Background: an optimization exercise with open tools, aiming at a short achievable clock period and few clock cycles. Do not read the settings as production practice. Where RTL was checked, it was by simulation tests only, not by an equivalence proof against the original. The series may have gaps, and a smaller design here may also do less where the tests do not look. No functional check of the RTL was part of runs 2, 3 and 6 to 8. No driver is modelled on the clock port, so clocking that relies on it looks cheaper here than on a real chip. No activity file was given, so power comes from the tool's default toggle rates.

[flow/flow/margin.txt]
7.8
[flow/design.v]
module CPU(clk,
            rst_n,
            wen_D,
            addr_D,
            wdata_D,
            rdata_D,
            addr_I,
            rdata_I);
    input         clk, rst_n ;
    output        wen_D  ;
    output [31:0] addr_D ;
    output [31:0] wdata_D;
    input  [31:0] rdata_D;
    output [31:0] addr_I ;
    input  [31:0] rdata_I;
    localparam [31:0] RESET_PC = 32'h00010000;
    reg  [31:0] pc_f;         
    reg  [31:0] pc_n;         
    reg         x_v;
    reg  [4:0]  x_rd;
    reg         x_wr;         
    reg         x_ld, x_st, x_br, x_jalr, x_jrok, x_mul, x_div, x_rem, x_pop;
    reg         x_jlong;      
    reg  [31:0] x_pc;
    reg  [2:0]  x_f3;
    reg         x_pred;       
    reg  [31:0] x_alt;        
    reg  [31:0] x_imm;
    reg  [31:0] x_pass;       
    reg  [31:0] x_rf1, x_rf2;
    reg  [3:0]  x_fa;         
    reg  [3:0]  x_fs;         
    reg         x_useimm;
    reg  [5:0]  x_op;         
    reg         m_wr;
    reg  [4:0]  m_rd;
    reg         m_ld, m_mul;
    reg  [31:0] m_res;
    reg  [31:0] m_addr;       
    reg  [31:0] m_wdata;
    reg         m_wen;
    reg         w_wr;
    reg  [4:0]  w_rd;
    reg  [31:0] w_res;
    wire [31:0] rf [0:31];
    wire [31:0] fi = rdata_I;
    wire [6:0] opc   = fi[6:0];
    wire [4:0] f_rd  = fi[11:7];
    wire [2:0] f_f3  = fi[14:12];
    wire [4:0] f_rs1 = fi[19:15];
    wire [4:0] f_rs2 = fi[24:20];
    wire f_lui   = (opc == 7'b0110111);
    wire f_auipc = (opc == 7'b0010111);
    wire f_jal   = (opc == 7'b1101111);
    wire f_jalr  = (opc == 7'b1100111);
    wire f_br    = (opc == 7'b1100011);
    wire f_ld    = (opc == 7'b0000011);
    wire f_st    = (opc == 7'b0100011);
    wire f_opi   = (opc == 7'b0010011);
    wire f_op    = (opc == 7'b0110011);
    wire f_md    = f_op & fi[25];
    wire f_mul   = f_md & ~f_f3[2];
    wire f_div   = f_md & f_f3[2];            
    wire f_pop   = f_lui | f_auipc | f_jal | f_jalr;    
    wire f_use1  = f_jalr | f_br | f_ld | f_st | f_opi | f_op;
    wire f_use2  = f_br | f_st | f_op;
    wire f_wr    = (f_pop | f_ld | f_opi | f_op) & (f_rd != 5'd0);
    wire [31:0] immI = {{20{fi[31]}}, fi[31:20]};
    wire [31:0] immS = {{20{fi[31]}}, fi[31:25], fi[11:7]};
    wire [31:0] immB = {{19{fi[31]}}, fi[31], fi[7], fi[30:25], fi[11:8], 1'b0};
    wire [31:0] immU = {fi[31:12], 12'b0};
    wire [31:0] immJ = {{11{fi[31]}}, fi[31], fi[19:12], fi[20], fi[30:21], 1'b0};
    wire [31:0] pc      = ~pc_n;
    wire [31:0] f_pc4   = pc + 32'd4;
    wire [31:0] f_auipcv = pc + immU;
    function [31:0] sadd(input [31:0] base, input [18:0] hp1, input [18:0] hm1, input [12:0] off);
        reg [13:0] lo;
        begin
            lo = {1'b0, base[12:0]} + {1'b0, off};
            sadd[12:0] = lo[12:0];
            sadd[31:13] = (lo[13] & ~off[12]) ? hp1 : (~lo[13] & off[12]) ? hm1 : base[31:13];
        end
    endfunction
    wire [18:0] pc_hp1 = pc[31:13] + 19'd1;
    wire [18:0] pc_hm1 = pc[31:13] - 19'd1;
    wire [31:0] f_btgt  = sadd(pc, pc_hp1, pc_hm1, immB[12:0]);
    wire [31:0] f_jtgt  = sadd(pc, pc_hp1, pc_hm1, immJ[12:0]);
    wire        f_jfit  = (immJ[20:13] == {8{immJ[12]}});    
    wire f_sub = f_op & ~fi[25] & fi[30];
    wire f_sll = f_opi & (f_f3 == 3'b001);
    wire f_srl = f_opi & (f_f3 == 3'b101) & ~fi[30];
    wire f_sra = f_opi & (f_f3 == 3'b101) & fi[30];
    wire f_slt = f_opi & (f_f3 == 3'b010);
    wire f_add = ~(f_sub | f_sll | f_srl | f_sra | f_slt);
    wire [31:0] rf1 = (w_wr && w_rd == f_rs1) ? w_res : rf[f_rs1];
    wire [31:0] rf2 = (w_wr && w_rd == f_rs2) ? w_res : rf[f_rs2];
    wire hit1_x = x_v & x_wr & (x_rd == f_rs1);
    wire hit2_x = x_v & x_wr & (x_rd == f_rs2);
    wire hit1_m = m_wr & (m_rd == f_rs1);
    wire hit2_m = m_wr & (m_rd == f_rs2);
    wire f_dep_x = (f_use1 & hit1_x) | (f_use2 & ~f_st & hit2_x);
    wire f_haz   = (f_dep_x & (x_mul | x_ld)) | (f_st & hit2_x & x_mul);
    wire jr_x = x_v & x_wr & (x_rd == f_rs1);
    wire jr_m = m_wr & (m_rd == f_rs1);
    wire jr_w = w_wr & (w_rd == f_rs1);
    wire jr_0 = (f_rs1 == 5'd0);
    wire jr_1 = (f_rs1 == 5'd1);
    wire jsel_x = jr_x & x_pop;
    wire jsel_m = ~jr_x & jr_m & ~(m_ld | m_mul);
    wire jsel_w = ~jr_x & ~jr_m & jr_w;
    wire jsel_0 = jr_0;
    wire jsel_1 = ~jr_x & ~jr_m & ~jr_w & jr_1;
    wire [18:0] xp_hp1 = x_pass[31:13] + 19'd1, xp_hm1 = x_pass[31:13] - 19'd1;
    wire [18:0] mr_hp1 = m_res[31:13] + 19'd1,  mr_hm1 = m_res[31:13] - 19'd1;
    wire [18:0] wr_hp1 = w_res[31:13] + 19'd1,  wr_hm1 = w_res[31:13] - 19'd1;
    wire [18:0] r1_hp1 = rf[1][31:13] + 19'd1,  r1_hm1 = rf[1][31:13] - 19'd1;
    wire [31:0] jt_x = sadd(x_pass, xp_hp1, xp_hm1, immI[12:0]);
    wire [31:0] jt_m = sadd(m_res,  mr_hp1, mr_hm1, immI[12:0]);
    wire [31:0] jt_w = sadd(w_res,  wr_hp1, wr_hm1, immI[12:0]);
    wire [31:0] jt_1 = sadd(rf[1],  r1_hp1, r1_hm1, immI[12:0]);
    wire f_jrok = f_jalr & (jsel_x | jsel_m | jsel_w | jsel_0 | jsel_1);
    wire f_jok = f_jal & f_jfit;
    wire f_bt = f_br & (fi[31] | (f_f3 == 3'b001));    
    wire f_take = f_jok | f_bt | f_jrok;
    wire [31:0] f_tgt = ({32{f_jal}} & f_jtgt) | ({32{f_bt}} & f_btgt) |
                        ({32{f_jalr}} & ((({32{jsel_x}} & jt_x) | ({32{jsel_m}} & jt_m) |
                                          ({32{jsel_w}} & jt_w) | ({32{jsel_1}} & jt_1) |
                                          ({32{jsel_0}} & immI)) & ~32'd1));
    wire [31:0] mul_p;                  
    reg  [167-1:0] m_mrows;
    mul_stage2 mul2(.r(m_mrows), .p(mul_p));
    wire [31:0] ra_e = ({32{x_fa[2]}} & m_res) | ({32{x_fa[1]}} & w_res) | ({32{x_fa[0]}} & x_rf1);
    wire [31:0] rs_e = ({32{x_fs[2]}} & m_res) | ({32{x_fs[1]}} & w_res) | ({32{x_fs[0]}} & x_rf2);
    wire [31:0] ra = ra_e;
    wire [31:0] rs = rs_e;
    wire [31:0] st_data = x_fs[3] ? rdata_D : rs_e;      
    wire [31:0] rb = x_useimm ? x_imm : rs;
    wire [31:0] sum  = ra + rb;
    wire [31:0] diff = ra - rs;
    wire        slt  = $signed(ra) < $signed(x_imm);
    wire [31:0] shl  = ra << x_imm[4:0];
    wire [31:0] shr  = ra >> x_imm[4:0];
    wire [31:0] sha  = $signed(ra) >>> x_imm[4:0];
    wire [31:0] alu = ({32{x_op[0]}} & sum) | ({32{x_op[1]}} & diff) | ({32{x_op[2]}} & shl) |
                      ({32{x_op[3]}} & shr) | ({32{x_op[4]}} & sha) | {31'd0, x_op[5] & slt};
    wire br_eq = (ra == rs);
    wire br_lt = $signed(ra) < $signed(rs);
    wire br_taken = x_f3[2] ? (br_lt ^ x_f3[0]) : (br_eq ^ x_f3[0]);
    wire [31:0] jalr_tgt = sum & ~32'd1;
    wire [31:0] jlong_tgt = x_pc + x_imm;
    wire x_redirect = x_v & ((x_br & (br_taken ^ x_pred)) | (x_jalr & ~x_jrok) | x_jlong);
    wire [31:0] x_target = x_jalr ? jalr_tgt : x_jlong ? jlong_tgt : x_alt;
    reg         dv_busy;
    reg  [31:0] dv_r;           
    reg  [31:0] dv_a;           
    reg  [31:0] dv_q;           
    reg  [2:0]  dv_n;           
    reg  [35:0] dv_m1, dv_m3, dv_m5, dv_m7, dv_m9, dv_m11, dv_m13, dv_m15;    
    wire [31:0] da = ra_e;
    wire [31:0] db = rs_e;
    wire        dv_bz  = (db == 32'd0);
    wire        dv_lt  = (da < db);
    wire        dv_one = (da[31:1] < db);              
    wire [31:0] dv_a1  = da - db;
    wire        dv_quick = dv_bz | dv_one;
    wire [31:0] dv_qq = dv_bz ? 32'hFFFFFFFF : {31'd0, ~dv_lt};
    wire [31:0] dv_qr = (dv_bz | dv_lt) ? da : dv_a1;
    wire [8:1]  dv_fit;
    genvar gn;
    generate
        for (gn = 1; gn < 8; gn = gn + 1) begin : dfit
            assign dv_fit[gn] = ((da >> (4 * gn)) < db);
        end
    endgenerate
    assign dv_fit[8] = 1'b1;
    wire [8:1]  dv_nd = dv_fit & ~{dv_fit[7:1], 1'b0};      
    reg  [2:0]  dv_nd1;
    reg  [31:0] dv_r0, dv_a0;
    integer u;
    always @(*) begin
        dv_nd1 = 3'd0; dv_r0 = 32'd0; dv_a0 = 32'd0;
        for (u = 1; u < 8; u = u + 1) begin
            dv_nd1 = dv_nd1 | ({3{dv_nd[u]}} & (u - 1));
            dv_r0  = dv_r0  | ({32{dv_nd[u]}} & (da >> (4 * u)));
            dv_a0  = dv_a0  | ({32{dv_nd[u]}} & (da << (32 - 4 * u)));
        end
        dv_nd1 = dv_nd1 | {3{dv_nd[8]}};
        dv_a0  = dv_a0  | ({32{dv_nd[8]}} & da);
    end
    wire [35:0] b1  = {4'd0, db};
    wire [35:0] b3  = b1 + {b1[34:0], 1'b0};
    wire [35:0] b5  = b1 + {b1[33:0], 2'b0};
    wire [35:0] b7  = {b1[32:0], 3'b0} - b1;
    wire [35:0] b9  = {b1[32:0], 3'b0} + b1;
    wire [35:0] c11s = {b1[32:0], 3'b0} ^ {b1[34:0], 1'b0} ^ b1;
    wire [35:0] c11c = ({b1[32:0], 3'b0} & {b1[34:0], 1'b0}) | ({b1[32:0], 3'b0} & b1) | ({b1[34:0], 1'b0} & b1);
    wire [35:0] c13s = {b1[32:0], 3'b0} ^ {b1[33:0], 2'b0} ^ b1;
    wire [35:0] c13c = ({b1[32:0], 3'b0} & {b1[33:0], 2'b0}) | ({b1[32:0], 3'b0} & b1) | ({b1[33:0], 2'b0} & b1);
    wire [35:0] b11 = c11s + {c11c[34:0], 1'b0};
    wire [35:0] b13 = c13s + {c13c[34:0], 1'b0};
    wire [35:0] b15 = {b1[31:0], 4'b0} - b1;
    wire [35:0] rx = {dv_r, dv_a[31:28]};
    wire [35:0] mk [1:15];
    assign mk[1] = dv_m1;  assign mk[2] = {dv_m1[34:0], 1'b0};  assign mk[3] = dv_m3;
    assign mk[4] = {dv_m1[33:0], 2'b0};  assign mk[5] = dv_m5;  assign mk[6] = {dv_m3[34:0], 1'b0};
    assign mk[7] = dv_m7;  assign mk[8] = {dv_m1[32:0], 3'b0};  assign mk[9] = dv_m9;
    assign mk[10] = {dv_m5[34:0], 1'b0};  assign mk[11] = dv_m11;  assign mk[12] = {dv_m3[33:0], 2'b0};
    assign mk[13] = dv_m13;  assign mk[14] = {dv_m7[34:0], 1'b0};  assign mk[15] = dv_m15;
    wire [36:0] dt [1:15];
    wire [15:0] ge;
    assign ge[0] = 1'b1;
    genvar gk;
    generate
        for (gk = 1; gk < 16; gk = gk + 1) begin : dsub
            assign dt[gk] = {1'b0, rx} - {1'b0, mk[gk]};
            assign ge[gk] = ~dt[gk][36];
        end
    endgenerate
    reg  [3:0]  dv_dig;
    reg  [31:0] dv_rn;
    integer t;
    always @(*) begin
        dv_dig = 4'd0;
        dv_rn  = rx[31:0];
        for (t = 1; t < 16; t = t + 1)
            if (ge[t]) begin
                dv_dig = t[3:0];
                dv_rn  = dt[t][31:0];
            end
    end
    wire        dv_last = (dv_n == 3'd0);
    wire [31:0] dv_qn   = {dv_q[27:0], dv_dig};
    wire        x_dv    = x_v & x_div;
    wire        dv_done = dv_busy ? dv_last : dv_quick;
    wire [31:0] dv_res  = dv_busy ? (x_rem ? dv_rn : dv_qn) : (x_rem ? dv_qr : dv_qq);
    wire        x_hold  = x_dv & ~dv_done;
    always @(posedge clk or negedge rst_n) begin
        if (!rst_n) begin
            dv_busy <= 1'b0;
            dv_r <= 32'd0; dv_a <= 32'd0; dv_q <= 32'd0; dv_n <= 3'd0;
            dv_m1 <= 36'd0; dv_m3 <= 36'd0; dv_m5 <= 36'd0; dv_m7 <= 36'd0;
            dv_m9 <= 36'd0; dv_m11 <= 36'd0; dv_m13 <= 36'd0; dv_m15 <= 36'd0;
        end else if (x_dv) begin
            if (!dv_busy) begin
                dv_busy <= ~dv_quick;
                dv_r  <= dv_r0;
                dv_a  <= dv_a0;
                dv_q  <= 32'd0;
                dv_n  <= dv_nd1;
                dv_m1 <= b1;  dv_m3 <= b3;  dv_m5 <= b5;  dv_m7 <= b7;
                dv_m9 <= b9;  dv_m11 <= b11;  dv_m13 <= b13;  dv_m15 <= b15;
            end else begin
                dv_busy <= ~dv_last;
                dv_r  <= dv_rn;
                dv_a  <= {dv_a[27:0], 4'd0};
                dv_q  <= dv_qn;
                dv_n  <= dv_n - 3'd1;
            end
        end
    end
    wire [167-1:0] mul_rows;
    mul_stage1 mul1(.a(ra_e), .b(rs_e), .r(mul_rows));
    wire [31:0] x_res = x_div ? dv_res : x_pop ? x_pass : alu;
    assign addr_D  = m_addr;
    assign wdata_D = m_wdata;
    assign wen_D   = m_wen;
    assign addr_I  = pc_f;
    wire f_stall = x_hold | f_haz;
    wire f_go    = ~f_stall & ~x_redirect;       
    wire [31:0] pc_next = x_redirect ? x_target : f_stall ? pc : f_take ? f_tgt : f_pc4;
    always @(posedge clk or negedge rst_n) begin
        if (!rst_n) begin
            pc_f <= RESET_PC;
            pc_n <= ~RESET_PC;
        end else begin
            pc_f <= pc_next;
            pc_n <= ~pc_next;
        end
    end
    always @(posedge clk or negedge rst_n) begin
        if (!rst_n) begin
            x_v <= 1'b0; x_rd <= 5'd0; x_wr <= 1'b0;
            x_ld <= 1'b0; x_st <= 1'b0; x_br <= 1'b0; x_jalr <= 1'b0; x_jrok <= 1'b0;
            x_jlong <= 1'b0; x_pc <= 32'd0;
            x_mul <= 1'b0; x_div <= 1'b0; x_rem <= 1'b0; x_pop <= 1'b0; x_f3 <= 3'd0;
            x_pred <= 1'b0; x_alt <= 32'd0; x_imm <= 32'd0; x_pass <= 32'd0;
            x_rf1 <= 32'd0; x_rf2 <= 32'd0;
            x_fa <= 4'd0; x_fs <= 4'd0; x_useimm <= 1'b0; x_op <= 6'd0;
        end else if (!x_hold) begin
            x_v    <= f_go;
            x_rd   <= f_rd;
            x_wr   <= f_wr;
            x_ld   <= f_ld;
            x_st   <= f_st;
            x_br   <= f_br;
            x_jalr <= f_jalr;
            x_jrok <= f_jrok;
            x_jlong <= f_jal & ~f_jfit;
            x_pc   <= pc;
            x_mul  <= f_mul;
            x_div  <= f_div;
            x_rem  <= f_f3[1];
            x_pop  <= f_pop;
            x_f3   <= f_f3;
            x_pred <= f_bt;
            x_alt  <= f_bt ? f_pc4 : f_btgt;
            x_imm  <= f_st ? immS : f_jal ? immJ : immI;
            x_pass <= f_lui ? immU : f_auipc ? f_auipcv : f_pc4;
            x_rf1  <= rf1;
            x_rf2  <= rf2;
            x_fa   <= {1'b0, hit1_x & ~x_ld, ~hit1_x & hit1_m, ~hit1_x & ~hit1_m};
            x_fs   <= {hit2_x & x_ld, hit2_x & ~x_ld, ~hit2_x & hit2_m, ~hit2_x & ~hit2_m};
            x_useimm <= ~(f_op | f_br);
            x_op   <= {f_slt, f_sra, f_srl, f_sll, f_sub, f_add};
        end
    end
    always @(posedge clk or negedge rst_n) begin
        if (!rst_n) begin
            m_wr <= 1'b0; m_rd <= 5'd0; m_ld <= 1'b0; m_mul <= 1'b0;
            m_res <= 32'd0; m_addr <= 32'd0; m_wdata <= 32'd0; m_wen <= 1'b0;
            m_mrows <= {167{1'b0}};
        end else begin
            m_wr    <= x_v & x_wr & ~x_hold;
            m_rd    <= x_rd;
            m_ld    <= x_ld;
            m_mul   <= x_mul;
            m_res   <= x_res;
            if (x_ld | x_st)
                m_addr <= sum;
            m_wdata <= st_data;
            m_wen   <= x_v & x_st;
            m_mrows <= mul_rows;
        end
    end
    always @(posedge clk or negedge rst_n) begin
        if (!rst_n) begin
            w_wr <= 1'b0; w_rd <= 5'd0; w_res <= 32'd0;
        end else begin
            w_wr  <= m_wr;
            w_rd  <= m_rd;
            w_res <= m_ld ? rdata_D : m_mul ? mul_p : m_res;
        end
    end
    assign rf[0] = 32'd0;
    genvar g;
    generate
        for (g = 1; g < 32; g = g + 1) begin : regs
            localparam [31:0] INIT = (g == 2) ? 32'hbffffff0 : (g == 3) ? 32'h10008000 : 32'd0;
            reg [31:0] q;
            always @(posedge clk or negedge rst_n) begin
                if (!rst_n)
                    q <= INIT;
                else if (w_wr && w_rd == g)
                    q <= w_res;
            end
            assign rf[g] = q;
        end
    endgenerate
endmodule
module mul_stage1(input [31:0] a, input [31:0] b, output [166:0] r);
  wire one0 = b[0] ^ 1'b0;
  wire two0 = (b[1] & ~b[0] & ~1'b0) | (~b[1] & b[0] & 1'b0);
  wire neg0 = b[1];
  wire pp0_0 = ((one0 & a[0]) | (two0 & 1'b0)) ^ neg0;
  wire pp0_1 = ((one0 & a[1]) | (two0 & a[0])) ^ neg0;
  wire pp0_2 = ((one0 & a[2]) | (two0 & a[1])) ^ neg0;
  wire pp0_3 = ((one0 & a[3]) | (two0 & a[2])) ^ neg0;
  wire pp0_4 = ((one0 & a[4]) | (two0 & a[3])) ^ neg0;
  wire pp0_5 = ((one0 & a[5]) | (two0 & a[4])) ^ neg0;
  wire pp0_6 = ((one0 & a[6]) | (two0 & a[5])) ^ neg0;
  wire pp0_7 = ((one0 & a[7]) | (two0 & a[6])) ^ neg0;
  wire pp0_8 = ((one0 & a[8]) | (two0 & a[7])) ^ neg0;
  wire pp0_9 = ((one0 & a[9]) | (two0 & a[8])) ^ neg0;
  wire pp0_10 = ((one0 & a[10]) | (two0 & a[9])) ^ neg0;
  wire pp0_11 = ((one0 & a[11]) | (two0 & a[10])) ^ neg0;
  wire pp0_12 = ((one0 & a[12]) | (two0 & a[11])) ^ neg0;
  wire pp0_13 = ((one0 & a[13]) | (two0 & a[12])) ^ neg0;
  wire pp0_14 = ((one0 & a[14]) | (two0 & a[13])) ^ neg0;
  wire pp0_15 = ((one0 & a[15]) | (two0 & a[14])) ^ neg0;
  wire pp0_16 = ((one0 & a[16]) | (two0 & a[15])) ^ neg0;
  wire pp0_17 = ((one0 & a[17]) | (two0 & a[16])) ^ neg0;
  wire pp0_18 = ((one0 & a[18]) | (two0 & a[17])) ^ neg0;
  wire pp0_19 = ((one0 & a[19]) | (two0 & a[18])) ^ neg0;
  wire pp0_20 = ((one0 & a[20]) | (two0 & a[19])) ^ neg0;
  wire pp0_21 = ((one0 & a[21]) | (two0 & a[20])) ^ neg0;
  wire pp0_22 = ((one0 & a[22]) | (two0 & a[21])) ^ neg0;
  wire pp0_23 = ((one0 & a[23]) | (two0 & a[22])) ^ neg0;
  wire pp0_24 = ((one0 & a[24]) | (two0 & a[23])) ^ neg0;
  wire pp0_25 = ((one0 & a[25]) | (two0 & a[24])) ^ neg0;
  wire pp0_26 = ((one0 & a[26]) | (two0 & a[25])) ^ neg0;
  wire pp0_27 = ((one0 & a[27]) | (two0 & a[26])) ^ neg0;
  wire pp0_28 = ((one0 & a[28]) | (two0 & a[27])) ^ neg0;
  wire pp0_29 = ((one0 & a[29]) | (two0 & a[28])) ^ neg0;
  wire pp0_30 = ((one0 & a[30]) | (two0 & a[29])) ^ neg0;
  wire pp0_31 = ((one0 & a[31]) | (two0 & a[30])) ^ neg0;
  wire one1 = b[2] ^ b[1];
  wire two1 = (b[3] & ~b[2] & ~b[1]) | (~b[3] & b[2] & b[1]);
  wire neg1 = b[3];
  wire pp1_2 = ((one1 & a[0]) | (two1 & 1'b0)) ^ neg1;
  wire pp1_3 = ((one1 & a[1]) | (two1 & a[0])) ^ neg1;
  wire pp1_4 = ((one1 & a[2]) | (two1 & a[1])) ^ neg1;
  wire pp1_5 = ((one1 & a[3]) | (two1 & a[2])) ^ neg1;
  wire pp1_6 = ((one1 & a[4]) | (two1 & a[3])) ^ neg1;
  wire pp1_7 = ((one1 & a[5]) | (two1 & a[4])) ^ neg1;
  wire pp1_8 = ((one1 & a[6]) | (two1 & a[5])) ^ neg1;
  wire pp1_9 = ((one1 & a[7]) | (two1 & a[6])) ^ neg1;
  wire pp1_10 = ((one1 & a[8]) | (two1 & a[7])) ^ neg1;
  wire pp1_11 = ((one1 & a[9]) | (two1 & a[8])) ^ neg1;
  wire pp1_12 = ((one1 & a[10]) | (two1 & a[9])) ^ neg1;
  wire pp1_13 = ((one1 & a[11]) | (two1 & a[10])) ^ neg1;
  wire pp1_14 = ((one1 & a[12]) | (two1 & a[11])) ^ neg1;
  wire pp1_15 = ((one1 & a[13]) | (two1 & a[12])) ^ neg1;
  wire pp1_16 = ((one1 & a[14]) | (two1 & a[13])) ^ neg1;
  wire pp1_17 = ((one1 & a[15]) | (two1 & a[14])) ^ neg1;
  wire pp1_18 = ((one1 & a[16]) | (two1 & a[15])) ^ neg1;
  wire pp1_19 = ((one1 & a[17]) | (two1 & a[16])) ^ neg1;
  wire pp1_20 = ((one1 & a[18]) | (two1 & a[17])) ^ neg1;
  wire pp1_21 = ((one1 & a[19]) | (two1 & a[18])) ^ neg1;
  wire pp1_22 = ((one1 & a[20]) | (two1 & a[19])) ^ neg1;
  wire pp1_23 = ((one1 & a[21]) | (two1 & a[20])) ^ neg1;
  wire pp1_24 = ((one1 & a[22]) | (two1 & a[21])) ^ neg1;
  wire pp1_25 = ((one1 & a[23]) | (two1 & a[22])) ^ neg1;
  wire pp1_26 = ((one1 & a[24]) | (two1 & a[23])) ^ neg1;
  wire pp1_27 = ((one1 & a[25]) | (two1 & a[24])) ^ neg1;
  wire pp1_28 = ((one1 & a[26]) | (two1 & a[25])) ^ neg1;
  wire pp1_29 = ((one1 & a[27]) | (two1 & a[26])) ^ neg1;
  wire pp1_30 = ((one1 & a[28]) | (two1 & a[27])) ^ neg1;
  wire pp1_31 = ((one1 & a[29]) | (two1 & a[28])) ^ neg1;
  wire one2 = b[4] ^ b[3];
  wire two2 = (b[5] & ~b[4] & ~b[3]) | (~b[5] & b[4] & b[3]);
  wire neg2 = b[5];
  wire pp2_4 = ((one2 & a[0]) | (two2 & 1'b0)) ^ neg2;
  wire pp2_5 = ((one2 & a[1]) | (two2 & a[0])) ^ neg2;
  wire pp2_6 = ((one2 & a[2]) | (two2 & a[1])) ^ neg2;
  wire pp2_7 = ((one2 & a[3]) | (two2 & a[2])) ^ neg2;
  wire pp2_8 = ((one2 & a[4]) | (two2 & a[3])) ^ neg2;
  wire pp2_9 = ((one2 & a[5]) | (two2 & a[4])) ^ neg2;
  wire pp2_10 = ((one2 & a[6]) | (two2 & a[5])) ^ neg2;
  wire pp2_11 = ((one2 & a[7]) | (two2 & a[6])) ^ neg2;
  wire pp2_12 = ((one2 & a[8]) | (two2 & a[7])) ^ neg2;
  wire pp2_13 = ((one2 & a[9]) | (two2 & a[8])) ^ neg2;
  wire pp2_14 = ((one2 & a[10]) | (two2 & a[9])) ^ neg2;
  wire pp2_15 = ((one2 & a[11]) | (two2 & a[10])) ^ neg2;
  wire pp2_16 = ((one2 & a[12]) | (two2 & a[11])) ^ neg2;
  wire pp2_17 = ((one2 & a[13]) | (two2 & a[12])) ^ neg2;
  wire pp2_18 = ((one2 & a[14]) | (two2 & a[13])) ^ neg2;
  wire pp2_19 = ((one2 & a[15]) | (two2 & a[14])) ^ neg2;
  wire pp2_20 = ((one2 & a[16]) | (two2 & a[15])) ^ neg2;
  wire pp2_21 = ((one2 & a[17]) | (two2 & a[16])) ^ neg2;
  wire pp2_22 = ((one2 & a[18]) | (two2 & a[17])) ^ neg2;
  wire pp2_23 = ((one2 & a[19]) | (two2 & a[18])) ^ neg2;
  wire pp2_24 = ((one2 & a[20]) | (two2 & a[19])) ^ neg2;
  wire pp2_25 = ((one2 & a[21]) | (two2 & a[20])) ^ neg2;
  wire pp2_26 = ((one2 & a[22]) | (two2 & a[21])) ^ neg2;
  wire pp2_27 = ((one2 & a[23]) | (two2 & a[22])) ^ neg2;
  wire pp2_28 = ((one2 & a[24]) | (two2 & a[23])) ^ neg2;
  wire pp2_29 = ((one2 & a[25]) | (two2 & a[24])) ^ neg2;
  wire pp2_30 = ((one2 & a[26]) | (two2 & a[25])) ^ neg2;
  wire pp2_31 = ((one2 & a[27]) | (two2 & a[26])) ^ neg2;
  wire one3 = b[6] ^ b[5];
  wire two3 = (b[7] & ~b[6] & ~b[5]) | (~b[7] & b[6] & b[5]);
  wire neg3 = b[7];
  wire pp3_6 = ((one3 & a[0]) | (two3 & 1'b0)) ^ neg3;
  wire pp3_7 = ((one3 & a[1]) | (two3 & a[0])) ^ neg3;
  wire pp3_8 = ((one3 & a[2]) | (two3 & a[1])) ^ neg3;
  wire pp3_9 = ((one3 & a[3]) | (two3 & a[2])) ^ neg3;
  wire pp3_10 = ((one3 & a[4]) | (two3 & a[3])) ^ neg3;
  wire pp3_11 = ((one3 & a[5]) | (two3 & a[4])) ^ neg3;
  wire pp3_12 = ((one3 & a[6]) | (two3 & a[5])) ^ neg3;
  wire pp3_13 = ((one3 & a[7]) | (two3 & a[6])) ^ neg3;
  wire pp3_14 = ((one3 & a[8]) | (two3 & a[7])) ^ neg3;
  wire pp3_15 = ((one3 & a[9]) | (two3 & a[8])) ^ neg3;
  wire pp3_16 = ((one3 & a[10]) | (two3 & a[9])) ^ neg3;
  wire pp3_17 = ((one3 & a[11]) | (two3 & a[10])) ^ neg3;
  wire pp3_18 = ((one3 & a[12]) | (two3 & a[11])) ^ neg3;
  wire pp3_19 = ((one3 & a[13]) | (two3 & a[12])) ^ neg3;
  wire pp3_20 = ((one3 & a[14]) | (two3 & a[13])) ^ neg3;
  wire pp3_21 = ((one3 & a[15]) | (two3 & a[14])) ^ neg3;
  wire pp3_22 = ((one3 & a[16]) | (two3 & a[15])) ^ neg3;
  wire pp3_23 = ((one3 & a[17]) | (two3 & a[16])) ^ neg3;
  wire pp3_24 = ((one3 & a[18]) | (two3 & a[17])) ^ neg3;
  wire pp3_25 = ((one3 & a[19]) | (two3 & a[18])) ^ neg3;
  wire pp3_26 = ((one3 & a[20]) | (two3 & a[19])) ^ neg3;
  wire pp3_27 = ((one3 & a[21]) | (two3 & a[20])) ^ neg3;
  wire pp3_28 = ((one3 & a[22]) | (two3 & a[21])) ^ neg3;
  wire pp3_29 = ((one3 & a[23]) | (two3 & a[22])) ^ neg3;
  wire pp3_30 = ((one3 & a[24]) | (two3 & a[23])) ^ neg3;
  wire pp3_31 = ((one3 & a[25]) | (two3 & a[24])) ^ neg3;
  wire one4 = b[8] ^ b[7];
  wire two4 = (b[9] & ~b[8] & ~b[7]) | (~b[9] & b[8] & b[7]);
  wire neg4 = b[9];
  wire pp4_8 = ((one4 & a[0]) | (two4 & 1'b0)) ^ neg4;
  wire pp4_9 = ((one4 & a[1]) | (two4 & a[0])) ^ neg4;
  wire pp4_10 = ((one4 & a[2]) | (two4 & a[1])) ^ neg4;
  wire pp4_11 = ((one4 & a[3]) | (two4 & a[2])) ^ neg4;
  wire pp4_12 = ((one4 & a[4]) | (two4 & a[3])) ^ neg4;
  wire pp4_13 = ((one4 & a[5]) | (two4 & a[4])) ^ neg4;
  wire pp4_14 = ((one4 & a[6]) | (two4 & a[5])) ^ neg4;
  wire pp4_15 = ((one4 & a[7]) | (two4 & a[6])) ^ neg4;
  wire pp4_16 = ((one4 & a[8]) | (two4 & a[7])) ^ neg4;
  wire pp4_17 = ((one4 & a[9]) | (two4 & a[8])) ^ neg4;
  wire pp4_18 = ((one4 & a[10]) | (two4 & a[9])) ^ neg4;
  wire pp4_19 = ((one4 & a[11]) | (two4 & a[10])) ^ neg4;
  wire pp4_20 = ((one4 & a[12]) | (two4 & a[11])) ^ neg4;
  wire pp4_21 = ((one4 & a[13]) | (two4 & a[12])) ^ neg4;
  wire pp4_22 = ((one4 & a[14]) | (two4 & a[13])) ^ neg4;
  wire pp4_23 = ((one4 & a[15]) | (two4 & a[14])) ^ neg4;
  wire pp4_24 = ((one4 & a[16]) | (two4 & a[15])) ^ neg4;
  wire pp4_25 = ((one4 & a[17]) | (two4 & a[16])) ^ neg4;
  wire pp4_26 = ((one4 & a[18]) | (two4 & a[17])) ^ neg4;
  wire pp4_27 = ((one4 & a[19]) | (two4 & a[18])) ^ neg4;
  wire pp4_28 = ((one4 & a[20]) | (two4 & a[19])) ^ neg4;
  wire pp4_29 = ((one4 & a[21]) | (two4 & a[20])) ^ neg4;
  wire pp4_30 = ((one4 & a[22]) | (two4 & a[21])) ^ neg4;
  wire pp4_31 = ((one4 & a[23]) | (two4 & a[22])) ^ neg4;
  wire one5 = b[10] ^ b[9];
  wire two5 = (b[11] & ~b[10] & ~b[9]) | (~b[11] & b[10] & b[9]);
  wire neg5 = b[11];
  wire pp5_10 = ((one5 & a[0]) | (two5 & 1'b0)) ^ neg5;
  wire pp5_11 = ((one5 & a[1]) | (two5 & a[0])) ^ neg5;
  wire pp5_12 = ((one5 & a[2]) | (two5 & a[1])) ^ neg5;
  wire pp5_13 = ((one5 & a[3]) | (two5 & a[2])) ^ neg5;
  wire pp5_14 = ((one5 & a[4]) | (two5 & a[3])) ^ neg5;
  wire pp5_15 = ((one5 & a[5]) | (two5 & a[4])) ^ neg5;
  wire pp5_16 = ((one5 & a[6]) | (two5 & a[5])) ^ neg5;
  wire pp5_17 = ((one5 & a[7]) | (two5 & a[6])) ^ neg5;
  wire pp5_18 = ((one5 & a[8]) | (two5 & a[7])) ^ neg5;
  wire pp5_19 = ((one5 & a[9]) | (two5 & a[8])) ^ neg5;
  wire pp5_20 = ((one5 & a[10]) | (two5 & a[9])) ^ neg5;
  wire pp5_21 = ((one5 & a[11]) | (two5 & a[10])) ^ neg5;
  wire pp5_22 = ((one5 & a[12]) | (two5 & a[11])) ^ neg5;
  wire pp5_23 = ((one5 & a[13]) | (two5 & a[12])) ^ neg5;
  wire pp5_24 = ((one5 & a[14]) | (two5 & a[13])) ^ neg5;
  wire pp5_25 = ((one5 & a[15]) | (two5 & a[14])) ^ neg5;
  wire pp5_26 = ((one5 & a[16]) | (two5 & a[15])) ^ neg5;
  wire pp5_27 = ((one5 & a[17]) | (two5 & a[16])) ^ neg5;
  wire pp5_28 = ((one5 & a[18]) | (two5 & a[17])) ^ neg5;
  wire pp5_29 = ((one5 & a[19]) | (two5 & a[18])) ^ neg5;
  wire pp5_30 = ((one5 & a[20]) | (two5 & a[19])) ^ neg5;
  wire pp5_31 = ((one5 & a[21]) | (two5 & a[20])) ^ neg5;
  wire one6 = b[12] ^ b[11];
  wire two6 = (b[13] & ~b[12] & ~b[11]) | (~b[13] & b[12] & b[11]);
  wire neg6 = b[13];
  wire pp6_12 = ((one6 & a[0]) | (two6 & 1'b0)) ^ neg6;
  wire pp6_13 = ((one6 & a[1]) | (two6 & a[0])) ^ neg6;
  wire pp6_14 = ((one6 & a[2]) | (two6 & a[1])) ^ neg6;
  wire pp6_15 = ((one6 & a[3]) | (two6 & a[2])) ^ neg6;
  wire pp6_16 = ((one6 & a[4]) | (two6 & a[3])) ^ neg6;
  wire pp6_17 = ((one6 & a[5]) | (two6 & a[4])) ^ neg6;
  wire pp6_18 = ((one6 & a[6]) | (two6 & a[5])) ^ neg6;
  wire pp6_19 = ((one6 & a[7]) | (two6 & a[6])) ^ neg6;
  wire pp6_20 = ((one6 & a[8]) | (two6 & a[7])) ^ neg6;
  wire pp6_21 = ((one6 & a[9]) | (two6 & a[8])) ^ neg6;
  wire pp6_22 = ((one6 & a[10]) | (two6 & a[9])) ^ neg6;
  wire pp6_23 = ((one6 & a[11]) | (two6 & a[10])) ^ neg6;
  wire pp6_24 = ((one6 & a[12]) | (two6 & a[11])) ^ neg6;
  wire pp6_25 = ((one6 & a[13]) | (two6 & a[12])) ^ neg6;
  wire pp6_26 = ((one6 & a[14]) | (two6 & a[13])) ^ neg6;
  wire pp6_27 = ((one6 & a[15]) | (two6 & a[14])) ^ neg6;
  wire pp6_28 = ((one6 & a[16]) | (two6 & a[15])) ^ neg6;
  wire pp6_29 = ((one6 & a[17]) | (two6 & a[16])) ^ neg6;
  wire pp6_30 = ((one6 & a[18]) | (two6 & a[17])) ^ neg6;
  wire pp6_31 = ((one6 & a[19]) | (two6 & a[18])) ^ neg6;
  wire one7 = b[14] ^ b[13];
  wire two7 = (b[15] & ~b[14] & ~b[13]) | (~b[15] & b[14] & b[13]);
  wire neg7 = b[15];
  wire pp7_14 = ((one7 & a[0]) | (two7 & 1'b0)) ^ neg7;
  wire pp7_15 = ((one7 & a[1]) | (two7 & a[0])) ^ neg7;
  wire pp7_16 = ((one7 & a[2]) | (two7 & a[1])) ^ neg7;
  wire pp7_17 = ((one7 & a[3]) | (two7 & a[2])) ^ neg7;
  wire pp7_18 = ((one7 & a[4]) | (two7 & a[3])) ^ neg7;
  wire pp7_19 = ((one7 & a[5]) | (two7 & a[4])) ^ neg7;
  wire pp7_20 = ((one7 & a[6]) | (two7 & a[5])) ^ neg7;
  wire pp7_21 = ((one7 & a[7]) | (two7 & a[6])) ^ neg7;
  wire pp7_22 = ((one7 & a[8]) | (two7 & a[7])) ^ neg7;
  wire pp7_23 = ((one7 & a[9]) | (two7 & a[8])) ^ neg7;
  wire pp7_24 = ((one7 & a[10]) | (two7 & a[9])) ^ neg7;
  wire pp7_25 = ((one7 & a[11]) | (two7 & a[10])) ^ neg7;
  wire pp7_26 = ((one7 & a[12]) | (two7 & a[11])) ^ neg7;
  wire pp7_27 = ((one7 & a[13]) | (two7 & a[12])) ^ neg7;
  wire pp7_28 = ((one7 & a[14]) | (two7 & a[13])) ^ neg7;
  wire pp7_29 = ((one7 & a[15]) | (two7 & a[14])) ^ neg7;
  wire pp7_30 = ((one7 & a[16]) | (two7 & a[15])) ^ neg7;
  wire pp7_31 = ((one7 & a[17]) | (two7 & a[16])) ^ neg7;
  wire one8 = b[16] ^ b[15];
  wire two8 = (b[17] & ~b[16] & ~b[15]) | (~b[17] & b[16] & b[15]);
  wire neg8 = b[17];
  wire pp8_16 = ((one8 & a[0]) | (two8 & 1'b0)) ^ neg8;
  wire pp8_17 = ((one8 & a[1]) | (two8 & a[0])) ^ neg8;
  wire pp8_18 = ((one8 & a[2]) | (two8 & a[1])) ^ neg8;
  wire pp8_19 = ((one8 & a[3]) | (two8 & a[2])) ^ neg8;
  wire pp8_20 = ((one8 & a[4]) | (two8 & a[3])) ^ neg8;
  wire pp8_21 = ((one8 & a[5]) | (two8 & a[4])) ^ neg8;
  wire pp8_22 = ((one8 & a[6]) | (two8 & a[5])) ^ neg8;
  wire pp8_23 = ((one8 & a[7]) | (two8 & a[6])) ^ neg8;
  wire pp8_24 = ((one8 & a[8]) | (two8 & a[7])) ^ neg8;
  wire pp8_25 = ((one8 & a[9]) | (two8 & a[8])) ^ neg8;
  wire pp8_26 = ((one8 & a[10]) | (two8 & a[9])) ^ neg8;
  wire pp8_27 = ((one8 & a[11]) | (two8 & a[10])) ^ neg8;
  wire pp8_28 = ((one8 & a[12]) | (two8 & a[11])) ^ neg8;
  wire pp8_29 = ((one8 & a[13]) | (two8 & a[12])) ^ neg8;
  wire pp8_30 = ((one8 & a[14]) | (two8 & a[13])) ^ neg8;
  wire pp8_31 = ((one8 & a[15]) | (two8 & a[14])) ^ neg8;
  wire one9 = b[18] ^ b[17];
  wire two9 = (b[19] & ~b[18] & ~b[17]) | (~b[19] & b[18] & b[17]);
  wire neg9 = b[19];
  wire pp9_18 = ((one9 & a[0]) | (two9 & 1'b0)) ^ neg9;
  wire pp9_19 = ((one9 & a[1]) | (two9 & a[0])) ^ neg9;
  wire pp9_20 = ((one9 & a[2]) | (two9 & a[1])) ^ neg9;
  wire pp9_21 = ((one9 & a[3]) | (two9 & a[2])) ^ neg9;
  wire pp9_22 = ((one9 & a[4]) | (two9 & a[3])) ^ neg9;
  wire pp9_23 = ((one9 & a[5]) | (two9 & a[4])) ^ neg9;
  wire pp9_24 = ((one9 & a[6]) | (two9 & a[5])) ^ neg9;
  wire pp9_25 = ((one9 & a[7]) | (two9 & a[6])) ^ neg9;
  wire pp9_26 = ((one9 & a[8]) | (two9 & a[7])) ^ neg9;
  wire pp9_27 = ((one9 & a[9]) | (two9 & a[8])) ^ neg9;
  wire pp9_28 = ((one9 & a[10]) | (two9 & a[9])) ^ neg9;
  wire pp9_29 = ((one9 & a[11]) | (two9 & a[10])) ^ neg9;
  wire pp9_30 = ((one9 & a[12]) | (two9 & a[11])) ^ neg9;
  wire pp9_31 = ((one9 & a[13]) | (two9 & a[12])) ^ neg9;
  wire one10 = b[20] ^ b[19];
  wire two10 = (b[21] & ~b[20] & ~b[19]) | (~b[21] & b[20] & b[19]);
  wire neg10 = b[21];
  wire pp10_20 = ((one10 & a[0]) | (two10 & 1'b0)) ^ neg10;
  wire pp10_21 = ((one10 & a[1]) | (two10 & a[0])) ^ neg10;
  wire pp10_22 = ((one10 & a[2]) | (two10 & a[1])) ^ neg10;
  wire pp10_23 = ((one10 & a[3]) | (two10 & a[2])) ^ neg10;
  wire pp10_24 = ((one10 & a[4]) | (two10 & a[3])) ^ neg10;
  wire pp10_25 = ((one10 & a[5]) | (two10 & a[4])) ^ neg10;
  wire pp10_26 = ((one10 & a[6]) | (two10 & a[5])) ^ neg10;
  wire pp10_27 = ((one10 & a[7]) | (two10 & a[6])) ^ neg10;
  wire pp10_28 = ((one10 & a[8]) | (two10 & a[7])) ^ neg10;
  wire pp10_29 = ((one10 & a[9]) | (two10 & a[8])) ^ neg10;
  wire pp10_30 = ((one10 & a[10]) | (two10 & a[9])) ^ neg10;
  wire pp10_31 = ((one10 & a[11]) | (two10 & a[10])) ^ neg10;
  wire one11 = b[22] ^ b[21];
  wire two11 = (b[23] & ~b[22] & ~b[21]) | (~b[23] & b[22] & b[21]);
  wire neg11 = b[23];
  wire pp11_22 = ((one11 & a[0]) | (two11 & 1'b0)) ^ neg11;
  wire pp11_23 = ((one11 & a[1]) | (two11 & a[0])) ^ neg11;
  wire pp11_24 = ((one11 & a[2]) | (two11 & a[1])) ^ neg11;
  wire pp11_25 = ((one11 & a[3]) | (two11 & a[2])) ^ neg11;
  wire pp11_26 = ((one11 & a[4]) | (two11 & a[3])) ^ neg11;
  wire pp11_27 = ((one11 & a[5]) | (two11 & a[4])) ^ neg11;
  wire pp11_28 = ((one11 & a[6]) | (two11 & a[5])) ^ neg11;
  wire pp11_29 = ((one11 & a[7]) | (two11 & a[6])) ^ neg11;
  wire pp11_30 = ((one11 & a[8]) | (two11 & a[7])) ^ neg11;
  wire pp11_31 = ((one11 & a[9]) | (two11 & a[8])) ^ neg11;
  wire one12 = b[24] ^ b[23];
  wire two12 = (b[25] & ~b[24] & ~b[23]) | (~b[25] & b[24] & b[23]);
  wire neg12 = b[25];
  wire pp12_24 = ((one12 & a[0]) | (two12 & 1'b0)) ^ neg12;
  wire pp12_25 = ((one12 & a[1]) | (two12 & a[0])) ^ neg12;
  wire pp12_26 = ((one12 & a[2]) | (two12 & a[1])) ^ neg12;
  wire pp12_27 = ((one12 & a[3]) | (two12 & a[2])) ^ neg12;
  wire pp12_28 = ((one12 & a[4]) | (two12 & a[3])) ^ neg12;
  wire pp12_29 = ((one12 & a[5]) | (two12 & a[4])) ^ neg12;
  wire pp12_30 = ((one12 & a[6]) | (two12 & a[5])) ^ neg12;
  wire pp12_31 = ((one12 & a[7]) | (two12 & a[6])) ^ neg12;
  wire one13 = b[26] ^ b[25];
  wire two13 = (b[27] & ~b[26] & ~b[25]) | (~b[27] & b[26] & b[25]);
  wire neg13 = b[27];
  wire pp13_26 = ((one13 & a[0]) | (two13 & 1'b0)) ^ neg13;
  wire pp13_27 = ((one13 & a[1]) | (two13 & a[0])) ^ neg13;
  wire pp13_28 = ((one13 & a[2]) | (two13 & a[1])) ^ neg13;
  wire pp13_29 = ((one13 & a[3]) | (two13 & a[2])) ^ neg13;
  wire pp13_30 = ((one13 & a[4]) | (two13 & a[3])) ^ neg13;
  wire pp13_31 = ((one13 & a[5]) | (two13 & a[4])) ^ neg13;
  wire one14 = b[28] ^ b[27];
  wire two14 = (b[29] & ~b[28] & ~b[27]) | (~b[29] & b[28] & b[27]);
  wire neg14 = b[29];
  wire pp14_28 = ((one14 & a[0]) | (two14 & 1'b0)) ^ neg14;
  wire pp14_29 = ((one14 & a[1]) | (two14 & a[0])) ^ neg14;
  wire pp14_30 = ((one14 & a[2]) | (two14 & a[1])) ^ neg14;
  wire pp14_31 = ((one14 & a[3]) | (two14 & a[2])) ^ neg14;
  wire one15 = b[30] ^ b[29];
  wire two15 = (b[31] & ~b[30] & ~b[29]) | (~b[31] & b[30] & b[29]);
  wire neg15 = b[31];
  wire pp15_30 = ((one15 & a[0]) | (two15 & 1'b0)) ^ neg15;
  wire pp15_31 = ((one15 & a[1]) | (two15 & a[0])) ^ neg15;
  wire xs1;
  assign xs1 = pp0_24 ^ pp1_24;
  wire xc2;
  assign xc2 = pp0_24 & pp1_24;
  wire xs3;
  assign xs3 = pp0_25 ^ pp1_25;
  wire xc4;
  assign xc4 = pp0_25 & pp1_25;
  wire xs5;
  assign xs5 = pp0_26 ^ pp1_26 ^ pp2_26;
  wire xc6;
  assign xc6 = (pp0_26 & pp1_26) | (pp0_26 & pp2_26) | (pp1_26 & pp2_26);
  wire xs7;
  assign xs7 = pp3_26 ^ pp4_26;
  wire xc8;
  assign xc8 = pp3_26 & pp4_26;
  wire xs9;
  assign xs9 = pp0_27 ^ pp1_27 ^ pp2_27;
  wire xc10;
  assign xc10 = (pp0_27 & pp1_27) | (pp0_27 & pp2_27) | (pp1_27 & pp2_27);
  wire xs11;
  assign xs11 = pp3_27 ^ pp4_27;
  wire xc12;
  assign xc12 = pp3_27 & pp4_27;
  wire xs13;
  assign xs13 = pp0_28 ^ pp1_28 ^ pp2_28;
  wire xc14;
  assign xc14 = (pp0_28 & pp1_28) | (pp0_28 & pp2_28) | (pp1_28 & pp2_28);
  wire xs15;
  assign xs15 = pp3_28 ^ pp4_28 ^ pp5_28;
  wire xc16;
  assign xc16 = (pp3_28 & pp4_28) | (pp3_28 & pp5_28) | (pp4_28 & pp5_28);
  wire xs17;
  assign xs17 = pp6_28 ^ pp7_28;
  wire xc18;
  assign xc18 = pp6_28 & pp7_28;
  wire xs19;
  assign xs19 = pp0_29 ^ pp1_29 ^ pp2_29;
  wire xc20;
  assign xc20 = (pp0_29 & pp1_29) | (pp0_29 & pp2_29) | (pp1_29 & pp2_29);
  wire xs21;
  assign xs21 = pp3_29 ^ pp4_29 ^ pp5_29;
  wire xc22;
  assign xc22 = (pp3_29 & pp4_29) | (pp3_29 & pp5_29) | (pp4_29 & pp5_29);
  wire xs23;
  assign xs23 = pp6_29 ^ pp7_29;
  wire xc24;
  assign xc24 = pp6_29 & pp7_29;
  wire xs25;
  assign xs25 = pp0_30 ^ pp1_30 ^ pp2_30;
  wire xc26;
  assign xc26 = (pp0_30 & pp1_30) | (pp0_30 & pp2_30) | (pp1_30 & pp2_30);
  wire xs27;
  assign xs27 = pp3_30 ^ pp4_30 ^ pp5_30;
  wire xc28;
  assign xc28 = (pp3_30 & pp4_30) | (pp3_30 & pp5_30) | (pp4_30 & pp5_30);
  wire xs29;
  assign xs29 = pp6_30 ^ pp7_30 ^ pp8_30;
  wire xc30;
  assign xc30 = (pp6_30 & pp7_30) | (pp6_30 & pp8_30) | (pp7_30 & pp8_30);
  wire xs31;
  assign xs31 = pp9_30 ^ pp10_30;
  wire xc32;
  assign xc32 = pp9_30 & pp10_30;
  wire xs33;
  assign xs33 = pp0_31 ^ pp1_31 ^ pp2_31;
  wire xs34;
  assign xs34 = pp3_31 ^ pp4_31 ^ pp5_31;
  wire xs35;
  assign xs35 = pp6_31 ^ pp7_31 ^ pp8_31;
  wire xs36;
  assign xs36 = pp9_31 ^ pp10_31;
  wire xs37;
  assign xs37 = pp0_16 ^ pp1_16;
  wire xc38;
  assign xc38 = pp0_16 & pp1_16;
  wire xs39;
  assign xs39 = pp0_17 ^ pp1_17;
  wire xc40;
  assign xc40 = pp0_17 & pp1_17;
  wire xs41;
  assign xs41 = pp0_18 ^ pp1_18 ^ pp2_18;
  wire xc42;
  assign xc42 = (pp0_18 & pp1_18) | (pp0_18 & pp2_18) | (pp1_18 & pp2_18);
  wire xs43;
  assign xs43 = pp3_18 ^ pp4_18;
  wire xc44;
  assign xc44 = pp3_18 & pp4_18;
  wire xs45;
  assign xs45 = pp0_19 ^ pp1_19 ^ pp2_19;
  wire xc46;
  assign xc46 = (pp0_19 & pp1_19) | (pp0_19 & pp2_19) | (pp1_19 & pp2_19);
  wire xs47;
  assign xs47 = pp3_19 ^ pp4_19;
  wire xc48;
  assign xc48 = pp3_19 & pp4_19;
  wire xs49;
  assign xs49 = pp0_20 ^ pp1_20 ^ pp2_20;
  wire xc50;
  assign xc50 = (pp0_20 & pp1_20) | (pp0_20 & pp2_20) | (pp1_20 & pp2_20);
  wire xs51;
  assign xs51 = pp3_20 ^ pp4_20 ^ pp5_20;
  wire xc52;
  assign xc52 = (pp3_20 & pp4_20) | (pp3_20 & pp5_20) | (pp4_20 & pp5_20);
  wire xs53;
  assign xs53 = pp6_20 ^ pp7_20;
  wire xc54;
  assign xc54 = pp6_20 & pp7_20;
  wire xs55;
  assign xs55 = pp0_21 ^ pp1_21 ^ pp2_21;
  wire xc56;
  assign xc56 = (pp0_21 & pp1_21) | (pp0_21 & pp2_21) | (pp1_21 & pp2_21);
  wire xs57;
  assign xs57 = pp3_21 ^ pp4_21 ^ pp5_21;
  wire xc58;
  assign xc58 = (pp3_21 & pp4_21) | (pp3_21 & pp5_21) | (pp4_21 & pp5_21);
  wire xs59;
  assign xs59 = pp6_21 ^ pp7_21;
  wire xc60;
  assign xc60 = pp6_21 & pp7_21;
  wire xs61;
  assign xs61 = pp0_22 ^ pp1_22 ^ pp2_22;
  wire xc62;
  assign xc62 = (pp0_22 & pp1_22) | (pp0_22 & pp2_22) | (pp1_22 & pp2_22);
  wire xs63;
  assign xs63 = pp3_22 ^ pp4_22 ^ pp5_22;
  wire xc64;
  assign xc64 = (pp3_22 & pp4_22) | (pp3_22 & pp5_22) | (pp4_22 & pp5_22);
  wire xs65;
  assign xs65 = pp6_22 ^ pp7_22 ^ pp8_22;
  wire xc66;
  assign xc66 = (pp6_22 & pp7_22) | (pp6_22 & pp8_22) | (pp7_22 & pp8_22);
  wire xs67;
  assign xs67 = pp9_22 ^ pp10_22;
  wire xc68;
  assign xc68 = pp9_22 & pp10_22;
  wire xs69;
  assign xs69 = pp0_23 ^ pp1_23 ^ pp2_23;
  wire xc70;
  assign xc70 = (pp0_23 & pp1_23) | (pp0_23 & pp2_23) | (pp1_23 & pp2_23);
  wire xs71;
  assign xs71 = pp3_23 ^ pp4_23 ^ pp5_23;
  wire xc72;
  assign xc72 = (pp3_23 & pp4_23) | (pp3_23 & pp5_23) | (pp4_23 & pp5_23);
  wire xs73;
  assign xs73 = pp6_23 ^ pp7_23 ^ pp8_23;
  wire xc74;
  assign xc74 = (pp6_23 & pp7_23) | (pp6_23 & pp8_23) | (pp7_23 & pp8_23);
  wire xs75;
  assign xs75 = pp9_23 ^ pp10_23;
  wire xc76;
  assign xc76 = pp9_23 & pp10_23;
  wire xs77;
  assign xs77 = xs1 ^ pp2_24 ^ pp3_24;
  wire xc78;
  assign xc78 = (xs1 & pp2_24) | (xs1 & pp3_24) | (pp2_24 & pp3_24);
  wire xs79;
  assign xs79 = pp4_24 ^ pp5_24 ^ pp6_24;
  wire xc80;
  assign xc80 = (pp4_24 & pp5_24) | (pp4_24 & pp6_24) | (pp5_24 & pp6_24);
  wire xs81;
  assign xs81 = pp7_24 ^ pp8_24 ^ pp9_24;
  wire xc82;
  assign xc82 = (pp7_24 & pp8_24) | (pp7_24 & pp9_24) | (pp8_24 & pp9_24);
  wire xs83;
  assign xs83 = pp10_24 ^ pp11_24 ^ pp12_24;
  wire xc84;
  assign xc84 = (pp10_24 & pp11_24) | (pp10_24 & pp12_24) | (pp11_24 & pp12_24);
  wire xs85;
  assign xs85 = xc2 ^ xs3 ^ pp2_25;
  wire xc86;
  assign xc86 = (xc2 & xs3) | (xc2 & pp2_25) | (xs3 & pp2_25);
  wire xs87;
  assign xs87 = pp3_25 ^ pp4_25 ^ pp5_25;
  wire xc88;
  assign xc88 = (pp3_25 & pp4_25) | (pp3_25 & pp5_25) | (pp4_25 & pp5_25);
  wire xs89;
  assign xs89 = pp6_25 ^ pp7_25 ^ pp8_25;
  wire xc90;
  assign xc90 = (pp6_25 & pp7_25) | (pp6_25 & pp8_25) | (pp7_25 & pp8_25);
  wire xs91;
  assign xs91 = pp9_25 ^ pp10_25 ^ pp11_25;
  wire xc92;
  assign xc92 = (pp9_25 & pp10_25) | (pp9_25 & pp11_25) | (pp10_25 & pp11_25);
  wire xs93;
  assign xs93 = xc4 ^ xs5 ^ xs7;
  wire xc94;
  assign xc94 = (xc4 & xs5) | (xc4 & xs7) | (xs5 & xs7);
  wire xs95;
  assign xs95 = pp5_26 ^ pp6_26 ^ pp7_26;
  wire xc96;
  assign xc96 = (pp5_26 & pp6_26) | (pp5_26 & pp7_26) | (pp6_26 & pp7_26);
  wire xs97;
  assign xs97 = pp8_26 ^ pp9_26 ^ pp10_26;
  wire xc98;
  assign xc98 = (pp8_26 & pp9_26) | (pp8_26 & pp10_26) | (pp9_26 & pp10_26);
  wire xs99;
  assign xs99 = pp11_26 ^ pp12_26 ^ pp13_26;
  wire xc100;
  assign xc100 = (pp11_26 & pp12_26) | (pp11_26 & pp13_26) | (pp12_26 & pp13_26);
  wire xs101;
  assign xs101 = xc6 ^ xc8 ^ xs9;
  wire xc102;
  assign xc102 = (xc6 & xc8) | (xc6 & xs9) | (xc8 & xs9);
  wire xs103;
  assign xs103 = xs11 ^ pp5_27 ^ pp6_27;
  wire xc104;
  assign xc104 = (xs11 & pp5_27) | (xs11 & pp6_27) | (pp5_27 & pp6_27);
  wire xs105;
  assign xs105 = pp7_27 ^ pp8_27 ^ pp9_27;
  wire xc106;
  assign xc106 = (pp7_27 & pp8_27) | (pp7_27 & pp9_27) | (pp8_27 & pp9_27);
  wire xs107;
  assign xs107 = pp10_27 ^ pp11_27 ^ pp12_27;
  wire xc108;
  assign xc108 = (pp10_27 & pp11_27) | (pp10_27 & pp12_27) | (pp11_27 & pp12_27);
  wire xs109;
  assign xs109 = xc10 ^ xc12 ^ xs13;
  wire xc110;
  assign xc110 = (xc10 & xc12) | (xc10 & xs13) | (xc12 & xs13);
  wire xs111;
  assign xs111 = xs15 ^ xs17 ^ pp8_28;
  wire xc112;
  assign xc112 = (xs15 & xs17) | (xs15 & pp8_28) | (xs17 & pp8_28);
  wire xs113;
  assign xs113 = pp9_28 ^ pp10_28 ^ pp11_28;
  wire xc114;
  assign xc114 = (pp9_28 & pp10_28) | (pp9_28 & pp11_28) | (pp10_28 & pp11_28);
  wire xs115;
  assign xs115 = pp12_28 ^ pp13_28 ^ pp14_28;
  wire xc116;
  assign xc116 = (pp12_28 & pp13_28) | (pp12_28 & pp14_28) | (pp13_28 & pp14_28);
  wire xs117;
  assign xs117 = xc14 ^ xc16 ^ xc18;
  wire xc118;
  assign xc118 = (xc14 & xc16) | (xc14 & xc18) | (xc16 & xc18);
  wire xs119;
  assign xs119 = xs19 ^ xs21 ^ xs23;
  wire xc120;
  assign xc120 = (xs19 & xs21) | (xs19 & xs23) | (xs21 & xs23);
  wire xs121;
  assign xs121 = pp8_29 ^ pp9_29 ^ pp10_29;
  wire xc122;
  assign xc122 = (pp8_29 & pp9_29) | (pp8_29 & pp10_29) | (pp9_29 & pp10_29);
  wire xs123;
  assign xs123 = pp11_29 ^ pp12_29 ^ pp13_29;
  wire xc124;
  assign xc124 = (pp11_29 & pp12_29) | (pp11_29 & pp13_29) | (pp12_29 & pp13_29);
  wire xs125;
  assign xs125 = xc20 ^ xc22 ^ xc24;
  wire xc126;
  assign xc126 = (xc20 & xc22) | (xc20 & xc24) | (xc22 & xc24);
  wire xs127;
  assign xs127 = xs25 ^ xs27 ^ xs29;
  wire xc128;
  assign xc128 = (xs25 & xs27) | (xs25 & xs29) | (xs27 & xs29);
  wire xs129;
  assign xs129 = xs31 ^ pp11_30 ^ pp12_30;
  wire xc130;
  assign xc130 = (xs31 & pp11_30) | (xs31 & pp12_30) | (pp11_30 & pp12_30);
  wire xs131;
  assign xs131 = pp13_30 ^ pp14_30 ^ pp15_30;
  wire xc132;
  assign xc132 = (pp13_30 & pp14_30) | (pp13_30 & pp15_30) | (pp14_30 & pp15_30);
  wire xs133;
  assign xs133 = xc26 ^ xc28 ^ xc30;
  wire xs134;
  assign xs134 = xc32 ^ xs33 ^ xs34;
  wire xs135;
  assign xs135 = xs35 ^ xs36 ^ pp11_31;
  wire xs136;
  assign xs136 = pp12_31 ^ pp13_31 ^ pp14_31;
  wire xs137;
  assign xs137 = pp0_10 ^ pp1_10;
  wire xc138;
  assign xc138 = pp0_10 & pp1_10;
  wire xs139;
  assign xs139 = pp0_11 ^ pp1_11;
  wire xc140;
  assign xc140 = pp0_11 & pp1_11;
  wire xs141;
  assign xs141 = pp0_12 ^ pp1_12 ^ pp2_12;
  wire xc142;
  assign xc142 = (pp0_12 & pp1_12) | (pp0_12 & pp2_12) | (pp1_12 & pp2_12);
  wire xs143;
  assign xs143 = pp3_12 ^ pp4_12;
  wire xc144;
  assign xc144 = pp3_12 & pp4_12;
  wire xs145;
  assign xs145 = pp0_13 ^ pp1_13 ^ pp2_13;
  wire xc146;
  assign xc146 = (pp0_13 & pp1_13) | (pp0_13 & pp2_13) | (pp1_13 & pp2_13);
  wire xs147;
  assign xs147 = pp3_13 ^ pp4_13;
  wire xc148;
  assign xc148 = pp3_13 & pp4_13;
  wire xs149;
  assign xs149 = pp0_14 ^ pp1_14 ^ pp2_14;
  wire xc150;
  assign xc150 = (pp0_14 & pp1_14) | (pp0_14 & pp2_14) | (pp1_14 & pp2_14);
  wire xs151;
  assign xs151 = pp3_14 ^ pp4_14 ^ pp5_14;
  wire xc152;
  assign xc152 = (pp3_14 & pp4_14) | (pp3_14 & pp5_14) | (pp4_14 & pp5_14);
  wire xs153;
  assign xs153 = pp6_14 ^ pp7_14;
  wire xc154;
  assign xc154 = pp6_14 & pp7_14;
  wire xs155;
  assign xs155 = pp0_15 ^ pp1_15 ^ pp2_15;
  wire xc156;
  assign xc156 = (pp0_15 & pp1_15) | (pp0_15 & pp2_15) | (pp1_15 & pp2_15);
  wire xs157;
  assign xs157 = pp3_15 ^ pp4_15 ^ pp5_15;
  wire xc158;
  assign xc158 = (pp3_15 & pp4_15) | (pp3_15 & pp5_15) | (pp4_15 & pp5_15);
  wire xs159;
  assign xs159 = pp6_15 ^ pp7_15;
  wire xc160;
  assign xc160 = pp6_15 & pp7_15;
  wire xs161;
  assign xs161 = xs37 ^ pp2_16 ^ pp3_16;
  wire xc162;
  assign xc162 = (xs37 & pp2_16) | (xs37 & pp3_16) | (pp2_16 & pp3_16);
  wire xs163;
  assign xs163 = pp4_16 ^ pp5_16 ^ pp6_16;
  wire xc164;
  assign xc164 = (pp4_16 & pp5_16) | (pp4_16 & pp6_16) | (pp5_16 & pp6_16);
  wire xs165;
  assign xs165 = pp7_16 ^ pp8_16 ^ neg8;
  wire xc166;
  assign xc166 = (pp7_16 & pp8_16) | (pp7_16 & neg8) | (pp8_16 & neg8);
  wire xs167;
  assign xs167 = xc38 ^ xs39 ^ pp2_17;
  wire xc168;
  assign xc168 = (xc38 & xs39) | (xc38 & pp2_17) | (xs39 & pp2_17);
  wire xs169;
  assign xs169 = pp3_17 ^ pp4_17 ^ pp5_17;
  wire xc170;
  assign xc170 = (pp3_17 & pp4_17) | (pp3_17 & pp5_17) | (pp4_17 & pp5_17);
  wire xs171;
  assign xs171 = pp6_17 ^ pp7_17 ^ pp8_17;
  wire xc172;
  assign xc172 = (pp6_17 & pp7_17) | (pp6_17 & pp8_17) | (pp7_17 & pp8_17);
  wire xs173;
  assign xs173 = xc40 ^ xs41 ^ xs43;
  wire xc174;
  assign xc174 = (xc40 & xs41) | (xc40 & xs43) | (xs41 & xs43);
  wire xs175;
  assign xs175 = pp5_18 ^ pp6_18 ^ pp7_18;
  wire xc176;
  assign xc176 = (pp5_18 & pp6_18) | (pp5_18 & pp7_18) | (pp6_18 & pp7_18);
  wire xs177;
  assign xs177 = pp8_18 ^ pp9_18 ^ neg9;
  wire xc178;
  assign xc178 = (pp8_18 & pp9_18) | (pp8_18 & neg9) | (pp9_18 & neg9);
  wire xs179;
  assign xs179 = xc42 ^ xc44 ^ xs45;
  wire xc180;
  assign xc180 = (xc42 & xc44) | (xc42 & xs45) | (xc44 & xs45);
  wire xs181;
  assign xs181 = xs47 ^ pp5_19 ^ pp6_19;
  wire xc182;
  assign xc182 = (xs47 & pp5_19) | (xs47 & pp6_19) | (pp5_19 & pp6_19);
  wire xs183;
  assign xs183 = pp7_19 ^ pp8_19 ^ pp9_19;
  wire xc184;
  assign xc184 = (pp7_19 & pp8_19) | (pp7_19 & pp9_19) | (pp8_19 & pp9_19);
  wire xs185;
  assign xs185 = xc46 ^ xc48 ^ xs49;
  wire xc186;
  assign xc186 = (xc46 & xc48) | (xc46 & xs49) | (xc48 & xs49);
  wire xs187;
  assign xs187 = xs51 ^ xs53 ^ pp8_20;
  wire xc188;
  assign xc188 = (xs51 & xs53) | (xs51 & pp8_20) | (xs53 & pp8_20);
  wire xs189;
  assign xs189 = pp9_20 ^ pp10_20 ^ neg10;
  wire xc190;
  assign xc190 = (pp9_20 & pp10_20) | (pp9_20 & neg10) | (pp10_20 & neg10);
  wire xs191;
  assign xs191 = xc50 ^ xc52 ^ xc54;
  wire xc192;
  assign xc192 = (xc50 & xc52) | (xc50 & xc54) | (xc52 & xc54);
  wire xs193;
  assign xs193 = xs55 ^ xs57 ^ xs59;
  wire xc194;
  assign xc194 = (xs55 & xs57) | (xs55 & xs59) | (xs57 & xs59);
  wire xs195;
  assign xs195 = pp8_21 ^ pp9_21 ^ pp10_21;
  wire xc196;
  assign xc196 = (pp8_21 & pp9_21) | (pp8_21 & pp10_21) | (pp9_21 & pp10_21);
  wire xs197;
  assign xs197 = xc56 ^ xc58 ^ xc60;
  wire xc198;
  assign xc198 = (xc56 & xc58) | (xc56 & xc60) | (xc58 & xc60);
  wire xs199;
  assign xs199 = xs61 ^ xs63 ^ xs65;
  wire xc200;
  assign xc200 = (xs61 & xs63) | (xs61 & xs65) | (xs63 & xs65);
  wire xs201;
  assign xs201 = xs67 ^ pp11_22 ^ neg11;
  wire xc202;
  assign xc202 = (xs67 & pp11_22) | (xs67 & neg11) | (pp11_22 & neg11);
  wire xs203;
  assign xs203 = xc62 ^ xc64 ^ xc66;
  wire xc204;
  assign xc204 = (xc62 & xc64) | (xc62 & xc66) | (xc64 & xc66);
  wire xs205;
  assign xs205 = xc68 ^ xs69 ^ xs71;
  wire xc206;
  assign xc206 = (xc68 & xs69) | (xc68 & xs71) | (xs69 & xs71);
  wire xs207;
  assign xs207 = xs73 ^ xs75 ^ pp11_23;
  wire xc208;
  assign xc208 = (xs73 & xs75) | (xs73 & pp11_23) | (xs75 & pp11_23);
  wire xs209;
  assign xs209 = xc70 ^ xc72 ^ xc74;
  wire xc210;
  assign xc210 = (xc70 & xc72) | (xc70 & xc74) | (xc72 & xc74);
  wire xs211;
  assign xs211 = xc76 ^ xs77 ^ xs79;
  wire xc212;
  assign xc212 = (xc76 & xs77) | (xc76 & xs79) | (xs77 & xs79);
  wire xs213;
  assign xs213 = xs81 ^ xs83 ^ neg12;
  wire xc214;
  assign xc214 = (xs81 & xs83) | (xs81 & neg12) | (xs83 & neg12);
  wire xs215;
  assign xs215 = xc78 ^ xc80 ^ xc82;
  wire xc216;
  assign xc216 = (xc78 & xc80) | (xc78 & xc82) | (xc80 & xc82);
  wire xs217;
  assign xs217 = xc84 ^ xs85 ^ xs87;
  wire xc218;
  assign xc218 = (xc84 & xs85) | (xc84 & xs87) | (xs85 & xs87);
  wire xs219;
  assign xs219 = xs89 ^ xs91 ^ pp12_25;
  wire xc220;
  assign xc220 = (xs89 & xs91) | (xs89 & pp12_25) | (xs91 & pp12_25);
  wire xs221;
  assign xs221 = xc86 ^ xc88 ^ xc90;
  wire xc222;
  assign xc222 = (xc86 & xc88) | (xc86 & xc90) | (xc88 & xc90);
  wire xs223;
  assign xs223 = xc92 ^ xs93 ^ xs95;
  wire xc224;
  assign xc224 = (xc92 & xs93) | (xc92 & xs95) | (xs93 & xs95);
  wire xs225;
  assign xs225 = xs97 ^ xs99 ^ neg13;
  wire xc226;
  assign xc226 = (xs97 & xs99) | (xs97 & neg13) | (xs99 & neg13);
  wire xs227;
  assign xs227 = xc94 ^ xc96 ^ xc98;
  wire xc228;
  assign xc228 = (xc94 & xc96) | (xc94 & xc98) | (xc96 & xc98);
  wire xs229;
  assign xs229 = xc100 ^ xs101 ^ xs103;
  wire xc230;
  assign xc230 = (xc100 & xs101) | (xc100 & xs103) | (xs101 & xs103);
  wire xs231;
  assign xs231 = xs105 ^ xs107 ^ pp13_27;
  wire xc232;
  assign xc232 = (xs105 & xs107) | (xs105 & pp13_27) | (xs107 & pp13_27);
  wire xs233;
  assign xs233 = xc102 ^ xc104 ^ xc106;
  wire xc234;
  assign xc234 = (xc102 & xc104) | (xc102 & xc106) | (xc104 & xc106);
  wire xs235;
  assign xs235 = xc108 ^ xs109 ^ xs111;
  wire xc236;
  assign xc236 = (xc108 & xs109) | (xc108 & xs111) | (xs109 & xs111);
  wire xs237;
  assign xs237 = xs113 ^ xs115 ^ neg14;
  wire xc238;
  assign xc238 = (xs113 & xs115) | (xs113 & neg14) | (xs115 & neg14);
  wire xs239;
  assign xs239 = xc110 ^ xc112 ^ xc114;
  wire xc240;
  assign xc240 = (xc110 & xc112) | (xc110 & xc114) | (xc112 & xc114);
  wire xs241;
  assign xs241 = xc116 ^ xs117 ^ xs119;
  wire xc242;
  assign xc242 = (xc116 & xs117) | (xc116 & xs119) | (xs117 & xs119);
  wire xs243;
  assign xs243 = xs121 ^ xs123 ^ pp14_29;
  wire xc244;
  assign xc244 = (xs121 & xs123) | (xs121 & pp14_29) | (xs123 & pp14_29);
  wire xs245;
  assign xs245 = xc118 ^ xc120 ^ xc122;
  wire xc246;
  assign xc246 = (xc118 & xc120) | (xc118 & xc122) | (xc120 & xc122);
  wire xs247;
  assign xs247 = xc124 ^ xs125 ^ xs127;
  wire xc248;
  assign xc248 = (xc124 & xs125) | (xc124 & xs127) | (xs125 & xs127);
  wire xs249;
  assign xs249 = xs129 ^ xs131 ^ neg15;
  wire xc250;
  assign xc250 = (xs129 & xs131) | (xs129 & neg15) | (xs131 & neg15);
  wire xs251;
  assign xs251 = xc126 ^ xc128 ^ xc130;
  wire xs252;
  assign xs252 = xc132 ^ xs133 ^ xs134;
  wire xs253;
  assign xs253 = xs135 ^ xs136 ^ pp15_31;
  assign r[0] = pp0_0;
  assign r[1] = neg0;
  assign r[2] = pp0_1;
  assign r[3] = pp0_2;
  assign r[4] = pp1_2;
  assign r[5] = neg1;
  assign r[6] = pp0_3;
  assign r[7] = pp1_3;
  assign r[8] = pp0_4;
  assign r[9] = pp1_4;
  assign r[10] = pp2_4;
  assign r[11] = neg2;
  assign r[12] = pp0_5;
  assign r[13] = pp1_5;
  assign r[14] = pp2_5;
  assign r[15] = pp0_6;
  assign r[16] = pp1_6;
  assign r[17] = pp2_6;
  assign r[18] = pp3_6;
  assign r[19] = neg3;
  assign r[20] = pp0_7;
  assign r[21] = pp1_7;
  assign r[22] = pp2_7;
  assign r[23] = pp3_7;
  assign r[24] = pp0_8;
  assign r[25] = pp1_8;
  assign r[26] = pp2_8;
  assign r[27] = pp3_8;
  assign r[28] = pp4_8;
  assign r[29] = neg4;
  assign r[30] = pp0_9;
  assign r[31] = pp1_9;
  assign r[32] = pp2_9;
  assign r[33] = pp3_9;
  assign r[34] = pp4_9;
  assign r[35] = xs137;
  assign r[36] = pp2_10;
  assign r[37] = pp3_10;
  assign r[38] = pp4_10;
  assign r[39] = pp5_10;
  assign r[40] = neg5;
  assign r[41] = xc138;
  assign r[42] = xs139;
  assign r[43] = pp2_11;
  assign r[44] = pp3_11;
  assign r[45] = pp4_11;
  assign r[46] = pp5_11;
  assign r[47] = xc140;
  assign r[48] = xs141;
  assign r[49] = xs143;
  assign r[50] = pp5_12;
  assign r[51] = pp6_12;
  assign r[52] = neg6;
  assign r[53] = xc142;
  assign r[54] = xc144;
  assign r[55] = xs145;
  assign r[56] = xs147;
  assign r[57] = pp5_13;
  assign r[58] = pp6_13;
  assign r[59] = xc146;
  assign r[60] = xc148;
  assign r[61] = xs149;
  assign r[62] = xs151;
  assign r[63] = xs153;
  assign r[64] = neg7;
  assign r[65] = xc150;
  assign r[66] = xc152;
  assign r[67] = xc154;
  assign r[68] = xs155;
  assign r[69] = xs157;
  assign r[70] = xs159;
  assign r[71] = xc156;
  assign r[72] = xc158;
  assign r[73] = xc160;
  assign r[74] = xs161;
  assign r[75] = xs163;
  assign r[76] = xs165;
  assign r[77] = xc162;
  assign r[78] = xc164;
  assign r[79] = xc166;
  assign r[80] = xs167;
  assign r[81] = xs169;
  assign r[82] = xs171;
  assign r[83] = xc168;
  assign r[84] = xc170;
  assign r[85] = xc172;
  assign r[86] = xs173;
  assign r[87] = xs175;
  assign r[88] = xs177;
  assign r[89] = xc174;
  assign r[90] = xc176;
  assign r[91] = xc178;
  assign r[92] = xs179;
  assign r[93] = xs181;
  assign r[94] = xs183;
  assign r[95] = xc180;
  assign r[96] = xc182;
  assign r[97] = xc184;
  assign r[98] = xs185;
  assign r[99] = xs187;
  assign r[100] = xs189;
  assign r[101] = xc186;
  assign r[102] = xc188;
  assign r[103] = xc190;
  assign r[104] = xs191;
  assign r[105] = xs193;
  assign r[106] = xs195;
  assign r[107] = xc192;
  assign r[108] = xc194;
  assign r[109] = xc196;
  assign r[110] = xs197;
  assign r[111] = xs199;
  assign r[112] = xs201;
  assign r[113] = xc198;
  assign r[114] = xc200;
  assign r[115] = xc202;
  assign r[116] = xs203;
  assign r[117] = xs205;
  assign r[118] = xs207;
  assign r[119] = xc204;
  assign r[120] = xc206;
  assign r[121] = xc208;
  assign r[122] = xs209;
  assign r[123] = xs211;
  assign r[124] = xs213;
  assign r[125] = xc210;
  assign r[126] = xc212;
  assign r[127] = xc214;
  assign r[128] = xs215;
  assign r[129] = xs217;
  assign r[130] = xs219;
  assign r[131] = xc216;
  assign r[132] = xc218;
  assign r[133] = xc220;
  assign r[134] = xs221;
  assign r[135] = xs223;
  assign r[136] = xs225;
  assign r[137] = xc222;
  assign r[138] = xc224;
  assign r[139] = xc226;
  assign r[140] = xs227;
  assign r[141] = xs229;
  assign r[142] = xs231;
  assign r[143] = xc228;
  assign r[144] = xc230;
  assign r[145] = xc232;
  assign r[146] = xs233;
  assign r[147] = xs235;
  assign r[148] = xs237;
  assign r[149] = xc234;
  assign r[150] = xc236;
  assign r[151] = xc238;
  assign r[152] = xs239;
  assign r[153] = xs241;
  assign r[154] = xs243;
  assign r[155] = xc240;
  assign r[156] = xc242;
  assign r[157] = xc244;
  assign r[158] = xs245;
  assign r[159] = xs247;
  assign r[160] = xs249;
  assign r[161] = xc246;
  assign r[162] = xc248;
  assign r[163] = xc250;
  assign r[164] = xs251;
  assign r[165] = xs252;
  assign r[166] = xs253;
endmodule
module mul_stage2(input [166:0] r, output [31:0] p);
  wire ys254;
  assign ys254 = r[15] ^ r[16];
  wire yc255;
  assign yc255 = r[15] & r[16];
  wire ys256;
  assign ys256 = r[20] ^ r[21];
  wire yc257;
  assign yc257 = r[20] & r[21];
  wire ys258;
  assign ys258 = r[24] ^ r[25] ^ r[26];
  wire yc259;
  assign yc259 = (r[24] & r[25]) | (r[24] & r[26]) | (r[25] & r[26]);
  wire ys260;
  assign ys260 = r[27] ^ r[28];
  wire yc261;
  assign yc261 = r[27] & r[28];
  wire ys262;
  assign ys262 = r[30] ^ r[31] ^ r[32];
  wire yc263;
  assign yc263 = (r[30] & r[31]) | (r[30] & r[32]) | (r[31] & r[32]);
  wire ys264;
  assign ys264 = r[33] ^ r[34];
  wire yc265;
  assign yc265 = r[33] & r[34];
  wire ys266;
  assign ys266 = r[35] ^ r[36] ^ r[37];
  wire yc267;
  assign yc267 = (r[35] & r[36]) | (r[35] & r[37]) | (r[36] & r[37]);
  wire ys268;
  assign ys268 = r[38] ^ r[39] ^ r[40];
  wire yc269;
  assign yc269 = (r[38] & r[39]) | (r[38] & r[40]) | (r[39] & r[40]);
  wire ys270;
  assign ys270 = r[41] ^ r[42] ^ r[43];
  wire yc271;
  assign yc271 = (r[41] & r[42]) | (r[41] & r[43]) | (r[42] & r[43]);
  wire ys272;
  assign ys272 = r[44] ^ r[45] ^ r[46];
  wire yc273;
  assign yc273 = (r[44] & r[45]) | (r[44] & r[46]) | (r[45] & r[46]);
  wire ys274;
  assign ys274 = r[47] ^ r[48] ^ r[49];
  wire yc275;
  assign yc275 = (r[47] & r[48]) | (r[47] & r[49]) | (r[48] & r[49]);
  wire ys276;
  assign ys276 = r[50] ^ r[51] ^ r[52];
  wire yc277;
  assign yc277 = (r[50] & r[51]) | (r[50] & r[52]) | (r[51] & r[52]);
  wire ys278;
  assign ys278 = r[53] ^ r[54] ^ r[55];
  wire yc279;
  assign yc279 = (r[53] & r[54]) | (r[53] & r[55]) | (r[54] & r[55]);
  wire ys280;
  assign ys280 = r[56] ^ r[57] ^ r[58];
  wire yc281;
  assign yc281 = (r[56] & r[57]) | (r[56] & r[58]) | (r[57] & r[58]);
  wire ys282;
  assign ys282 = r[59] ^ r[60] ^ r[61];
  wire yc283;
  assign yc283 = (r[59] & r[60]) | (r[59] & r[61]) | (r[60] & r[61]);
  wire ys284;
  assign ys284 = r[62] ^ r[63] ^ r[64];
  wire yc285;
  assign yc285 = (r[62] & r[63]) | (r[62] & r[64]) | (r[63] & r[64]);
  wire ys286;
  assign ys286 = r[65] ^ r[66] ^ r[67];
  wire yc287;
  assign yc287 = (r[65] & r[66]) | (r[65] & r[67]) | (r[66] & r[67]);
  wire ys288;
  assign ys288 = r[68] ^ r[69] ^ r[70];
  wire yc289;
  assign yc289 = (r[68] & r[69]) | (r[68] & r[70]) | (r[69] & r[70]);
  wire ys290;
  assign ys290 = r[71] ^ r[72] ^ r[73];
  wire yc291;
  assign yc291 = (r[71] & r[72]) | (r[71] & r[73]) | (r[72] & r[73]);
  wire ys292;
  assign ys292 = r[74] ^ r[75] ^ r[76];
  wire yc293;
  assign yc293 = (r[74] & r[75]) | (r[74] & r[76]) | (r[75] & r[76]);
  wire ys294;
  assign ys294 = r[77] ^ r[78] ^ r[79];
  wire yc295;
  assign yc295 = (r[77] & r[78]) | (r[77] & r[79]) | (r[78] & r[79]);
  wire ys296;
  assign ys296 = r[80] ^ r[81] ^ r[82];
  wire yc297;
  assign yc297 = (r[80] & r[81]) | (r[80] & r[82]) | (r[81] & r[82]);
  wire ys298;
  assign ys298 = r[83] ^ r[84] ^ r[85];
  wire yc299;
  assign yc299 = (r[83] & r[84]) | (r[83] & r[85]) | (r[84] & r[85]);
  wire ys300;
  assign ys300 = r[86] ^ r[87] ^ r[88];
  wire yc301;
  assign yc301 = (r[86] & r[87]) | (r[86] & r[88]) | (r[87] & r[88]);
  wire ys302;
  assign ys302 = r[89] ^ r[90] ^ r[91];
  wire yc303;
  assign yc303 = (r[89] & r[90]) | (r[89] & r[91]) | (r[90] & r[91]);
  wire ys304;
  assign ys304 = r[92] ^ r[93] ^ r[94];
  wire yc305;
  assign yc305 = (r[92] & r[93]) | (r[92] & r[94]) | (r[93] & r[94]);
  wire ys306;
  assign ys306 = r[95] ^ r[96] ^ r[97];
  wire yc307;
  assign yc307 = (r[95] & r[96]) | (r[95] & r[97]) | (r[96] & r[97]);
  wire ys308;
  assign ys308 = r[98] ^ r[99] ^ r[100];
  wire yc309;
  assign yc309 = (r[98] & r[99]) | (r[98] & r[100]) | (r[99] & r[100]);
  wire ys310;
  assign ys310 = r[101] ^ r[102] ^ r[103];
  wire yc311;
  assign yc311 = (r[101] & r[102]) | (r[101] & r[103]) | (r[102] & r[103]);
  wire ys312;
  assign ys312 = r[104] ^ r[105] ^ r[106];
  wire yc313;
  assign yc313 = (r[104] & r[105]) | (r[104] & r[106]) | (r[105] & r[106]);
  wire ys314;
  assign ys314 = r[107] ^ r[108] ^ r[109];
  wire yc315;
  assign yc315 = (r[107] & r[108]) | (r[107] & r[109]) | (r[108] & r[109]);
  wire ys316;
  assign ys316 = r[110] ^ r[111] ^ r[112];
  wire yc317;
  assign yc317 = (r[110] & r[111]) | (r[110] & r[112]) | (r[111] & r[112]);
  wire ys318;
  assign ys318 = r[113] ^ r[114] ^ r[115];
  wire yc319;
  assign yc319 = (r[113] & r[114]) | (r[113] & r[115]) | (r[114] & r[115]);
  wire ys320;
  assign ys320 = r[116] ^ r[117] ^ r[118];
  wire yc321;
  assign yc321 = (r[116] & r[117]) | (r[116] & r[118]) | (r[117] & r[118]);
  wire ys322;
  assign ys322 = r[119] ^ r[120] ^ r[121];
  wire yc323;
  assign yc323 = (r[119] & r[120]) | (r[119] & r[121]) | (r[120] & r[121]);
  wire ys324;
  assign ys324 = r[122] ^ r[123] ^ r[124];
  wire yc325;
  assign yc325 = (r[122] & r[123]) | (r[122] & r[124]) | (r[123] & r[124]);
  wire ys326;
  assign ys326 = r[125] ^ r[126] ^ r[127];
  wire yc327;
  assign yc327 = (r[125] & r[126]) | (r[125] & r[127]) | (r[126] & r[127]);
  wire ys328;
  assign ys328 = r[128] ^ r[129] ^ r[130];
  wire yc329;
  assign yc329 = (r[128] & r[129]) | (r[128] & r[130]) | (r[129] & r[130]);
  wire ys330;
  assign ys330 = r[131] ^ r[132] ^ r[133];
  wire yc331;
  assign yc331 = (r[131] & r[132]) | (r[131] & r[133]) | (r[132] & r[133]);
  wire ys332;
  assign ys332 = r[134] ^ r[135] ^ r[136];
  wire yc333;
  assign yc333 = (r[134] & r[135]) | (r[134] & r[136]) | (r[135] & r[136]);
  wire ys334;
  assign ys334 = r[137] ^ r[138] ^ r[139];
  wire yc335;
  assign yc335 = (r[137] & r[138]) | (r[137] & r[139]) | (r[138] & r[139]);
  wire ys336;
  assign ys336 = r[140] ^ r[141] ^ r[142];
  wire yc337;
  assign yc337 = (r[140] & r[141]) | (r[140] & r[142]) | (r[141] & r[142]);
  wire ys338;
  assign ys338 = r[143] ^ r[144] ^ r[145];
  wire yc339;
  assign yc339 = (r[143] & r[144]) | (r[143] & r[145]) | (r[144] & r[145]);
  wire ys340;
  assign ys340 = r[146] ^ r[147] ^ r[148];
  wire yc341;
  assign yc341 = (r[146] & r[147]) | (r[146] & r[148]) | (r[147] & r[148]);
  wire ys342;
  assign ys342 = r[149] ^ r[150] ^ r[151];
  wire yc343;
  assign yc343 = (r[149] & r[150]) | (r[149] & r[151]) | (r[150] & r[151]);
  wire ys344;
  assign ys344 = r[152] ^ r[153] ^ r[154];
  wire yc345;
  assign yc345 = (r[152] & r[153]) | (r[152] & r[154]) | (r[153] & r[154]);
  wire ys346;
  assign ys346 = r[155] ^ r[156] ^ r[157];
  wire yc347;
  assign yc347 = (r[155] & r[156]) | (r[155] & r[157]) | (r[156] & r[157]);
  wire ys348;
  assign ys348 = r[158] ^ r[159] ^ r[160];
  wire yc349;
  assign yc349 = (r[158] & r[159]) | (r[158] & r[160]) | (r[159] & r[160]);
  wire ys350;
  assign ys350 = r[161] ^ r[162] ^ r[163];
  wire ys351;
  assign ys351 = r[164] ^ r[165] ^ r[166];
  wire ys352;
  assign ys352 = r[8] ^ r[9];
  wire yc353;
  assign yc353 = r[8] & r[9];
  wire ys354;
  assign ys354 = r[12] ^ r[13];
  wire yc355;
  assign yc355 = r[12] & r[13];
  wire ys356;
  assign ys356 = ys254 ^ r[17] ^ r[18];
  wire yc357;
  assign yc357 = (ys254 & r[17]) | (ys254 & r[18]) | (r[17] & r[18]);
  wire ys358;
  assign ys358 = yc255 ^ ys256 ^ r[22];
  wire yc359;
  assign yc359 = (yc255 & ys256) | (yc255 & r[22]) | (ys256 & r[22]);
  wire ys360;
  assign ys360 = yc257 ^ ys258 ^ ys260;
  wire yc361;
  assign yc361 = (yc257 & ys258) | (yc257 & ys260) | (ys258 & ys260);
  wire ys362;
  assign ys362 = yc259 ^ yc261 ^ ys262;
  wire yc363;
  assign yc363 = (yc259 & yc261) | (yc259 & ys262) | (yc261 & ys262);
  wire ys364;
  assign ys364 = yc263 ^ yc265 ^ ys266;
  wire yc365;
  assign yc365 = (yc263 & yc265) | (yc263 & ys266) | (yc265 & ys266);
  wire ys366;
  assign ys366 = yc267 ^ yc269 ^ ys270;
  wire yc367;
  assign yc367 = (yc267 & yc269) | (yc267 & ys270) | (yc269 & ys270);
  wire ys368;
  assign ys368 = yc271 ^ yc273 ^ ys274;
  wire yc369;
  assign yc369 = (yc271 & yc273) | (yc271 & ys274) | (yc273 & ys274);
  wire ys370;
  assign ys370 = yc275 ^ yc277 ^ ys278;
  wire yc371;
  assign yc371 = (yc275 & yc277) | (yc275 & ys278) | (yc277 & ys278);
  wire ys372;
  assign ys372 = yc279 ^ yc281 ^ ys282;
  wire yc373;
  assign yc373 = (yc279 & yc281) | (yc279 & ys282) | (yc281 & ys282);
  wire ys374;
  assign ys374 = yc283 ^ yc285 ^ ys286;
  wire yc375;
  assign yc375 = (yc283 & yc285) | (yc283 & ys286) | (yc285 & ys286);
  wire ys376;
  assign ys376 = yc287 ^ yc289 ^ ys290;
  wire yc377;
  assign yc377 = (yc287 & yc289) | (yc287 & ys290) | (yc289 & ys290);
  wire ys378;
  assign ys378 = yc291 ^ yc293 ^ ys294;
  wire yc379;
  assign yc379 = (yc291 & yc293) | (yc291 & ys294) | (yc293 & ys294);
  wire ys380;
  assign ys380 = yc295 ^ yc297 ^ ys298;
  wire yc381;
  assign yc381 = (yc295 & yc297) | (yc295 & ys298) | (yc297 & ys298);
  wire ys382;
  assign ys382 = yc299 ^ yc301 ^ ys302;
  wire yc383;
  assign yc383 = (yc299 & yc301) | (yc299 & ys302) | (yc301 & ys302);
  wire ys384;
  assign ys384 = yc303 ^ yc305 ^ ys306;
  wire yc385;
  assign yc385 = (yc303 & yc305) | (yc303 & ys306) | (yc305 & ys306);
  wire ys386;
  assign ys386 = yc307 ^ yc309 ^ ys310;
  wire yc387;
  assign yc387 = (yc307 & yc309) | (yc307 & ys310) | (yc309 & ys310);
  wire ys388;
  assign ys388 = yc311 ^ yc313 ^ ys314;
  wire yc389;
  assign yc389 = (yc311 & yc313) | (yc311 & ys314) | (yc313 & ys314);
  wire ys390;
  assign ys390 = yc315 ^ yc317 ^ ys318;
  wire yc391;
  assign yc391 = (yc315 & yc317) | (yc315 & ys318) | (yc317 & ys318);
  wire ys392;
  assign ys392 = yc319 ^ yc321 ^ ys322;
  wire yc393;
  assign yc393 = (yc319 & yc321) | (yc319 & ys322) | (yc321 & ys322);
  wire ys394;
  assign ys394 = yc323 ^ yc325 ^ ys326;
  wire yc395;
  assign yc395 = (yc323 & yc325) | (yc323 & ys326) | (yc325 & ys326);
  wire ys396;
  assign ys396 = yc327 ^ yc329 ^ ys330;
  wire yc397;
  assign yc397 = (yc327 & yc329) | (yc327 & ys330) | (yc329 & ys330);
  wire ys398;
  assign ys398 = yc331 ^ yc333 ^ ys334;
  wire yc399;
  assign yc399 = (yc331 & yc333) | (yc331 & ys334) | (yc333 & ys334);
  wire ys400;
  assign ys400 = yc335 ^ yc337 ^ ys338;
  wire yc401;
  assign yc401 = (yc335 & yc337) | (yc335 & ys338) | (yc337 & ys338);
  wire ys402;
  assign ys402 = yc339 ^ yc341 ^ ys342;
  wire yc403;
  assign yc403 = (yc339 & yc341) | (yc339 & ys342) | (yc341 & ys342);
  wire ys404;
  assign ys404 = yc343 ^ yc345 ^ ys346;
  wire yc405;
  assign yc405 = (yc343 & yc345) | (yc343 & ys346) | (yc345 & ys346);
  wire ys406;
  assign ys406 = yc347 ^ yc349 ^ ys350;
  wire ys407;
  assign ys407 = r[3] ^ r[4];
  wire yc408;
  assign yc408 = r[3] & r[4];
  wire ys409;
  assign ys409 = r[6] ^ r[7];
  wire yc410;
  assign yc410 = r[6] & r[7];
  wire ys411;
  assign ys411 = ys352 ^ r[10] ^ r[11];
  wire yc412;
  assign yc412 = (ys352 & r[10]) | (ys352 & r[11]) | (r[10] & r[11]);
  wire ys413;
  assign ys413 = yc353 ^ ys354 ^ r[14];
  wire yc414;
  assign yc414 = (yc353 & ys354) | (yc353 & r[14]) | (ys354 & r[14]);
  wire ys415;
  assign ys415 = yc355 ^ ys356 ^ r[19];
  wire yc416;
  assign yc416 = (yc355 & ys356) | (yc355 & r[19]) | (ys356 & r[19]);
  wire ys417;
  assign ys417 = yc357 ^ ys358 ^ r[23];
  wire yc418;
  assign yc418 = (yc357 & ys358) | (yc357 & r[23]) | (ys358 & r[23]);
  wire ys419;
  assign ys419 = yc359 ^ ys360 ^ r[29];
  wire yc420;
  assign yc420 = (yc359 & ys360) | (yc359 & r[29]) | (ys360 & r[29]);
  wire ys421;
  assign ys421 = yc361 ^ ys362 ^ ys264;
  wire yc422;
  assign yc422 = (yc361 & ys362) | (yc361 & ys264) | (ys362 & ys264);
  wire ys423;
  assign ys423 = yc363 ^ ys364 ^ ys268;
  wire yc424;
  assign yc424 = (yc363 & ys364) | (yc363 & ys268) | (ys364 & ys268);
  wire ys425;
  assign ys425 = yc365 ^ ys366 ^ ys272;
  wire yc426;
  assign yc426 = (yc365 & ys366) | (yc365 & ys272) | (ys366 & ys272);
  wire ys427;
  assign ys427 = yc367 ^ ys368 ^ ys276;
  wire yc428;
  assign yc428 = (yc367 & ys368) | (yc367 & ys276) | (ys368 & ys276);
  wire ys429;
  assign ys429 = yc369 ^ ys370 ^ ys280;
  wire yc430;
  assign yc430 = (yc369 & ys370) | (yc369 & ys280) | (ys370 & ys280);
  wire ys431;
  assign ys431 = yc371 ^ ys372 ^ ys284;
  wire yc432;
  assign yc432 = (yc371 & ys372) | (yc371 & ys284) | (ys372 & ys284);
  wire ys433;
  assign ys433 = yc373 ^ ys374 ^ ys288;
  wire yc434;
  assign yc434 = (yc373 & ys374) | (yc373 & ys288) | (ys374 & ys288);
  wire ys435;
  assign ys435 = yc375 ^ ys376 ^ ys292;
  wire yc436;
  assign yc436 = (yc375 & ys376) | (yc375 & ys292) | (ys376 & ys292);
  wire ys437;
  assign ys437 = yc377 ^ ys378 ^ ys296;
  wire yc438;
  assign yc438 = (yc377 & ys378) | (yc377 & ys296) | (ys378 & ys296);
  wire ys439;
  assign ys439 = yc379 ^ ys380 ^ ys300;
  wire yc440;
  assign yc440 = (yc379 & ys380) | (yc379 & ys300) | (ys380 & ys300);
  wire ys441;
  assign ys441 = yc381 ^ ys382 ^ ys304;
  wire yc442;
  assign yc442 = (yc381 & ys382) | (yc381 & ys304) | (ys382 & ys304);
  wire ys443;
  assign ys443 = yc383 ^ ys384 ^ ys308;
  wire yc444;
  assign yc444 = (yc383 & ys384) | (yc383 & ys308) | (ys384 & ys308);
  wire ys445;
  assign ys445 = yc385 ^ ys386 ^ ys312;
  wire yc446;
  assign yc446 = (yc385 & ys386) | (yc385 & ys312) | (ys386 & ys312);
  wire ys447;
  assign ys447 = yc387 ^ ys388 ^ ys316;
  wire yc448;
  assign yc448 = (yc387 & ys388) | (yc387 & ys316) | (ys388 & ys316);
  wire ys449;
  assign ys449 = yc389 ^ ys390 ^ ys320;
  wire yc450;
  assign yc450 = (yc389 & ys390) | (yc389 & ys320) | (ys390 & ys320);
  wire ys451;
  assign ys451 = yc391 ^ ys392 ^ ys324;
  wire yc452;
  assign yc452 = (yc391 & ys392) | (yc391 & ys324) | (ys392 & ys324);
  wire ys453;
  assign ys453 = yc393 ^ ys394 ^ ys328;
  wire yc454;
  assign yc454 = (yc393 & ys394) | (yc393 & ys328) | (ys394 & ys328);
  wire ys455;
  assign ys455 = yc395 ^ ys396 ^ ys332;
  wire yc456;
  assign yc456 = (yc395 & ys396) | (yc395 & ys332) | (ys396 & ys332);
  wire ys457;
  assign ys457 = yc397 ^ ys398 ^ ys336;
  wire yc458;
  assign yc458 = (yc397 & ys398) | (yc397 & ys336) | (ys398 & ys336);
  wire ys459;
  assign ys459 = yc399 ^ ys400 ^ ys340;
  wire yc460;
  assign yc460 = (yc399 & ys400) | (yc399 & ys340) | (ys400 & ys340);
  wire ys461;
  assign ys461 = yc401 ^ ys402 ^ ys344;
  wire yc462;
  assign yc462 = (yc401 & ys402) | (yc401 & ys344) | (ys402 & ys344);
  wire ys463;
  assign ys463 = yc403 ^ ys404 ^ ys348;
  wire yc464;
  assign yc464 = (yc403 & ys404) | (yc403 & ys348) | (ys404 & ys348);
  wire ys465;
  assign ys465 = yc405 ^ ys406 ^ ys351;
  wire [31:0] sa = {yc464, yc462, yc460, yc458, yc456, yc454, yc452, yc450, yc448, yc446, yc444, yc442, yc440, yc438, yc436, yc434, yc432, yc430, yc428, yc426, yc424, yc422, yc420, yc418, yc416, yc414, yc412, yc410, yc408, ys407, r[2], r[0]};
  wire [31:0] sb = {ys465, ys463, ys461, ys459, ys457, ys455, ys453, ys451, ys449, ys447, ys445, ys443, ys441, ys439, ys437, ys435, ys433, ys431, ys429, ys427, ys425, ys423, ys421, ys419, ys417, ys415, ys413, ys411, ys409, r[5], 1'b0, r[1]};
  assign p = sa + sb;
endmodule
[flow/flow/run.sh]
#!/bin/bash
set -euo pipefail
MARGIN=$(cat flow/margin.txt)
bash standard.sh SETUP_SLACK_MARGIN=$MARGIN finish > flow_make.log 2>&1
[flow/config.mk]
export PLATFORM = sky130hd
export DESIGN_NAME = CPU
export DESIGN_NICKNAME = CPU
export VERILOG_FILES = /design/flow/design.v
export SDC_FILE = /design/flow/constraint.sdc
export NUM_CORES = 8
export LEC_CHECK = 0
export ABC_CLOCK_PERIOD_IN_PS = 3500
export CAP_MARGIN = 20
export CORE_MARGIN = 2
export CORE_UTILIZATION = 40
export SLEW_MARGIN = 20
[flow/constraint.sdc]
create_clock -name core_clock -period 12.0 [get_ports {clk}]
set_input_delay 2.4000 -clock core_clock [delete_from_list [all_inputs] [get_ports {clk}]]
set_output_delay 2.4000 -clock core_clock [all_outputs]
set_load 0.01 [all_outputs]
[flow/standard.sh]
#!/bin/bash
# synth_recipe.tcl (not shown) runs the flow's synth.tcl, then flattens the netlist and writes it again
# the make line also repeats each setting of config.mk as NAME=value (left out here)
make -C /OpenROAD-flow-scripts/flow DESIGN_CONFIG=/design/flow/config.mk WORK_HOME=/design/flow/orfs CLKGATE_MAP_FILE= SYNTH_SCRIPT=/design/flow/synth_recipe.tcl "${@:-finish}"
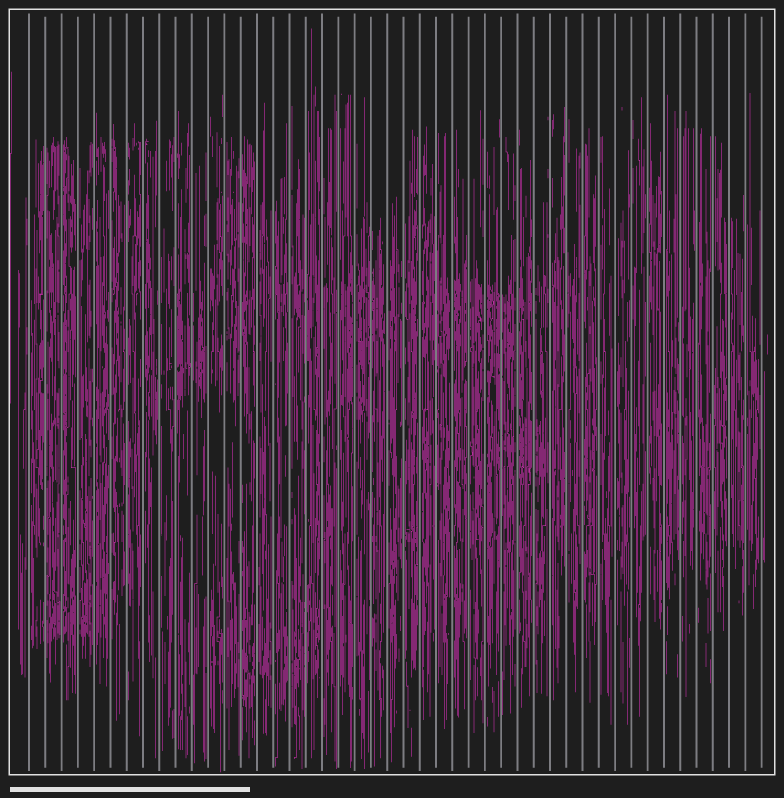
**Above:** run 1 (signal wires on met4).
The bar under the picture is 200 µm long. Supply wires on this layer in grey.
longest straight run = 346 µm
share of all routed wire = 13%
wire length on this layer = 123 mm
Detailed Route WL: 945 mm
via count: 172000

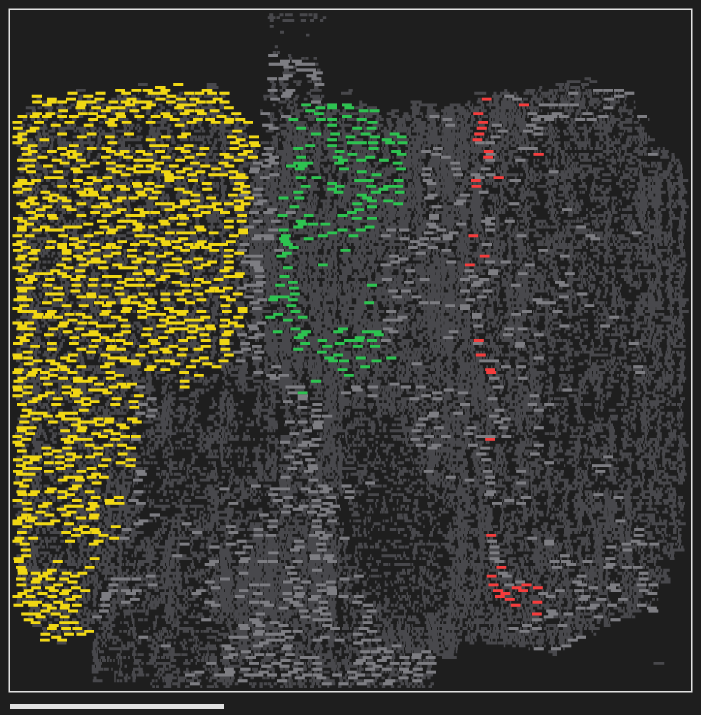
**Above:** run 1 (sequential cells coloured by netlist name).
The bar under the picture is 200 µm long. Other sequential cells in the stronger grey, the rest of the logic in the fainter grey.
red -> dv_m13  # sequential cells 36
green -> m_mrows  # sequential cells 167
yellow -> regs.q  # sequential cells 992
not coloured = 745
area used by sequential logic in the layout: 0.0487 mm²
sequential share of cell area: 23.3%

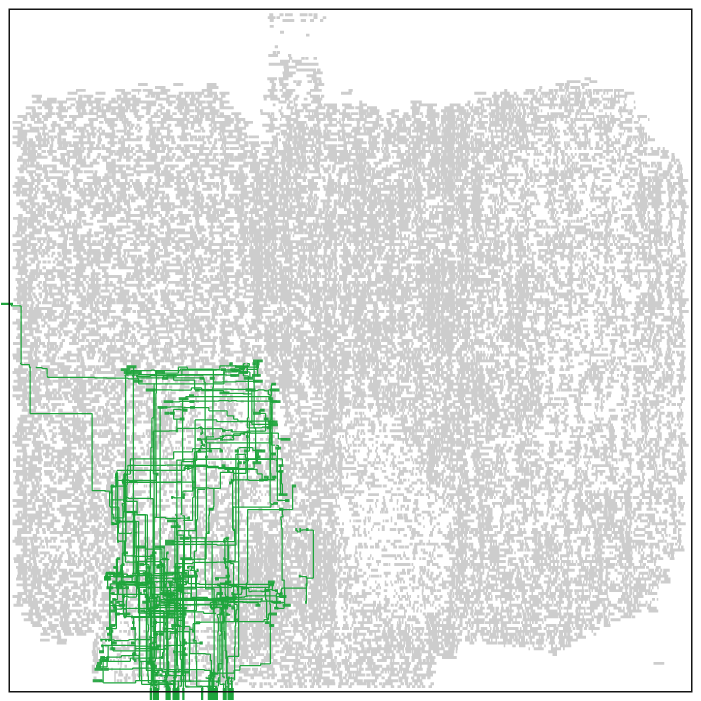
**Above:** run 1 (nets reached from selected ports).
green -> rdata_I  # direction input, edge 31 south, 1 west, end cells 352, buffers 94, wire 16900 µm

==> results list, run 1 <==
- Across the run, the number of max-cap violations was 0.
- Measured against its own limit, the worst slew margin works out to 9.86%.
* DRC viols: 0
- After Yosys synthesis, and, or, nand and nor cells account for 11.6% of the synthesized area.
- Fraction of area in multi-input gates: 56.5%
* Share of synthesized cell area in full adder, half adder and majority cells: 12.6%
- VDD IR-drop max: 0.163 mV
* Cell group occupying the most layout area: multi-input combinational cells
- For this run, global-route usage on met3 was measured as 16.9%.
* Critical Path Max Stage Delay: about 0.90 ns
- Global-route wire length before repair: about 1300 mm
- Once the floorplan was initialized, standard cells occupied 40.1% of the core.
* Area after detailed placement: 0.171 mm²
- Non-clock buffering takes up 11.2% of total cell area after layout.
- Total non-filler cell area in the finished layout: 0.209 mm²
* Clock-pin slew reported for the worst setup and hold paths after clock tree synthesis: ~0.07 ns
- Among all flip-flop cells after synthesis, the most frequent one is dfrtp_1.
- Kind of cell with the highest combined delay on the critical path: compound AO/OA/AOI/OAI gates
* Relative area change from synthesis to final layout: 30.5%
- STA puts the critical path data required time at 12.80 ns.
* Final-layout worst hold slack: 0.458 ns
* Final worst-path setup slack: 6.64 ns
- The path class of the tightest hold or removal check is flop to flop.
* Vias/cell: approximately 7.0
- The path with the worst hold slack has its endpoint at w_rd[4]$_DFF_PN0_.
- The region available for standard cell placement spans about 0.4 mm².
- Part of the power in combinational logic: 60.9%
- Timing analysis after detailed placement gives a worst setup slack of around 3.7 ns.
- Most frequently used cell type in the post-synthesis netlist: dfrtp_1
* Met1 routed wirelength after detailed routing: 314 mm
- Each instance of the synthesized netlist takes up on average a little under 9 µm².
* Synth top area share: 29.4%
- The setup check on the worst reg-to-reg path leaves a slack of 6.64 ns.
- DP Cell Count: ~23000
- The synthesized design contains approximately 1900 register bits.
- Summed over all instances, the cell type with the most area after synthesis is dfrtp_1.
- The die is 637 µm tall.
- Total setup buffers inserted after CTS: about 840
- The first routing iteration left roughly 26000 violations.
* Sequential element share of the synthesized area: 30.4%
* Antenna Violating Nets Remaining: 0
- By area, the combinational part of the netlist is dominated by compound AO/OA/AOI/OAI gates.
* Crit path max fanout: 43
- Entering global routing, the biggest net connects 168 pins.
- Main power group: combinational cells
* Reg-to-reg startpoint: x_v$_DFFE_PN0N_
- For this run, the number of Yosys warnings is 1.
* Fillers: 36000
- Sw frac: 48.0%
* Final #Nets: 20500
- Adding up every negative setup slack in the final design gives 0 ns.
* Library cell contributing the largest single delay on the critical path: a21oi_1
- Post-cts resize count: 2834
- Fraction of layout instances using a drive strength above 1: between 20% and 30%
- Top Registers: regs.q x992, m_mrows x167, dv_m13 x36
- The count of buffers added on input and output ports is 162.
- The worst path in the final design needs a cycle of 5.36 ns, including I/O delays and setup.
- The number of pins with negative max-slew slack in the final report is 0.
- The flow inserted approximately 5300 tap cells.
* Post-cts hold buffer count: 0
- Between clock sinks in the finished design, the worst skew comes to 0.142 ns.
- Buffers from clock root to sink, at most: 4
- In the synthesized netlist, mux cells make up 8.28% of the area.
* Via count of the first global-routing pass: 163000
- Clock tree synthesis found a total of between 1500 and 2000 sinks.
- Multi-input gates: 13800
* Status: finished clean
- Clock latency reported for the late side of the worst-skew pair: 1.08 ns
- In this run, power in combinational logic comes to 25.4 mW.
- After global routing the overflow that remains totals 0.
- Buffers inserted during clock tree synthesis total 230.
* Clock group power: just under 8 mW
- Hold Crit Depth: 0
- For this design the ratio of total power to cell area is 200 mW/mm².
* Library cells used by synthesis: 97
- TritonCTS built the clock tree.
* Critical path buffer and inverter count: 5
* Hpwl dp: 592 mm
- Traced cell by cell, the critical path runs through buf_4, and2_2, buf_4, nand2_1, a21oi_1, a211oi_1, o21ai_4, a21oi_4, a31o_4, buf_6, buf_16, buf_16, o211ai_1, o21ai_1.
- Leak pwr: between 90 and 100 nW
* Fraction of power consumed by the clock network: 18.5%
- Depth of the critical timing path with buffers and inverters included: 14
- Registers are responsible for 20.6% of the overall power.
- Routed wirelength normalized by instance count: 38.5 µm
* Global-route met1 utilization: 49.3%
- Global-route met2 utilization: 64.2%
- For the worst flop-to-flop path, the logic depth is 14.
- Net switching power: 20.0 mW
- Setup repair after global routing missed its margin: yes
* Synthesized instance count: 17900
* Startpoint of the most critical setup path: x_v$_DFFE_PN0N_
- The number of nets in the synthesized netlist is 19400.
- Root buf cell: clkbuf_16
- For the worst setup path, the data arrival time is 6.16 ns.
- Start point of the worst hold path: m_rd[4]$_DFF_PN0_
- In this run, power in flip-flops and latches comes to roughly 8.6 mW.
- After floorplanning, the core was divided into around 230 placement rows.
- Derived from the worst setup path, the maximum achievable clock frequency is 0.187 GHz.
* Post-synth EDFFs: 0
- Critical Path Start Type: flop
- Terminus of the critical flop-to-flop path: x_pass[13]$_DFFE_PN0N_
* Multi-input combinational cell area: 0.118 mm²
- Setup violations remaining at the end of the flow were counted as 0.
- Sequential cells: around 1900
- After layout, the buffer instance count without clock buffers stands at 1985.
- The finished layout holds 24500 standard cells, fillers aside.
- The clock buffers instantiated in the layout total 322.
- The H-tree generated during clock tree synthesis spans 4 levels.
- Endpoint of the most critical setup path: x_pass[13]$_DFFE_PN0N_
* Most common cell after layout, fill and taps aside: dfrtp_1
* Met2 wire length: 382 mm
* Antenna Diode Count: between 70 and 80
- The first detailed-routing pass took 14 iterations.
- Detailed routing placed a total of 125 mm of wire on met3.
* Max layer used: met5
* Number of antenna violations at the first check in global routing: 74
* FFs w/ async S/R, synth: 100%
- regs.q holds more flip-flops than any other register.
* Die area: 0.406 mm²
* Top post-synthesis cells by count: 1879 x dfrtp_1, 1389 x nand2_1, 1225 x o21ai_0
- The synthesized netlist occupies a cell area of 0.160 mm².
- Internal power summed over all cells: between 20 and 25 mW
- Die width: 637 µm
- The layout has 998 inverters outside the clock class.
- By area the synthesized netlist is led by dfrtp_1 29%, ha_1 9.2%, mux2_2 7.2%.
- Class of the most critical setup path: flop to flop
- Clock distribution area overhead in the final layout: 3.85%
* IO Count: 163
- Final core utilization: 52.4%
- In the layout the commonest cells are 1825 x dfrtp_1, 1257 x nand2_1, 1034 x buf_4.
* Combined global-route utilization of all metal layers: between 40% and 50%
- Routability congestion estimate: 1.10
- The number of endpoints with negative hold slack in the final report came to 0.
* Slew at the pin with the worst max-slew slack: 1.35 ns
- The global routing stage identified its most utilized layer as met2.
- The final critical path takes up 44.7% of the cycle.
- Area fraction in compound gates after synthesis: between 20% and 30%
* Flip-flop count of the largest register, all copies and words added: 992
- Summing the areas of all xor and xnor instances in the mapped netlist gives 6.48% of the synthesized area.
- The worst setup path is captured at a flop.
* Overall power: around 42 mW
Testbench counts for the RTL of run 1, summed over its fixed seeds: cycles 57,178.
**Run 1: clock wiring as the flow saved it**

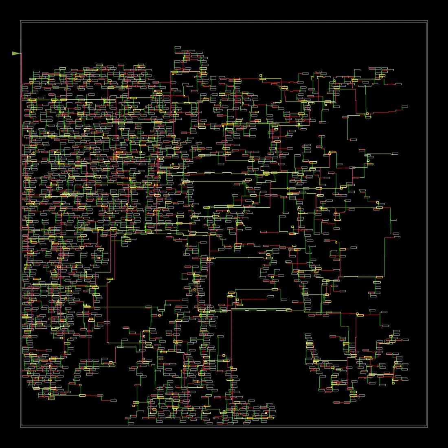

==> run 2: too many edits to list; what changed since run 1 <==
flow/design.v: 1783 -> 1705 lines; modules unchanged: 0
  CPU: edited, 359 -> 329 lines
  mul_stage1: edited, 995 -> 1143 lines
  mul_stage2: edited, 429 -> 233 lines
==> module mul_stage2 as of run 2 <==
module mul_stage2(input [118:0] r, output [31:0] p);
  wire ys352;
  assign ys352 = r[8] ^ r[9];
  wire yc353;
  assign yc353 = r[8] & r[9];
  wire ys354;
  assign ys354 = r[12] ^ r[13];
  wire yc355;
  assign yc355 = r[12] & r[13];
  wire ys356;
  assign ys356 = r[15] ^ r[16] ^ r[17];
  wire yc357;
  assign yc357 = (r[15] & r[16]) | (r[15] & r[17]) | (r[16] & r[17]);
  wire ys358;
  assign ys358 = r[19] ^ r[20] ^ r[21];
  wire yc359;
  assign yc359 = (r[19] & r[20]) | (r[19] & r[21]) | (r[20] & r[21]);
  wire ys360;
  assign ys360 = r[23] ^ r[24] ^ r[25];
  wire yc361;
  assign yc361 = (r[23] & r[24]) | (r[23] & r[25]) | (r[24] & r[25]);
  wire ys362;
  assign ys362 = r[27] ^ r[28] ^ r[29];
  wire yc363;
  assign yc363 = (r[27] & r[28]) | (r[27] & r[29]) | (r[28] & r[29]);
  wire ys364;
  assign ys364 = r[31] ^ r[32] ^ r[33];
  wire yc365;
  assign yc365 = (r[31] & r[32]) | (r[31] & r[33]) | (r[32] & r[33]);
  wire ys366;
  assign ys366 = r[35] ^ r[36] ^ r[37];
  wire yc367;
  assign yc367 = (r[35] & r[36]) | (r[35] & r[37]) | (r[36] & r[37]);
  wire ys368;
  assign ys368 = r[39] ^ r[40] ^ r[41];
  wire yc369;
  assign yc369 = (r[39] & r[40]) | (r[39] & r[41]) | (r[40] & r[41]);
  wire ys370;
  assign ys370 = r[43] ^ r[44] ^ r[45];
  wire yc371;
  assign yc371 = (r[43] & r[44]) | (r[43] & r[45]) | (r[44] & r[45]);
  wire ys372;
  assign ys372 = r[47] ^ r[48] ^ r[49];
  wire yc373;
  assign yc373 = (r[47] & r[48]) | (r[47] & r[49]) | (r[48] & r[49]);
  wire ys374;
  assign ys374 = r[51] ^ r[52] ^ r[53];
  wire yc375;
  assign yc375 = (r[51] & r[52]) | (r[51] & r[53]) | (r[52] & r[53]);
  wire ys376;
  assign ys376 = r[55] ^ r[56] ^ r[57];
  wire yc377;
  assign yc377 = (r[55] & r[56]) | (r[55] & r[57]) | (r[56] & r[57]);
  wire ys378;
  assign ys378 = r[59] ^ r[60] ^ r[61];
  wire yc379;
  assign yc379 = (r[59] & r[60]) | (r[59] & r[61]) | (r[60] & r[61]);
  wire ys380;
  assign ys380 = r[63] ^ r[64] ^ r[65];
  wire yc381;
  assign yc381 = (r[63] & r[64]) | (r[63] & r[65]) | (r[64] & r[65]);
  wire ys382;
  assign ys382 = r[67] ^ r[68] ^ r[69];
  wire yc383;
  assign yc383 = (r[67] & r[68]) | (r[67] & r[69]) | (r[68] & r[69]);
  wire ys384;
  assign ys384 = r[71] ^ r[72] ^ r[73];
  wire yc385;
  assign yc385 = (r[71] & r[72]) | (r[71] & r[73]) | (r[72] & r[73]);
  wire ys386;
  assign ys386 = r[75] ^ r[76] ^ r[77];
  wire yc387;
  assign yc387 = (r[75] & r[76]) | (r[75] & r[77]) | (r[76] & r[77]);
  wire ys388;
  assign ys388 = r[79] ^ r[80] ^ r[81];
  wire yc389;
  assign yc389 = (r[79] & r[80]) | (r[79] & r[81]) | (r[80] & r[81]);
  wire ys390;
  assign ys390 = r[83] ^ r[84] ^ r[85];
  wire yc391;
  assign yc391 = (r[83] & r[84]) | (r[83] & r[85]) | (r[84] & r[85]);
  wire ys392;
  assign ys392 = r[87] ^ r[88] ^ r[89];
  wire yc393;
  assign yc393 = (r[87] & r[88]) | (r[87] & r[89]) | (r[88] & r[89]);
  wire ys394;
  assign ys394 = r[91] ^ r[92] ^ r[93];
  wire yc395;
  assign yc395 = (r[91] & r[92]) | (r[91] & r[93]) | (r[92] & r[93]);
  wire ys396;
  assign ys396 = r[95] ^ r[96] ^ r[97];
  wire yc397;
  assign yc397 = (r[95] & r[96]) | (r[95] & r[97]) | (r[96] & r[97]);
  wire ys398;
  assign ys398 = r[99] ^ r[100] ^ r[101];
  wire yc399;
  assign yc399 = (r[99] & r[100]) | (r[99] & r[101]) | (r[100] & r[101]);
  wire ys400;
  assign ys400 = r[103] ^ r[104] ^ r[105];
  wire yc401;
  assign yc401 = (r[103] & r[104]) | (r[103] & r[105]) | (r[104] & r[105]);
  wire ys402;
  assign ys402 = r[107] ^ r[108] ^ r[109];
  wire yc403;
  assign yc403 = (r[107] & r[108]) | (r[107] & r[109]) | (r[108] & r[109]);
  wire ys404;
  assign ys404 = r[111] ^ r[112] ^ r[113];
  wire yc405;
  assign yc405 = (r[111] & r[112]) | (r[111] & r[113]) | (r[112] & r[113]);
  wire ys406;
  assign ys406 = r[115] ^ r[116] ^ r[117];
  wire ys407;
  assign ys407 = r[3] ^ r[4];
  wire yc408;
  assign yc408 = r[3] & r[4];
  wire ys409;
  assign ys409 = r[6] ^ r[7];
  wire yc410;
  assign yc410 = r[6] & r[7];
  wire ys411;
  assign ys411 = ys352 ^ r[10] ^ r[11];
  wire yc412;
  assign yc412 = (ys352 & r[10]) | (ys352 & r[11]) | (r[10] & r[11]);
  wire ys413;
  assign ys413 = yc353 ^ ys354 ^ r[14];
  wire yc414;
  assign yc414 = (yc353 & ys354) | (yc353 & r[14]) | (ys354 & r[14]);
  wire ys415;
  assign ys415 = yc355 ^ ys356 ^ r[18];
  wire yc416;
  assign yc416 = (yc355 & ys356) | (yc355 & r[18]) | (ys356 & r[18]);
  wire ys417;
  assign ys417 = yc357 ^ ys358 ^ r[22];
  wire yc418;
  assign yc418 = (yc357 & ys358) | (yc357 & r[22]) | (ys358 & r[22]);
  wire ys419;
  assign ys419 = yc359 ^ ys360 ^ r[26];
  wire yc420;
  assign yc420 = (yc359 & ys360) | (yc359 & r[26]) | (ys360 & r[26]);
  wire ys421;
  assign ys421 = yc361 ^ ys362 ^ r[30];
  wire yc422;
  assign yc422 = (yc361 & ys362) | (yc361 & r[30]) | (ys362 & r[30]);
  wire ys423;
  assign ys423 = yc363 ^ ys364 ^ r[34];
  wire yc424;
  assign yc424 = (yc363 & ys364) | (yc363 & r[34]) | (ys364 & r[34]);
  wire ys425;
  assign ys425 = yc365 ^ ys366 ^ r[38];
  wire yc426;
  assign yc426 = (yc365 & ys366) | (yc365 & r[38]) | (ys366 & r[38]);
  wire ys427;
  assign ys427 = yc367 ^ ys368 ^ r[42];
  wire yc428;
  assign yc428 = (yc367 & ys368) | (yc367 & r[42]) | (ys368 & r[42]);
  wire ys429;
  assign ys429 = yc369 ^ ys370 ^ r[46];
  wire yc430;
  assign yc430 = (yc369 & ys370) | (yc369 & r[46]) | (ys370 & r[46]);
  wire ys431;
  assign ys431 = yc371 ^ ys372 ^ r[50];
  wire yc432;
  assign yc432 = (yc371 & ys372) | (yc371 & r[50]) | (ys372 & r[50]);
  wire ys433;
  assign ys433 = yc373 ^ ys374 ^ r[54];
  wire yc434;
  assign yc434 = (yc373 & ys374) | (yc373 & r[54]) | (ys374 & r[54]);
  wire ys435;
  assign ys435 = yc375 ^ ys376 ^ r[58];
  wire yc436;
  assign yc436 = (yc375 & ys376) | (yc375 & r[58]) | (ys376 & r[58]);
  wire ys437;
  assign ys437 = yc377 ^ ys378 ^ r[62];
  wire yc438;
  assign yc438 = (yc377 & ys378) | (yc377 & r[62]) | (ys378 & r[62]);
  wire ys439;
  assign ys439 = yc379 ^ ys380 ^ r[66];
  wire yc440;
  assign yc440 = (yc379 & ys380) | (yc379 & r[66]) | (ys380 & r[66]);
  wire ys441;
  assign ys441 = yc381 ^ ys382 ^ r[70];
  wire yc442;
  assign yc442 = (yc381 & ys382) | (yc381 & r[70]) | (ys382 & r[70]);
  wire ys443;
  assign ys443 = yc383 ^ ys384 ^ r[74];
  wire yc444;
  assign yc444 = (yc383 & ys384) | (yc383 & r[74]) | (ys384 & r[74]);
  wire ys445;
  assign ys445 = yc385 ^ ys386 ^ r[78];
  wire yc446;
  assign yc446 = (yc385 & ys386) | (yc385 & r[78]) | (ys386 & r[78]);
  wire ys447;
  assign ys447 = yc387 ^ ys388 ^ r[82];
  wire yc448;
  assign yc448 = (yc387 & ys388) | (yc387 & r[82]) | (ys388 & r[82]);
  wire ys449;
  assign ys449 = yc389 ^ ys390 ^ r[86];
  wire yc450;
  assign yc450 = (yc389 & ys390) | (yc389 & r[86]) | (ys390 & r[86]);
  wire ys451;
  assign ys451 = yc391 ^ ys392 ^ r[90];
  wire yc452;
  assign yc452 = (yc391 & ys392) | (yc391 & r[90]) | (ys392 & r[90]);
  wire ys453;
  assign ys453 = yc393 ^ ys394 ^ r[94];
  wire yc454;
  assign yc454 = (yc393 & ys394) | (yc393 & r[94]) | (ys394 & r[94]);
  wire ys455;
  assign ys455 = yc395 ^ ys396 ^ r[98];
  wire yc456;
  assign yc456 = (yc395 & ys396) | (yc395 & r[98]) | (ys396 & r[98]);
  wire ys457;
  assign ys457 = yc397 ^ ys398 ^ r[102];
  wire yc458;
  assign yc458 = (yc397 & ys398) | (yc397 & r[102]) | (ys398 & r[102]);
  wire ys459;
  assign ys459 = yc399 ^ ys400 ^ r[106];
  wire yc460;
  assign yc460 = (yc399 & ys400) | (yc399 & r[106]) | (ys400 & r[106]);
  wire ys461;
  assign ys461 = yc401 ^ ys402 ^ r[110];
  wire yc462;
  assign yc462 = (yc401 & ys402) | (yc401 & r[110]) | (ys402 & r[110]);
  wire ys463;
  assign ys463 = yc403 ^ ys404 ^ r[114];
  wire yc464;
  assign yc464 = (yc403 & ys404) | (yc403 & r[114]) | (ys404 & r[114]);
  wire ys465;
  assign ys465 = yc405 ^ ys406 ^ r[118];
  wire [31:0] sa = {yc464, yc462, yc460, yc458, yc456, yc454, yc452, yc450, yc448, yc446, yc444, yc442, yc440, yc438, yc436, yc434, yc432, yc430, yc428, yc426, yc424, yc422, yc420, yc418, yc416, yc414, yc412, yc410, yc408, ys407, r[2], r[0]};
  wire [31:0] sb = {ys465, ys463, ys461, ys459, ys457, ys455, ys453, ys451, ys449, ys447, ys445, ys443, ys441, ys439, ys437, ys435, ys433, ys431, ys429, ys427, ys425, ys423, ys421, ys419, ys417, ys415, ys413, ys411, ys409, r[5], 1'b0, r[1]};
  assign p = sa + sb;
endmodule
==> flow/flow/margin.txt (replaced) <==
8.4
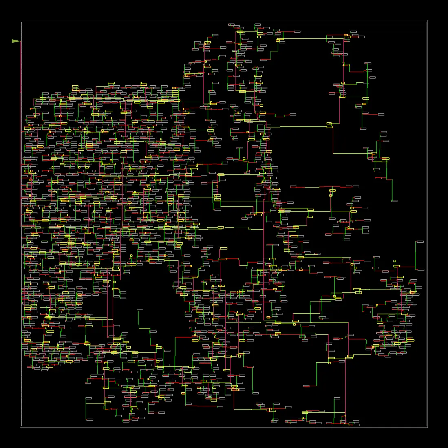
**Above:** run 2 (clock wiring as the flow saved it).
Setup Skew: 0.118 ns
sequential cells: 1787

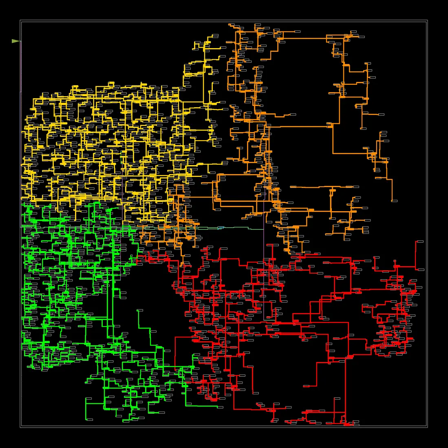
**Above:** run 2 (the clock tree on the layout).
clock tree sinks: 1787
Inserted Clock Buffers: 216
root buf cell: clkbuf_16
H-Tree Level Count: 4

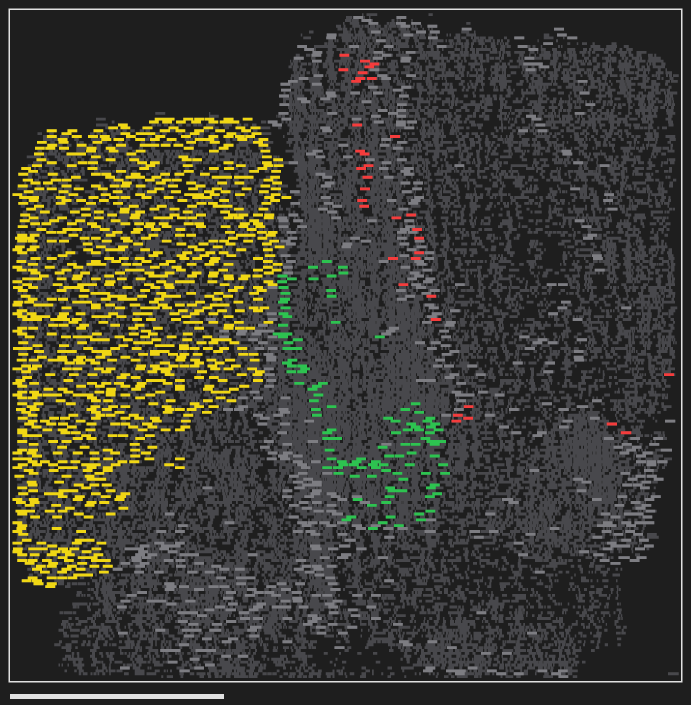
**Above:** run 2 (sequential cells coloured by netlist name).
The bar under the picture is 200 µm long. Other sequential cells in the stronger grey, the rest of the logic in the fainter grey.
green -> m_mrows  # sequential cells 119
red -> dv_m13  # sequential cells 36
yellow -> regs.q  # sequential cells 992
not coloured = 640

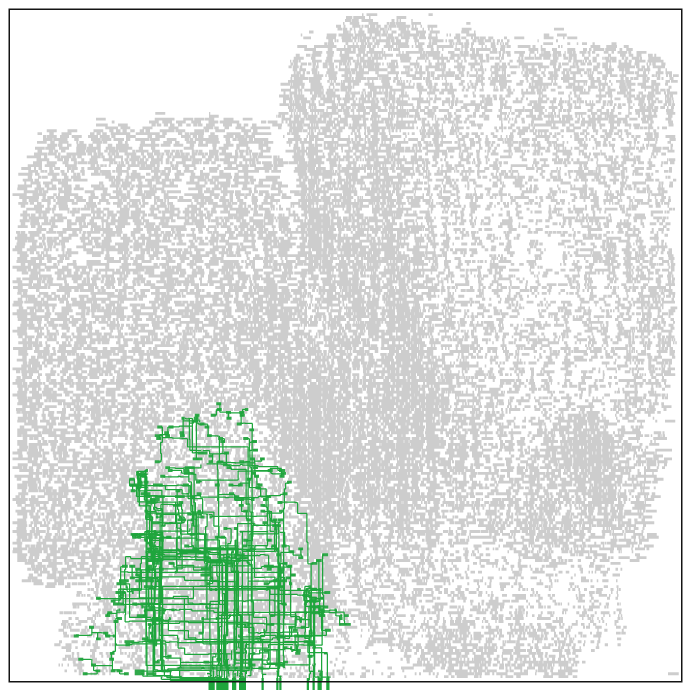
**Above:** run 2 (nets reached from selected ports).
IO Count: 163
number of I/O port buffers: 162

==> results list, run 2 <==
- Status: finished clean
- Die width: 629 µm
- dfrtp_1 takes more of the synthesized area than any other cell.
- Counting flops per register, the top entry is regs.q.
- Clock tree from TritonCTS: built
- The highest layer touched by signal routing is met5.
- In this run the static leakage power is 92.2 nW.
* Share of total power in sequential cells: between 10% and 20%
- Global routing consumed, over all layers together, 45.4% of the routing resources.
* Multi-input gates: 14000
- Relative slew slack: between 15 and 20%
- Cell group occupying the most layout area: multi-input combinational cells
- Of the total power, the clock network draws 16.3%.
- From bottom edge to top edge, the die measures ~630 µm.
- Max-cap violation count: 0
* Cell types with the largest area share after synthesis: dfrtp_1 28%, ha_1 10%, mux2_2 7.8%
- Ranked by power, first place goes to combinational cells.
- The number of endpoints with negative hold slack in the final report is 0.
- Dividing the synthesized area by the synthesized cell count gives 8.84 µm².
- Buffers from clock root to sink, at most: 4
- The core region is between 0.3 and 0.4 mm².
- After legalization and detailed placement, the total HPWL measured about 620 mm.
- Post-cts hold buffer count: 0
* Via count of the first global-routing pass: between 150k and 200k
* Most frequently used cell type in the post-synthesis netlist: dfrtp_1
- For the pin with the worst max-slew slack, the measured transition is 1.25 ns.
- Detailed Route WL: 953 mm
* Flip-flop cell with the highest count after synthesis: dfrtp_1
- Overall power: ~45 mW
- The worst path meets setup with 5.49 ns of slack.
* Layout Cells excl Fill: 24300
* Clock latency reported for the late side of the worst-skew pair: 1.01 ns
- Post-cts resize count: 3515
- 50 antenna diodes ended up in the layout.
* Global-route met2 utilization: ~62%
* Number of non-clock inverters: 739
- In this run, power in flip-flops and latches comes to 7.28 mW.
- Summed over all nets, wire length on met3 after detailed routing comes to 138 mm.
- Final-layout worst hold slack: 0.410 ns
- Global routing used 18.2% of the available met3 tracks.
* Routing layer with the top usage in global route: met2
* Syn Nets: 19200
* Largest net degree at the start of global routing: 189
- The flow inserted roughly 5200 tap cells.
- Once the clock tree was built, the setup fixing pass inserted 881 buffers.
- Timing analysis after detailed placement gives a worst setup slack of ~4.2 ns.
- For this run the aggregate overflow at the end of global routing stands at 0.
* Clock buffer count: around 300
- VDD IR-drop max: 0.300 mV
- Count of TritonRoute iterations in the first routing pass: 17
* Routed wirelength normalized by instance count: 39.2 µm
- Part of the power in combinational logic: 67.7%
* Terminus of the critical flop-to-flop path: dv_m11[34]$_DFFE_PN0P_
- Setup repair after global routing missed its margin: yes
* Relative area change from synthesis to final layout: 32.6%
- Wire segments on met2 add up to around 370 mm in the final route.
- Counting buffers and inverters, the worst setup path is 29 cells deep.
- The startpoint identified for the worst hold timing path is m_wr$_DFF_PN0_.
- Global-route wire length before repair: 1280 mm
- At the end of the flow the core is filled with cells to 53.2%.
- After routing the design area is 0.207 mm².
* Post-synth EDFFs: 0
- Arrival time worst endpoint: around 7.3 ns
* Library cell contributing the largest single delay on the critical path: or4_1
- The detailed router put a total of 339 mm of wire on met1.
- Synthesis instantiated 109 different standard cells from the library.
* Number of slew-limit violations in the final report: 0
* FFs w/ async S/R, synth: 100%
* Worst Reg-to-Reg Cells: 29
* Effective utilization at floorplan: 40.1%
- Worst EP required: between 10 and 15 ns
* Largest family of logic cells by synthesized area: compound AO/OA/AOI/OAI gates
- Number of core rows: 229
* Final worst path period share: 54.3%
- The worst setup path is captured at a flop.
* Minimum period implied by the final worst setup slack: 6.51 ns
- Area fraction in compound gates after synthesis: 26.3%
* Worst reg-to-reg setup slack: about 5.5 ns
- Once placement completed, the tool counted placed cells totaling 22400.
- Portion of netlist area occupied by mux cells: 8.85%
- End of the worst hold path: w_wr$_DFF_PN0_
- Top post-synthesis cells by count: 1757 x dfrtp_1, 1441 x nand2_1, 1251 x ha_1
* Flip-flop count of the largest register, all copies and words added: approximately 1000
- Net switching power: 22.9 mW
* Class of the most critical setup path: flop to flop
- Ys Warns: 1
- Of the total power, the share spent switching nets is around half.
- The floorplan step defined a die boundary enclosing slightly below 0.4 mm².
- Summing the areas of all and, or, nand and nor instances in the mapped netlist gives 12.4% of the synthesized area.
* Endpoint of the most critical setup path: dv_m11[34]$_DFFE_PN0P_
- After technology mapping, the gate count stands at 17700.
* Final #Nets: 20400
- Synthesis-stage register bit count: 1787
* Sequential element share of the synthesized area: 28.7%
- Count of final setup violators: 0
- Routability congestion estimate: 1.08
- Counting plain and timing-repair buffers in the layout gives about 2100.
- After clock tree synthesis, the clock-pin slew on the worst setup and hold paths is 0.06 ns.
- Synthesized area: roughly 0.16 mm²
- The number of buffers and inverters on the critical path is 5.
- Hold Crit Depth: 0
- Fraction of area in multi-input gates: 58.4%
- Fillers: 34900
- First-iteration detailed-routing DRC count: 27500
* Most common cell after layout, fill and taps aside: dfrtp_1
* Crit path max fanout: 18
- In the final layout, the multi-input gates occupy 0.121 mm².
- For this run, the slowest stage of the critical path takes 0.48 ns.
* Number of antenna violations at the first check in global routing: a little under 90
- After Yosys synthesis, XOR and XNOR cells account for 6.45% of the synthesized area.
* Clock group power: 7.39 mW
- Cell internal power was estimated by the tool at 22.4 mW.
- Via count: about 170k
* Share of synthesized cell area in full adder, half adder and majority cells: 12.8%
* DRC viols: 0
- The top cell type by area accounts for 28.2% of the synthesized area.
- In the final layout, clock buffers and inverters account for roughly 3.7% of the cell area.
* Power density of the placed cells: 219 mW/mm²
- Global-route met1 utilization: 54.7%
* Antenna Violating Nets Remaining: 0
- Timing would allow up to 0.154 GHz.
- In the final layout, flip-flops and latches take up between 20% and 30% of the cell area.
--- run 3 (diff from run 2) ---
--- a/flow/design.v
+++ b/flow/design.v
@@ -14,25 +14,35 @@
     output [31:0] addr_I ;
     input  [31:0] rdata_I;
     localparam [31:0] RESET_PC = 32'h00010000;
-    reg  [31:0] pc_f;
+    reg  [31:0] pc_f;         
+    reg  [31:0] pc_n;         
     reg         x_v;
     reg  [4:0]  x_rd;
     reg         x_wr;         
     reg         x_ld, x_st, x_br, x_jalr, x_jrok, x_mul, x_div, x_rem, x_pop;
+    reg         x_jlong;      
+    reg  [31:0] x_pc;
     reg  [2:0]  x_f3;
     reg         x_pred;       
+    reg  [3:0]  x_rdc;        
     reg  [31:0] x_alt;        
     reg  [31:0] x_imm;
     reg  [31:0] x_pass;       
     reg  [31:0] x_rf1, x_rf2;
-    reg  [3:0]  x_fa;         
-    reg  [3:0]  x_fs;         
+    reg  [4:0]  x_fa;         
+    reg  [4:0]  x_fs;         
+    reg  [3:0]  x_fam, x_fsm;   
+    reg  [3:0]  x_fad, x_fsd;   
+    reg         x_issum;      
     reg         x_useimm;
     reg  [5:0]  x_op;         
     reg         m_wr;
     reg  [4:0]  m_rd;
     reg         m_ld, m_mul;
-    reg  [31:0] m_res;
+    reg  [31:0] m_sum;        
+    reg  [31:0] m_oth;        
+    reg         m_issum;
+    reg  [31:0] m_addr;       
     reg  [31:0] m_wdata;
     reg         m_wen;
     reg         w_wr;
@@ -66,10 +76,22 @@
     wire [31:0] immB = {{19{fi[31]}}, fi[31], fi[7], fi[30:25], fi[11:8], 1'b0};
     wire [31:0] immU = {fi[31:12], 12'b0};
     wire [31:0] immJ = {{11{fi[31]}}, fi[31], fi[19:12], fi[20], fi[30:21], 1'b0};
-    wire [31:0] f_pc4   = pc_f + 32'd4;
-    wire [31:0] f_btgt  = pc_f + immB;
-    wire [31:0] f_jtgt  = pc_f + immJ;
-    wire [31:0] f_auipcv = pc_f + immU;
+    wire [31:0] pc      = ~pc_n;
+    wire [31:0] f_pc4   = pc + 32'd4;
+    wire [31:0] f_auipcv = pc + immU;
+    function [31:0] sadd(input [31:0] base, input [18:0] hp1, input [18:0] hm1, input [12:0] off);
+        reg [13:0] lo;
+        begin
+            lo = {1'b0, base[12:0]} + {1'b0, off};
+            sadd[12:0] = lo[12:0];
+            sadd[31:13] = (lo[13] & ~off[12]) ? hp1 : (~lo[13] & off[12]) ? hm1 : base[31:13];
+        end
+    endfunction
+    wire [18:0] pc_hp1 = pc[31:13] + 19'd1;
+    wire [18:0] pc_hm1 = pc[31:13] - 19'd1;
+    wire [31:0] f_btgt  = sadd(pc, pc_hp1, pc_hm1, immB[12:0]);
+    wire [31:0] f_jtgt  = sadd(pc, pc_hp1, pc_hm1, immJ[12:0]);
+    wire        f_jfit  = (immJ[20:13] == {8{immJ[12]}});    
     wire f_sub = f_op & ~fi[25] & fi[30];
     wire f_sll = f_opi & (f_f3 == 3'b001);
     wire f_srl = f_opi & (f_f3 == 3'b101) & ~fi[30];
@@ -82,8 +104,10 @@
     wire hit2_x = x_v & x_wr & (x_rd == f_rs2);
     wire hit1_m = m_wr & (m_rd == f_rs1);
     wire hit2_m = m_wr & (m_rd == f_rs2);
-    wire f_dep_x = (f_use1 & hit1_x) | (f_use2 & hit2_x);
-    wire f_haz   = f_dep_x & (x_mul | (x_ld & f_md));
+    wire [3:0] src1 = {hit1_x & ~x_ld & x_issum, hit1_x & ~x_ld & ~x_issum, ~hit1_x & hit1_m, ~hit1_x & ~hit1_m};
+    wire [3:0] src2 = {hit2_x & ~x_ld & x_issum, hit2_x & ~x_ld & ~x_issum, ~hit2_x & hit2_m, ~hit2_x & ~hit2_m};
+    wire f_dep_x = (f_use1 & hit1_x) | (f_use2 & ~f_st & hit2_x);
+    wire f_haz   = (f_dep_x & (x_mul | x_ld)) | (f_st & hit2_x & x_mul);
     wire jr_x = x_v & x_wr & (x_rd == f_rs1);
     wire jr_m = m_wr & (m_rd == f_rs1);
     wire jr_w = w_wr & (w_rd == f_rs1);
@@ -94,24 +118,34 @@
     wire jsel_w = ~jr_x & ~jr_m & jr_w;
     wire jsel_0 = jr_0;
     wire jsel_1 = ~jr_x & ~jr_m & ~jr_w & jr_1;
-    wire [31:0] jt_x = x_pass + immI;
-    wire [31:0] jt_m = m_res + immI;
-    wire [31:0] jt_w = w_res + immI;
-    wire [31:0] jt_1 = rf[1] + immI;
+    wire [18:0] xp_hp1 = x_pass[31:13] + 19'd1, xp_hm1 = x_pass[31:13] - 19'd1;
+    wire [18:0] mr_hp1 = m_res[31:13] + 19'd1,  mr_hm1 = m_res[31:13] - 19'd1;
+    wire [18:0] wr_hp1 = w_res[31:13] + 19'd1,  wr_hm1 = w_res[31:13] - 19'd1;
+    wire [18:0] r1_hp1 = rf[1][31:13] + 19'd1,  r1_hm1 = rf[1][31:13] - 19'd1;
+    wire [31:0] jt_x = sadd(x_pass, xp_hp1, xp_hm1, immI[12:0]);
+    wire [31:0] jt_m = sadd(m_res,  mr_hp1, mr_hm1, immI[12:0]);
+    wire [31:0] jt_w = sadd(w_res,  wr_hp1, wr_hm1, immI[12:0]);
+    wire [31:0] jt_1 = sadd(rf[1],  r1_hp1, r1_hm1, immI[12:0]);
     wire f_jrok = f_jalr & (jsel_x | jsel_m | jsel_w | jsel_0 | jsel_1);
-    wire f_bt = f_br & fi[31];
-    wire f_take = f_jal | f_bt | f_jrok;
-    wire [31:0] f_tgt = ({32{f_jal}} & f_jtgt) | ({32{f_bt}} & f_btgt) |
-                        ({32{f_jalr}} & ((({32{jsel_x}} & jt_x) | ({32{jsel_m}} & jt_m) |
-                                          ({32{jsel_w}} & jt_w) | ({32{jsel_1}} & jt_1) |
-                                          ({32{jsel_0}} & immI)) & ~32'd1));
+    wire f_jok = f_jal & f_jfit;
+    wire f_bt = f_br & (fi[31] | (f_f3 == 3'b001));    
+    wire f_take = f_jok | f_bt | f_jrok;
+    wire [31:0] m_res = m_issum ? m_sum : m_oth;
     wire [31:0] mul_p;                  
     reg  [119-1:0] m_mrows;
     mul_stage2 mul2(.r(m_mrows), .p(mul_p));
-    wire [31:0] ra_e = ({32{x_fa[2]}} & m_res) | ({32{x_fa[1]}} & w_res) | ({32{x_fa[0]}} & x_rf1);
-    wire [31:0] rs_e = ({32{x_fs[2]}} & m_res) | ({32{x_fs[1]}} & w_res) | ({32{x_fs[0]}} & x_rf2);
-    wire [31:0] ra = ({32{x_fa[3]}} & rdata_D) | ra_e;
-    wire [31:0] rs = ({32{x_fs[3]}} & rdata_D) | rs_e;
+    function [31:0] fwd(input [3:0] sel, input [31:0] a, input [31:0] b, input [31:0] c, input [31:0] d);
+        fwd = ({32{sel[3]}} & a) | ({32{sel[2]}} & b) | ({32{sel[1]}} & c) | ({32{sel[0]}} & d);
+    endfunction
+    wire [31:0] ra_e = fwd(x_fa[3:0], m_sum, m_oth, w_res, x_rf1);
+    wire [31:0] rs_e = fwd(x_fs[3:0], m_sum, m_oth, w_res, x_rf2);
+    wire [31:0] ra = ra_e;
+    wire [31:0] rs = rs_e;
+    wire [31:0] ma = fwd(x_fam, m_sum, m_oth, w_res, x_rf1);
+    wire [31:0] mb = fwd(x_fsm, m_sum, m_oth, w_res, x_rf2);
+    wire [31:0] da = fwd(x_fad, m_sum, m_oth, w_res, x_rf1);
+    wire [31:0] db = fwd(x_fsd, m_sum, m_oth, w_res, x_rf2);
+    wire [31:0] st_data = x_fs[4] ? rdata_D : rs_e;      
     wire [31:0] rb = x_useimm ? x_imm : rs;
     wire [31:0] sum  = ra + rb;
     wire [31:0] diff = ra - rs;
@@ -119,148 +153,176 @@
     wire [31:0] shl  = ra << x_imm[4:0];
     wire [31:0] shr  = ra >> x_imm[4:0];
     wire [31:0] sha  = $signed(ra) >>> x_imm[4:0];
-    wire [31:0] alu = ({32{x_op[0]}} & sum) | ({32{x_op[1]}} & diff) | ({32{x_op[2]}} & shl) |
-                      ({32{x_op[3]}} & shr) | ({32{x_op[4]}} & sha) | {31'd0, x_op[5] & slt};
+    wire [31:0] alu;
     wire br_eq = (ra == rs);
     wire br_lt = $signed(ra) < $signed(rs);
     wire br_taken = x_f3[2] ? (br_lt ^ x_f3[0]) : (br_eq ^ x_f3[0]);
     wire [31:0] jalr_tgt = sum & ~32'd1;
-    wire x_redirect = x_v & ((x_br & (br_taken ^ x_pred)) | (x_jalr & ~x_jrok));
-    wire [31:0] x_target = x_jalr ? jalr_tgt : x_alt;
+    wire [31:0] jlong_tgt = x_pc + x_imm;
+    wire x_redirect = x_v & ~x_hold & ((x_rdc[3] & br_eq) | (x_rdc[2] & ~br_eq) | (x_rdc[1] & br_lt) |
+                                       (x_rdc[0] & ~br_lt) | (x_jalr & ~x_jrok) | x_jlong);
+    wire [31:0] x_target = x_jalr ? jalr_tgt : x_jlong ? jlong_tgt : x_alt;
     reg         dv_busy;
+    reg         dv_setup;
+    reg  [31:0] dv_x, dv_y;     
     reg  [31:0] dv_r;           
-    reg  [31:0] dv_a;           
+    reg  [32:0] dv_a;           
     reg  [31:0] dv_q;           
-    reg  [2:0]  dv_n;           
-    reg  [35:0] dv_m1, dv_m3, dv_m5, dv_m7, dv_m9, dv_m11, dv_m13, dv_m15;    
-    wire [31:0] da = ra_e;
-    wire [31:0] db = rs_e;
-    wire        dv_bz  = (db == 32'd0);
-    wire        dv_lt  = (da < db);
-    wire        dv_one = (da[31:1] < db);              
-    wire [31:0] dv_a1  = da - db;
+    reg  [3:0]  dv_n;           
+    reg  [34:0] dv_m1, dv_m3, dv_m5, dv_m7;    
+    reg         dv_rem, dv_wr;
+    reg  [4:0]  dv_rd;
+    wire        dv_bz  = (dv_y == 32'd0);
+    wire        dv_lt  = (dv_x < dv_y);
+    wire        dv_one = (dv_x[31:1] < dv_y);            
+    wire [31:0] dv_a1  = dv_x - dv_y;
     wire        dv_quick = dv_bz | dv_one;
     wire [31:0] dv_qq = dv_bz ? 32'hFFFFFFFF : {31'd0, ~dv_lt};
-    wire [31:0] dv_qr = (dv_bz | dv_lt) ? da : dv_a1;
-    wire [8:1]  dv_fit;
+    wire [31:0] dv_qr = (dv_bz | dv_lt) ? dv_x : dv_a1;
+    wire [31:0] dv_qres = dv_rem ? dv_qr : dv_qq;
+    wire [11:1] dv_fit;
     genvar gn;
     generate
-        for (gn = 1; gn < 8; gn = gn + 1) begin : dfit
-            assign dv_fit[gn] = ((da >> (4 * gn)) < db);
+        for (gn = 1; gn < 11; gn = gn + 1) begin : dfit
+            assign dv_fit[gn] = ((dv_x >> (3 * gn)) < dv_y);
         end
     endgenerate
-    assign dv_fit[8] = 1'b1;
-    wire [8:1]  dv_nd = dv_fit & ~{dv_fit[7:1], 1'b0};      
-    reg  [2:0]  dv_nd1;
-    reg  [31:0] dv_r0, dv_a0;
+    assign dv_fit[11] = 1'b1;
+    wire [11:1] dv_nd = dv_fit & ~{dv_fit[10:1], 1'b0};    
+    reg  [3:0]  dv_nd1;
+    reg  [31:0] dv_r0;
+    reg  [32:0] dv_a0;
     integer u;
     always @(*) begin
-        dv_nd1 = 3'd0; dv_r0 = 32'd0; dv_a0 = 32'd0;
-        for (u = 1; u < 8; u = u + 1) begin
-            dv_nd1 = dv_nd1 | ({3{dv_nd[u]}} & (u - 1));
-            dv_r0  = dv_r0  | ({32{dv_nd[u]}} & (da >> (4 * u)));
-            dv_a0  = dv_a0  | ({32{dv_nd[u]}} & (da << (32 - 4 * u)));
+        dv_nd1 = 4'd0; dv_r0 = 32'd0; dv_a0 = 33'd0;
+        for (u = 1; u < 11; u = u + 1) begin
+            dv_nd1 = dv_nd1 | ({4{dv_nd[u]}} & (u - 1));
+            dv_r0  = dv_r0  | ({32{dv_nd[u]}} & (dv_x >> (3 * u)));
+            dv_a0  = dv_a0  | ({33{dv_nd[u]}} & ({1'b0, dv_x} << (33 - 3 * u)));
         end
-        dv_nd1 = dv_nd1 | {3{dv_nd[8]}};
-        dv_a0  = dv_a0  | ({32{dv_nd[8]}} & da);
+        dv_nd1 = dv_nd1 | ({4{dv_nd[11]}} & 4'd10);
+        dv_a0  = dv_a0  | ({33{dv_nd[11]}} & {1'b0, dv_x});
     end
-    wire [35:0] b1  = {4'd0, db};
-    wire [35:0] b3  = b1 + {b1[34:0], 1'b0};
-    wire [35:0] b5  = b1 + {b1[33:0], 2'b0};
-    wire [35:0] b7  = {b1[32:0], 3'b0} - b1;
-    wire [35:0] b9  = {b1[32:0], 3'b0} + b1;
-    wire [35:0] b11 = {b1[32:0], 3'b0} + b3;
-    wire [35:0] b13 = {b1[32:0], 3'b0} + b5;
-    wire [35:0] b15 = {b1[31:0], 4'b0} - b1;
-    wire [35:0] rx = {dv_r, dv_a[31:28]};
-    wire [35:0] mk [1:15];
-    assign mk[1] = dv_m1;  assign mk[2] = {dv_m1[34:0], 1'b0};  assign mk[3] = dv_m3;
-    assign mk[4] = {dv_m1[33:0], 2'b0};  assign mk[5] = dv_m5;  assign mk[6] = {dv_m3[34:0], 1'b0};
-    assign mk[7] = dv_m7;  assign mk[8] = {dv_m1[32:0], 3'b0};  assign mk[9] = dv_m9;
-    assign mk[10] = {dv_m5[34:0], 1'b0};  assign mk[11] = dv_m11;  assign mk[12] = {dv_m3[33:0], 2'b0};
-    assign mk[13] = dv_m13;  assign mk[14] = {dv_m7[34:0], 1'b0};  assign mk[15] = dv_m15;
-    wire [36:0] dt [1:15];
-    wire [15:0] ge;
+    wire [34:0] b1 = {3'd0, dv_y};
+    wire [34:0] b3 = b1 + {b1[33:0], 1'b0};
+    wire [34:0] b5 = b1 + {b1[32:0], 2'b0};
+    wire [34:0] b7 = {b1[31:0], 3'b0} - b1;
+    wire [34:0] rx = {dv_r, dv_a[32:30]};
+    wire [34:0] mk [1:7];
+    assign mk[1] = dv_m1;  assign mk[2] = {dv_m1[33:0], 1'b0};  assign mk[3] = dv_m3;
+    assign mk[4] = {dv_m1[32:0], 2'b0};  assign mk[5] = dv_m5;  assign mk[6] = {dv_m3[33:0], 1'b0};
+    assign mk[7] = dv_m7;
+    wire [35:0] dt [1:7];
+    wire [7:0]  ge;
     assign ge[0] = 1'b1;
     genvar gk;
     generate
-        for (gk = 1; gk < 16; gk = gk + 1) begin : dsub
+        for (gk = 1; gk < 8; gk = gk + 1) begin : dsub
             assign dt[gk] = {1'b0, rx} - {1'b0, mk[gk]};
-            assign ge[gk] = ~dt[gk][36];
+            assign ge[gk] = (rx >= mk[gk]);
         end
     endgenerate
-    reg  [3:0]  dv_dig;
+    wire [7:0]  dv_sel = ge & ~{1'b0, ge[7:1]};          
+    reg  [2:0]  dv_dig;
     reg  [31:0] dv_rn;
     integer t;
     always @(*) begin
-        dv_dig = 4'd0;
-        dv_rn  = rx[31:0];
-        for (t = 1; t < 16; t = t + 1)
-            if (ge[t]) begin
-                dv_dig = t[3:0];
-                dv_rn  = dt[t][31:0];
-            end
+        dv_dig = 3'd0;
+        dv_rn  = {32{dv_sel[0]}} & rx[31:0];
+        for (t = 1; t < 8; t = t + 1) begin
+            dv_dig = dv_dig | ({3{dv_sel[t]}} & t[2:0]);
+            dv_rn  = dv_rn  | ({32{dv_sel[t]}} & dt[t][31:0]);
+        end
     end
-    wire        dv_last = (dv_n == 3'd0);
-    wire [31:0] dv_qn   = {dv_q[27:0], dv_dig};
-    wire        x_dv    = x_v & x_div;
-    wire        dv_done = dv_busy ? dv_last : dv_quick;
-    wire [31:0] dv_res  = dv_busy ? (x_rem ? dv_rn : dv_qn) : (x_rem ? dv_qr : dv_qq);
-    wire        x_hold  = x_dv & ~dv_done;
+    wire        dv_last = (dv_n == 4'd0);
+    wire [31:0] dv_qn   = {dv_q[28:0], dv_dig};
+    wire [31:0] dv_out  = dv_rem ? dv_rn : dv_qn;
+    wire        x_hold  = dv_busy;
+    wire        x_dv    = x_v & x_div & ~dv_busy;           
+    wire        dv_give = dv_busy & (dv_setup ? dv_quick : dv_last);
+    wire [31:0] dv_res  = dv_setup ? dv_qres : dv_out;
     always @(posedge clk or negedge rst_n) begin
         if (!rst_n) begin
-            dv_busy <= 1'b0;
-            dv_r <= 32'd0; dv_a <= 32'd0; dv_q <= 32'd0; dv_n <= 3'd0;
-            dv_m1 <= 36'd0; dv_m3 <= 36'd0; dv_m5 <= 36'd0; dv_m7 <= 36'd0;
-            dv_m9 <= 36'd0; dv_m11 <= 36'd0; dv_m13 <= 36'd0; dv_m15 <= 36'd0;
-        end else if (x_dv) begin
-            if (!dv_busy) begin
+            dv_busy <= 1'b0; dv_setup <= 1'b0; dv_rem <= 1'b0; dv_wr <= 1'b0; dv_rd <= 5'd0;
+            dv_x <= 32'd0; dv_y <= 32'd0;
+            dv_r <= 32'd0; dv_a <= 33'd0; dv_q <= 32'd0; dv_n <= 4'd0;
+            dv_m1 <= 35'd0; dv_m3 <= 35'd0; dv_m5 <= 35'd0; dv_m7 <= 35'd0;
+        end else if (dv_busy) begin
+            if (dv_setup) begin
+                dv_setup <= 1'b0;
                 dv_busy <= ~dv_quick;
                 dv_r  <= dv_r0;
                 dv_a  <= dv_a0;
                 dv_q  <= 32'd0;
                 dv_n  <= dv_nd1;
                 dv_m1 <= b1;  dv_m3 <= b3;  dv_m5 <= b5;  dv_m7 <= b7;
-                dv_m9 <= b9;  dv_m11 <= b11;  dv_m13 <= b13;  dv_m15 <= b15;
             end else begin
                 dv_busy <= ~dv_last;
                 dv_r  <= dv_rn;
-                dv_a  <= {dv_a[27:0], 4'd0};
+                dv_a  <= {dv_a[29:0], 3'd0};
                 dv_q  <= dv_qn;
-                dv_n  <= dv_n - 3'd1;
+                dv_n  <= dv_n - 4'd1;
             end
+        end else if (x_dv) begin
+            dv_busy  <= 1'b1;
+            dv_setup <= 1'b1;
+            dv_rem <= x_rem;
+            dv_wr  <= x_wr;
+            dv_rd  <= x_rd;
+            dv_x   <= da;
+            dv_y   <= db;
         end
     end
     wire [119-1:0] mul_rows;
-    mul_stage1 mul1(.a(ra_e), .b(rs_e), .r(mul_rows));
-    wire [31:0] x_res = x_div ? dv_res : x_pop ? x_pass : alu;
-    assign addr_D  = m_res;
+    mul_stage1 mul1(.a(ma), .b(mb), .r(mul_rows));
+    wire xs_on = ~x_hold;
+    assign alu = ({32{xs_on & x_op[1]}} & diff) | ({32{xs_on & x_op[2]}} & shl) |
+                 ({32{xs_on & x_op[3]}} & shr) | ({32{xs_on & x_op[4]}} & sha) |
+                 {31'd0, xs_on & x_op[5] & slt} | ({32{xs_on & x_pop}} & x_pass) |
+                 ({32{x_hold}} & dv_res);
+    assign addr_D  = m_addr;
     assign wdata_D = m_wdata;
     assign wen_D   = m_wen;
     assign addr_I  = pc_f;
     wire f_stall = x_hold | f_haz;
     wire f_go    = ~f_stall & ~x_redirect;       
+    wire [31:0] pc_fnext = ({32{f_stall}} & pc) |
+                           ({32{~f_stall & f_jok}} & f_jtgt) | ({32{~f_stall & f_bt}} & f_btgt) |
+                           ({32{~f_stall & f_jalr & jsel_x}} & (jt_x & ~32'd1)) |
+                           ({32{~f_stall & f_jalr & jsel_m}} & (jt_m & ~32'd1)) |
+                           ({32{~f_stall & f_jalr & jsel_w}} & (jt_w & ~32'd1)) |
+                           ({32{~f_stall & f_jalr & jsel_1}} & (jt_1 & ~32'd1)) |
+                           ({32{~f_stall & f_jalr & jsel_0}} & (immI & ~32'd1)) |
+                           ({32{~f_stall & ~f_take}} & f_pc4);
+    wire [31:0] pc_next = x_redirect ? x_target : pc_fnext;
     always @(posedge clk or negedge rst_n) begin
-        if (!rst_n)
+        if (!rst_n) begin
             pc_f <= RESET_PC;
-        else if (x_redirect)
-            pc_f <= x_target;
-        else if (f_stall)
-            pc_f <= pc_f;
-        else if (f_take)
-            pc_f <= f_tgt;
-        else
-            pc_f <= f_pc4;
+            pc_n <= ~RESET_PC;
+        end else begin
+            pc_f <= pc_next;
+            pc_n <= ~pc_next;
+        end
     end
     always @(posedge clk or negedge rst_n) begin
         if (!rst_n) begin
             x_v <= 1'b0; x_rd <= 5'd0; x_wr <= 1'b0;
             x_ld <= 1'b0; x_st <= 1'b0; x_br <= 1'b0; x_jalr <= 1'b0; x_jrok <= 1'b0;
+            x_jlong <= 1'b0; x_pc <= 32'd0;
             x_mul <= 1'b0; x_div <= 1'b0; x_rem <= 1'b0; x_pop <= 1'b0; x_f3 <= 3'd0;
-            x_pred <= 1'b0; x_alt <= 32'd0; x_imm <= 32'd0; x_pass <= 32'd0;
+            x_pred <= 1'b0; x_rdc <= 4'd0; x_alt <= 32'd0; x_imm <= 32'd0; x_pass <= 32'd0;
             x_rf1 <= 32'd0; x_rf2 <= 32'd0;
-            x_fa <= 4'd0; x_fs <= 4'd0; x_useimm <= 1'b0; x_op <= 6'd0;
-        end else if (!x_hold) begin
+            x_fa <= 5'd0; x_fs <= 5'd0; x_fam <= 4'd0; x_fsm <= 4'd0; x_fad <= 4'd0; x_fsd <= 4'd0; x_issum <= 1'b0; x_useimm <= 1'b0; x_op <= 6'd0;
+        end else if (x_hold) begin
+            if (x_fa[1]) begin
+                x_rf1 <= w_res; x_fa <= 5'b00001;
+                x_fam <= {3'b000, x_fam[1]}; x_fad <= {3'b000, x_fad[1]};
+            end
+            if (x_fs[1]) begin
+                x_rf2 <= w_res; x_fs <= 5'b00001;
+                x_fsm <= {3'b000, x_fsm[1]}; x_fsd <= {3'b000, x_fsd[1]};
+            end
+        end else begin
             x_v    <= f_go;
             x_rd   <= f_rd;
             x_wr   <= f_wr;
@@ -269,19 +331,28 @@
             x_br   <= f_br;
             x_jalr <= f_jalr;
             x_jrok <= f_jrok;
+            x_jlong <= f_jal & ~f_jfit;
+            x_pc   <= pc;
             x_mul  <= f_mul;
             x_div  <= f_div;
             x_rem  <= f_f3[1];
             x_pop  <= f_pop;
             x_f3   <= f_f3;
-            x_pred <= fi[31];
-            x_alt  <= fi[31] ? f_pc4 : f_btgt;
-            x_imm  <= f_st ? immS : immI;
+            x_pred <= f_bt;
+            x_rdc  <= {4{f_br}} & {~f_f3[2] & (f_f3[0] ~^ f_bt), ~f_f3[2] & (f_f3[0] ^ f_bt),
+                                   f_f3[2] & (f_f3[0] ~^ f_bt),  f_f3[2] & (f_f3[0] ^ f_bt)};
+            x_alt  <= f_bt ? f_pc4 : f_btgt;
+            x_imm  <= f_st ? immS : f_jal ? immJ : immI;
             x_pass <= f_lui ? immU : f_auipc ? f_auipcv : f_pc4;
             x_rf1  <= rf1;
             x_rf2  <= rf2;
-            x_fa   <= {hit1_x & x_ld, hit1_x & ~x_ld, ~hit1_x & hit1_m, ~hit1_x & ~hit1_m};
-            x_fs   <= {hit2_x & x_ld, hit2_x & ~x_ld, ~hit2_x & hit2_m, ~hit2_x & ~hit2_m};
+            x_fa   <= {1'b0, src1};
+            x_fs   <= {hit2_x & x_ld, src2};
+            x_fam  <= {4{f_mul}} & src1;
+            x_fsm  <= {4{f_mul}} & src2;
+            x_fad  <= {4{f_div}} & src1;
+            x_fsd  <= {4{f_div}} & src2;
+            x_issum <= f_add & ~f_pop & ~f_md;
             x_useimm <= ~(f_op | f_br);
             x_op   <= {f_slt, f_sra, f_srl, f_sll, f_sub, f_add};
         end
@@ -289,16 +360,25 @@
     always @(posedge clk or negedge rst_n) begin
         if (!rst_n) begin
             m_wr <= 1'b0; m_rd <= 5'd0; m_ld <= 1'b0; m_mul <= 1'b0;
-            m_res <= 32'd0; m_wdata <= 32'd0; m_wen <= 1'b0;
+            m_sum <= 32'd0; m_oth <= 32'd0; m_issum <= 1'b0; m_addr <= 32'd0; m_wdata <= 32'd0; m_wen <= 1'b0;
             m_mrows <= {119{1'b0}};
         end else begin
-            m_wr    <= x_v & x_wr & ~x_hold;
-            m_rd    <= x_rd;
-            m_ld    <= x_ld;
-            m_mul   <= x_mul;
-            m_res   <= x_res;
-            m_wdata <= rs;
-            m_wen   <= x_v & x_st;
+            if (x_hold) begin
+                m_wr  <= dv_give & dv_wr;
+                m_rd  <= dv_rd;
+            end else begin
+                m_wr  <= x_v & x_wr & ~x_div;
+                m_rd  <= x_rd;
+            end
+            m_oth <= alu;
+            m_sum   <= sum;
+            m_issum <= x_issum & ~x_hold;
+            m_ld    <= x_v & x_ld & ~x_hold;
+            m_mul   <= x_v & x_mul & ~x_hold;
+            m_wen   <= x_v & x_st & ~x_hold;
+            if (x_ld | x_st)
+                m_addr <= sum;
+            m_wdata <= st_data;
             m_mrows <= mul_rows;
         end
     end
==> flow/flow/margin.txt (replaced) <==
7.8
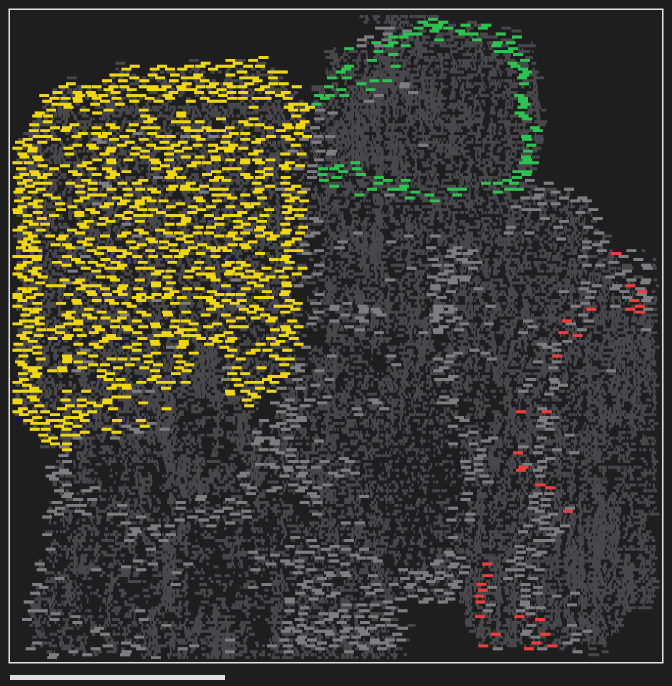
**Above:** run 3 (sequential cells coloured by netlist name).
The bar under the picture is 200 µm long. Other sequential cells in the stronger grey, the rest of the logic in the fainter grey.
red -> dv_m5  # sequential cells 35
green -> m_mrows  # sequential cells 119
yellow -> regs.q  # sequential cells 992
not coloured = 739
area used by sequential logic in the layout: 0.0474 mm²
sequential share of cell area: 26.7%
final core utilization: 49.5%

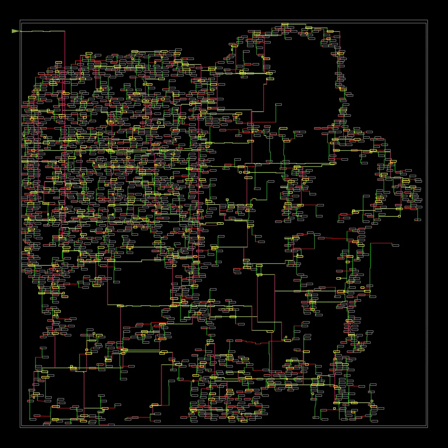
**Above:** run 3 (clock wiring as the flow saved it).
clock latency reported for the late side of the worst-skew pair: 1.06 ns
clock group power: 7.57 mW
clock tree sinks: 1885
clock buffer count: 300

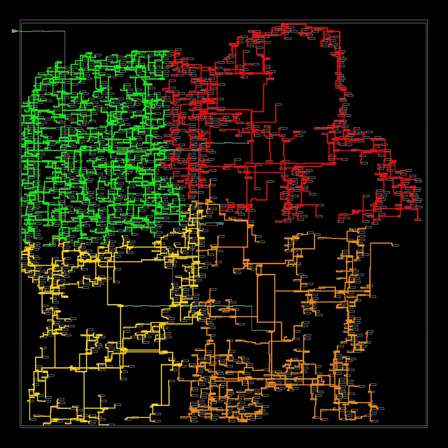
**Above:** run 3 (the clock tree on the layout).
sequential cells: 1885
Inserted Clock Buffers: 221

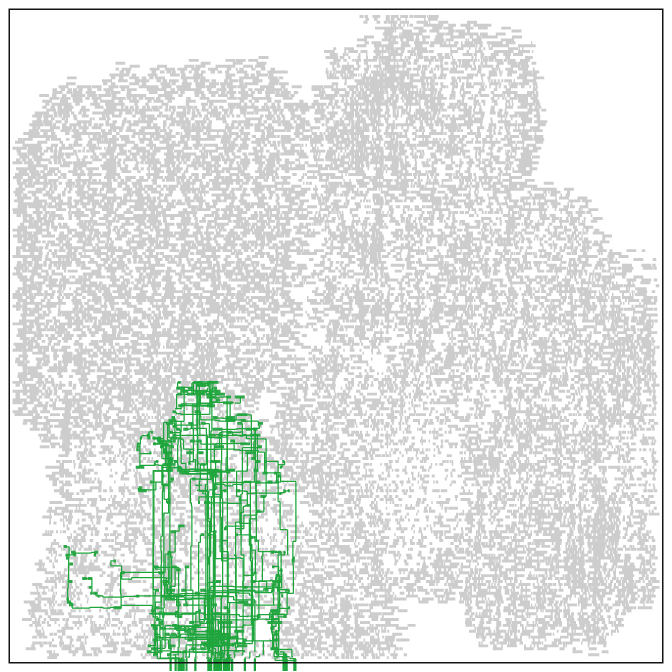
**Above:** run 3 (nets reached from selected ports).

==> results list, run 3 <==
- Of the total synthesized cell area, the portion taken by AND, OR, NAND and NOR gates is a little under an eighth.
- By startpoint and endpoint, the worst setup path is classified as flop to flop.
* Cell group occupying the most layout area: multi-input combinational cells
- H-Tree Level Count: 4
- The startpoint identified for the worst register-to-register timing path is x_fa[1]$_DFF_PN0_.
- Terminus of the critical flop-to-flop path: pc_n[24]$_DFF_PN1_
- In the routed design, unresolved DRC markers number 0.
* Synthesis-stage register bit count: 1885
- Wire length on met3: approximately 120 mm
- The kind of cell with the highest combined delay along the critical path is compound AO/OA/AOI/OAI gates.
- Library cell with the largest summed area after synthesis: dfrtp_1
- Synthesized area: 0.145 mm²
- Global-route met1 utilization: between 50 and 60%
- Synthesized instance count: 16100
- Multi-input combinational cell area: 0.0989 mm²
* Crit path max fanout: 7
- Critical Path Max Stage Delay: 0.51 ns
- Layout Cells excl Fill: 21500
- For this run, global-route usage on met3 was measured as 17.9%.
* Most flop-heavy register: regs.q
- Main power group: combinational cells
- Placeable core area: ~0.36 mm²
- In this run the worst setup path terminates at pc_n[24]$_DFF_PN1_.
- At the pin with the least slew margin, the transition time is 1.40 ns.
- Fillers: 33800
- Multi-input gates: 12300
- Most common cell after layout, fill and taps aside: dfrtp_1
- Setup repair after global routing missed its margin: yes
* Type of element capturing the critical path: flop
* Tap cell count: between 4000 and 5000
- For the worst setup path, the data required time is about 13 ns.
- The clock passes through at most 4 buffers.
- Max-cap violation count: 0
* Hold violation count in the final report: 0
- Summing internal, switching and leakage power gives 34.2 mW.
- Between clock sinks in the finished design, the worst skew comes to about 0.13 ns.
- The top cell type by area accounts for 31.5% of the synthesized area.
* First-iteration detailed-routing DRC count: 26500
- Via count: 154000
* Vias/cell: 7.16
- Start point of the worst hold path: dv_a[23]$_DFFE_PN0P_
* Hold Crit Depth: 1
* Root buf cell: clkbuf_16
- Summing the areas of all compound-gate instances in the mapped netlist gives a little over a quarter of the synthesized area.
- Effective utilization at floorplan: 40.3%
* Clock-pin slew reported for the worst setup and hold paths after clock tree synthesis: 0.06 ns
- Startpoint of the most critical setup path: x_fa[1]$_DFF_PN0_
- Compared with the post-synthesis result, the final layout area differs by 22.9%.
* Setup slack after placement: 4.51 ns
- The number of antenna diodes in the final layout is 57.
* Non-clock buffer contribution to total cell area: 8.49%
- At the end of routability-driven placement, the weighted congestion stood at 1.08.
- The average instance in the mapped netlist occupies approximately 9 µm².
- The flow ran to the end and the layout has no timing, DRC or antenna violations.
- Minimum period implied by the final worst setup slack: 5.14 ns
- Depth of the critical timing path with buffers and inverters included: 17
- Share of synthesized cell area in full adder, half adder and majority cells: 10.1%
- Yosys mapped a number of flops with a built-in enable equal to 0.
- Relative slew slack: 5.71%
- Fraction of layout instances using a drive strength above 1: 26.2%
- Final #Nets: 17600
* Met2 wire length: 335 mm
- Entering global routing, the biggest net connects 181 pins.
- Post-CTS repair changed the size of 1735 cells.
- In this run the top signal layer used is met5.
- The share of total power dissipated in the clock network is about 22%.
- Die width: a little over 600 µm
* Top Registers: regs.q x992, m_mrows x119, dv_m5 x35
* Die area: 0.367 mm²
- Among all flip-flop cells after synthesis, the most frequent one is dfrtp_1.
* Largest family of logic cells by synthesized area: compound AO/OA/AOI/OAI gates
* Flip-flop count of the largest register, all copies and words added: 992
- Setup slack on the critical path of the routed design comes to 6.86 ns.
- Share of total power in sequential cells: approximately a quarter
- Synthesis instantiated 116 different standard cells from the library.
- Number of core rows: 220
* Commonest cells after routing, fill and taps aside: 1685 x dfrtp_1, 1146 x nand2_1, 1058 x mux2_2
* Count of TritonRoute iterations in the first routing pass: 14
* Highest attainable clock frequency: 0.195 GHz
- Routing layer with the top usage in global route: met2
- Worst Reg-to-Reg Cells: 17
- For this design the total switching power over the nets is around 16 mW.
- Across all hold checks on the routed design, the worst slack comes to approximately 0.48 ns.
- Library cell contributing the largest single delay on the critical path: or4_4
- Sequential element share of the synthesized area: 32.6%
- STA classifies the critical path startpoint as a flop.
- Setup violations remaining at the end of the flow were counted as 0.
* Routed wirelength normalized by instance count: 39.3 µm
* Non-Clock Buffer Count: 1445
- Power spread over the standard cell area amounts to approximately 190 mW/mm².
- Top post-synthesis cells by count: 1824 x dfrtp_1, 1280 x nand2_1, 1204 x clkbuf_1
* Setup TNS: 0 ns
- Per report_power, the combinational group accounts for 51.8% of the total.
- Of the total power, the share spent switching nets is 45.5%.
- Combined global-route utilization of all metal layers: 44.2%
- Internal power summed over all cells: about 19 mW
- Met1 routed wirelength after detailed routing: 294 mm
- Crit path cell chain: buf_12, buf_12, a22oi_1, nand2_2, ha_1, nand2_1, nor4_4, a31oi_1, or4_4, o211a_4, buf_12, a21o_4, a2111oi_2, o211ai_1, a221o_1, o21ai_2, or2_1
- VDD IR-drop max: between 0.15 and 0.2 mV
* Syn Nets: roughly 17000
--- run 4 (diff from run 3) ---
--- a/flow/design.v
+++ b/flow/design.v
@@ -15,7 +15,6 @@
     input  [31:0] rdata_I;
     localparam [31:0] RESET_PC = 32'h00010000;
     reg  [31:0] pc_f;         
-    reg  [31:0] pc_n;         
     reg         x_v;
     reg  [4:0]  x_rd;
     reg         x_wr;         
@@ -29,12 +28,14 @@
     reg  [31:0] x_imm;
     reg  [31:0] x_pass;       
     reg  [31:0] x_rf1, x_rf2;
-    reg  [4:0]  x_fa;         
-    reg  [4:0]  x_fs;         
-    reg  [3:0]  x_fam, x_fsm;   
-    reg  [3:0]  x_fad, x_fsd;   
+    reg  [5:0]  x_fa;         
+    reg  [5:0]  x_fs;         
+    reg  [4:0]  x_fam, x_fsm;   
+    reg  [4:0]  x_fad, x_fsd;   
+    reg  [4:0]  x_fab, x_fsb;   
     reg         x_issum;      
     reg         x_useimm;
+    reg  [5:0]  x_fb;         
     reg  [5:0]  x_op;         
     reg         m_wr;
     reg  [4:0]  m_rd;
@@ -42,7 +43,9 @@
     reg  [31:0] m_sum;        
     reg  [31:0] m_oth;        
     reg         m_issum;
-    reg  [31:0] m_addr;       
+    reg         m_jr;         
+    reg  [31:0] m_jrt;
+    reg  [31:0] m_addr_n;     
     reg  [31:0] m_wdata;
     reg         m_wen;
     reg         w_wr;
@@ -76,7 +79,7 @@
     wire [31:0] immB = {{19{fi[31]}}, fi[31], fi[7], fi[30:25], fi[11:8], 1'b0};
     wire [31:0] immU = {fi[31:12], 12'b0};
     wire [31:0] immJ = {{11{fi[31]}}, fi[31], fi[19:12], fi[20], fi[30:21], 1'b0};
-    wire [31:0] pc      = ~pc_n;
+    wire [31:0] pc      = pc_f;
     wire [31:0] f_pc4   = pc + 32'd4;
     wire [31:0] f_auipcv = pc + immU;
     function [31:0] sadd(input [31:0] base, input [18:0] hp1, input [18:0] hm1, input [12:0] off);
@@ -98,35 +101,38 @@
     wire f_sra = f_opi & (f_f3 == 3'b101) & fi[30];
     wire f_slt = f_opi & (f_f3 == 3'b010);
     wire f_add = ~(f_sub | f_sll | f_srl | f_sra | f_slt);
-    wire [31:0] rf1 = (w_wr && w_rd == f_rs1) ? w_res : rf[f_rs1];
-    wire [31:0] rf2 = (w_wr && w_rd == f_rs2) ? w_res : rf[f_rs2];
+    wire dv_w1 = dv_give & dv_wr & (dv_rd == f_rs1);
+    wire dv_w2 = dv_give & dv_wr & (dv_rd == f_rs2);
+    wire [31:0] rf1 = (w_wr && w_rd == f_rs1) ? w_res : (dvr_v && dvr_rd == f_rs1) ? dvr : rf[f_rs1];
+    wire [31:0] rf2 = (w_wr && w_rd == f_rs2) ? w_res : (dvr_v && dvr_rd == f_rs2) ? dvr : rf[f_rs2];
     wire hit1_x = x_v & x_wr & (x_rd == f_rs1);
     wire hit2_x = x_v & x_wr & (x_rd == f_rs2);
     wire hit1_m = m_wr & (m_rd == f_rs1);
     wire hit2_m = m_wr & (m_rd == f_rs2);
-    wire [3:0] src1 = {hit1_x & ~x_ld & x_issum, hit1_x & ~x_ld & ~x_issum, ~hit1_x & hit1_m, ~hit1_x & ~hit1_m};
-    wire [3:0] src2 = {hit2_x & ~x_ld & x_issum, hit2_x & ~x_ld & ~x_issum, ~hit2_x & hit2_m, ~hit2_x & ~hit2_m};
+    wire [4:0] src1 = {hit1_x & ~x_ld & x_issum, hit1_x & ~x_ld & ~x_issum, ~hit1_x & hit1_m,
+                       ~hit1_x & ~hit1_m & dv_w1, ~hit1_x & ~hit1_m & ~dv_w1};
+    wire [4:0] src2 = {hit2_x & ~x_ld & x_issum, hit2_x & ~x_ld & ~x_issum, ~hit2_x & hit2_m,
+                       ~hit2_x & ~hit2_m & dv_w2, ~hit2_x & ~hit2_m & ~dv_w2};
     wire f_dep_x = (f_use1 & hit1_x) | (f_use2 & ~f_st & hit2_x);
-    wire f_haz   = (f_dep_x & (x_mul | x_ld)) | (f_st & hit2_x & x_mul);
-    wire jr_x = x_v & x_wr & (x_rd == f_rs1);
-    wire jr_m = m_wr & (m_rd == f_rs1);
-    wire jr_w = w_wr & (w_rd == f_rs1);
-    wire jr_0 = (f_rs1 == 5'd0);
-    wire jr_1 = (f_rs1 == 5'd1);
-    wire jsel_x = jr_x & x_pop;
-    wire jsel_m = ~jr_x & jr_m & ~(m_ld | m_mul);
-    wire jsel_w = ~jr_x & ~jr_m & jr_w;
-    wire jsel_0 = jr_0;
-    wire jsel_1 = ~jr_x & ~jr_m & ~jr_w & jr_1;
-    wire [18:0] xp_hp1 = x_pass[31:13] + 19'd1, xp_hm1 = x_pass[31:13] - 19'd1;
-    wire [18:0] mr_hp1 = m_res[31:13] + 19'd1,  mr_hm1 = m_res[31:13] - 19'd1;
-    wire [18:0] wr_hp1 = w_res[31:13] + 19'd1,  wr_hm1 = w_res[31:13] - 19'd1;
-    wire [18:0] r1_hp1 = rf[1][31:13] + 19'd1,  r1_hm1 = rf[1][31:13] - 19'd1;
-    wire [31:0] jt_x = sadd(x_pass, xp_hp1, xp_hm1, immI[12:0]);
-    wire [31:0] jt_m = sadd(m_res,  mr_hp1, mr_hm1, immI[12:0]);
-    wire [31:0] jt_w = sadd(w_res,  wr_hp1, wr_hm1, immI[12:0]);
-    wire [31:0] jt_1 = sadd(rf[1],  r1_hp1, r1_hm1, immI[12:0]);
-    wire f_jrok = f_jalr & (jsel_x | jsel_m | jsel_w | jsel_0 | jsel_1);
+    wire dv_pend = dv_busy & ~dv_give;
+    wire f_dvhaz = (f_dep_x & x_div) | (f_st & hit2_x & x_div) |
+                   (dv_pend & dv_wr & ((f_use1 & (dv_rd == f_rs1)) | (f_use2 & (dv_rd == f_rs2)))) |
+                   (f_div & ((x_v & x_div) | dv_busy | dvr_v));
+    wire dv_kill_x = f_wr & x_v & x_div & (x_rd == f_rd);      
+    wire dv_kill_p = f_wr & dv_pend & (dv_rd == f_rd);        
+    wire f_haz   = (f_dep_x & (x_mul | x_ld)) | (f_st & hit2_x & x_mul) | f_dvhaz;
+    reg         ra_lv;
+    reg  [31:0] ra_pc;
+    wire x1_x    = x_v & x_wr & (x_rd == 5'd1);
+    wire x1_busy = (m_wr & (m_rd == 5'd1)) | (w_wr & (w_rd == 5'd1)) |
+                   (dv_busy & dv_wr & (dv_rd == 5'd1)) | (dvr_v & (dvr_rd == 5'd1));
+    wire [31:0] ra_val = ra_lv ? ra_pc : rf[1];
+    wire f_ret  = f_jalr & (fi[31:15] == 17'd1) & ~x1_x & (ra_lv | ~x1_busy);    
+    wire f_jrx  = f_jalr & x_v & x_wr & x_pop & (x_rd == f_rs1);
+    wire [18:0] xp_hp1 = x_pass[31:13] + 19'd1;
+    wire [18:0] xp_hm1 = x_pass[31:13] - 19'd1;
+    wire [31:0] f_jrxt = sadd(x_pass, xp_hp1, xp_hm1, immI[12:0]);
+    wire f_jrok = f_ret | f_jrx;
     wire f_jok = f_jal & f_jfit;
     wire f_bt = f_br & (fi[31] | (f_f3 == 3'b001));    
     wire f_take = f_jok | f_bt | f_jrok;
@@ -134,19 +140,21 @@
     wire [31:0] mul_p;                  
     reg  [119-1:0] m_mrows;
     mul_stage2 mul2(.r(m_mrows), .p(mul_p));
-    function [31:0] fwd(input [3:0] sel, input [31:0] a, input [31:0] b, input [31:0] c, input [31:0] d);
-        fwd = ({32{sel[3]}} & a) | ({32{sel[2]}} & b) | ({32{sel[1]}} & c) | ({32{sel[0]}} & d);
+    function [31:0] fwd(input [4:0] sel, input [31:0] a, input [31:0] b, input [31:0] c,
+                        input [31:0] d, input [31:0] e);
+        fwd = ({32{sel[4]}} & a) | ({32{sel[3]}} & b) | ({32{sel[2]}} & c) | ({32{sel[1]}} & d) |
+              ({32{sel[0]}} & e);
     endfunction
-    wire [31:0] ra_e = fwd(x_fa[3:0], m_sum, m_oth, w_res, x_rf1);
-    wire [31:0] rs_e = fwd(x_fs[3:0], m_sum, m_oth, w_res, x_rf2);
+    wire [31:0] ra_e = fwd(x_fa[4:0], m_sum, m_oth, w_res, dvr, x_rf1);
+    wire [31:0] rs_e = fwd(x_fs[4:0], m_sum, m_oth, w_res, dvr, x_rf2);
     wire [31:0] ra = ra_e;
     wire [31:0] rs = rs_e;
-    wire [31:0] ma = fwd(x_fam, m_sum, m_oth, w_res, x_rf1);
-    wire [31:0] mb = fwd(x_fsm, m_sum, m_oth, w_res, x_rf2);
-    wire [31:0] da = fwd(x_fad, m_sum, m_oth, w_res, x_rf1);
-    wire [31:0] db = fwd(x_fsd, m_sum, m_oth, w_res, x_rf2);
-    wire [31:0] st_data = x_fs[4] ? rdata_D : rs_e;      
-    wire [31:0] rb = x_useimm ? x_imm : rs;
+    wire [31:0] ma = fwd(x_fam, m_sum, m_oth, w_res, dvr, x_rf1);
+    wire [31:0] mb = fwd(x_fsm, m_sum, m_oth, w_res, dvr, x_rf2);
+    wire [31:0] da = fwd(x_fad, m_sum, m_oth, w_res, dvr, x_rf1);
+    wire [31:0] db = fwd(x_fsd, m_sum, m_oth, w_res, dvr, x_rf2);
+    wire [31:0] st_data = x_fs[5] ? rdata_D : rs_e;      
+    wire [31:0] rb = ({32{x_fb[5]}} & x_imm) | fwd(x_fb[4:0], m_sum, m_oth, w_res, dvr, x_rf2);
     wire [31:0] sum  = ra + rb;
     wire [31:0] diff = ra - rs;
     wire        slt  = $signed(ra) < $signed(x_imm);
@@ -154,14 +162,16 @@
     wire [31:0] shr  = ra >> x_imm[4:0];
     wire [31:0] sha  = $signed(ra) >>> x_imm[4:0];
     wire [31:0] alu;
-    wire br_eq = (ra == rs);
-    wire br_lt = $signed(ra) < $signed(rs);
+    wire [31:0] ba = fwd(x_fab, m_sum, m_oth, w_res, dvr, x_rf1);
+    wire [31:0] bb = fwd(x_fsb, m_sum, m_oth, w_res, dvr, x_rf2);
+    wire br_eq = (ba == bb);
+    wire br_lt = $signed(ba) < $signed(bb);
     wire br_taken = x_f3[2] ? (br_lt ^ x_f3[0]) : (br_eq ^ x_f3[0]);
-    wire [31:0] jalr_tgt = sum & ~32'd1;
+    wire x_jr = x_v & x_jalr & ~x_jrok;
     wire [31:0] jlong_tgt = x_pc + x_imm;
-    wire x_redirect = x_v & ~x_hold & ((x_rdc[3] & br_eq) | (x_rdc[2] & ~br_eq) | (x_rdc[1] & br_lt) |
-                                       (x_rdc[0] & ~br_lt) | (x_jalr & ~x_jrok) | x_jlong);
-    wire [31:0] x_target = x_jalr ? jalr_tgt : x_jlong ? jlong_tgt : x_alt;
+    wire x_redirect = x_v & ((x_rdc[3] & br_eq) | (x_rdc[2] & ~br_eq) | (x_rdc[1] & br_lt) |
+                                       (x_rdc[0] & ~br_lt) | x_jlong);
+    wire [31:0] x_target = x_jlong ? jlong_tgt : x_alt;
     reg         dv_busy;
     reg         dv_setup;
     reg  [31:0] dv_x, dv_y;     
@@ -172,6 +182,9 @@
     reg  [34:0] dv_m1, dv_m3, dv_m5, dv_m7;    
     reg         dv_rem, dv_wr;
     reg  [4:0]  dv_rd;
+    reg  [31:0] dvr;            
+    reg         dvr_v;
+    reg  [4:0]  dvr_rd;
     wire        dv_bz  = (dv_y == 32'd0);
     wire        dv_lt  = (dv_x < dv_y);
     wire        dv_one = (dv_x[31:1] < dv_y);            
@@ -237,7 +250,6 @@
     wire        dv_last = (dv_n == 4'd0);
     wire [31:0] dv_qn   = {dv_q[28:0], dv_dig};
     wire [31:0] dv_out  = dv_rem ? dv_rn : dv_qn;
-    wire        x_hold  = dv_busy;
     wire        x_dv    = x_v & x_div & ~dv_busy;           
     wire        dv_give = dv_busy & (dv_setup ? dv_quick : dv_last);
     wire [31:0] dv_res  = dv_setup ? dv_qres : dv_out;
@@ -248,6 +260,8 @@
             dv_r <= 32'd0; dv_a <= 33'd0; dv_q <= 32'd0; dv_n <= 4'd0;
             dv_m1 <= 35'd0; dv_m3 <= 35'd0; dv_m5 <= 35'd0; dv_m7 <= 35'd0;
         end else if (dv_busy) begin
+            if (dv_kill_p & f_go)
+                dv_wr <= 1'b0;
             if (dv_setup) begin
                 dv_setup <= 1'b0;
                 dv_busy <= ~dv_quick;
@@ -267,41 +281,56 @@
             dv_busy  <= 1'b1;
             dv_setup <= 1'b1;
             dv_rem <= x_rem;
-            dv_wr  <= x_wr;
+            dv_wr  <= x_wr & ~(dv_kill_x & f_go);
             dv_rd  <= x_rd;
             dv_x   <= da;
             dv_y   <= db;
         end
     end
+    always @(posedge clk or negedge rst_n) begin
+        if (!rst_n) begin
+            dvr <= 32'd0; dvr_v <= 1'b0; dvr_rd <= 5'd0;
+        end else begin
+            if (dv_give) begin
+                dvr    <= dv_res;
+                dvr_v  <= dv_wr & ~(dv_kill_p & f_go);
+                dvr_rd <= dv_rd;
+            end else if (dvr_v & (~w_wr | (w_rd == dvr_rd))) begin
+                dvr_v  <= 1'b0;       
+            end
+        end
+    end
     wire [119-1:0] mul_rows;
     mul_stage1 mul1(.a(ma), .b(mb), .r(mul_rows));
-    wire xs_on = ~x_hold;
-    assign alu = ({32{xs_on & x_op[1]}} & diff) | ({32{xs_on & x_op[2]}} & shl) |
-                 ({32{xs_on & x_op[3]}} & shr) | ({32{xs_on & x_op[4]}} & sha) |
-                 {31'd0, xs_on & x_op[5] & slt} | ({32{xs_on & x_pop}} & x_pass) |
-                 ({32{x_hold}} & dv_res);
-    assign addr_D  = m_addr;
+    assign alu = ({32{x_op[1]}} & diff) | ({32{x_op[2]}} & shl) |
+                 ({32{x_op[3]}} & shr) | ({32{x_op[4]}} & sha) |
+                 {31'd0, x_op[5] & slt} | ({32{x_pop}} & x_pass);
+    assign addr_D  = ~m_addr_n;
     assign wdata_D = m_wdata;
     assign wen_D   = m_wen;
     assign addr_I  = pc_f;
-    wire f_stall = x_hold | f_haz;
+    wire f_stall = f_haz | x_jr | m_jr;
     wire f_go    = ~f_stall & ~x_redirect;       
-    wire [31:0] pc_fnext = ({32{f_stall}} & pc) |
+    wire [31:0] pc_fnext = ({32{m_jr}} & m_jrt) | ({32{~m_jr & f_stall}} & pc) |
                            ({32{~f_stall & f_jok}} & f_jtgt) | ({32{~f_stall & f_bt}} & f_btgt) |
-                           ({32{~f_stall & f_jalr & jsel_x}} & (jt_x & ~32'd1)) |
-                           ({32{~f_stall & f_jalr & jsel_m}} & (jt_m & ~32'd1)) |
-                           ({32{~f_stall & f_jalr & jsel_w}} & (jt_w & ~32'd1)) |
-                           ({32{~f_stall & f_jalr & jsel_1}} & (jt_1 & ~32'd1)) |
-                           ({32{~f_stall & f_jalr & jsel_0}} & (immI & ~32'd1)) |
+                           ({32{~f_stall & f_ret}} & (ra_val & ~32'd1)) |
+                           ({32{~f_stall & f_jrx}} & (f_jrxt & ~32'd1)) |
                            ({32{~f_stall & ~f_take}} & f_pc4);
     wire [31:0] pc_next = x_redirect ? x_target : pc_fnext;
     always @(posedge clk or negedge rst_n) begin
         if (!rst_n) begin
             pc_f <= RESET_PC;
-            pc_n <= ~RESET_PC;
         end else begin
             pc_f <= pc_next;
-            pc_n <= ~pc_next;
+        end
+    end
+    always @(posedge clk or negedge rst_n) begin
+        if (!rst_n) begin
+            ra_lv <= 1'b0;
+            ra_pc <= 32'd0;
+        end else if (x1_x) begin
+            ra_lv <= x_pop;
+            ra_pc <= x_pass;
         end
     end
     always @(posedge clk or negedge rst_n) begin
@@ -312,16 +341,7 @@
             x_mul <= 1'b0; x_div <= 1'b0; x_rem <= 1'b0; x_pop <= 1'b0; x_f3 <= 3'd0;
             x_pred <= 1'b0; x_rdc <= 4'd0; x_alt <= 32'd0; x_imm <= 32'd0; x_pass <= 32'd0;
             x_rf1 <= 32'd0; x_rf2 <= 32'd0;
-            x_fa <= 5'd0; x_fs <= 5'd0; x_fam <= 4'd0; x_fsm <= 4'd0; x_fad <= 4'd0; x_fsd <= 4'd0; x_issum <= 1'b0; x_useimm <= 1'b0; x_op <= 6'd0;
-        end else if (x_hold) begin
-            if (x_fa[1]) begin
-                x_rf1 <= w_res; x_fa <= 5'b00001;
-                x_fam <= {3'b000, x_fam[1]}; x_fad <= {3'b000, x_fad[1]};
-            end
-            if (x_fs[1]) begin
-                x_rf2 <= w_res; x_fs <= 5'b00001;
-                x_fsm <= {3'b000, x_fsm[1]}; x_fsd <= {3'b000, x_fsd[1]};
-            end
+            x_fa <= 6'd0; x_fs <= 6'd0; x_fam <= 5'd0; x_fsm <= 5'd0; x_fad <= 5'd0; x_fsd <= 5'd0; x_fab <= 5'd0; x_fsb <= 5'd0; x_issum <= 1'b0; x_useimm <= 1'b0; x_fb <= 6'd0; x_op <= 6'd0;
         end else begin
             x_v    <= f_go;
             x_rd   <= f_rd;
@@ -348,36 +368,35 @@
             x_rf2  <= rf2;
             x_fa   <= {1'b0, src1};
             x_fs   <= {hit2_x & x_ld, src2};
-            x_fam  <= {4{f_mul}} & src1;
-            x_fsm  <= {4{f_mul}} & src2;
-            x_fad  <= {4{f_div}} & src1;
-            x_fsd  <= {4{f_div}} & src2;
+            x_fam  <= {5{f_mul}} & src1;
+            x_fsm  <= {5{f_mul}} & src2;
+            x_fad  <= {5{f_div}} & src1;
+            x_fsd  <= {5{f_div}} & src2;
+            x_fab  <= {5{f_br}} & src1;
+            x_fsb  <= {5{f_br}} & src2;
             x_issum <= f_add & ~f_pop & ~f_md;
             x_useimm <= ~(f_op | f_br);
+            x_fb   <= (f_op | f_br) ? {1'b0, src2} : 6'b100000;
             x_op   <= {f_slt, f_sra, f_srl, f_sll, f_sub, f_add};
         end
     end
     always @(posedge clk or negedge rst_n) begin
         if (!rst_n) begin
             m_wr <= 1'b0; m_rd <= 5'd0; m_ld <= 1'b0; m_mul <= 1'b0;
-            m_sum <= 32'd0; m_oth <= 32'd0; m_issum <= 1'b0; m_addr <= 32'd0; m_wdata <= 32'd0; m_wen <= 1'b0;
+            m_sum <= 32'd0; m_jr <= 1'b0; m_jrt <= 32'd0; m_oth <= 32'd0; m_issum <= 1'b0; m_addr_n <= 32'hFFFFFFFF; m_wdata <= 32'd0; m_wen <= 1'b0;
             m_mrows <= {119{1'b0}};
         end else begin
-            if (x_hold) begin
-                m_wr  <= dv_give & dv_wr;
-                m_rd  <= dv_rd;
-            end else begin
-                m_wr  <= x_v & x_wr & ~x_div;
-                m_rd  <= x_rd;
-            end
+            m_wr    <= x_v & x_wr & ~x_div;
+            m_rd    <= x_rd;
             m_oth <= alu;
             m_sum   <= sum;
-            m_issum <= x_issum & ~x_hold;
-            m_ld    <= x_v & x_ld & ~x_hold;
-            m_mul   <= x_v & x_mul & ~x_hold;
-            m_wen   <= x_v & x_st & ~x_hold;
-            if (x_ld | x_st)
-                m_addr <= sum;
+            m_jr    <= x_jr;
+            m_jrt   <= sum & ~32'd1;
+            m_issum <= x_issum;
+            m_ld    <= x_v & x_ld;
+            m_mul   <= x_v & x_mul;
+            m_wen   <= x_v & x_st;
+            m_addr_n <= ~sum;
             m_wdata <= st_data;
             m_mrows <= mul_rows;
         end
@@ -391,6 +410,9 @@
             w_res <= m_ld ? rdata_D : m_mul ? mul_p : m_res;
         end
     end
+    wire        rf_we = w_wr | dvr_v;
+    wire [4:0]  rf_wa = w_wr ? w_rd : dvr_rd;
+    wire [31:0] rf_wd = w_wr ? w_res : dvr;
     assign rf[0] = 32'd0;
     genvar g;
     generate
@@ -400,8 +422,8 @@
             always @(posedge clk or negedge rst_n) begin
                 if (!rst_n)
                     q <= INIT;
-                else if (w_wr && w_rd == g)
-                    q <= w_res;
+                else if (rf_we && rf_wa == g)
+                    q <= rf_wd;
             end
             assign rf[g] = q;
         end
--- a/flow/config.mk
+++ b/flow/config.mk
@@ -8,5 +8,5 @@
 export ABC_CLOCK_PERIOD_IN_PS = 3500
 export CAP_MARGIN = 20
 export CORE_MARGIN = 2
-export CORE_UTILIZATION = 40
+export CORE_UTILIZATION = 30
 export SLEW_MARGIN = 20
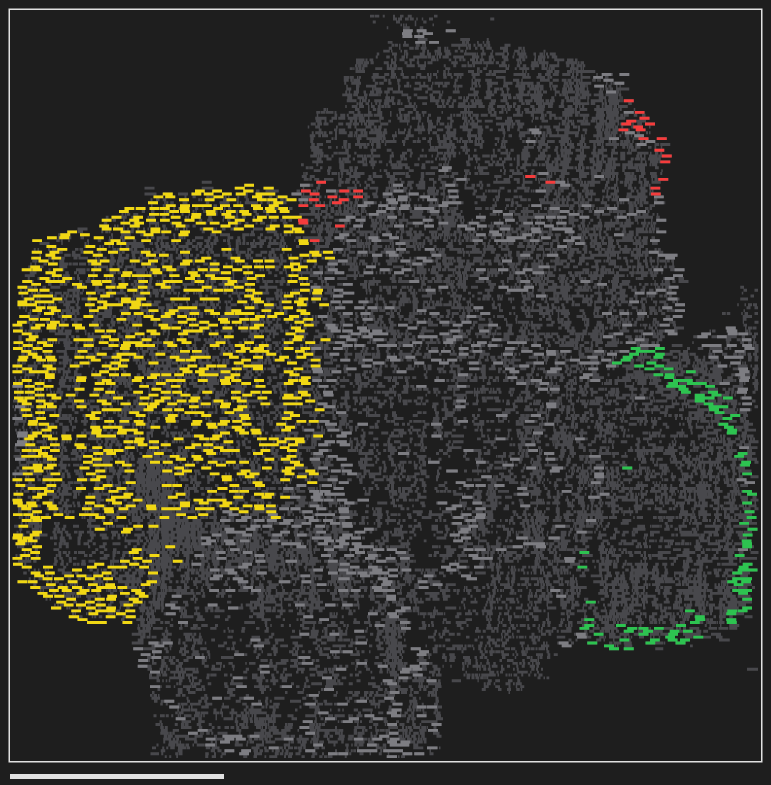
**Above:** run 4 (sequential cells coloured by netlist name).
The bar under the picture is 200 µm long. Other sequential cells in the stronger grey, the rest of the logic in the fainter grey.
yellow -> regs.q  # sequential cells 992, where west
red -> dv_m5  # sequential cells 35
green -> m_mrows  # sequential cells 119
not coloured = 799
sequential power: 7.64 mW
final core utilization: 38.2%
sequential share of cell area: 26.6%
area used by sequential logic in the layout: 0.0491 mm²

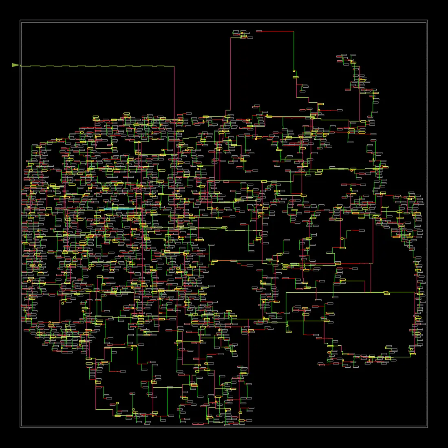
**Above:** run 4 (clock wiring as the flow saved it).
clock buffer count: 320
clock latency reported for the late side of the worst-skew pair: 1.07 ns

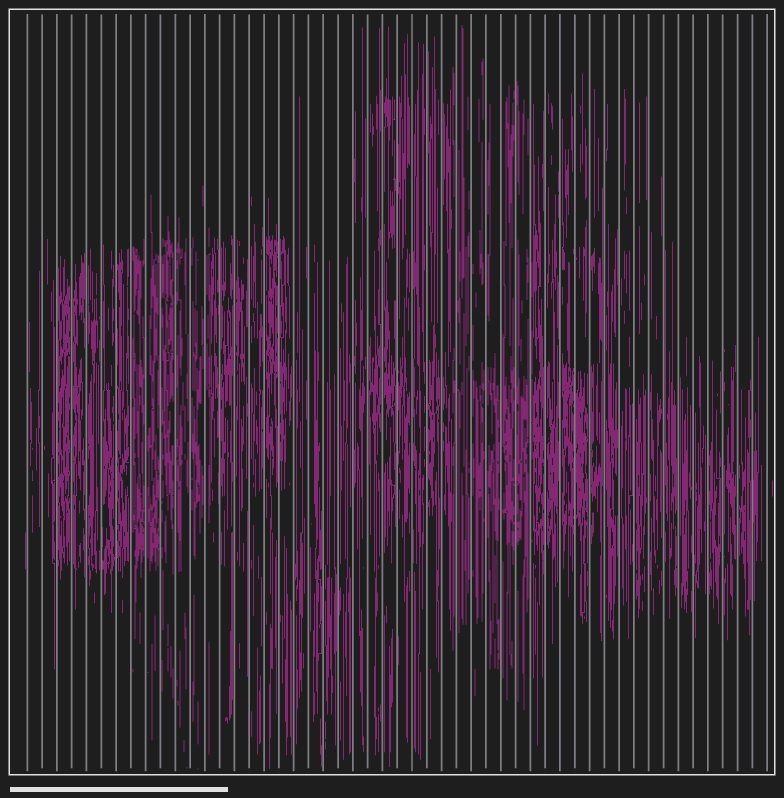
**Above:** run 4 (signal wires on met4).
The bar under the picture is 200 µm long. Supply wires on this layer in grey.
nets with wire on the layer = 1071
longest straight run = 345 µm
share of all routed wire = 9.6%
main direction = vertical
via count: 164000
Detailed Route WL: 943 mm

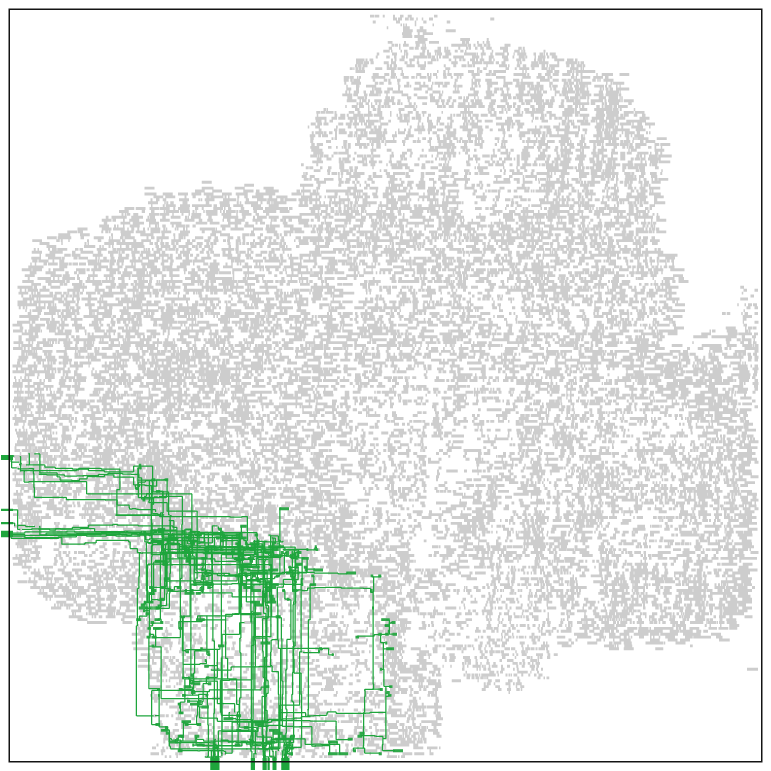
**Above:** run 4 (nets reached from selected ports).
green -> rdata_I  # direction input, edge 23 south, 9 west, end cells 311, buffers 103, wire 16000 µm

==> results list, run 4 <==
- Status: finished clean
* Met2 wire length: 364 mm
* Flip-flop cell with the highest count after synthesis: dfrtp_1
* Sequential element share of the synthesized area: 33.5%
- Total setup buffers inserted after CTS: between 600 and 700
- Post-synthesis simple-gate area fraction: around 15%
- Max-cap violations in this run came to 0.
- Synthesized instance count: 17300
* Minimum period implied by the final worst setup slack: 4.66 ns
- Number of non-clock inverters: 663
- The largest single stage delay on the critical path is 0.32 ns.
- Fillers: 48500
* Wire length on met3: 140 mm
- The worst register-to-register path has a depth of 14.
- Combinational cells account for 50.0% of the total power.
- Of the post-synthesis cell area, the part taken by muxes is approximately 2%.
- Setup Skew: 0.109 ns
- Excluding fillers, the count of instances in the completed layout stands at around 25000.
* Non-clock buffer contribution to total cell area: 9.93%
- Final worst-path setup slack: 7.34 ns
- Multi-input gates account for 53.1% of the area.
- Clock tree buffers and inverters occupy 4.42% of the routed design's cell area.
* Clock tree from TritonCTS: built
- Setup TNS: 0 ns
* Number of antenna violations at the first check in global routing: 102
* Share of synthesized cell area in full adder, half adder and majority cells: approximately 9.9%
- For this run, the number of Yosys warnings is 1.
- Global routing used just under 50% of the available met2 tracks.
* Internal power summed over all cells: around 17 mW
- Number of slew-limit violations in the final report: 0
- Main power group: combinational cells
* Crit path max fanout: 8
- Crit path cell chain: buf_4, buf_12, ha_4, nand3_2, nand2_2, a41oi_4, buf_12, a211oi_4, a211o_1, o31ai_4, buf_6, nor4bb_1, buf_4, nand4_1, and3_4, o21ai_4, a211oi_2
- The worst hold path terminates at m_wen$_DFF_PN0_.
- Sorting the synthesized cells by how often they occur yields 2039 x a21oi_1, 1883 x dfrtp_1, 1867 x nor2_1.
- Dividing total power by cell area gives a power density of 168 mW/mm².
- HP Class: flop to flop
* Top Registers: regs.q x992, m_mrows x119, dv_m5 x35
- Buffers inserted during clock tree synthesis total around 230.
* Combined global-route utilization of all metal layers: 36.1%
- DP Cell Count: around 23000
- At the placement stage, the worst setup path has a slack of ~5 ns.
* Most common cell after layout, fill and taps aside: a21oi_1
* Number of I/O port buffers: 162
- After synthesis, the largest area contributor takes up 32.4% of total cell area.
- Clock tree sinks: 1945
- Total non-filler cell area in the finished layout: around 0.18 mm²
- Placeable core area: between 0.4 and 0.5 mm²
* Area fraction in compound gates after synthesis: 30.5%
- Syn Nets: 18400
- The design has 1945 sequential cells.
* Global-route wire length before repair: between 1000 and 1500 mm
- Vias/cell: 6.69
- Final-layout worst hold slack: roughly 0.47 ns
- Count of TritonRoute iterations in the first routing pass: 15
* Antenna Diode Count: 100
- Flip-flop count of the largest register, all copies and words added: 992
- For the combinational group, total power comes out at between 15 and 20 mW.
- In this run the power spent charging and discharging nets is between 10 and 15 mW.
- Multi-input gates: 13200
- The congestion estimate from routability-driven global placement came to a little over 1.
- Met1 routed wirelength after detailed routing: 348 mm
* Die width: 701 µm
- By area, the combinational part of the netlist is dominated by compound AO/OA/AOI/OAI gates.
- The first routing iteration left 31800 violations.
- The number of gates resized after CTS was 1766.
- Share of total power in sequential cells: between 20% and 30%
- Hpwl dp: 616 mm
- Arrival time worst endpoint: 5.54 ns
* Class of the most critical setup path: primary input to flop
* Kind of cell with the highest combined delay on the critical path: compound AO/OA/AOI/OAI gates
* Fraction of layout instances using a drive strength above 1: a little over a fifth
- Type of element capturing the critical path: flop
- Worst reg-to-reg setup slack: 7.35 ns
- Synthesis inferred 1945 register bits.
* Clock group power: 7.86 mW
* Antenna Violating Nets Remaining: 0
* Setup repair after global routing missed its margin: yes
* Cell group occupying the most layout area: multi-input combinational cells
- After detailed routing, the number of remaining DRC violations is 0.
- The initial utilization of the core area, before any placement, comes to 30.2%.
- Endpoint of the most critical setup path: pc_f[31]$_DFF_PN0_
- Die area: 0.491 mm²
- The most common cell in the synthesized netlist is a21oi_1.
* Synthesized area: 0.146 mm²
* Final #Nets: 18900
- Critical Path Start Type: primary input
* Buffers from clock root to sink, at most: 4
* Startpoint of the most critical setup path: rdata_I[24]
- Fraction of power consumed by the clock network: 25.4%
- Summed over all layers, the global routing overflow is 0.
- Sw frac: 44.7%
- Count of final setup violators: 0
* Area after detailed placement: between 0.15 and 0.2 mm²
- In this run the critical register-to-register path is captured at m_mrows[102]$_DFF_PN0_.
- After clock tree synthesis, the clock-pin slew on the worst setup and hold paths is about 0.060 ns.
* Hold violation count in the final report: 0
- around 160 I/O pins were placed.
- Largest net degree at the start of global routing: 163
- The via count of the first global-routing pass came to 149000.
* Root buf cell: clkbuf_16
- In the final routed layout, each cell accounts on average for 38.4 µm.
* Relative area change from synthesis to final layout: 26.8%
* Tap cell count: between 6000 and 7000
* Most flop-heavy register: regs.q
- Start point of the worst hold path: x_st$_DFF_PN0_
* Library cell contributing the largest single delay on the critical path: ha_4
* Xor/xnor share of the synthesized area: around 3.8%
- The initialized floorplan defines 255 standard-cell rows.
- In the post-synthesis netlist, the biggest area contributors are dfrtp_1 32%, ha_1 7.0%, a21oi_1 7.0%.
* Non-Clock Buffer Count: 1770
- After global routing, the most crowded layer is met2.
* Met3 Track Usage GR: between 15 and 20%
- Library cell with the largest summed area after synthesis: dfrtp_1
- Multi-input combinational cell area: between 0.09 and 0.1 mm²
- Library cells used by synthesis: 116
- H-Tree Level Count: 4
* VDD IR-drop max: 0.342 mV
- Routed signal wires occupy layers up through met5.
- Hold repair after CTS inserted 0 buffers.
- Hold Crit Depth: 1
Testbench counts for the RTL of run 4, summed over its fixed seeds: cycles 58,583.
--- run 5 (diff from run 4) ---
==> flow/flow/run.sh (replaced) <==
#!/bin/bash
# The standard layout (standard.sh, with its synthesis unchanged). The resizer's setup
# repair after clock tree synthesis is done in steps (stepped.tcl, through ORFS's PRE_CTS_TCL
# hook) so that it works towards a shorter period than the design's; the other repairs ask
# for the margin in flow/margin.txt. make's output goes to flow_make.log; ORFS keeps each
# step's log under orfs/logs.
set -euo pipefail
MARGIN=$(cat flow/margin.txt)
HOOK=$(pwd)/flow/stepped.tcl
bash standard.sh SETUP_SLACK_MARGIN=$MARGIN PRE_CTS_TCL=$HOOK finish > flow_make.log 2>&1
==> flow/flow/stepped.tcl (new file) <==
# Sourced through ORFS's PRE_CTS_TCL and PRE_GLOBAL_ROUTE_TCL hooks: replaces the repair step the
# stage then runs (repair_timing_helper). A first pass asks for a margin far above reach
# (big_margin), which improves every endpoint but stalls on the worst one; then the setup margin
# is raised in steps from just above the worst slack reached, until the steps stop gaining.
# Hold is repaired last, keeping the setup slack reached.
set ::big_margin 8.2
proc repair_timing_helper { args } {
  repair_timing -setup -setup_margin $::big_margin -repair_tns 100 -match_cell_footprint
  puts [format "stepped repair: margin %.2f -> worst slack %.3f" $::big_margin [sta::worst_slack -max]]
  set ws [sta::worst_slack -max]
  set m [expr {$ws + 0.05}]
  set idle 0
  for {set i 0} {$i < 60 && $idle < 3} {incr i} {
    repair_timing -setup -setup_margin $m -repair_tns 100 -match_cell_footprint
    set now [sta::worst_slack -max]
    puts [format "stepped repair: margin %.2f -> worst slack %.3f" $m $now]
    if {$now < $ws + 0.01} { incr idle } else { set idle 0 }
    if {$now > $ws} { set ws $now }
    set m [expr {$ws + 0.1}]
  }
  repair_timing -hold -setup_margin [expr {$ws - 0.05}] -hold_margin 0 -match_cell_footprint
  puts [format "stepped repair: after hold repair worst slack %.3f, hold %.3f" [sta::worst_slack -max] [sta::worst_slack -min]]
}
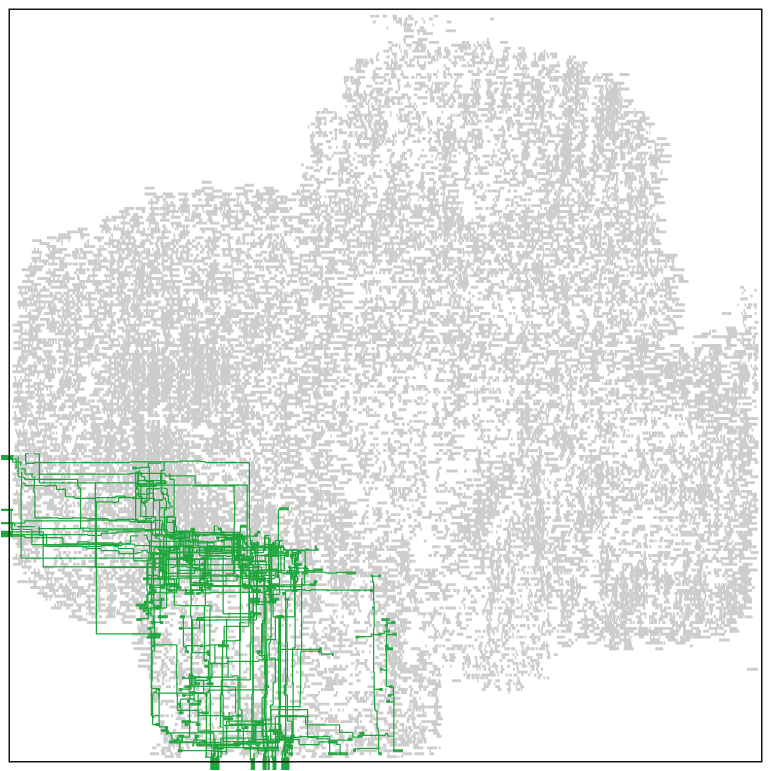
**Above:** run 5 (nets reached from selected ports).
green -> rdata_I  # direction input, edge 23 south, 9 west, end cells 311, buffers 116, wire 17300 µm

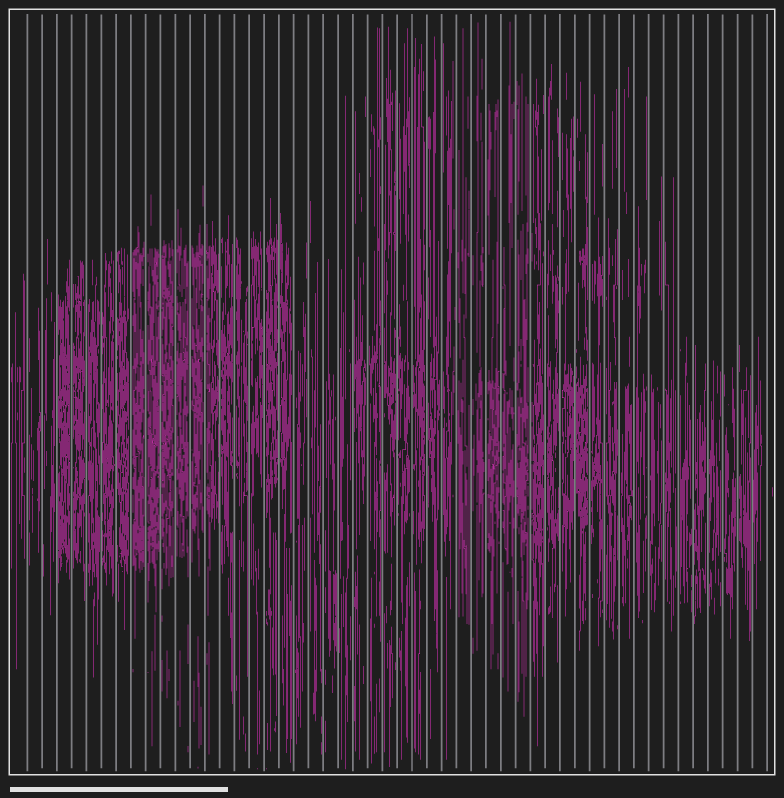
**Above:** run 5 (signal wires on met4).
The bar under the picture is 200 µm long. Supply wires on this layer in grey.
main direction = vertical
share of all routed wire = 10%
longest straight run = 312 µm

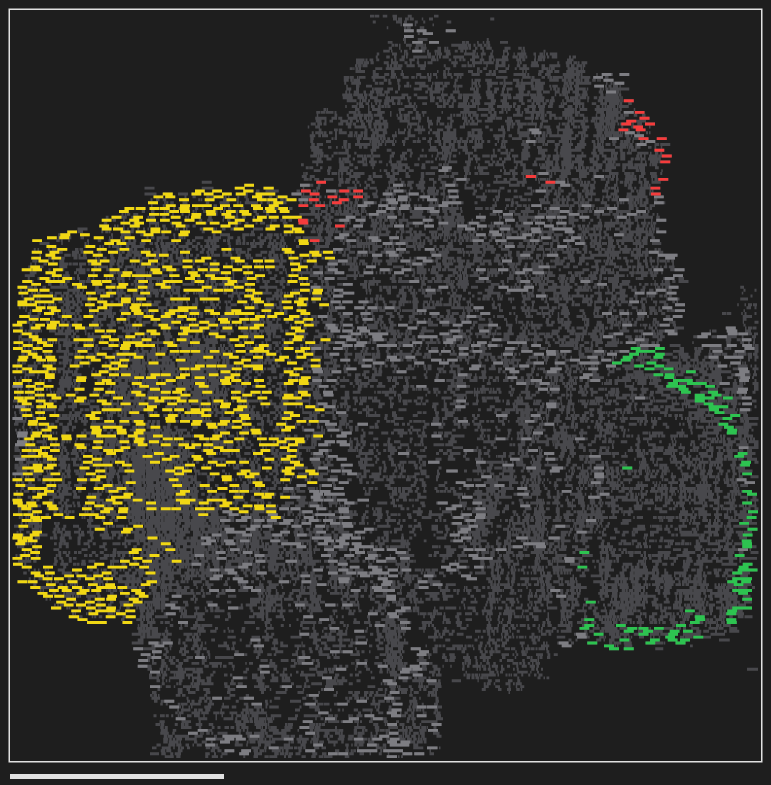
**Above:** run 5 (sequential cells coloured by netlist name).
The bar under the picture is 200 µm long. Other sequential cells in the stronger grey, the rest of the logic in the fainter grey.
yellow -> regs.q  # sequential cells 992, where west
green -> m_mrows  # sequential cells 119
red -> dv_m5  # sequential cells 35

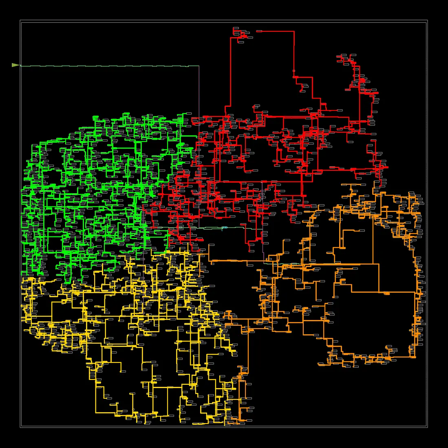
**Above:** run 5 (the clock tree on the layout).
Inserted Clock Buffers: 233
sequential cells: 1945

==> results list, run 5 <==
* Routability congestion estimate: 1.03
- Highest attainable clock frequency: 0.213 GHz
- Slew at the pin with the worst max-slew slack: 1.41 ns
- After synthesis, the most frequently instantiated cells are 2039 x a21oi_1, 1883 x dfrtp_1, 1867 x nor2_1.
- Sequential element share of the synthesized area: about a third
- Ys Warns: 1
- Final core utilization: 40.0%
- Total non-filler cell area in the finished layout: 0.193 mm²
- STA puts the critical path data arrival time at between 5 and 6 ns.
* Critical Path Start Type: flop
* DRC viols: 0
- The top cell type by area accounts for 32.4% of the synthesized area.
* Setup slack after placement: 4.98 ns
- The cell family contributing the most delay on the critical path is adder cells.
* Sw frac: 44.6%
- After synthesis the netlist holds a flip-flop and latch count of roughly 1900.
- Hold violation count in the final report: 0
- Max-cap violations in this run came to 0.
- Dividing the detail-routed wire length by the instance count gives 39.5 µm.
* Number of slew-limit violations in the final report: 0
- Via count: ~170k
- Effective utilization at floorplan: between 30% and 40%
- Leaving out the clock tree, the finished layout contains an inverter count of ~660.
* Post-synthesis simple-gate area fraction: 14.7%
* Post-cts resize count: 3269
* Total setup buffers inserted after CTS: 1097
- By area, multi-input combinational cells come first.
- Area after detailed placement: approximately 0.16 mm²
* Most common cell after layout, fill and taps aside: a21oi_1
- Detailed Route WL: approximately 990 mm
- Share of synthesized cell area in full adder, half adder and majority cells: 9.85%
- Clock tree sinks: 1945
- Counting flops with a built-in enable in the synthesized netlist gives 0.
* Fraction of layout instances using a drive strength above 1: 24.6%
* Combined global-route utilization of all metal layers: ~38%
- Headroom to the max-slew limit came out at 3.30%.
- In the synthesized netlist the dominant register cell turns out to be dfrtp_1.
* Clock distribution area overhead in the final layout: 4.22%
- Internal power comes to about 18 mW.
- Counting plain and timing-repair buffers in the layout gives 2192.
- Commonest cells after routing, fill and taps aside: 1922 x a21oi_1, 1720 x dfrtp_1, 1716 x nor2_1
* FFs w/ async S/R, synth: 100%
* Die Height: 701 µm
- Global routing used 19.8% of the available met3 tracks.
- The run finished with no timing, DRC or antenna violations.
* Type of element capturing the critical path: flop
- Via count of the first global-routing pass: 154000
* Most flop-heavy register: regs.q
- The worst path needs 4.70 ns of the cycle, external delays included.
- Non-clock buffer contribution to total cell area: 12.9%
- The number of nets handed over by synthesis was 18400.
* Overflow left after global routing: 0
* Fraction of area in multi-input gates: 51.7%
- Most frequently used cell type in the post-synthesis netlist: a21oi_1
* Tap cell count: 6425
- Data on the critical path is required at its endpoint by 12.89 ns.
- The area growth from synthesis to layout is 32.6%.
- Number of core rows: about 260
- Post-Synthesis Mean Instance Area: 8.40 µm²
- The synthesized netlist devotes 30.5% of its cell area to compound gates.
- After Yosys synthesis, XOR and XNOR cells account for 3.77% of the synthesized area.
* Library cells used by synthesis: 116
- Net switching power: approximately 14 mW
- Crit path cell chain: nand2_1, and4_4, a222oi_1, nor2_1, a221oi_4, fa_1, fa_2, fa_2, fa_2
- After detailed routing, no signal wire sits above met5.
- Terminus of the critical flop-to-flop path: m_mrows[106]$_DFF_PN0_
- In this run the critical register-to-register path is launched from x_rf1[23]$_DFF_PN0_.
* Die width: 701 µm
* End of the worst hold path: m_wen$_DFF_PN0_
- After clock tree synthesis, the flow added hold-fix buffers numbering 0.
* Hpwl dp: 616 mm
- DP Cell Count: about 23000
* Critical Path Max Stage Delay: just under 1 ns
* Final worst path period share: 39.2%
* Layout Cells excl Fill: 25000
- Global-route met1 utilization: 45.7%
* Main power group: combinational cells
- Synthesized area: 0.146 mm²
* Share of total power in sequential cells: 23.8%
- After detailed routing, the met3 layer carries 154 mm of wire.
* Portion of netlist area occupied by mux cells: between 2 and 2.5%
- Synthesized instance count: 17300
- Number of I/O port buffers: between 150 and 200
* Area used by sequential logic in the layout: 0.0491 mm²
- Largest family of logic cells by synthesized area: compound AO/OA/AOI/OAI gates
* Cell types with the largest area share after synthesis: dfrtp_1 32%, ha_1 7.0%, a21oi_1 7.0%
* Top Registers: regs.q x992, m_mrows x119, dv_m5 x35
* Depth of the critical timing path with buffers and inverters included: 9
- around 160 I/O pins were placed.
- The register with the most flip-flops in the layout has 992 of them.
- In this run the worst path has a maximum fanout of 12.
- Clock buffer count: 320
- Tracing the worst setup path back leads to its startpoint at x_rf1[23]$_DFF_PN0_.
* Number of antenna violations at the first check in global routing: 133
- Power density of the placed cells: 167 mW/mm²
- Clock latency reported for the late side of the worst-skew pair: 1.10 ns
* Die area: 0.491 mm²
* Vias/cell: 6.81
- Count of TritonRoute iterations in the first routing pass: 20
* Library cell contributing the largest single delay on the critical path: dfrtp_1
* Global-route met2 utilization: approximately half
* Worst Reg-to-Reg Cells: 9
- Sequential power: 7.65 mW
- In this run the register-to-register setup slack is 7.30 ns.
- The worst hold path belongs to the class flop to flop.
* Multi-input combinational cell area: 0.0999 mm²
- Met1 routed wirelength after detailed routing: 353 mm
* Start point of the worst hold path: x_st$_DFF_PN0_
- Combinational logic power: about 17 mW
- The worst-case IR drop observed on VDD is 0.369 mV.
- Leak pwr: 82.7 nW
* Critical path buffer and inverter count: 0
- Setup repair after global routing could not meet its margin everywhere.
- Multi-input gates: 13200
* Library cell with the largest summed area after synthesis: dfrtp_1
- Final #Nets: 19400
- The first global-routing pass estimated 1320 mm of wire.
* Clock group power: 7.89 mW
- Fraction of power consumed by the clock network: about 25%
* Setup Skew: approximately 0.15 ns
* Final worst-path setup slack: roughly 7.3 ns
- Overall power: approximately 32 mW
- Final-layout worst hold slack: 0.469 ns
- Setup TNS: 0 ns
- Antenna Violating Nets Remaining: 0
* Largest net degree at the start of global routing: 163
- Part of the power in combinational logic: just over 50%
- Summed over all nets, wire length on met2 after detailed routing comes to 375 mm.
- First-iteration detailed-routing DRC count: 34900
- Count of final setup violators: 0
- Clock-pin slew reported for the worst setup and hold paths after clock tree synthesis: roughly 0.060 ns
- Clock tree from TritonCTS: built
* Fillers: 47400
- Registers represent a cell area share of between 20% and 30%.
- Endpoint of the most critical setup path: m_mrows[106]$_DFF_PN0_
- The number of antenna diodes in the final layout is 157.
--- run 6 (diff from run 5) ---
--- a/flow/design.v
+++ b/flow/design.v
@@ -103,8 +103,8 @@
     wire f_add = ~(f_sub | f_sll | f_srl | f_sra | f_slt);
     wire dv_w1 = dv_give & dv_wr & (dv_rd == f_rs1);
     wire dv_w2 = dv_give & dv_wr & (dv_rd == f_rs2);
-    wire [31:0] rf1 = (w_wr && w_rd == f_rs1) ? w_res : (dvr_v && dvr_rd == f_rs1) ? dvr : rf[f_rs1];
-    wire [31:0] rf2 = (w_wr && w_rd == f_rs2) ? w_res : (dvr_v && dvr_rd == f_rs2) ? dvr : rf[f_rs2];
+    wire [31:0] rf1 = (dvr_v && dvr_rd == f_rs1) ? dvr : (w_wr && w_rd == f_rs1) ? w_res : rf[f_rs1];
+    wire [31:0] rf2 = (dvr_v && dvr_rd == f_rs2) ? dvr : (w_wr && w_rd == f_rs2) ? w_res : rf[f_rs2];
     wire hit1_x = x_v & x_wr & (x_rd == f_rs1);
     wire hit2_x = x_v & x_wr & (x_rd == f_rs2);
     wire hit1_m = m_wr & (m_rd == f_rs1);
@@ -117,7 +117,7 @@
     wire dv_pend = dv_busy & ~dv_give;
     wire f_dvhaz = (f_dep_x & x_div) | (f_st & hit2_x & x_div) |
                    (dv_pend & dv_wr & ((f_use1 & (dv_rd == f_rs1)) | (f_use2 & (dv_rd == f_rs2)))) |
-                   (f_div & ((x_v & x_div) | dv_busy | dvr_v));
+                   (f_div & ((x_v & x_div) | dv_pend));
     wire dv_kill_x = f_wr & x_v & x_div & (x_rd == f_rd);      
     wire dv_kill_p = f_wr & dv_pend & (dv_rd == f_rd);        
     wire f_haz   = (f_dep_x & (x_mul | x_ld)) | (f_st & hit2_x & x_mul) | f_dvhaz;
@@ -291,13 +291,9 @@
         if (!rst_n) begin
             dvr <= 32'd0; dvr_v <= 1'b0; dvr_rd <= 5'd0;
         end else begin
-            if (dv_give) begin
-                dvr    <= dv_res;
-                dvr_v  <= dv_wr & ~(dv_kill_p & f_go);
-                dvr_rd <= dv_rd;
-            end else if (dvr_v & (~w_wr | (w_rd == dvr_rd))) begin
-                dvr_v  <= 1'b0;       
-            end
+            dvr    <= dv_res;
+            dvr_v  <= dv_give & dv_wr & ~(dv_kill_p & f_go);
+            dvr_rd <= dv_rd;
         end
     end
     wire [119-1:0] mul_rows;
@@ -410,9 +406,6 @@
             w_res <= m_ld ? rdata_D : m_mul ? mul_p : m_res;
         end
     end
-    wire        rf_we = w_wr | dvr_v;
-    wire [4:0]  rf_wa = w_wr ? w_rd : dvr_rd;
-    wire [31:0] rf_wd = w_wr ? w_res : dvr;
     assign rf[0] = 32'd0;
     genvar g;
     generate
@@ -422,8 +415,10 @@
             always @(posedge clk or negedge rst_n) begin
                 if (!rst_n)
                     q <= INIT;
-                else if (rf_we && rf_wa == g)
-                    q <= rf_wd;
+                else if (dvr_v && dvr_rd == g)
+                    q <= dvr;                  
+                else if (w_wr && w_rd == g)
+                    q <= w_res;
             end
             assign rf[g] = q;
         end
==> flow/flow/run.sh (replaced) <==
#!/bin/bash
# The standard layout (standard.sh, with its synthesis unchanged). The resizer's setup
# repair after clock tree synthesis and after global routing is done in steps (stepped.tcl,
# through ORFS's PRE_CTS_TCL and PRE_GLOBAL_ROUTE_TCL hooks), so that it works towards a
# shorter period than the design's. make's output goes to flow_make.log; ORFS keeps each
# step's log under orfs/logs.
set -euo pipefail
MARGIN=$(cat flow/margin.txt)
HOOK=$(pwd)/flow/stepped.tcl
bash standard.sh SETUP_SLACK_MARGIN=$MARGIN PRE_CTS_TCL=$HOOK PRE_GLOBAL_ROUTE_TCL=$HOOK finish > flow_make.log 2>&1
==> flow/flow/margin.txt (replaced) <==
7.5
==> flow/flow/stepped.tcl (replaced) <==
# Sourced through ORFS's PRE_CTS_TCL and PRE_GLOBAL_ROUTE_TCL hooks: replaces the repair step the
# stage then runs (repair_timing_helper), to work towards a shorter period than the design's.
#  1. repair_timing asking for a margin far above reach (big_margin): it improves every
#     endpoint but stalls on the worst one;
#  2. repair_timing with the margin raised in steps from just above the worst slack reached,
#     until the steps stop gaining;
#  3. greedy sizing of the cells on the worst paths (greedy_size, below);
#  4. hold repair, keeping the setup slack reached.
# The stage then legalizes the placement (and, after global routing, reroutes what changed) as
# it does after its own repair.
set ::big_margin 8.2

proc stepped_setup { } {
  set ws [sta::worst_slack -max]
  set m [expr {$ws + 0.05}]
  set idle 0
  for {set i 0} {$i < 60 && $idle < 3} {incr i} {
    repair_timing -setup -setup_margin $m -repair_tns 100 -match_cell_footprint
    set now [sta::worst_slack -max]
    puts [format "stepped repair: margin %.2f -> worst slack %.3f" $m $now]
    if {$now < $ws + 0.01} { incr idle } else { set idle 0 }
    if {$now > $ws} { set ws $now }
    set m [expr {$ws + 0.1}]
  }
}

# the next drive strength of the same cell family, not on the don't-use list
proc gs_bigger { cell } {
  if { ![regexp {^(.*)_([0-9]+)$} $cell -> fam d] } { return "" }
  set best ""
  set bd 1000
  foreach lc [get_lib_cells -quiet ${fam}_*] {
    set n [get_name $lc]
    if { [regexp "^${fam}_(\[0-9\]+)\$" $n -> dd] && $dd > $d && $dd < $bd } {
      if { [info exists ::gs_dont_use($n)] } { continue }
      set best $n
      set bd $dd
    }
  }
  return $best
}

# For each cell driving a point of the worst paths, try the next drive strength and keep it
# if that path's endpoint slack improves and the worst slack does not get worse.
proc greedy_size { npaths rounds } {
  if { [info exists ::env(DONT_USE_CELLS)] } {
    foreach c [get_lib_cells -quiet $::env(DONT_USE_CELLS)] { set ::gs_dont_use([get_name $c]) 1 }
  }
  for { set r 0 } { $r < $rounds } { incr r } {
    set kept 0
    set tried 0
    # names first: path objects do not survive changes to the netlist
    set work {}
    foreach pe [find_timing_paths -path_delay max -group_path_count $npaths -endpoint_path_count 1] {
      set ep [get_full_name [get_property $pe endpoint]]
      if { [string match *RESET_B $ep] || [string match *SET_B $ep] } { continue }
      if { [llength [get_pins -quiet $ep]] == 0 } { continue }
      set insts {}
      foreach pt [get_property $pe points] {
        set pin [get_property $pt pin]
        if { [get_property $pin direction] ne "output" } { continue }
        set inst [get_cells -quiet -of_objects $pin]
        if { [llength $inst] == 0 } { continue }
        lappend insts [get_full_name $inst]
      }
      lappend work [list $ep $insts]
    }
    foreach item $work {
      lassign $item ep insts
      foreach iname $insts {
        set inst [get_cells $iname]
        set cell [get_property $inst ref_name]
        set big [gs_bigger $cell]
        if { $big eq "" } { continue }
        set s0 [get_property [get_pins $ep] slack_max]
        set w0 [sta::worst_slack -max]
        replace_cell $inst $big
        incr tried
        set s1 [get_property [get_pins $ep] slack_max]
        set w1 [sta::worst_slack -max]
        if { $s1 > $s0 + 0.001 && $w1 >= $w0 - 0.0001 } {
          incr kept
        } else {
          replace_cell $inst $cell
        }
      }
    }
    puts [format "greedy_size round %d: kept %d of %d, worst slack %.3f" $r $kept $tried [sta::worst_slack -max]]
    if { $kept == 0 } { break }
  }
}

proc repair_timing_helper { args } {
  repair_timing -setup -setup_margin $::big_margin -repair_tns 100 -match_cell_footprint
  puts [format "stepped repair: margin %.2f -> worst slack %.3f" $::big_margin [sta::worst_slack -max]]
  stepped_setup
  greedy_size 300 8
  stepped_setup
  set ws [sta::worst_slack -max]
  repair_timing -hold -setup_margin [expr {$ws - 0.05}] -hold_margin 0 -match_cell_footprint
  puts [format "stepped repair: after hold repair worst slack %.3f, hold %.3f" [sta::worst_slack -max] [sta::worst_slack -min]]
}
--- a/flow/config.mk
+++ b/flow/config.mk
@@ -7,6 +7,8 @@
 export LEC_CHECK = 0
 export ABC_CLOCK_PERIOD_IN_PS = 3500
 export CAP_MARGIN = 20
+export CELL_PAD_IN_SITES_DETAIL_PLACEMENT = 1
+export CELL_PAD_IN_SITES_GLOBAL_PLACEMENT = 2
 export CORE_MARGIN = 2
-export CORE_UTILIZATION = 30
+export CORE_UTILIZATION = 40
 export SLEW_MARGIN = 20
==> results list, run 6 <==
- The number of nets in the synthesized netlist is about 19000.
* Classification of the worst endpoint: sequential cell input
- Detailed placement ended at an HPWL of about 670 mm.
- After synthesis the cells add up to 0.155 mm².
- Once placement finished, the instance area stood at 0.163 mm².
- Ys Warns: 1
- Counting instances in the post-synthesis netlist gives the leading cell types as 1883 x dfrtp_1, 1733 x nand2_1, 1587 x a21oi_1.
- In this run the core area contains 228 standard-cell rows.
* Die width: 626 µm
- At the placement stage, the worst setup path has a slack of 5.03 ns.
- The first error in the log reads "[ERROR RSZ-0074] Failed to build tree from global routes for pin '_19501_/X' and net '_16368_' at grid (58650, 93150): found route to 3 pins, expected 4".
* Step where the flow halted: global routing (5_1_grt)
- In this run, distinct cell masters in the synthesized netlist total approximately 110.
* Largest net degree at the start of global routing: 148
- The number of clock buffers added by TritonCTS is 238.
- After Yosys synthesis, full adders, half adders and majority gates account for 9.28% of the synthesized area.
- Pin placement for this block handled approximately 160 I/O pins.
- Post-synthesis simple-gate area fraction: 13.4%
* Flip-flop cell with the highest count after synthesis: dfrtp_1
- Clock tree synthesis found a total of 1945 sinks.
- Area fraction in compound gates after synthesis: 28.4%
- Library cell with the largest summed area after synthesis: dfrtp_1
* Synthesis-stage register bit count: 1945
- Once placement completed, the tool counted placed cells totaling around 23000.
- The die is 626 µm tall.
- Post-cts hold buffer count: 0
* Most frequently used cell type in the post-synthesis netlist: dfrtp_1
- When the last timing repair stopped, the worst path ended at pc_f[28]$_DFF_PN0_/D.
- FFs w/ async S/R, synth: 100%
- Number of I/O port buffers: 162
* Synthesized instance count: 18400
- Post-Synthesis Mean Instance Area: 8.42 µm²
- Status: aborted with a tool error
- In the synthesized netlist, mux cells make up a little under 8% of the area.
* Effective utilization at floorplan: 40.1%
- Cell types with the largest area share after synthesis: dfrtp_1 30%, mux2i_1 7.4%, ha_1 6.6%
- In this run, synthesis inferred 0 flip-flops with an integrated enable.
- For this run, the register share of the synthesized area comes to 31.5%.
- Routability congestion estimate: around 1.0
* Xor/xnor share of the synthesized area: between 3 and 4%
* Total setup buffers inserted after CTS: around 1000
- The number of gates resized after CTS was between 3000 and 4000.
- Synth top area share: 30.5%
- By area, the combinational part of the netlist is dominated by compound AO/OA/AOI/OAI gates.
## Run 7: large edit since run 6, in outline
flow/design.v: 1802 -> 1652 lines; modules unchanged: 0
  CPU: edited, 426 -> 286 lines
  mul_stage1: edited, 1143 -> 1277 lines
  mul_stage2: edited, 233 -> 89 lines
==> module mul_stage2 as of run 7 <==
module mul_stage2(input [74:0] r, output [31:0] p);
  wire ys441;
  assign ys441 = r[16] ^ r[17] ^ r[18];
  wire yc442;
  assign yc442 = (r[16] & r[17]) | (r[16] & r[18]) | (r[17] & r[18]);
  wire ys443;
  assign ys443 = r[26] ^ r[27] ^ r[28];
  wire yc444;
  assign yc444 = (r[26] & r[27]) | (r[26] & r[28]) | (r[27] & r[28]);
  wire ys445;
  assign ys445 = r[31] ^ r[32] ^ r[33];
  wire yc446;
  assign yc446 = (r[31] & r[32]) | (r[31] & r[33]) | (r[32] & r[33]);
  wire ys447;
  assign ys447 = r[34] ^ r[35] ^ r[36];
  wire yc448;
  assign yc448 = (r[34] & r[35]) | (r[34] & r[36]) | (r[35] & r[36]);
  wire ys449;
  assign ys449 = r[37] ^ r[38] ^ r[39];
  wire yc450;
  assign yc450 = (r[37] & r[38]) | (r[37] & r[39]) | (r[38] & r[39]);
  wire ys451;
  assign ys451 = r[40] ^ r[41] ^ r[42];
  wire yc452;
  assign yc452 = (r[40] & r[41]) | (r[40] & r[42]) | (r[41] & r[42]);
  wire ys453;
  assign ys453 = r[43] ^ r[44] ^ r[45];
  wire yc454;
  assign yc454 = (r[43] & r[44]) | (r[43] & r[45]) | (r[44] & r[45]);
  wire ys455;
  assign ys455 = r[46] ^ r[47] ^ r[48];
  wire yc456;
  assign yc456 = (r[46] & r[47]) | (r[46] & r[48]) | (r[47] & r[48]);
  wire ys457;
  assign ys457 = r[49] ^ r[50] ^ r[51];
  wire yc458;
  assign yc458 = (r[49] & r[50]) | (r[49] & r[51]) | (r[50] & r[51]);
  wire ys459;
  assign ys459 = r[52] ^ r[53] ^ r[54];
  wire yc460;
  assign yc460 = (r[52] & r[53]) | (r[52] & r[54]) | (r[53] & r[54]);
  wire ys461;
  assign ys461 = r[56] ^ r[57] ^ r[58];
  wire yc462;
  assign yc462 = (r[56] & r[57]) | (r[56] & r[58]) | (r[57] & r[58]);
  wire ys463;
  assign ys463 = r[59] ^ r[60] ^ r[61];
  wire yc464;
  assign yc464 = (r[59] & r[60]) | (r[59] & r[61]) | (r[60] & r[61]);
  wire ys465;
  assign ys465 = r[63] ^ r[64] ^ r[65];
  wire yc466;
  assign yc466 = (r[63] & r[64]) | (r[63] & r[65]) | (r[64] & r[65]);
  wire ys467;
  assign ys467 = r[67] ^ r[68] ^ r[69];
  wire yc468;
  assign yc468 = (r[67] & r[68]) | (r[67] & r[69]) | (r[68] & r[69]);
  wire ys469;
  assign ys469 = r[71] ^ r[72] ^ r[73];
  wire ys470;
  assign ys470 = yc444 ^ r[29] ^ r[30];
  wire yc471;
  assign yc471 = (yc444 & r[29]) | (yc444 & r[30]) | (r[29] & r[30]);
  wire ys472;
  assign ys472 = yc458 ^ ys459 ^ r[55];
  wire yc473;
  assign yc473 = (yc458 & ys459) | (yc458 & r[55]) | (ys459 & r[55]);
  wire ys474;
  assign ys474 = yc462 ^ ys463 ^ r[62];
  wire yc475;
  assign yc475 = (yc462 & ys463) | (yc462 & r[62]) | (ys463 & r[62]);
  wire ys476;
  assign ys476 = yc464 ^ ys465 ^ r[66];
  wire yc477;
  assign yc477 = (yc464 & ys465) | (yc464 & r[66]) | (ys465 & r[66]);
  wire ys478;
  assign ys478 = yc466 ^ ys467 ^ r[70];
  wire yc479;
  assign yc479 = (yc466 & ys467) | (yc466 & r[70]) | (ys467 & r[70]);
  wire ys480;
  assign ys480 = yc468 ^ ys469 ^ r[74];
  wire ys481;
  assign ys481 = yc473 ^ yc460 ^ ys461;
  wire yc482;
  assign yc482 = (yc473 & yc460) | (yc473 & ys461) | (yc460 & ys461);
  wire [31:0] sa = {yc479, yc477, yc475, yc482, ys481, ys472, yc456, yc454, yc452, yc450, yc448, yc446, yc471, ys470, ys443, r[24], r[22], r[20], yc442, ys441, r[15], r[13], r[11], r[10], r[9], r[7], r[6], r[5], r[4], r[3], r[2], r[0]};
  wire [31:0] sb = {ys480, ys478, ys476, ys474, 1'b0, 1'b0, ys457, ys455, ys453, ys451, ys449, ys447, ys445, 1'b0, 1'b0, r[25], r[23], r[21], r[19], 1'b0, 1'b0, r[14], r[12], 1'b0, 1'b0, r[8], 1'b0, 1'b0, 1'b0, 1'b0, 1'b0, r[1]};
  assign p = sa + sb;
endmodule
==> flow/run.sh (new file) <==
#!/bin/bash
# synth_recipe.tcl (not shown) runs the flow's synth.tcl, then flattens the netlist and writes it again
# the make line also repeats each setting of config.mk as NAME=value (left out here)
make -C /OpenROAD-flow-scripts/flow DESIGN_CONFIG=/design/flow/config.mk WORK_HOME=/design/flow/orfs CLKGATE_MAP_FILE= SYNTH_SCRIPT=/design/flow/synth_recipe.tcl finish
==> flow/config.mk (replaced) <==
export PLATFORM = sky130hd
export DESIGN_NAME = CPU
export DESIGN_NICKNAME = CPU
export VERILOG_FILES = /design/flow/design.v
export SDC_FILE = /design/flow/constraint.sdc
export NUM_CORES = 8
export LEC_CHECK = 0
export ABC_CLOCK_PERIOD_IN_PS = 3000
export CAP_MARGIN = 20
export CORE_MARGIN = 2
export CORE_UTILIZATION = 40
export SETUP_SLACK_MARGIN = 5
export SLEW_MARGIN = 20
removed: flow/flow/run.sh
removed: flow/flow/margin.txt
removed: flow/flow/stepped.tcl
removed: flow/standard.sh
==> results list, run 7 <==
- Global-route wire length before repair: 762 mm
* Max layer used: met5
- The die covers 0.270 mm².
* Status: finished clean
* Number of core rows: 189
- Combinational logic power: 12.8 mW
* Endpoint of the most critical setup path: m_res[29]$_DFF_PN0_
- Largest net degree at the start of global routing: about 160
- Worst reg-to-reg setup slack: 5.14 ns
- Slew at the pin with the worst max-slew slack: 1.21 ns
- The design has 1549 sequential cells.
- Top post-synthesis cells by count: 1519 x dfrtp_1, 1040 x mux2_2, 965 x nand2_1
- The layout has 521 buffers outside the clock class.
- The cell family contributing the most delay on the critical path is compound AO/OA/AOI/OAI gates.
- For hold timing, the worst endpoint is m_ld$_DFF_PN0_.
- Relative area change from synthesis to final layout: 11.1%
- Sw frac: 45.4%
* Routing layer with the top usage in global route: met2
- The path class of the tightest hold or removal check is flop to flop.
* Fraction of power consumed by the clock network: 22.9%
* Post-Synthesis Mean Instance Area: between 9 and 10 µm²
- Across the whole layout, storage elements account for 0.0388 mm².
* Crit path cell chain: a22oi_1, and2_2, buf_4, inv_1, buf_4, ha_1, inv_1, a21oi_1, o31ai_1, a311oi_1, o311ai_0, o41ai_1, nor2_1, mux2i_1, nor4_1, a211oi_1
- DRC viols: 0
* Critical Path Max Stage Delay: 0.93 ns
* Depth of the critical timing path with buffers and inverters included: 16
- Cells fill between 40% and 50% of the core in the end.
- The number of pins with negative max-slew slack in the final report came to 0.
- Type of element capturing the critical path: flop
- For this block, wires on met1 add up to between 150 and 200 mm.
- Power density of the placed cells: 216 mW/mm²
- VDD sags by at most 0.259 mV.
- The congestion estimate from routability-driven global placement came to 1.03.
- Buffers inserted to repair hold after CTS numbered 0.
- Most frequently used cell type in the post-synthesis netlist: dfrtp_1
- Summed over all failing endpoints, the final setup total negative slack is 0 ns.
- STA puts the critical path data required time at 12.64 ns.
- For this configuration, the core starts out at a cell density of 40.1%.
- Across the whole layout, storage elements make up 32.9% of the cell area.
- Data on the critical path arrives at its endpoint at about 7.5 ns.
* Final worst-path setup slack: 5.14 ns
* Cell types with the largest area share after synthesis: dfrtp_1 36%, mux2_2 11%, a22oi_1 4.6%
- The number of nets in the synthesized netlist is around 12000.
* Flip-flop count of the largest register, all copies and words added: 992
- Buffers from clock root to sink, at most: 4
* Hold violation count in the final report: 0
- Global-route met1 utilization: 48.4%
- Summing all placed instances gives a cell area of 0.112 mm².
- Per report_power, the Sequential row totals 6.84 mW.
- Global routing used roughly 39% of the available tracks.
- The net count of the finished layout is 11700.
- Total non-filler cell area in the finished layout: ~0.12 mm²
- Measured in cells, the most critical reg-to-reg path has a length of 16.
* Antenna Diode Count: 21
- Clock tree buffers and inverters occupy under 10% of the routed design's cell area.
- For this run, the top clock speed supported by timing is around 0.15 GHz.
* Multi-input gates: approximately 8500
- The via count of the first global-routing pass was 99600.
- The layout has ~25000 filler cells.
* Minimum period implied by the final worst setup slack: 6.86 ns
* Met3 Track Usage GR: 13.9%
* Internal power summed over all cells: 13.9 mW
- Once the clock tree was built, the resizer swapped 13 gates to a different size.
- For this design the static power due to leakage is ~51 nW.
* Relative slew slack: 17.1%
- Xor/xnor share of the synthesized area: 3.14%
- Reg-to-reg startpoint: m_res[11]$_DFF_PN0_
- Root buf cell: clkbuf_16
- Share of synthesized cell area in full adder, half adder and majority cells: about 7.4%
- Tap cell count: 3533
- Die width: slightly above 500 µm
* Library cell with the largest summed area after synthesis: dfrtp_1
- Final-layout worst hold slack: between 0.4 and 0.5 ns
- First-iteration detailed-routing DRC count: 18500
- Placeable core area: 0.265 mm²
- Total setup buffers inserted after CTS: 0
- Wire length on met3: 73.7 mm
- regs.q holds more flip-flops than any other register.
* Fraction of layout instances using a drive strength above 1: about 17%
* Overflow left after global routing: 0
* Clock-pin slew reported for the worst setup and hold paths after clock tree synthesis: 0.06 ns
* Number of I/O port buffers: between 150 and 200
* Post-synthesis simple-gate area fraction: 10.8%
- In the final routed layout, each cell accounts on average for about 37 µm.
- Global-route met2 utilization: 55.1%
- In the final layout, non-clock buffers account for between 3 and 4% of the cell area.
- Hold Crit Depth: 0
- Multi-input combinational cell area: approximately 0.063 mm²
- Number of non-clock inverters: ~390
- In this run the count of I/O pins placed on the die edge is 163.
* Setup repair after global routing missed its margin: no
- After synthesis, flip-flops and latches occupy 36.5% of the total area.
* Class of the most critical setup path: flop to flop
- For the final database, setup skew stands at 0.117 ns.
- In this run the number of H-tree levels came out at 4.
- Including well taps, the total number of placed cells is roughly 14000.
- Synthesis-stage register bit count: roughly 1500
- Most common cell after layout, fill and taps aside: dfrtp_1
* Cell group occupying the most layout area: multi-input combinational cells
- Antenna Violating Nets Remaining: 0
* Part of the power in combinational logic: about half
* Post-synth EDFFs: 0
- The largest registers in the layout are regs.q x992, m_mrows x75.
- During synthesis, Yosys emitted a total of 4 warnings.
- Crit path max fanout: 36
- Hpwl dp: 345 mm
- In this run the biggest area consumer among cell types represents 35.8% of the synthesized area.
- Vias/cell: 7.08
- Met2 wire length: 222 mm
* Share of total power in sequential cells: 26.8%
- After layout, the design draws a total of 25.5 mW.
* Synthesized instance count: roughly 12000
* Final worst path period share: 57.2%
- Largest family of logic cells by synthesized area: compound AO/OA/AOI/OAI gates
- Setup violations remaining at the end of the flow were counted as 0.
- Net switching power: between 10 and 15 mW
- STA classifies the critical path startpoint as a flop.
- Flip-flop cell with the highest count after synthesis: dfrtp_1
- In the synthesized netlist the async set-or-reset flop fraction comes to 100%.
- Synthesized area: about 0.11 mm²
- Synthesis instantiated 96 different standard cells from the library.
- The number of buffers and inverters on the critical path is 4.
- Portion of netlist area occupied by mux cells: 13.6%
- The synthesized netlist devotes 23.2% of its cell area to compound gates.
- Prior to clock tree synthesis, the placed netlist has a worst setup slack of just over 4 ns.
* Library cell contributing the largest single delay on the critical path: o41ai_1
* Terminus of the critical flop-to-flop path: m_res[29]$_DFF_PN0_
* Commonest cells after routing, fill and taps aside: 1504 x dfrtp_1, 1040 x mux2_2, 950 x nand2_1
- Before antenna repair, the detailed router went through 14 iterations.
- The die is 520 µm tall.
* Number of antenna violations at the first check in global routing: 43
- Start point of the worst hold path: e_ld$_DFFE_PN0N_
- Tracing the worst setup path back leads to its startpoint at m_res[11]$_DFF_PN0_.
* Max-cap violation count: 0
- Of all power groups, the one with the highest power is combinational cells.
- Clock tree from TritonCTS: built
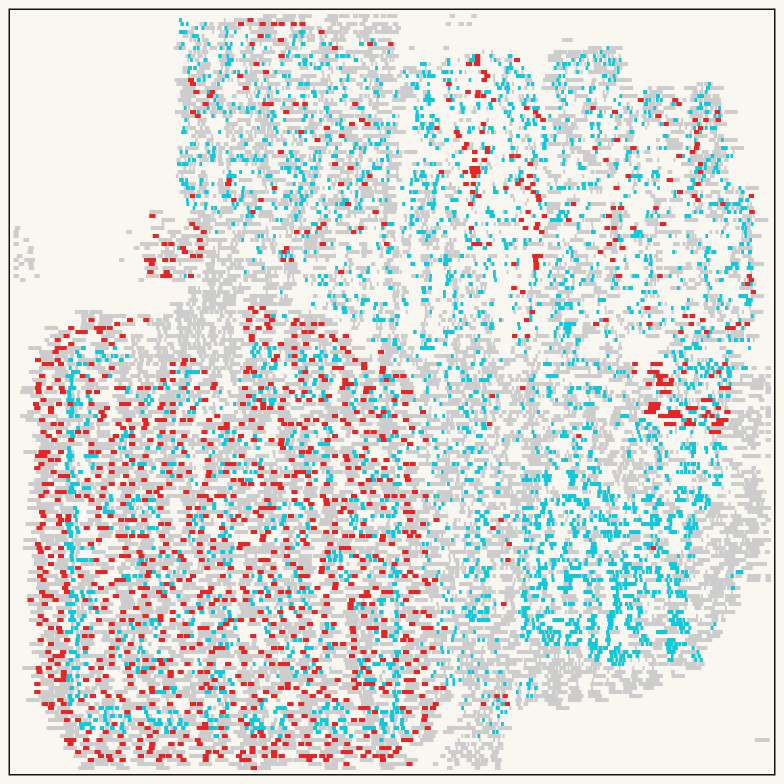
**Above:** run 7 (gate families picked out).
cyan -> aoi and oai cells  # cells 3423, where spread over the die
red -> mux cells  # cells 1280
fraction of area in multi-input gates: 53.1%
Layout Cells excl Fill: 14800

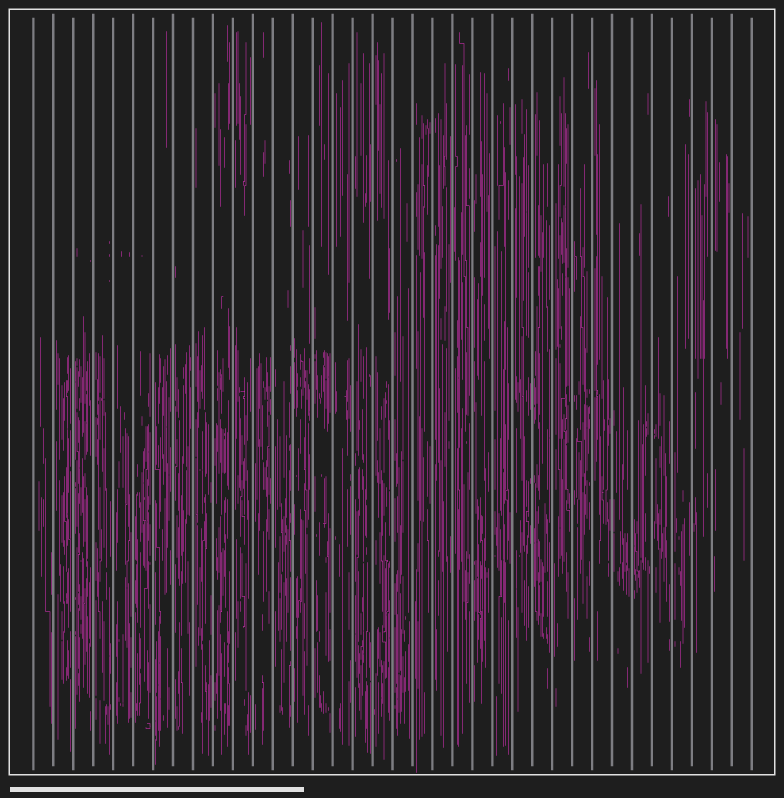
**Above:** run 7 (signal wires on met4).
The bar under the picture is 200 µm long. Supply wires on this layer in grey.
via count: 105000
Detailed Route WL: 546 mm

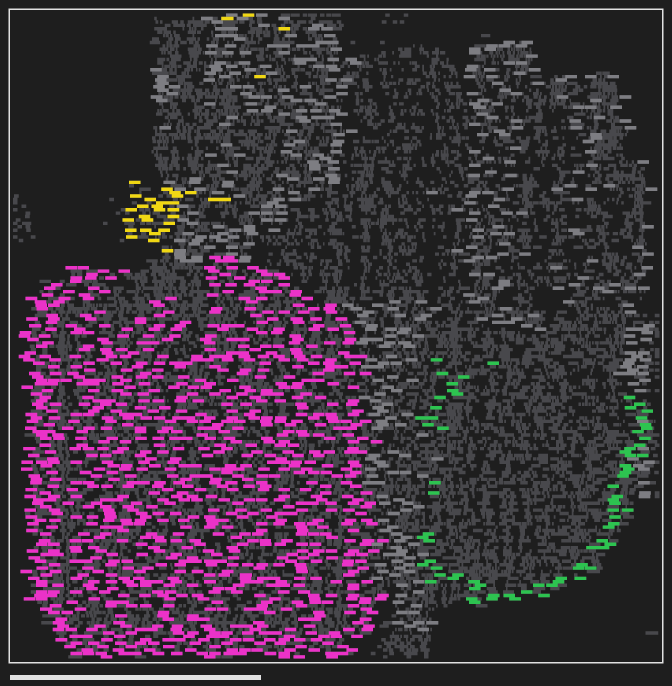
**Above:** run 7 (sequential cells coloured by netlist name).
The bar under the picture is 200 µm long. Other sequential cells in the stronger grey, the rest of the logic in the fainter grey.
magenta -> regs.q  # sequential cells 992
yellow -> id_ir  # sequential cells 32
green -> m_mrows  # sequential cells 75, where south-east

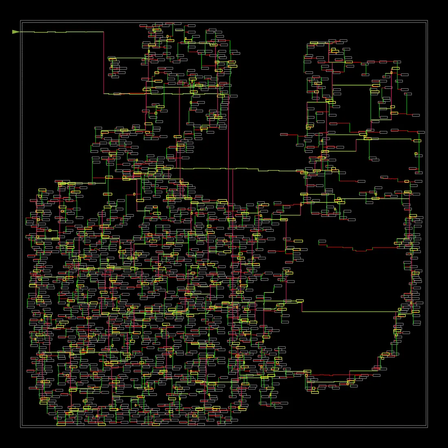
**Above:** run 7 (clock wiring as the flow saved it).
clock latency reported for the late side of the worst-skew pair: 0.92 ns
clock tree sinks: 1549
clock group power: 5.84 mW
clock buffer count: 260
Inserted Clock Buffers: 185

--- run 8 (diff from run 7) ---
==> flow/flow/run.sh (new file) <==
#!/bin/bash
set -euo pipefail
MARGIN=$(cat flow/margin.txt)
bash standard.sh SETUP_SLACK_MARGIN=$MARGIN finish > flow_make.log 2>&1
==> flow/flow/margin.txt (new file) <==
8.3
==> flow/standard.sh (new file) <==
#!/bin/bash
# synth_recipe.tcl (not shown) runs the flow's synth.tcl, then flattens the netlist and writes it again
# the make line also repeats each setting of config.mk as NAME=value (left out here)
make -C /OpenROAD-flow-scripts/flow DESIGN_CONFIG=/design/flow/config.mk WORK_HOME=/design/flow/orfs CLKGATE_MAP_FILE= SYNTH_SCRIPT=/design/flow/synth_recipe.tcl "${@:-finish}"
==> flow/config.mk (replaced) <==
export PLATFORM = sky130hd
export DESIGN_NAME = CPU
export DESIGN_NICKNAME = CPU
export VERILOG_FILES = /design/flow/design.v
export SDC_FILE = /design/flow/constraint.sdc
export NUM_CORES = 8
export LEC_CHECK = 0
export ABC_CLOCK_PERIOD_IN_PS = 3500
export CAP_MARGIN = 20
export CORE_MARGIN = 2
export CORE_UTILIZATION = 40
export SLEW_MARGIN = 20
removed: flow/run.sh
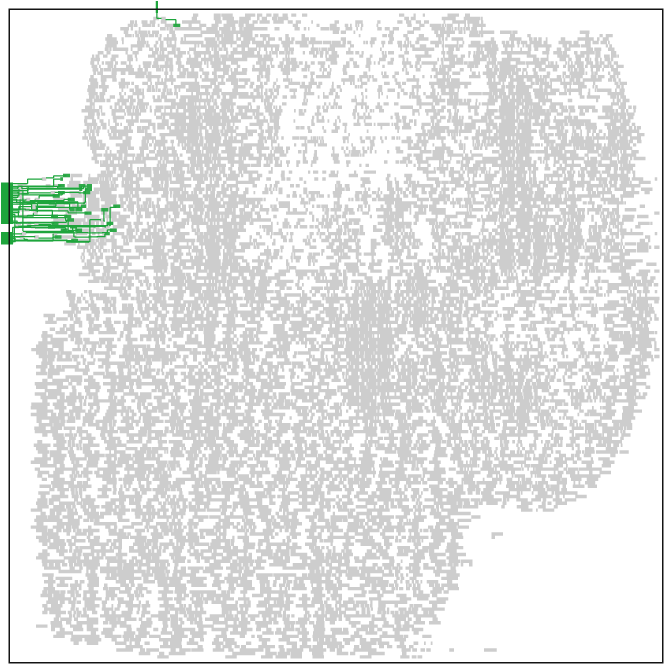
**Above:** run 8 (nets reached from selected ports).

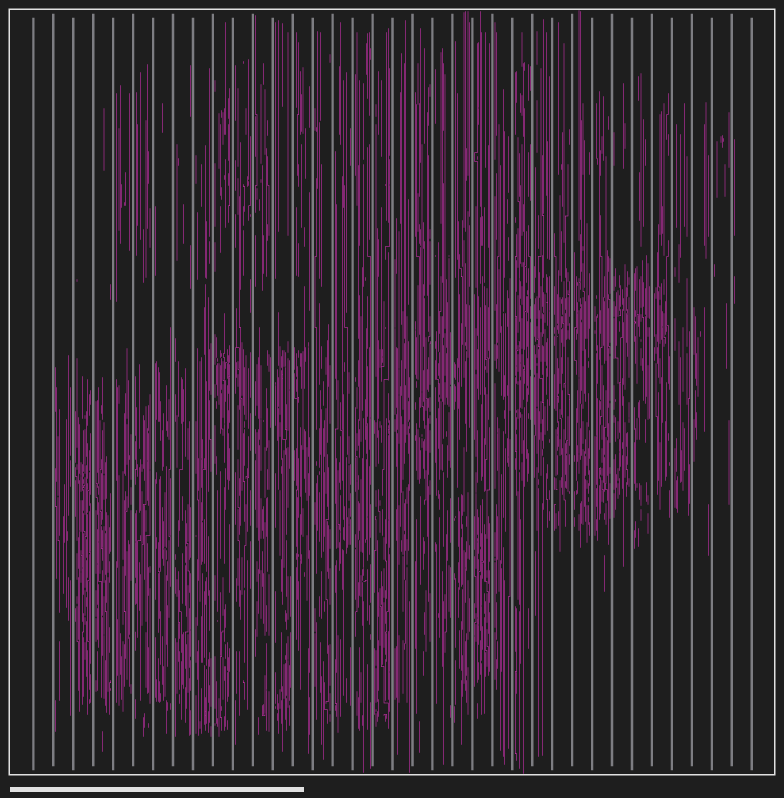
**Above:** run 8 (signal wires on met4).
The bar under the picture is 200 µm long. Supply wires on this layer in grey.
share of all routed wire = 11%
nets with wire on the layer = 850

==> results list, run 8 <==
- Syn Nets: 12000
- After Yosys synthesis, XOR and XNOR cells account for 3.14% of the synthesized area.
* Met3 Track Usage GR: 21.7%
- Non-clock inverters in the final layout number 392.
- Buffers placed on the I/O ports in this run total 162.
* Library cell with the largest summed area after synthesis: dfrtp_1
- After routing, the total negative slack on setup checks comes to 0 ns.
- In the synthesized netlist the dominant register cell turns out to be dfrtp_1.
- The register with the most flip-flops in the layout has 992 of them.
* Antenna Violating Nets Remaining: 0
- Critical Path Max Stage Delay: 0.85 ns
- Share of total power in sequential cells: 20.1%
- Post-synthesis simple-gate area fraction: 10.8%
- The run finished with no timing, DRC or antenna violations.
* Overflow left after global routing: 0
* Library cells used by synthesis: 96
- Total non-filler cell area in the finished layout: 0.136 mm²
- Total setup buffers inserted after CTS: 580
* Final worst path period share: between 40% and 50%
- The number of buffers and inverters on the critical path is 5.
* Sw frac: 44.8%
* Start point of the worst hold path: m_wr$_DFF_PN0_
- For this design the ratio of total power to cell area is 250 mW/mm².
* Hold violation count in the final report: 0
- Clock tree sinks: 1549
- For the final database, setup skew stands at around 0.11 ns.
- Number of antenna violations at the first check in global routing: 45
- Sequential element share of the synthesized area: 36.5%
* Combinational logic power: 21.2 mW
- Power comes to 33.9 mW.
- Final worst-path setup slack: between 6 and 7 ns
- Combined global-route utilization of all metal layers: 43.8%
* VDD IR-drop max: about 0.40 mV
- In this run the worst path has a maximum fanout of 5.
- Fillers: roughly 24000
- End of the worst hold path: w_wr$_DFF_PN0_
- For this configuration, the core starts out at a cell density of 40.1%.
* Final #Nets: 12500
* Setup repair after global routing missed its margin: yes
- Depth of the critical timing path with buffers and inverters included: 25
* Global-route wire length before repair: between 800 and 900 mm
* Part of the power in combinational logic: ~63%
- CTS placed an instance of clkbuf_16 at the clock tree root.
* Top post-synthesis cells by count: 1519 x dfrtp_1, 1040 x mux2_2, 965 x nand2_1
- Largest net degree at the start of global routing: about 180
* Fraction of power consumed by the clock network: 17.3%
- Relative area change from synthesis to final layout: 27.5%
* Synthesized area: about 0.11 mm²
- Clock latency reported for the late side of the worst-skew pair: ~0.95 ns
- Among all stages on the critical path, the largest delay is contributed by fa_4.
* Clock distribution area overhead in the final layout: 4.47%
- FFs w/ async S/R, synth: 100%
* Wire length on met3: 102 mm
- In this run the standard cell core region covers around 0.26 mm².
- Largest family of logic cells by synthesized area: compound AO/OA/AOI/OAI gates
* Endpoint of the most critical setup path: dv_d[19]$_DFFE_PN0P_
- Sequential share of cell area: 28.7%
* HP Class: flop to flop
- The clock buffers instantiated in the layout total 258.
- IO Count: 163
- Synthesized instance count: 11500
- Max-cap violation count: 0
- For the pin with the worst max-slew slack, the measured transition is 1.38 ns.
* First-iteration detailed-routing DRC count: 22900
* Die width: 520 µm
- The biggest slice of the total power is consumed by combinational cells.
- Across the placement rows, the number of tap cells is 3533.
- After layout, the buffer instance count without clock buffers stands at 1384.
- Ys Warns: 4
- Area after detailed placement: approximately 0.11 mm²
* Most flop-heavy register: regs.q
- Share of synthesized cell area in full adder, half adder and majority cells: 7.36%
* Buffers from clock root to sink, at most: 4
* Area fraction in compound gates after synthesis: 23.2%
* Die Height: between 500 and 600 µm
* Post-synth EDFFs: 0
- The worst register-to-register path begins at e_fs[0]$_DFFE_PN0N_.
* Clock group power: between 5 and 6 mW
* Worst EP required: between 10 and 15 ns
- Measured on the finished design, the core utilization comes to 51.2%.
* Multi-input gates: 8475
- Hpwl dp: 364 mm
- Internal power summed over all cells: 18.7 mW
- Minimum period implied by the final worst setup slack: 5.86 ns
- Worst reg-to-reg setup slack: 6.14 ns
- The largest registers in the layout are regs.q x992, m_mrows x75.
- Most frequently used cell type in the post-synthesis netlist: dfrtp_1
- By startpoint and endpoint, the worst setup path is classified as flop to flop.
- Summed over its instances, the top area cell type makes up 35.8% of the synthesized netlist area.
* Clock-pin slew reported for the worst setup and hold paths after clock tree synthesis: 0.07 ns
* Multi-input combinational cell area: 0.0683 mm²
- The die covers roughly 0.27 mm².
- In the global route stage, met2 resource usage came out at 58.1%.
- Terminus of the critical flop-to-flop path: dv_d[19]$_DFFE_PN0P_
* Met2 wire length: 237 mm
- For this block, wires on met1 add up to 216 mm.
- Cell types with the largest area share after synthesis: dfrtp_1 36%, mux2_2 11%, a22oi_1 4.6%
* Kind of cell with the highest combined delay on the critical path: compound AO/OA/AOI/OAI gates
- STA classifies the critical path startpoint as a flop.
- Synthesis inferred about 1500 register bits.
- Global-route met1 utilization: 53.4%
- DRC viols: 0
* Startpoint of the most critical setup path: e_fs[0]$_DFFE_PN0N_
- Hold repair after CTS inserted 0 buffers.
- Summing all flip-flop and latch instances after layout gives 0.0389 mm².
* Number of core rows: 189
- Vias/cell: 7.30
- Routability-driven placement finished with a final weighted congestion of 1.02.
- Summed over all layers, the routed wires come to 622 mm.
* Number of slew-limit violations in the final report: 0
- For this run, the top clock speed supported by timing is 0.171 GHz.
- The clock tree synthesis step divided the H-tree into 4 levels.
- The via count of the first global-routing pass was 106000.
* Arrival time worst endpoint: 6.56 ns
- The highest layer touched by signal routing is met5.
- The layer flagged by global routing as most heavily used is met2.
- The portion of synthesized area spent on multiplexers is 13.6%.
- DP Cell Count: 14500
- Averaged over all synthesized cells, the footprint is ~9 µm².
- Count of final setup violators: 0
* Antenna Diode Count: 53
- Post-cts resize count: 1680
* Type of element capturing the critical path: flop
- Worst Reg-to-Reg Cells: 25
* Commonest cells after routing, fill and taps aside: 1424 x dfrtp_1, 1021 x mux2_2, 846 x a21oi_1
- Relative slew slack: under 10%
* Non-clock buffer contribution to total cell area: between 10% and 20%
- Count of TritonRoute iterations in the first routing pass: 22
* Net switching power: 15.2 mW
* Sequential power: 6.82 mW
- Via count: 115000
- Cell group occupying the most layout area: multi-input combinational cells
* Routed wirelength normalized by instance count: 39.6 µm
- The worst hold path was traced through 0 stages.
* Setup slack after placement: 4.43 ns
* Fraction of layout instances using a drive strength above 1: 32.6%
- Leak pwr: 59.6 nW
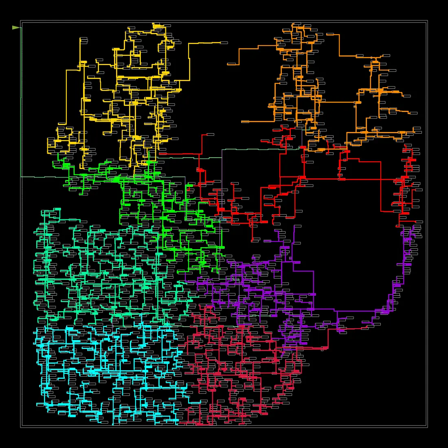
**Above:** run 8 (the clock tree on the layout).
Inserted Clock Buffers: 182
sequential cells: 1549

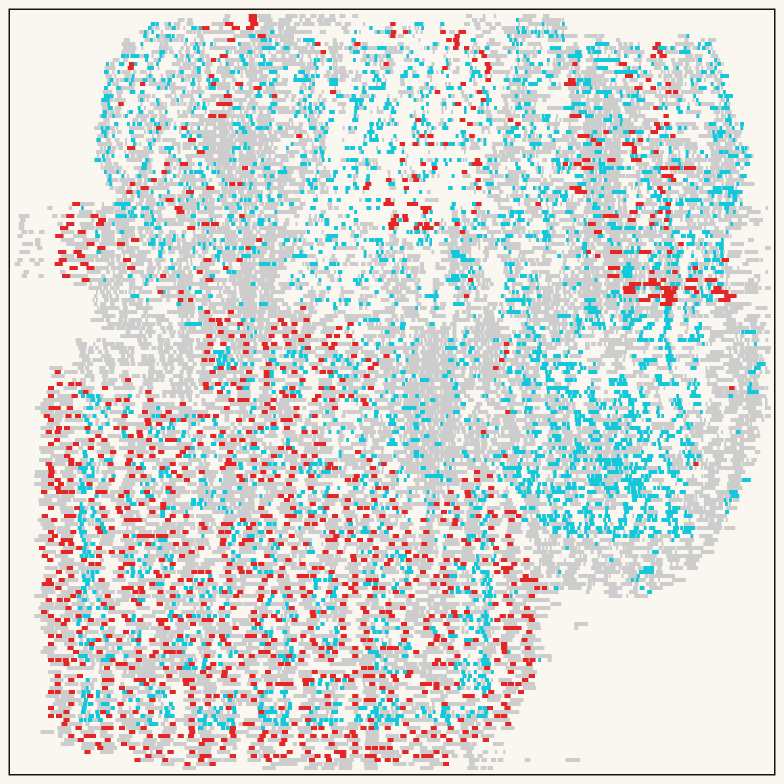
**Above:** run 8 (gate families picked out).
red -> mux cells  # cells 1280
cyan -> aoi and oai cells  # cells 3424, where spread over the die
fraction of area in multi-input gates: 50.4%
most common cell after layout, fill and taps aside: dfrtp_1
Layout Cells excl Fill: 15700

[static timing again, ports no longer ideal]
No port has a modelled driver above. Below, the same layouts with a new extraction and two added sets of constraints.
Step 1 assumes that a clkbuf_16 drives the clock port and a buf_2 every other input.
Step 2 adds t to the input delays and takes it off the output delays; t is the mean of the earliest and latest rising clock arrival at the registers after step 1. Input paths then give back, and output paths get back, about the clock's delay inside the block.
Three values: ideal, step 1, step 2; two values: the first two.
| run | t (ns) | setup slack, ns | worst hold slack (ns) | latest minus earliest clock arrival (ns) |
|---|---|---|---|---|
| run 1 | 1.131 | 6.640 / 6.640 / 5.775 | 0.458 / 0.458 / 0.458 | 0.147 / 0.147 |
| run 2 | 1.072 | 5.489 / 5.489 / 5.489 | 0.410 / 0.410 / 0.410 | 0.123 / 0.123 |
| run 3 | 1.121 | 6.860 / 6.860 / 5.862 | 0.477 / 0.477 / 0.477 | 0.133 / 0.134 |
| run 4 | 1.128 | 7.339 / 7.348 / 6.299 | 0.469 / 0.469 / 0.469 | 0.115 / 0.115 |
| run 5 | 1.142 | 7.301 / 7.301 / 6.343 | 0.469 / 0.469 / 0.469 | 0.154 / 0.154 |
| run 7 | 0.962 | 5.141 / 5.141 / 5.141 | 0.414 / 0.414 / 0.414 | 0.138 / 0.137 |
| run 8 | 0.978 | 6.143 / 6.143 / 6.143 | 0.391 / 0.391 / 0.391 | 0.120 / 0.120 |
After both steps setup and hold are still met in every run listed. The setup slack of run 4, which loses most, moves by +0.009 ns with the drivers and by -1.040 ns with both steps.
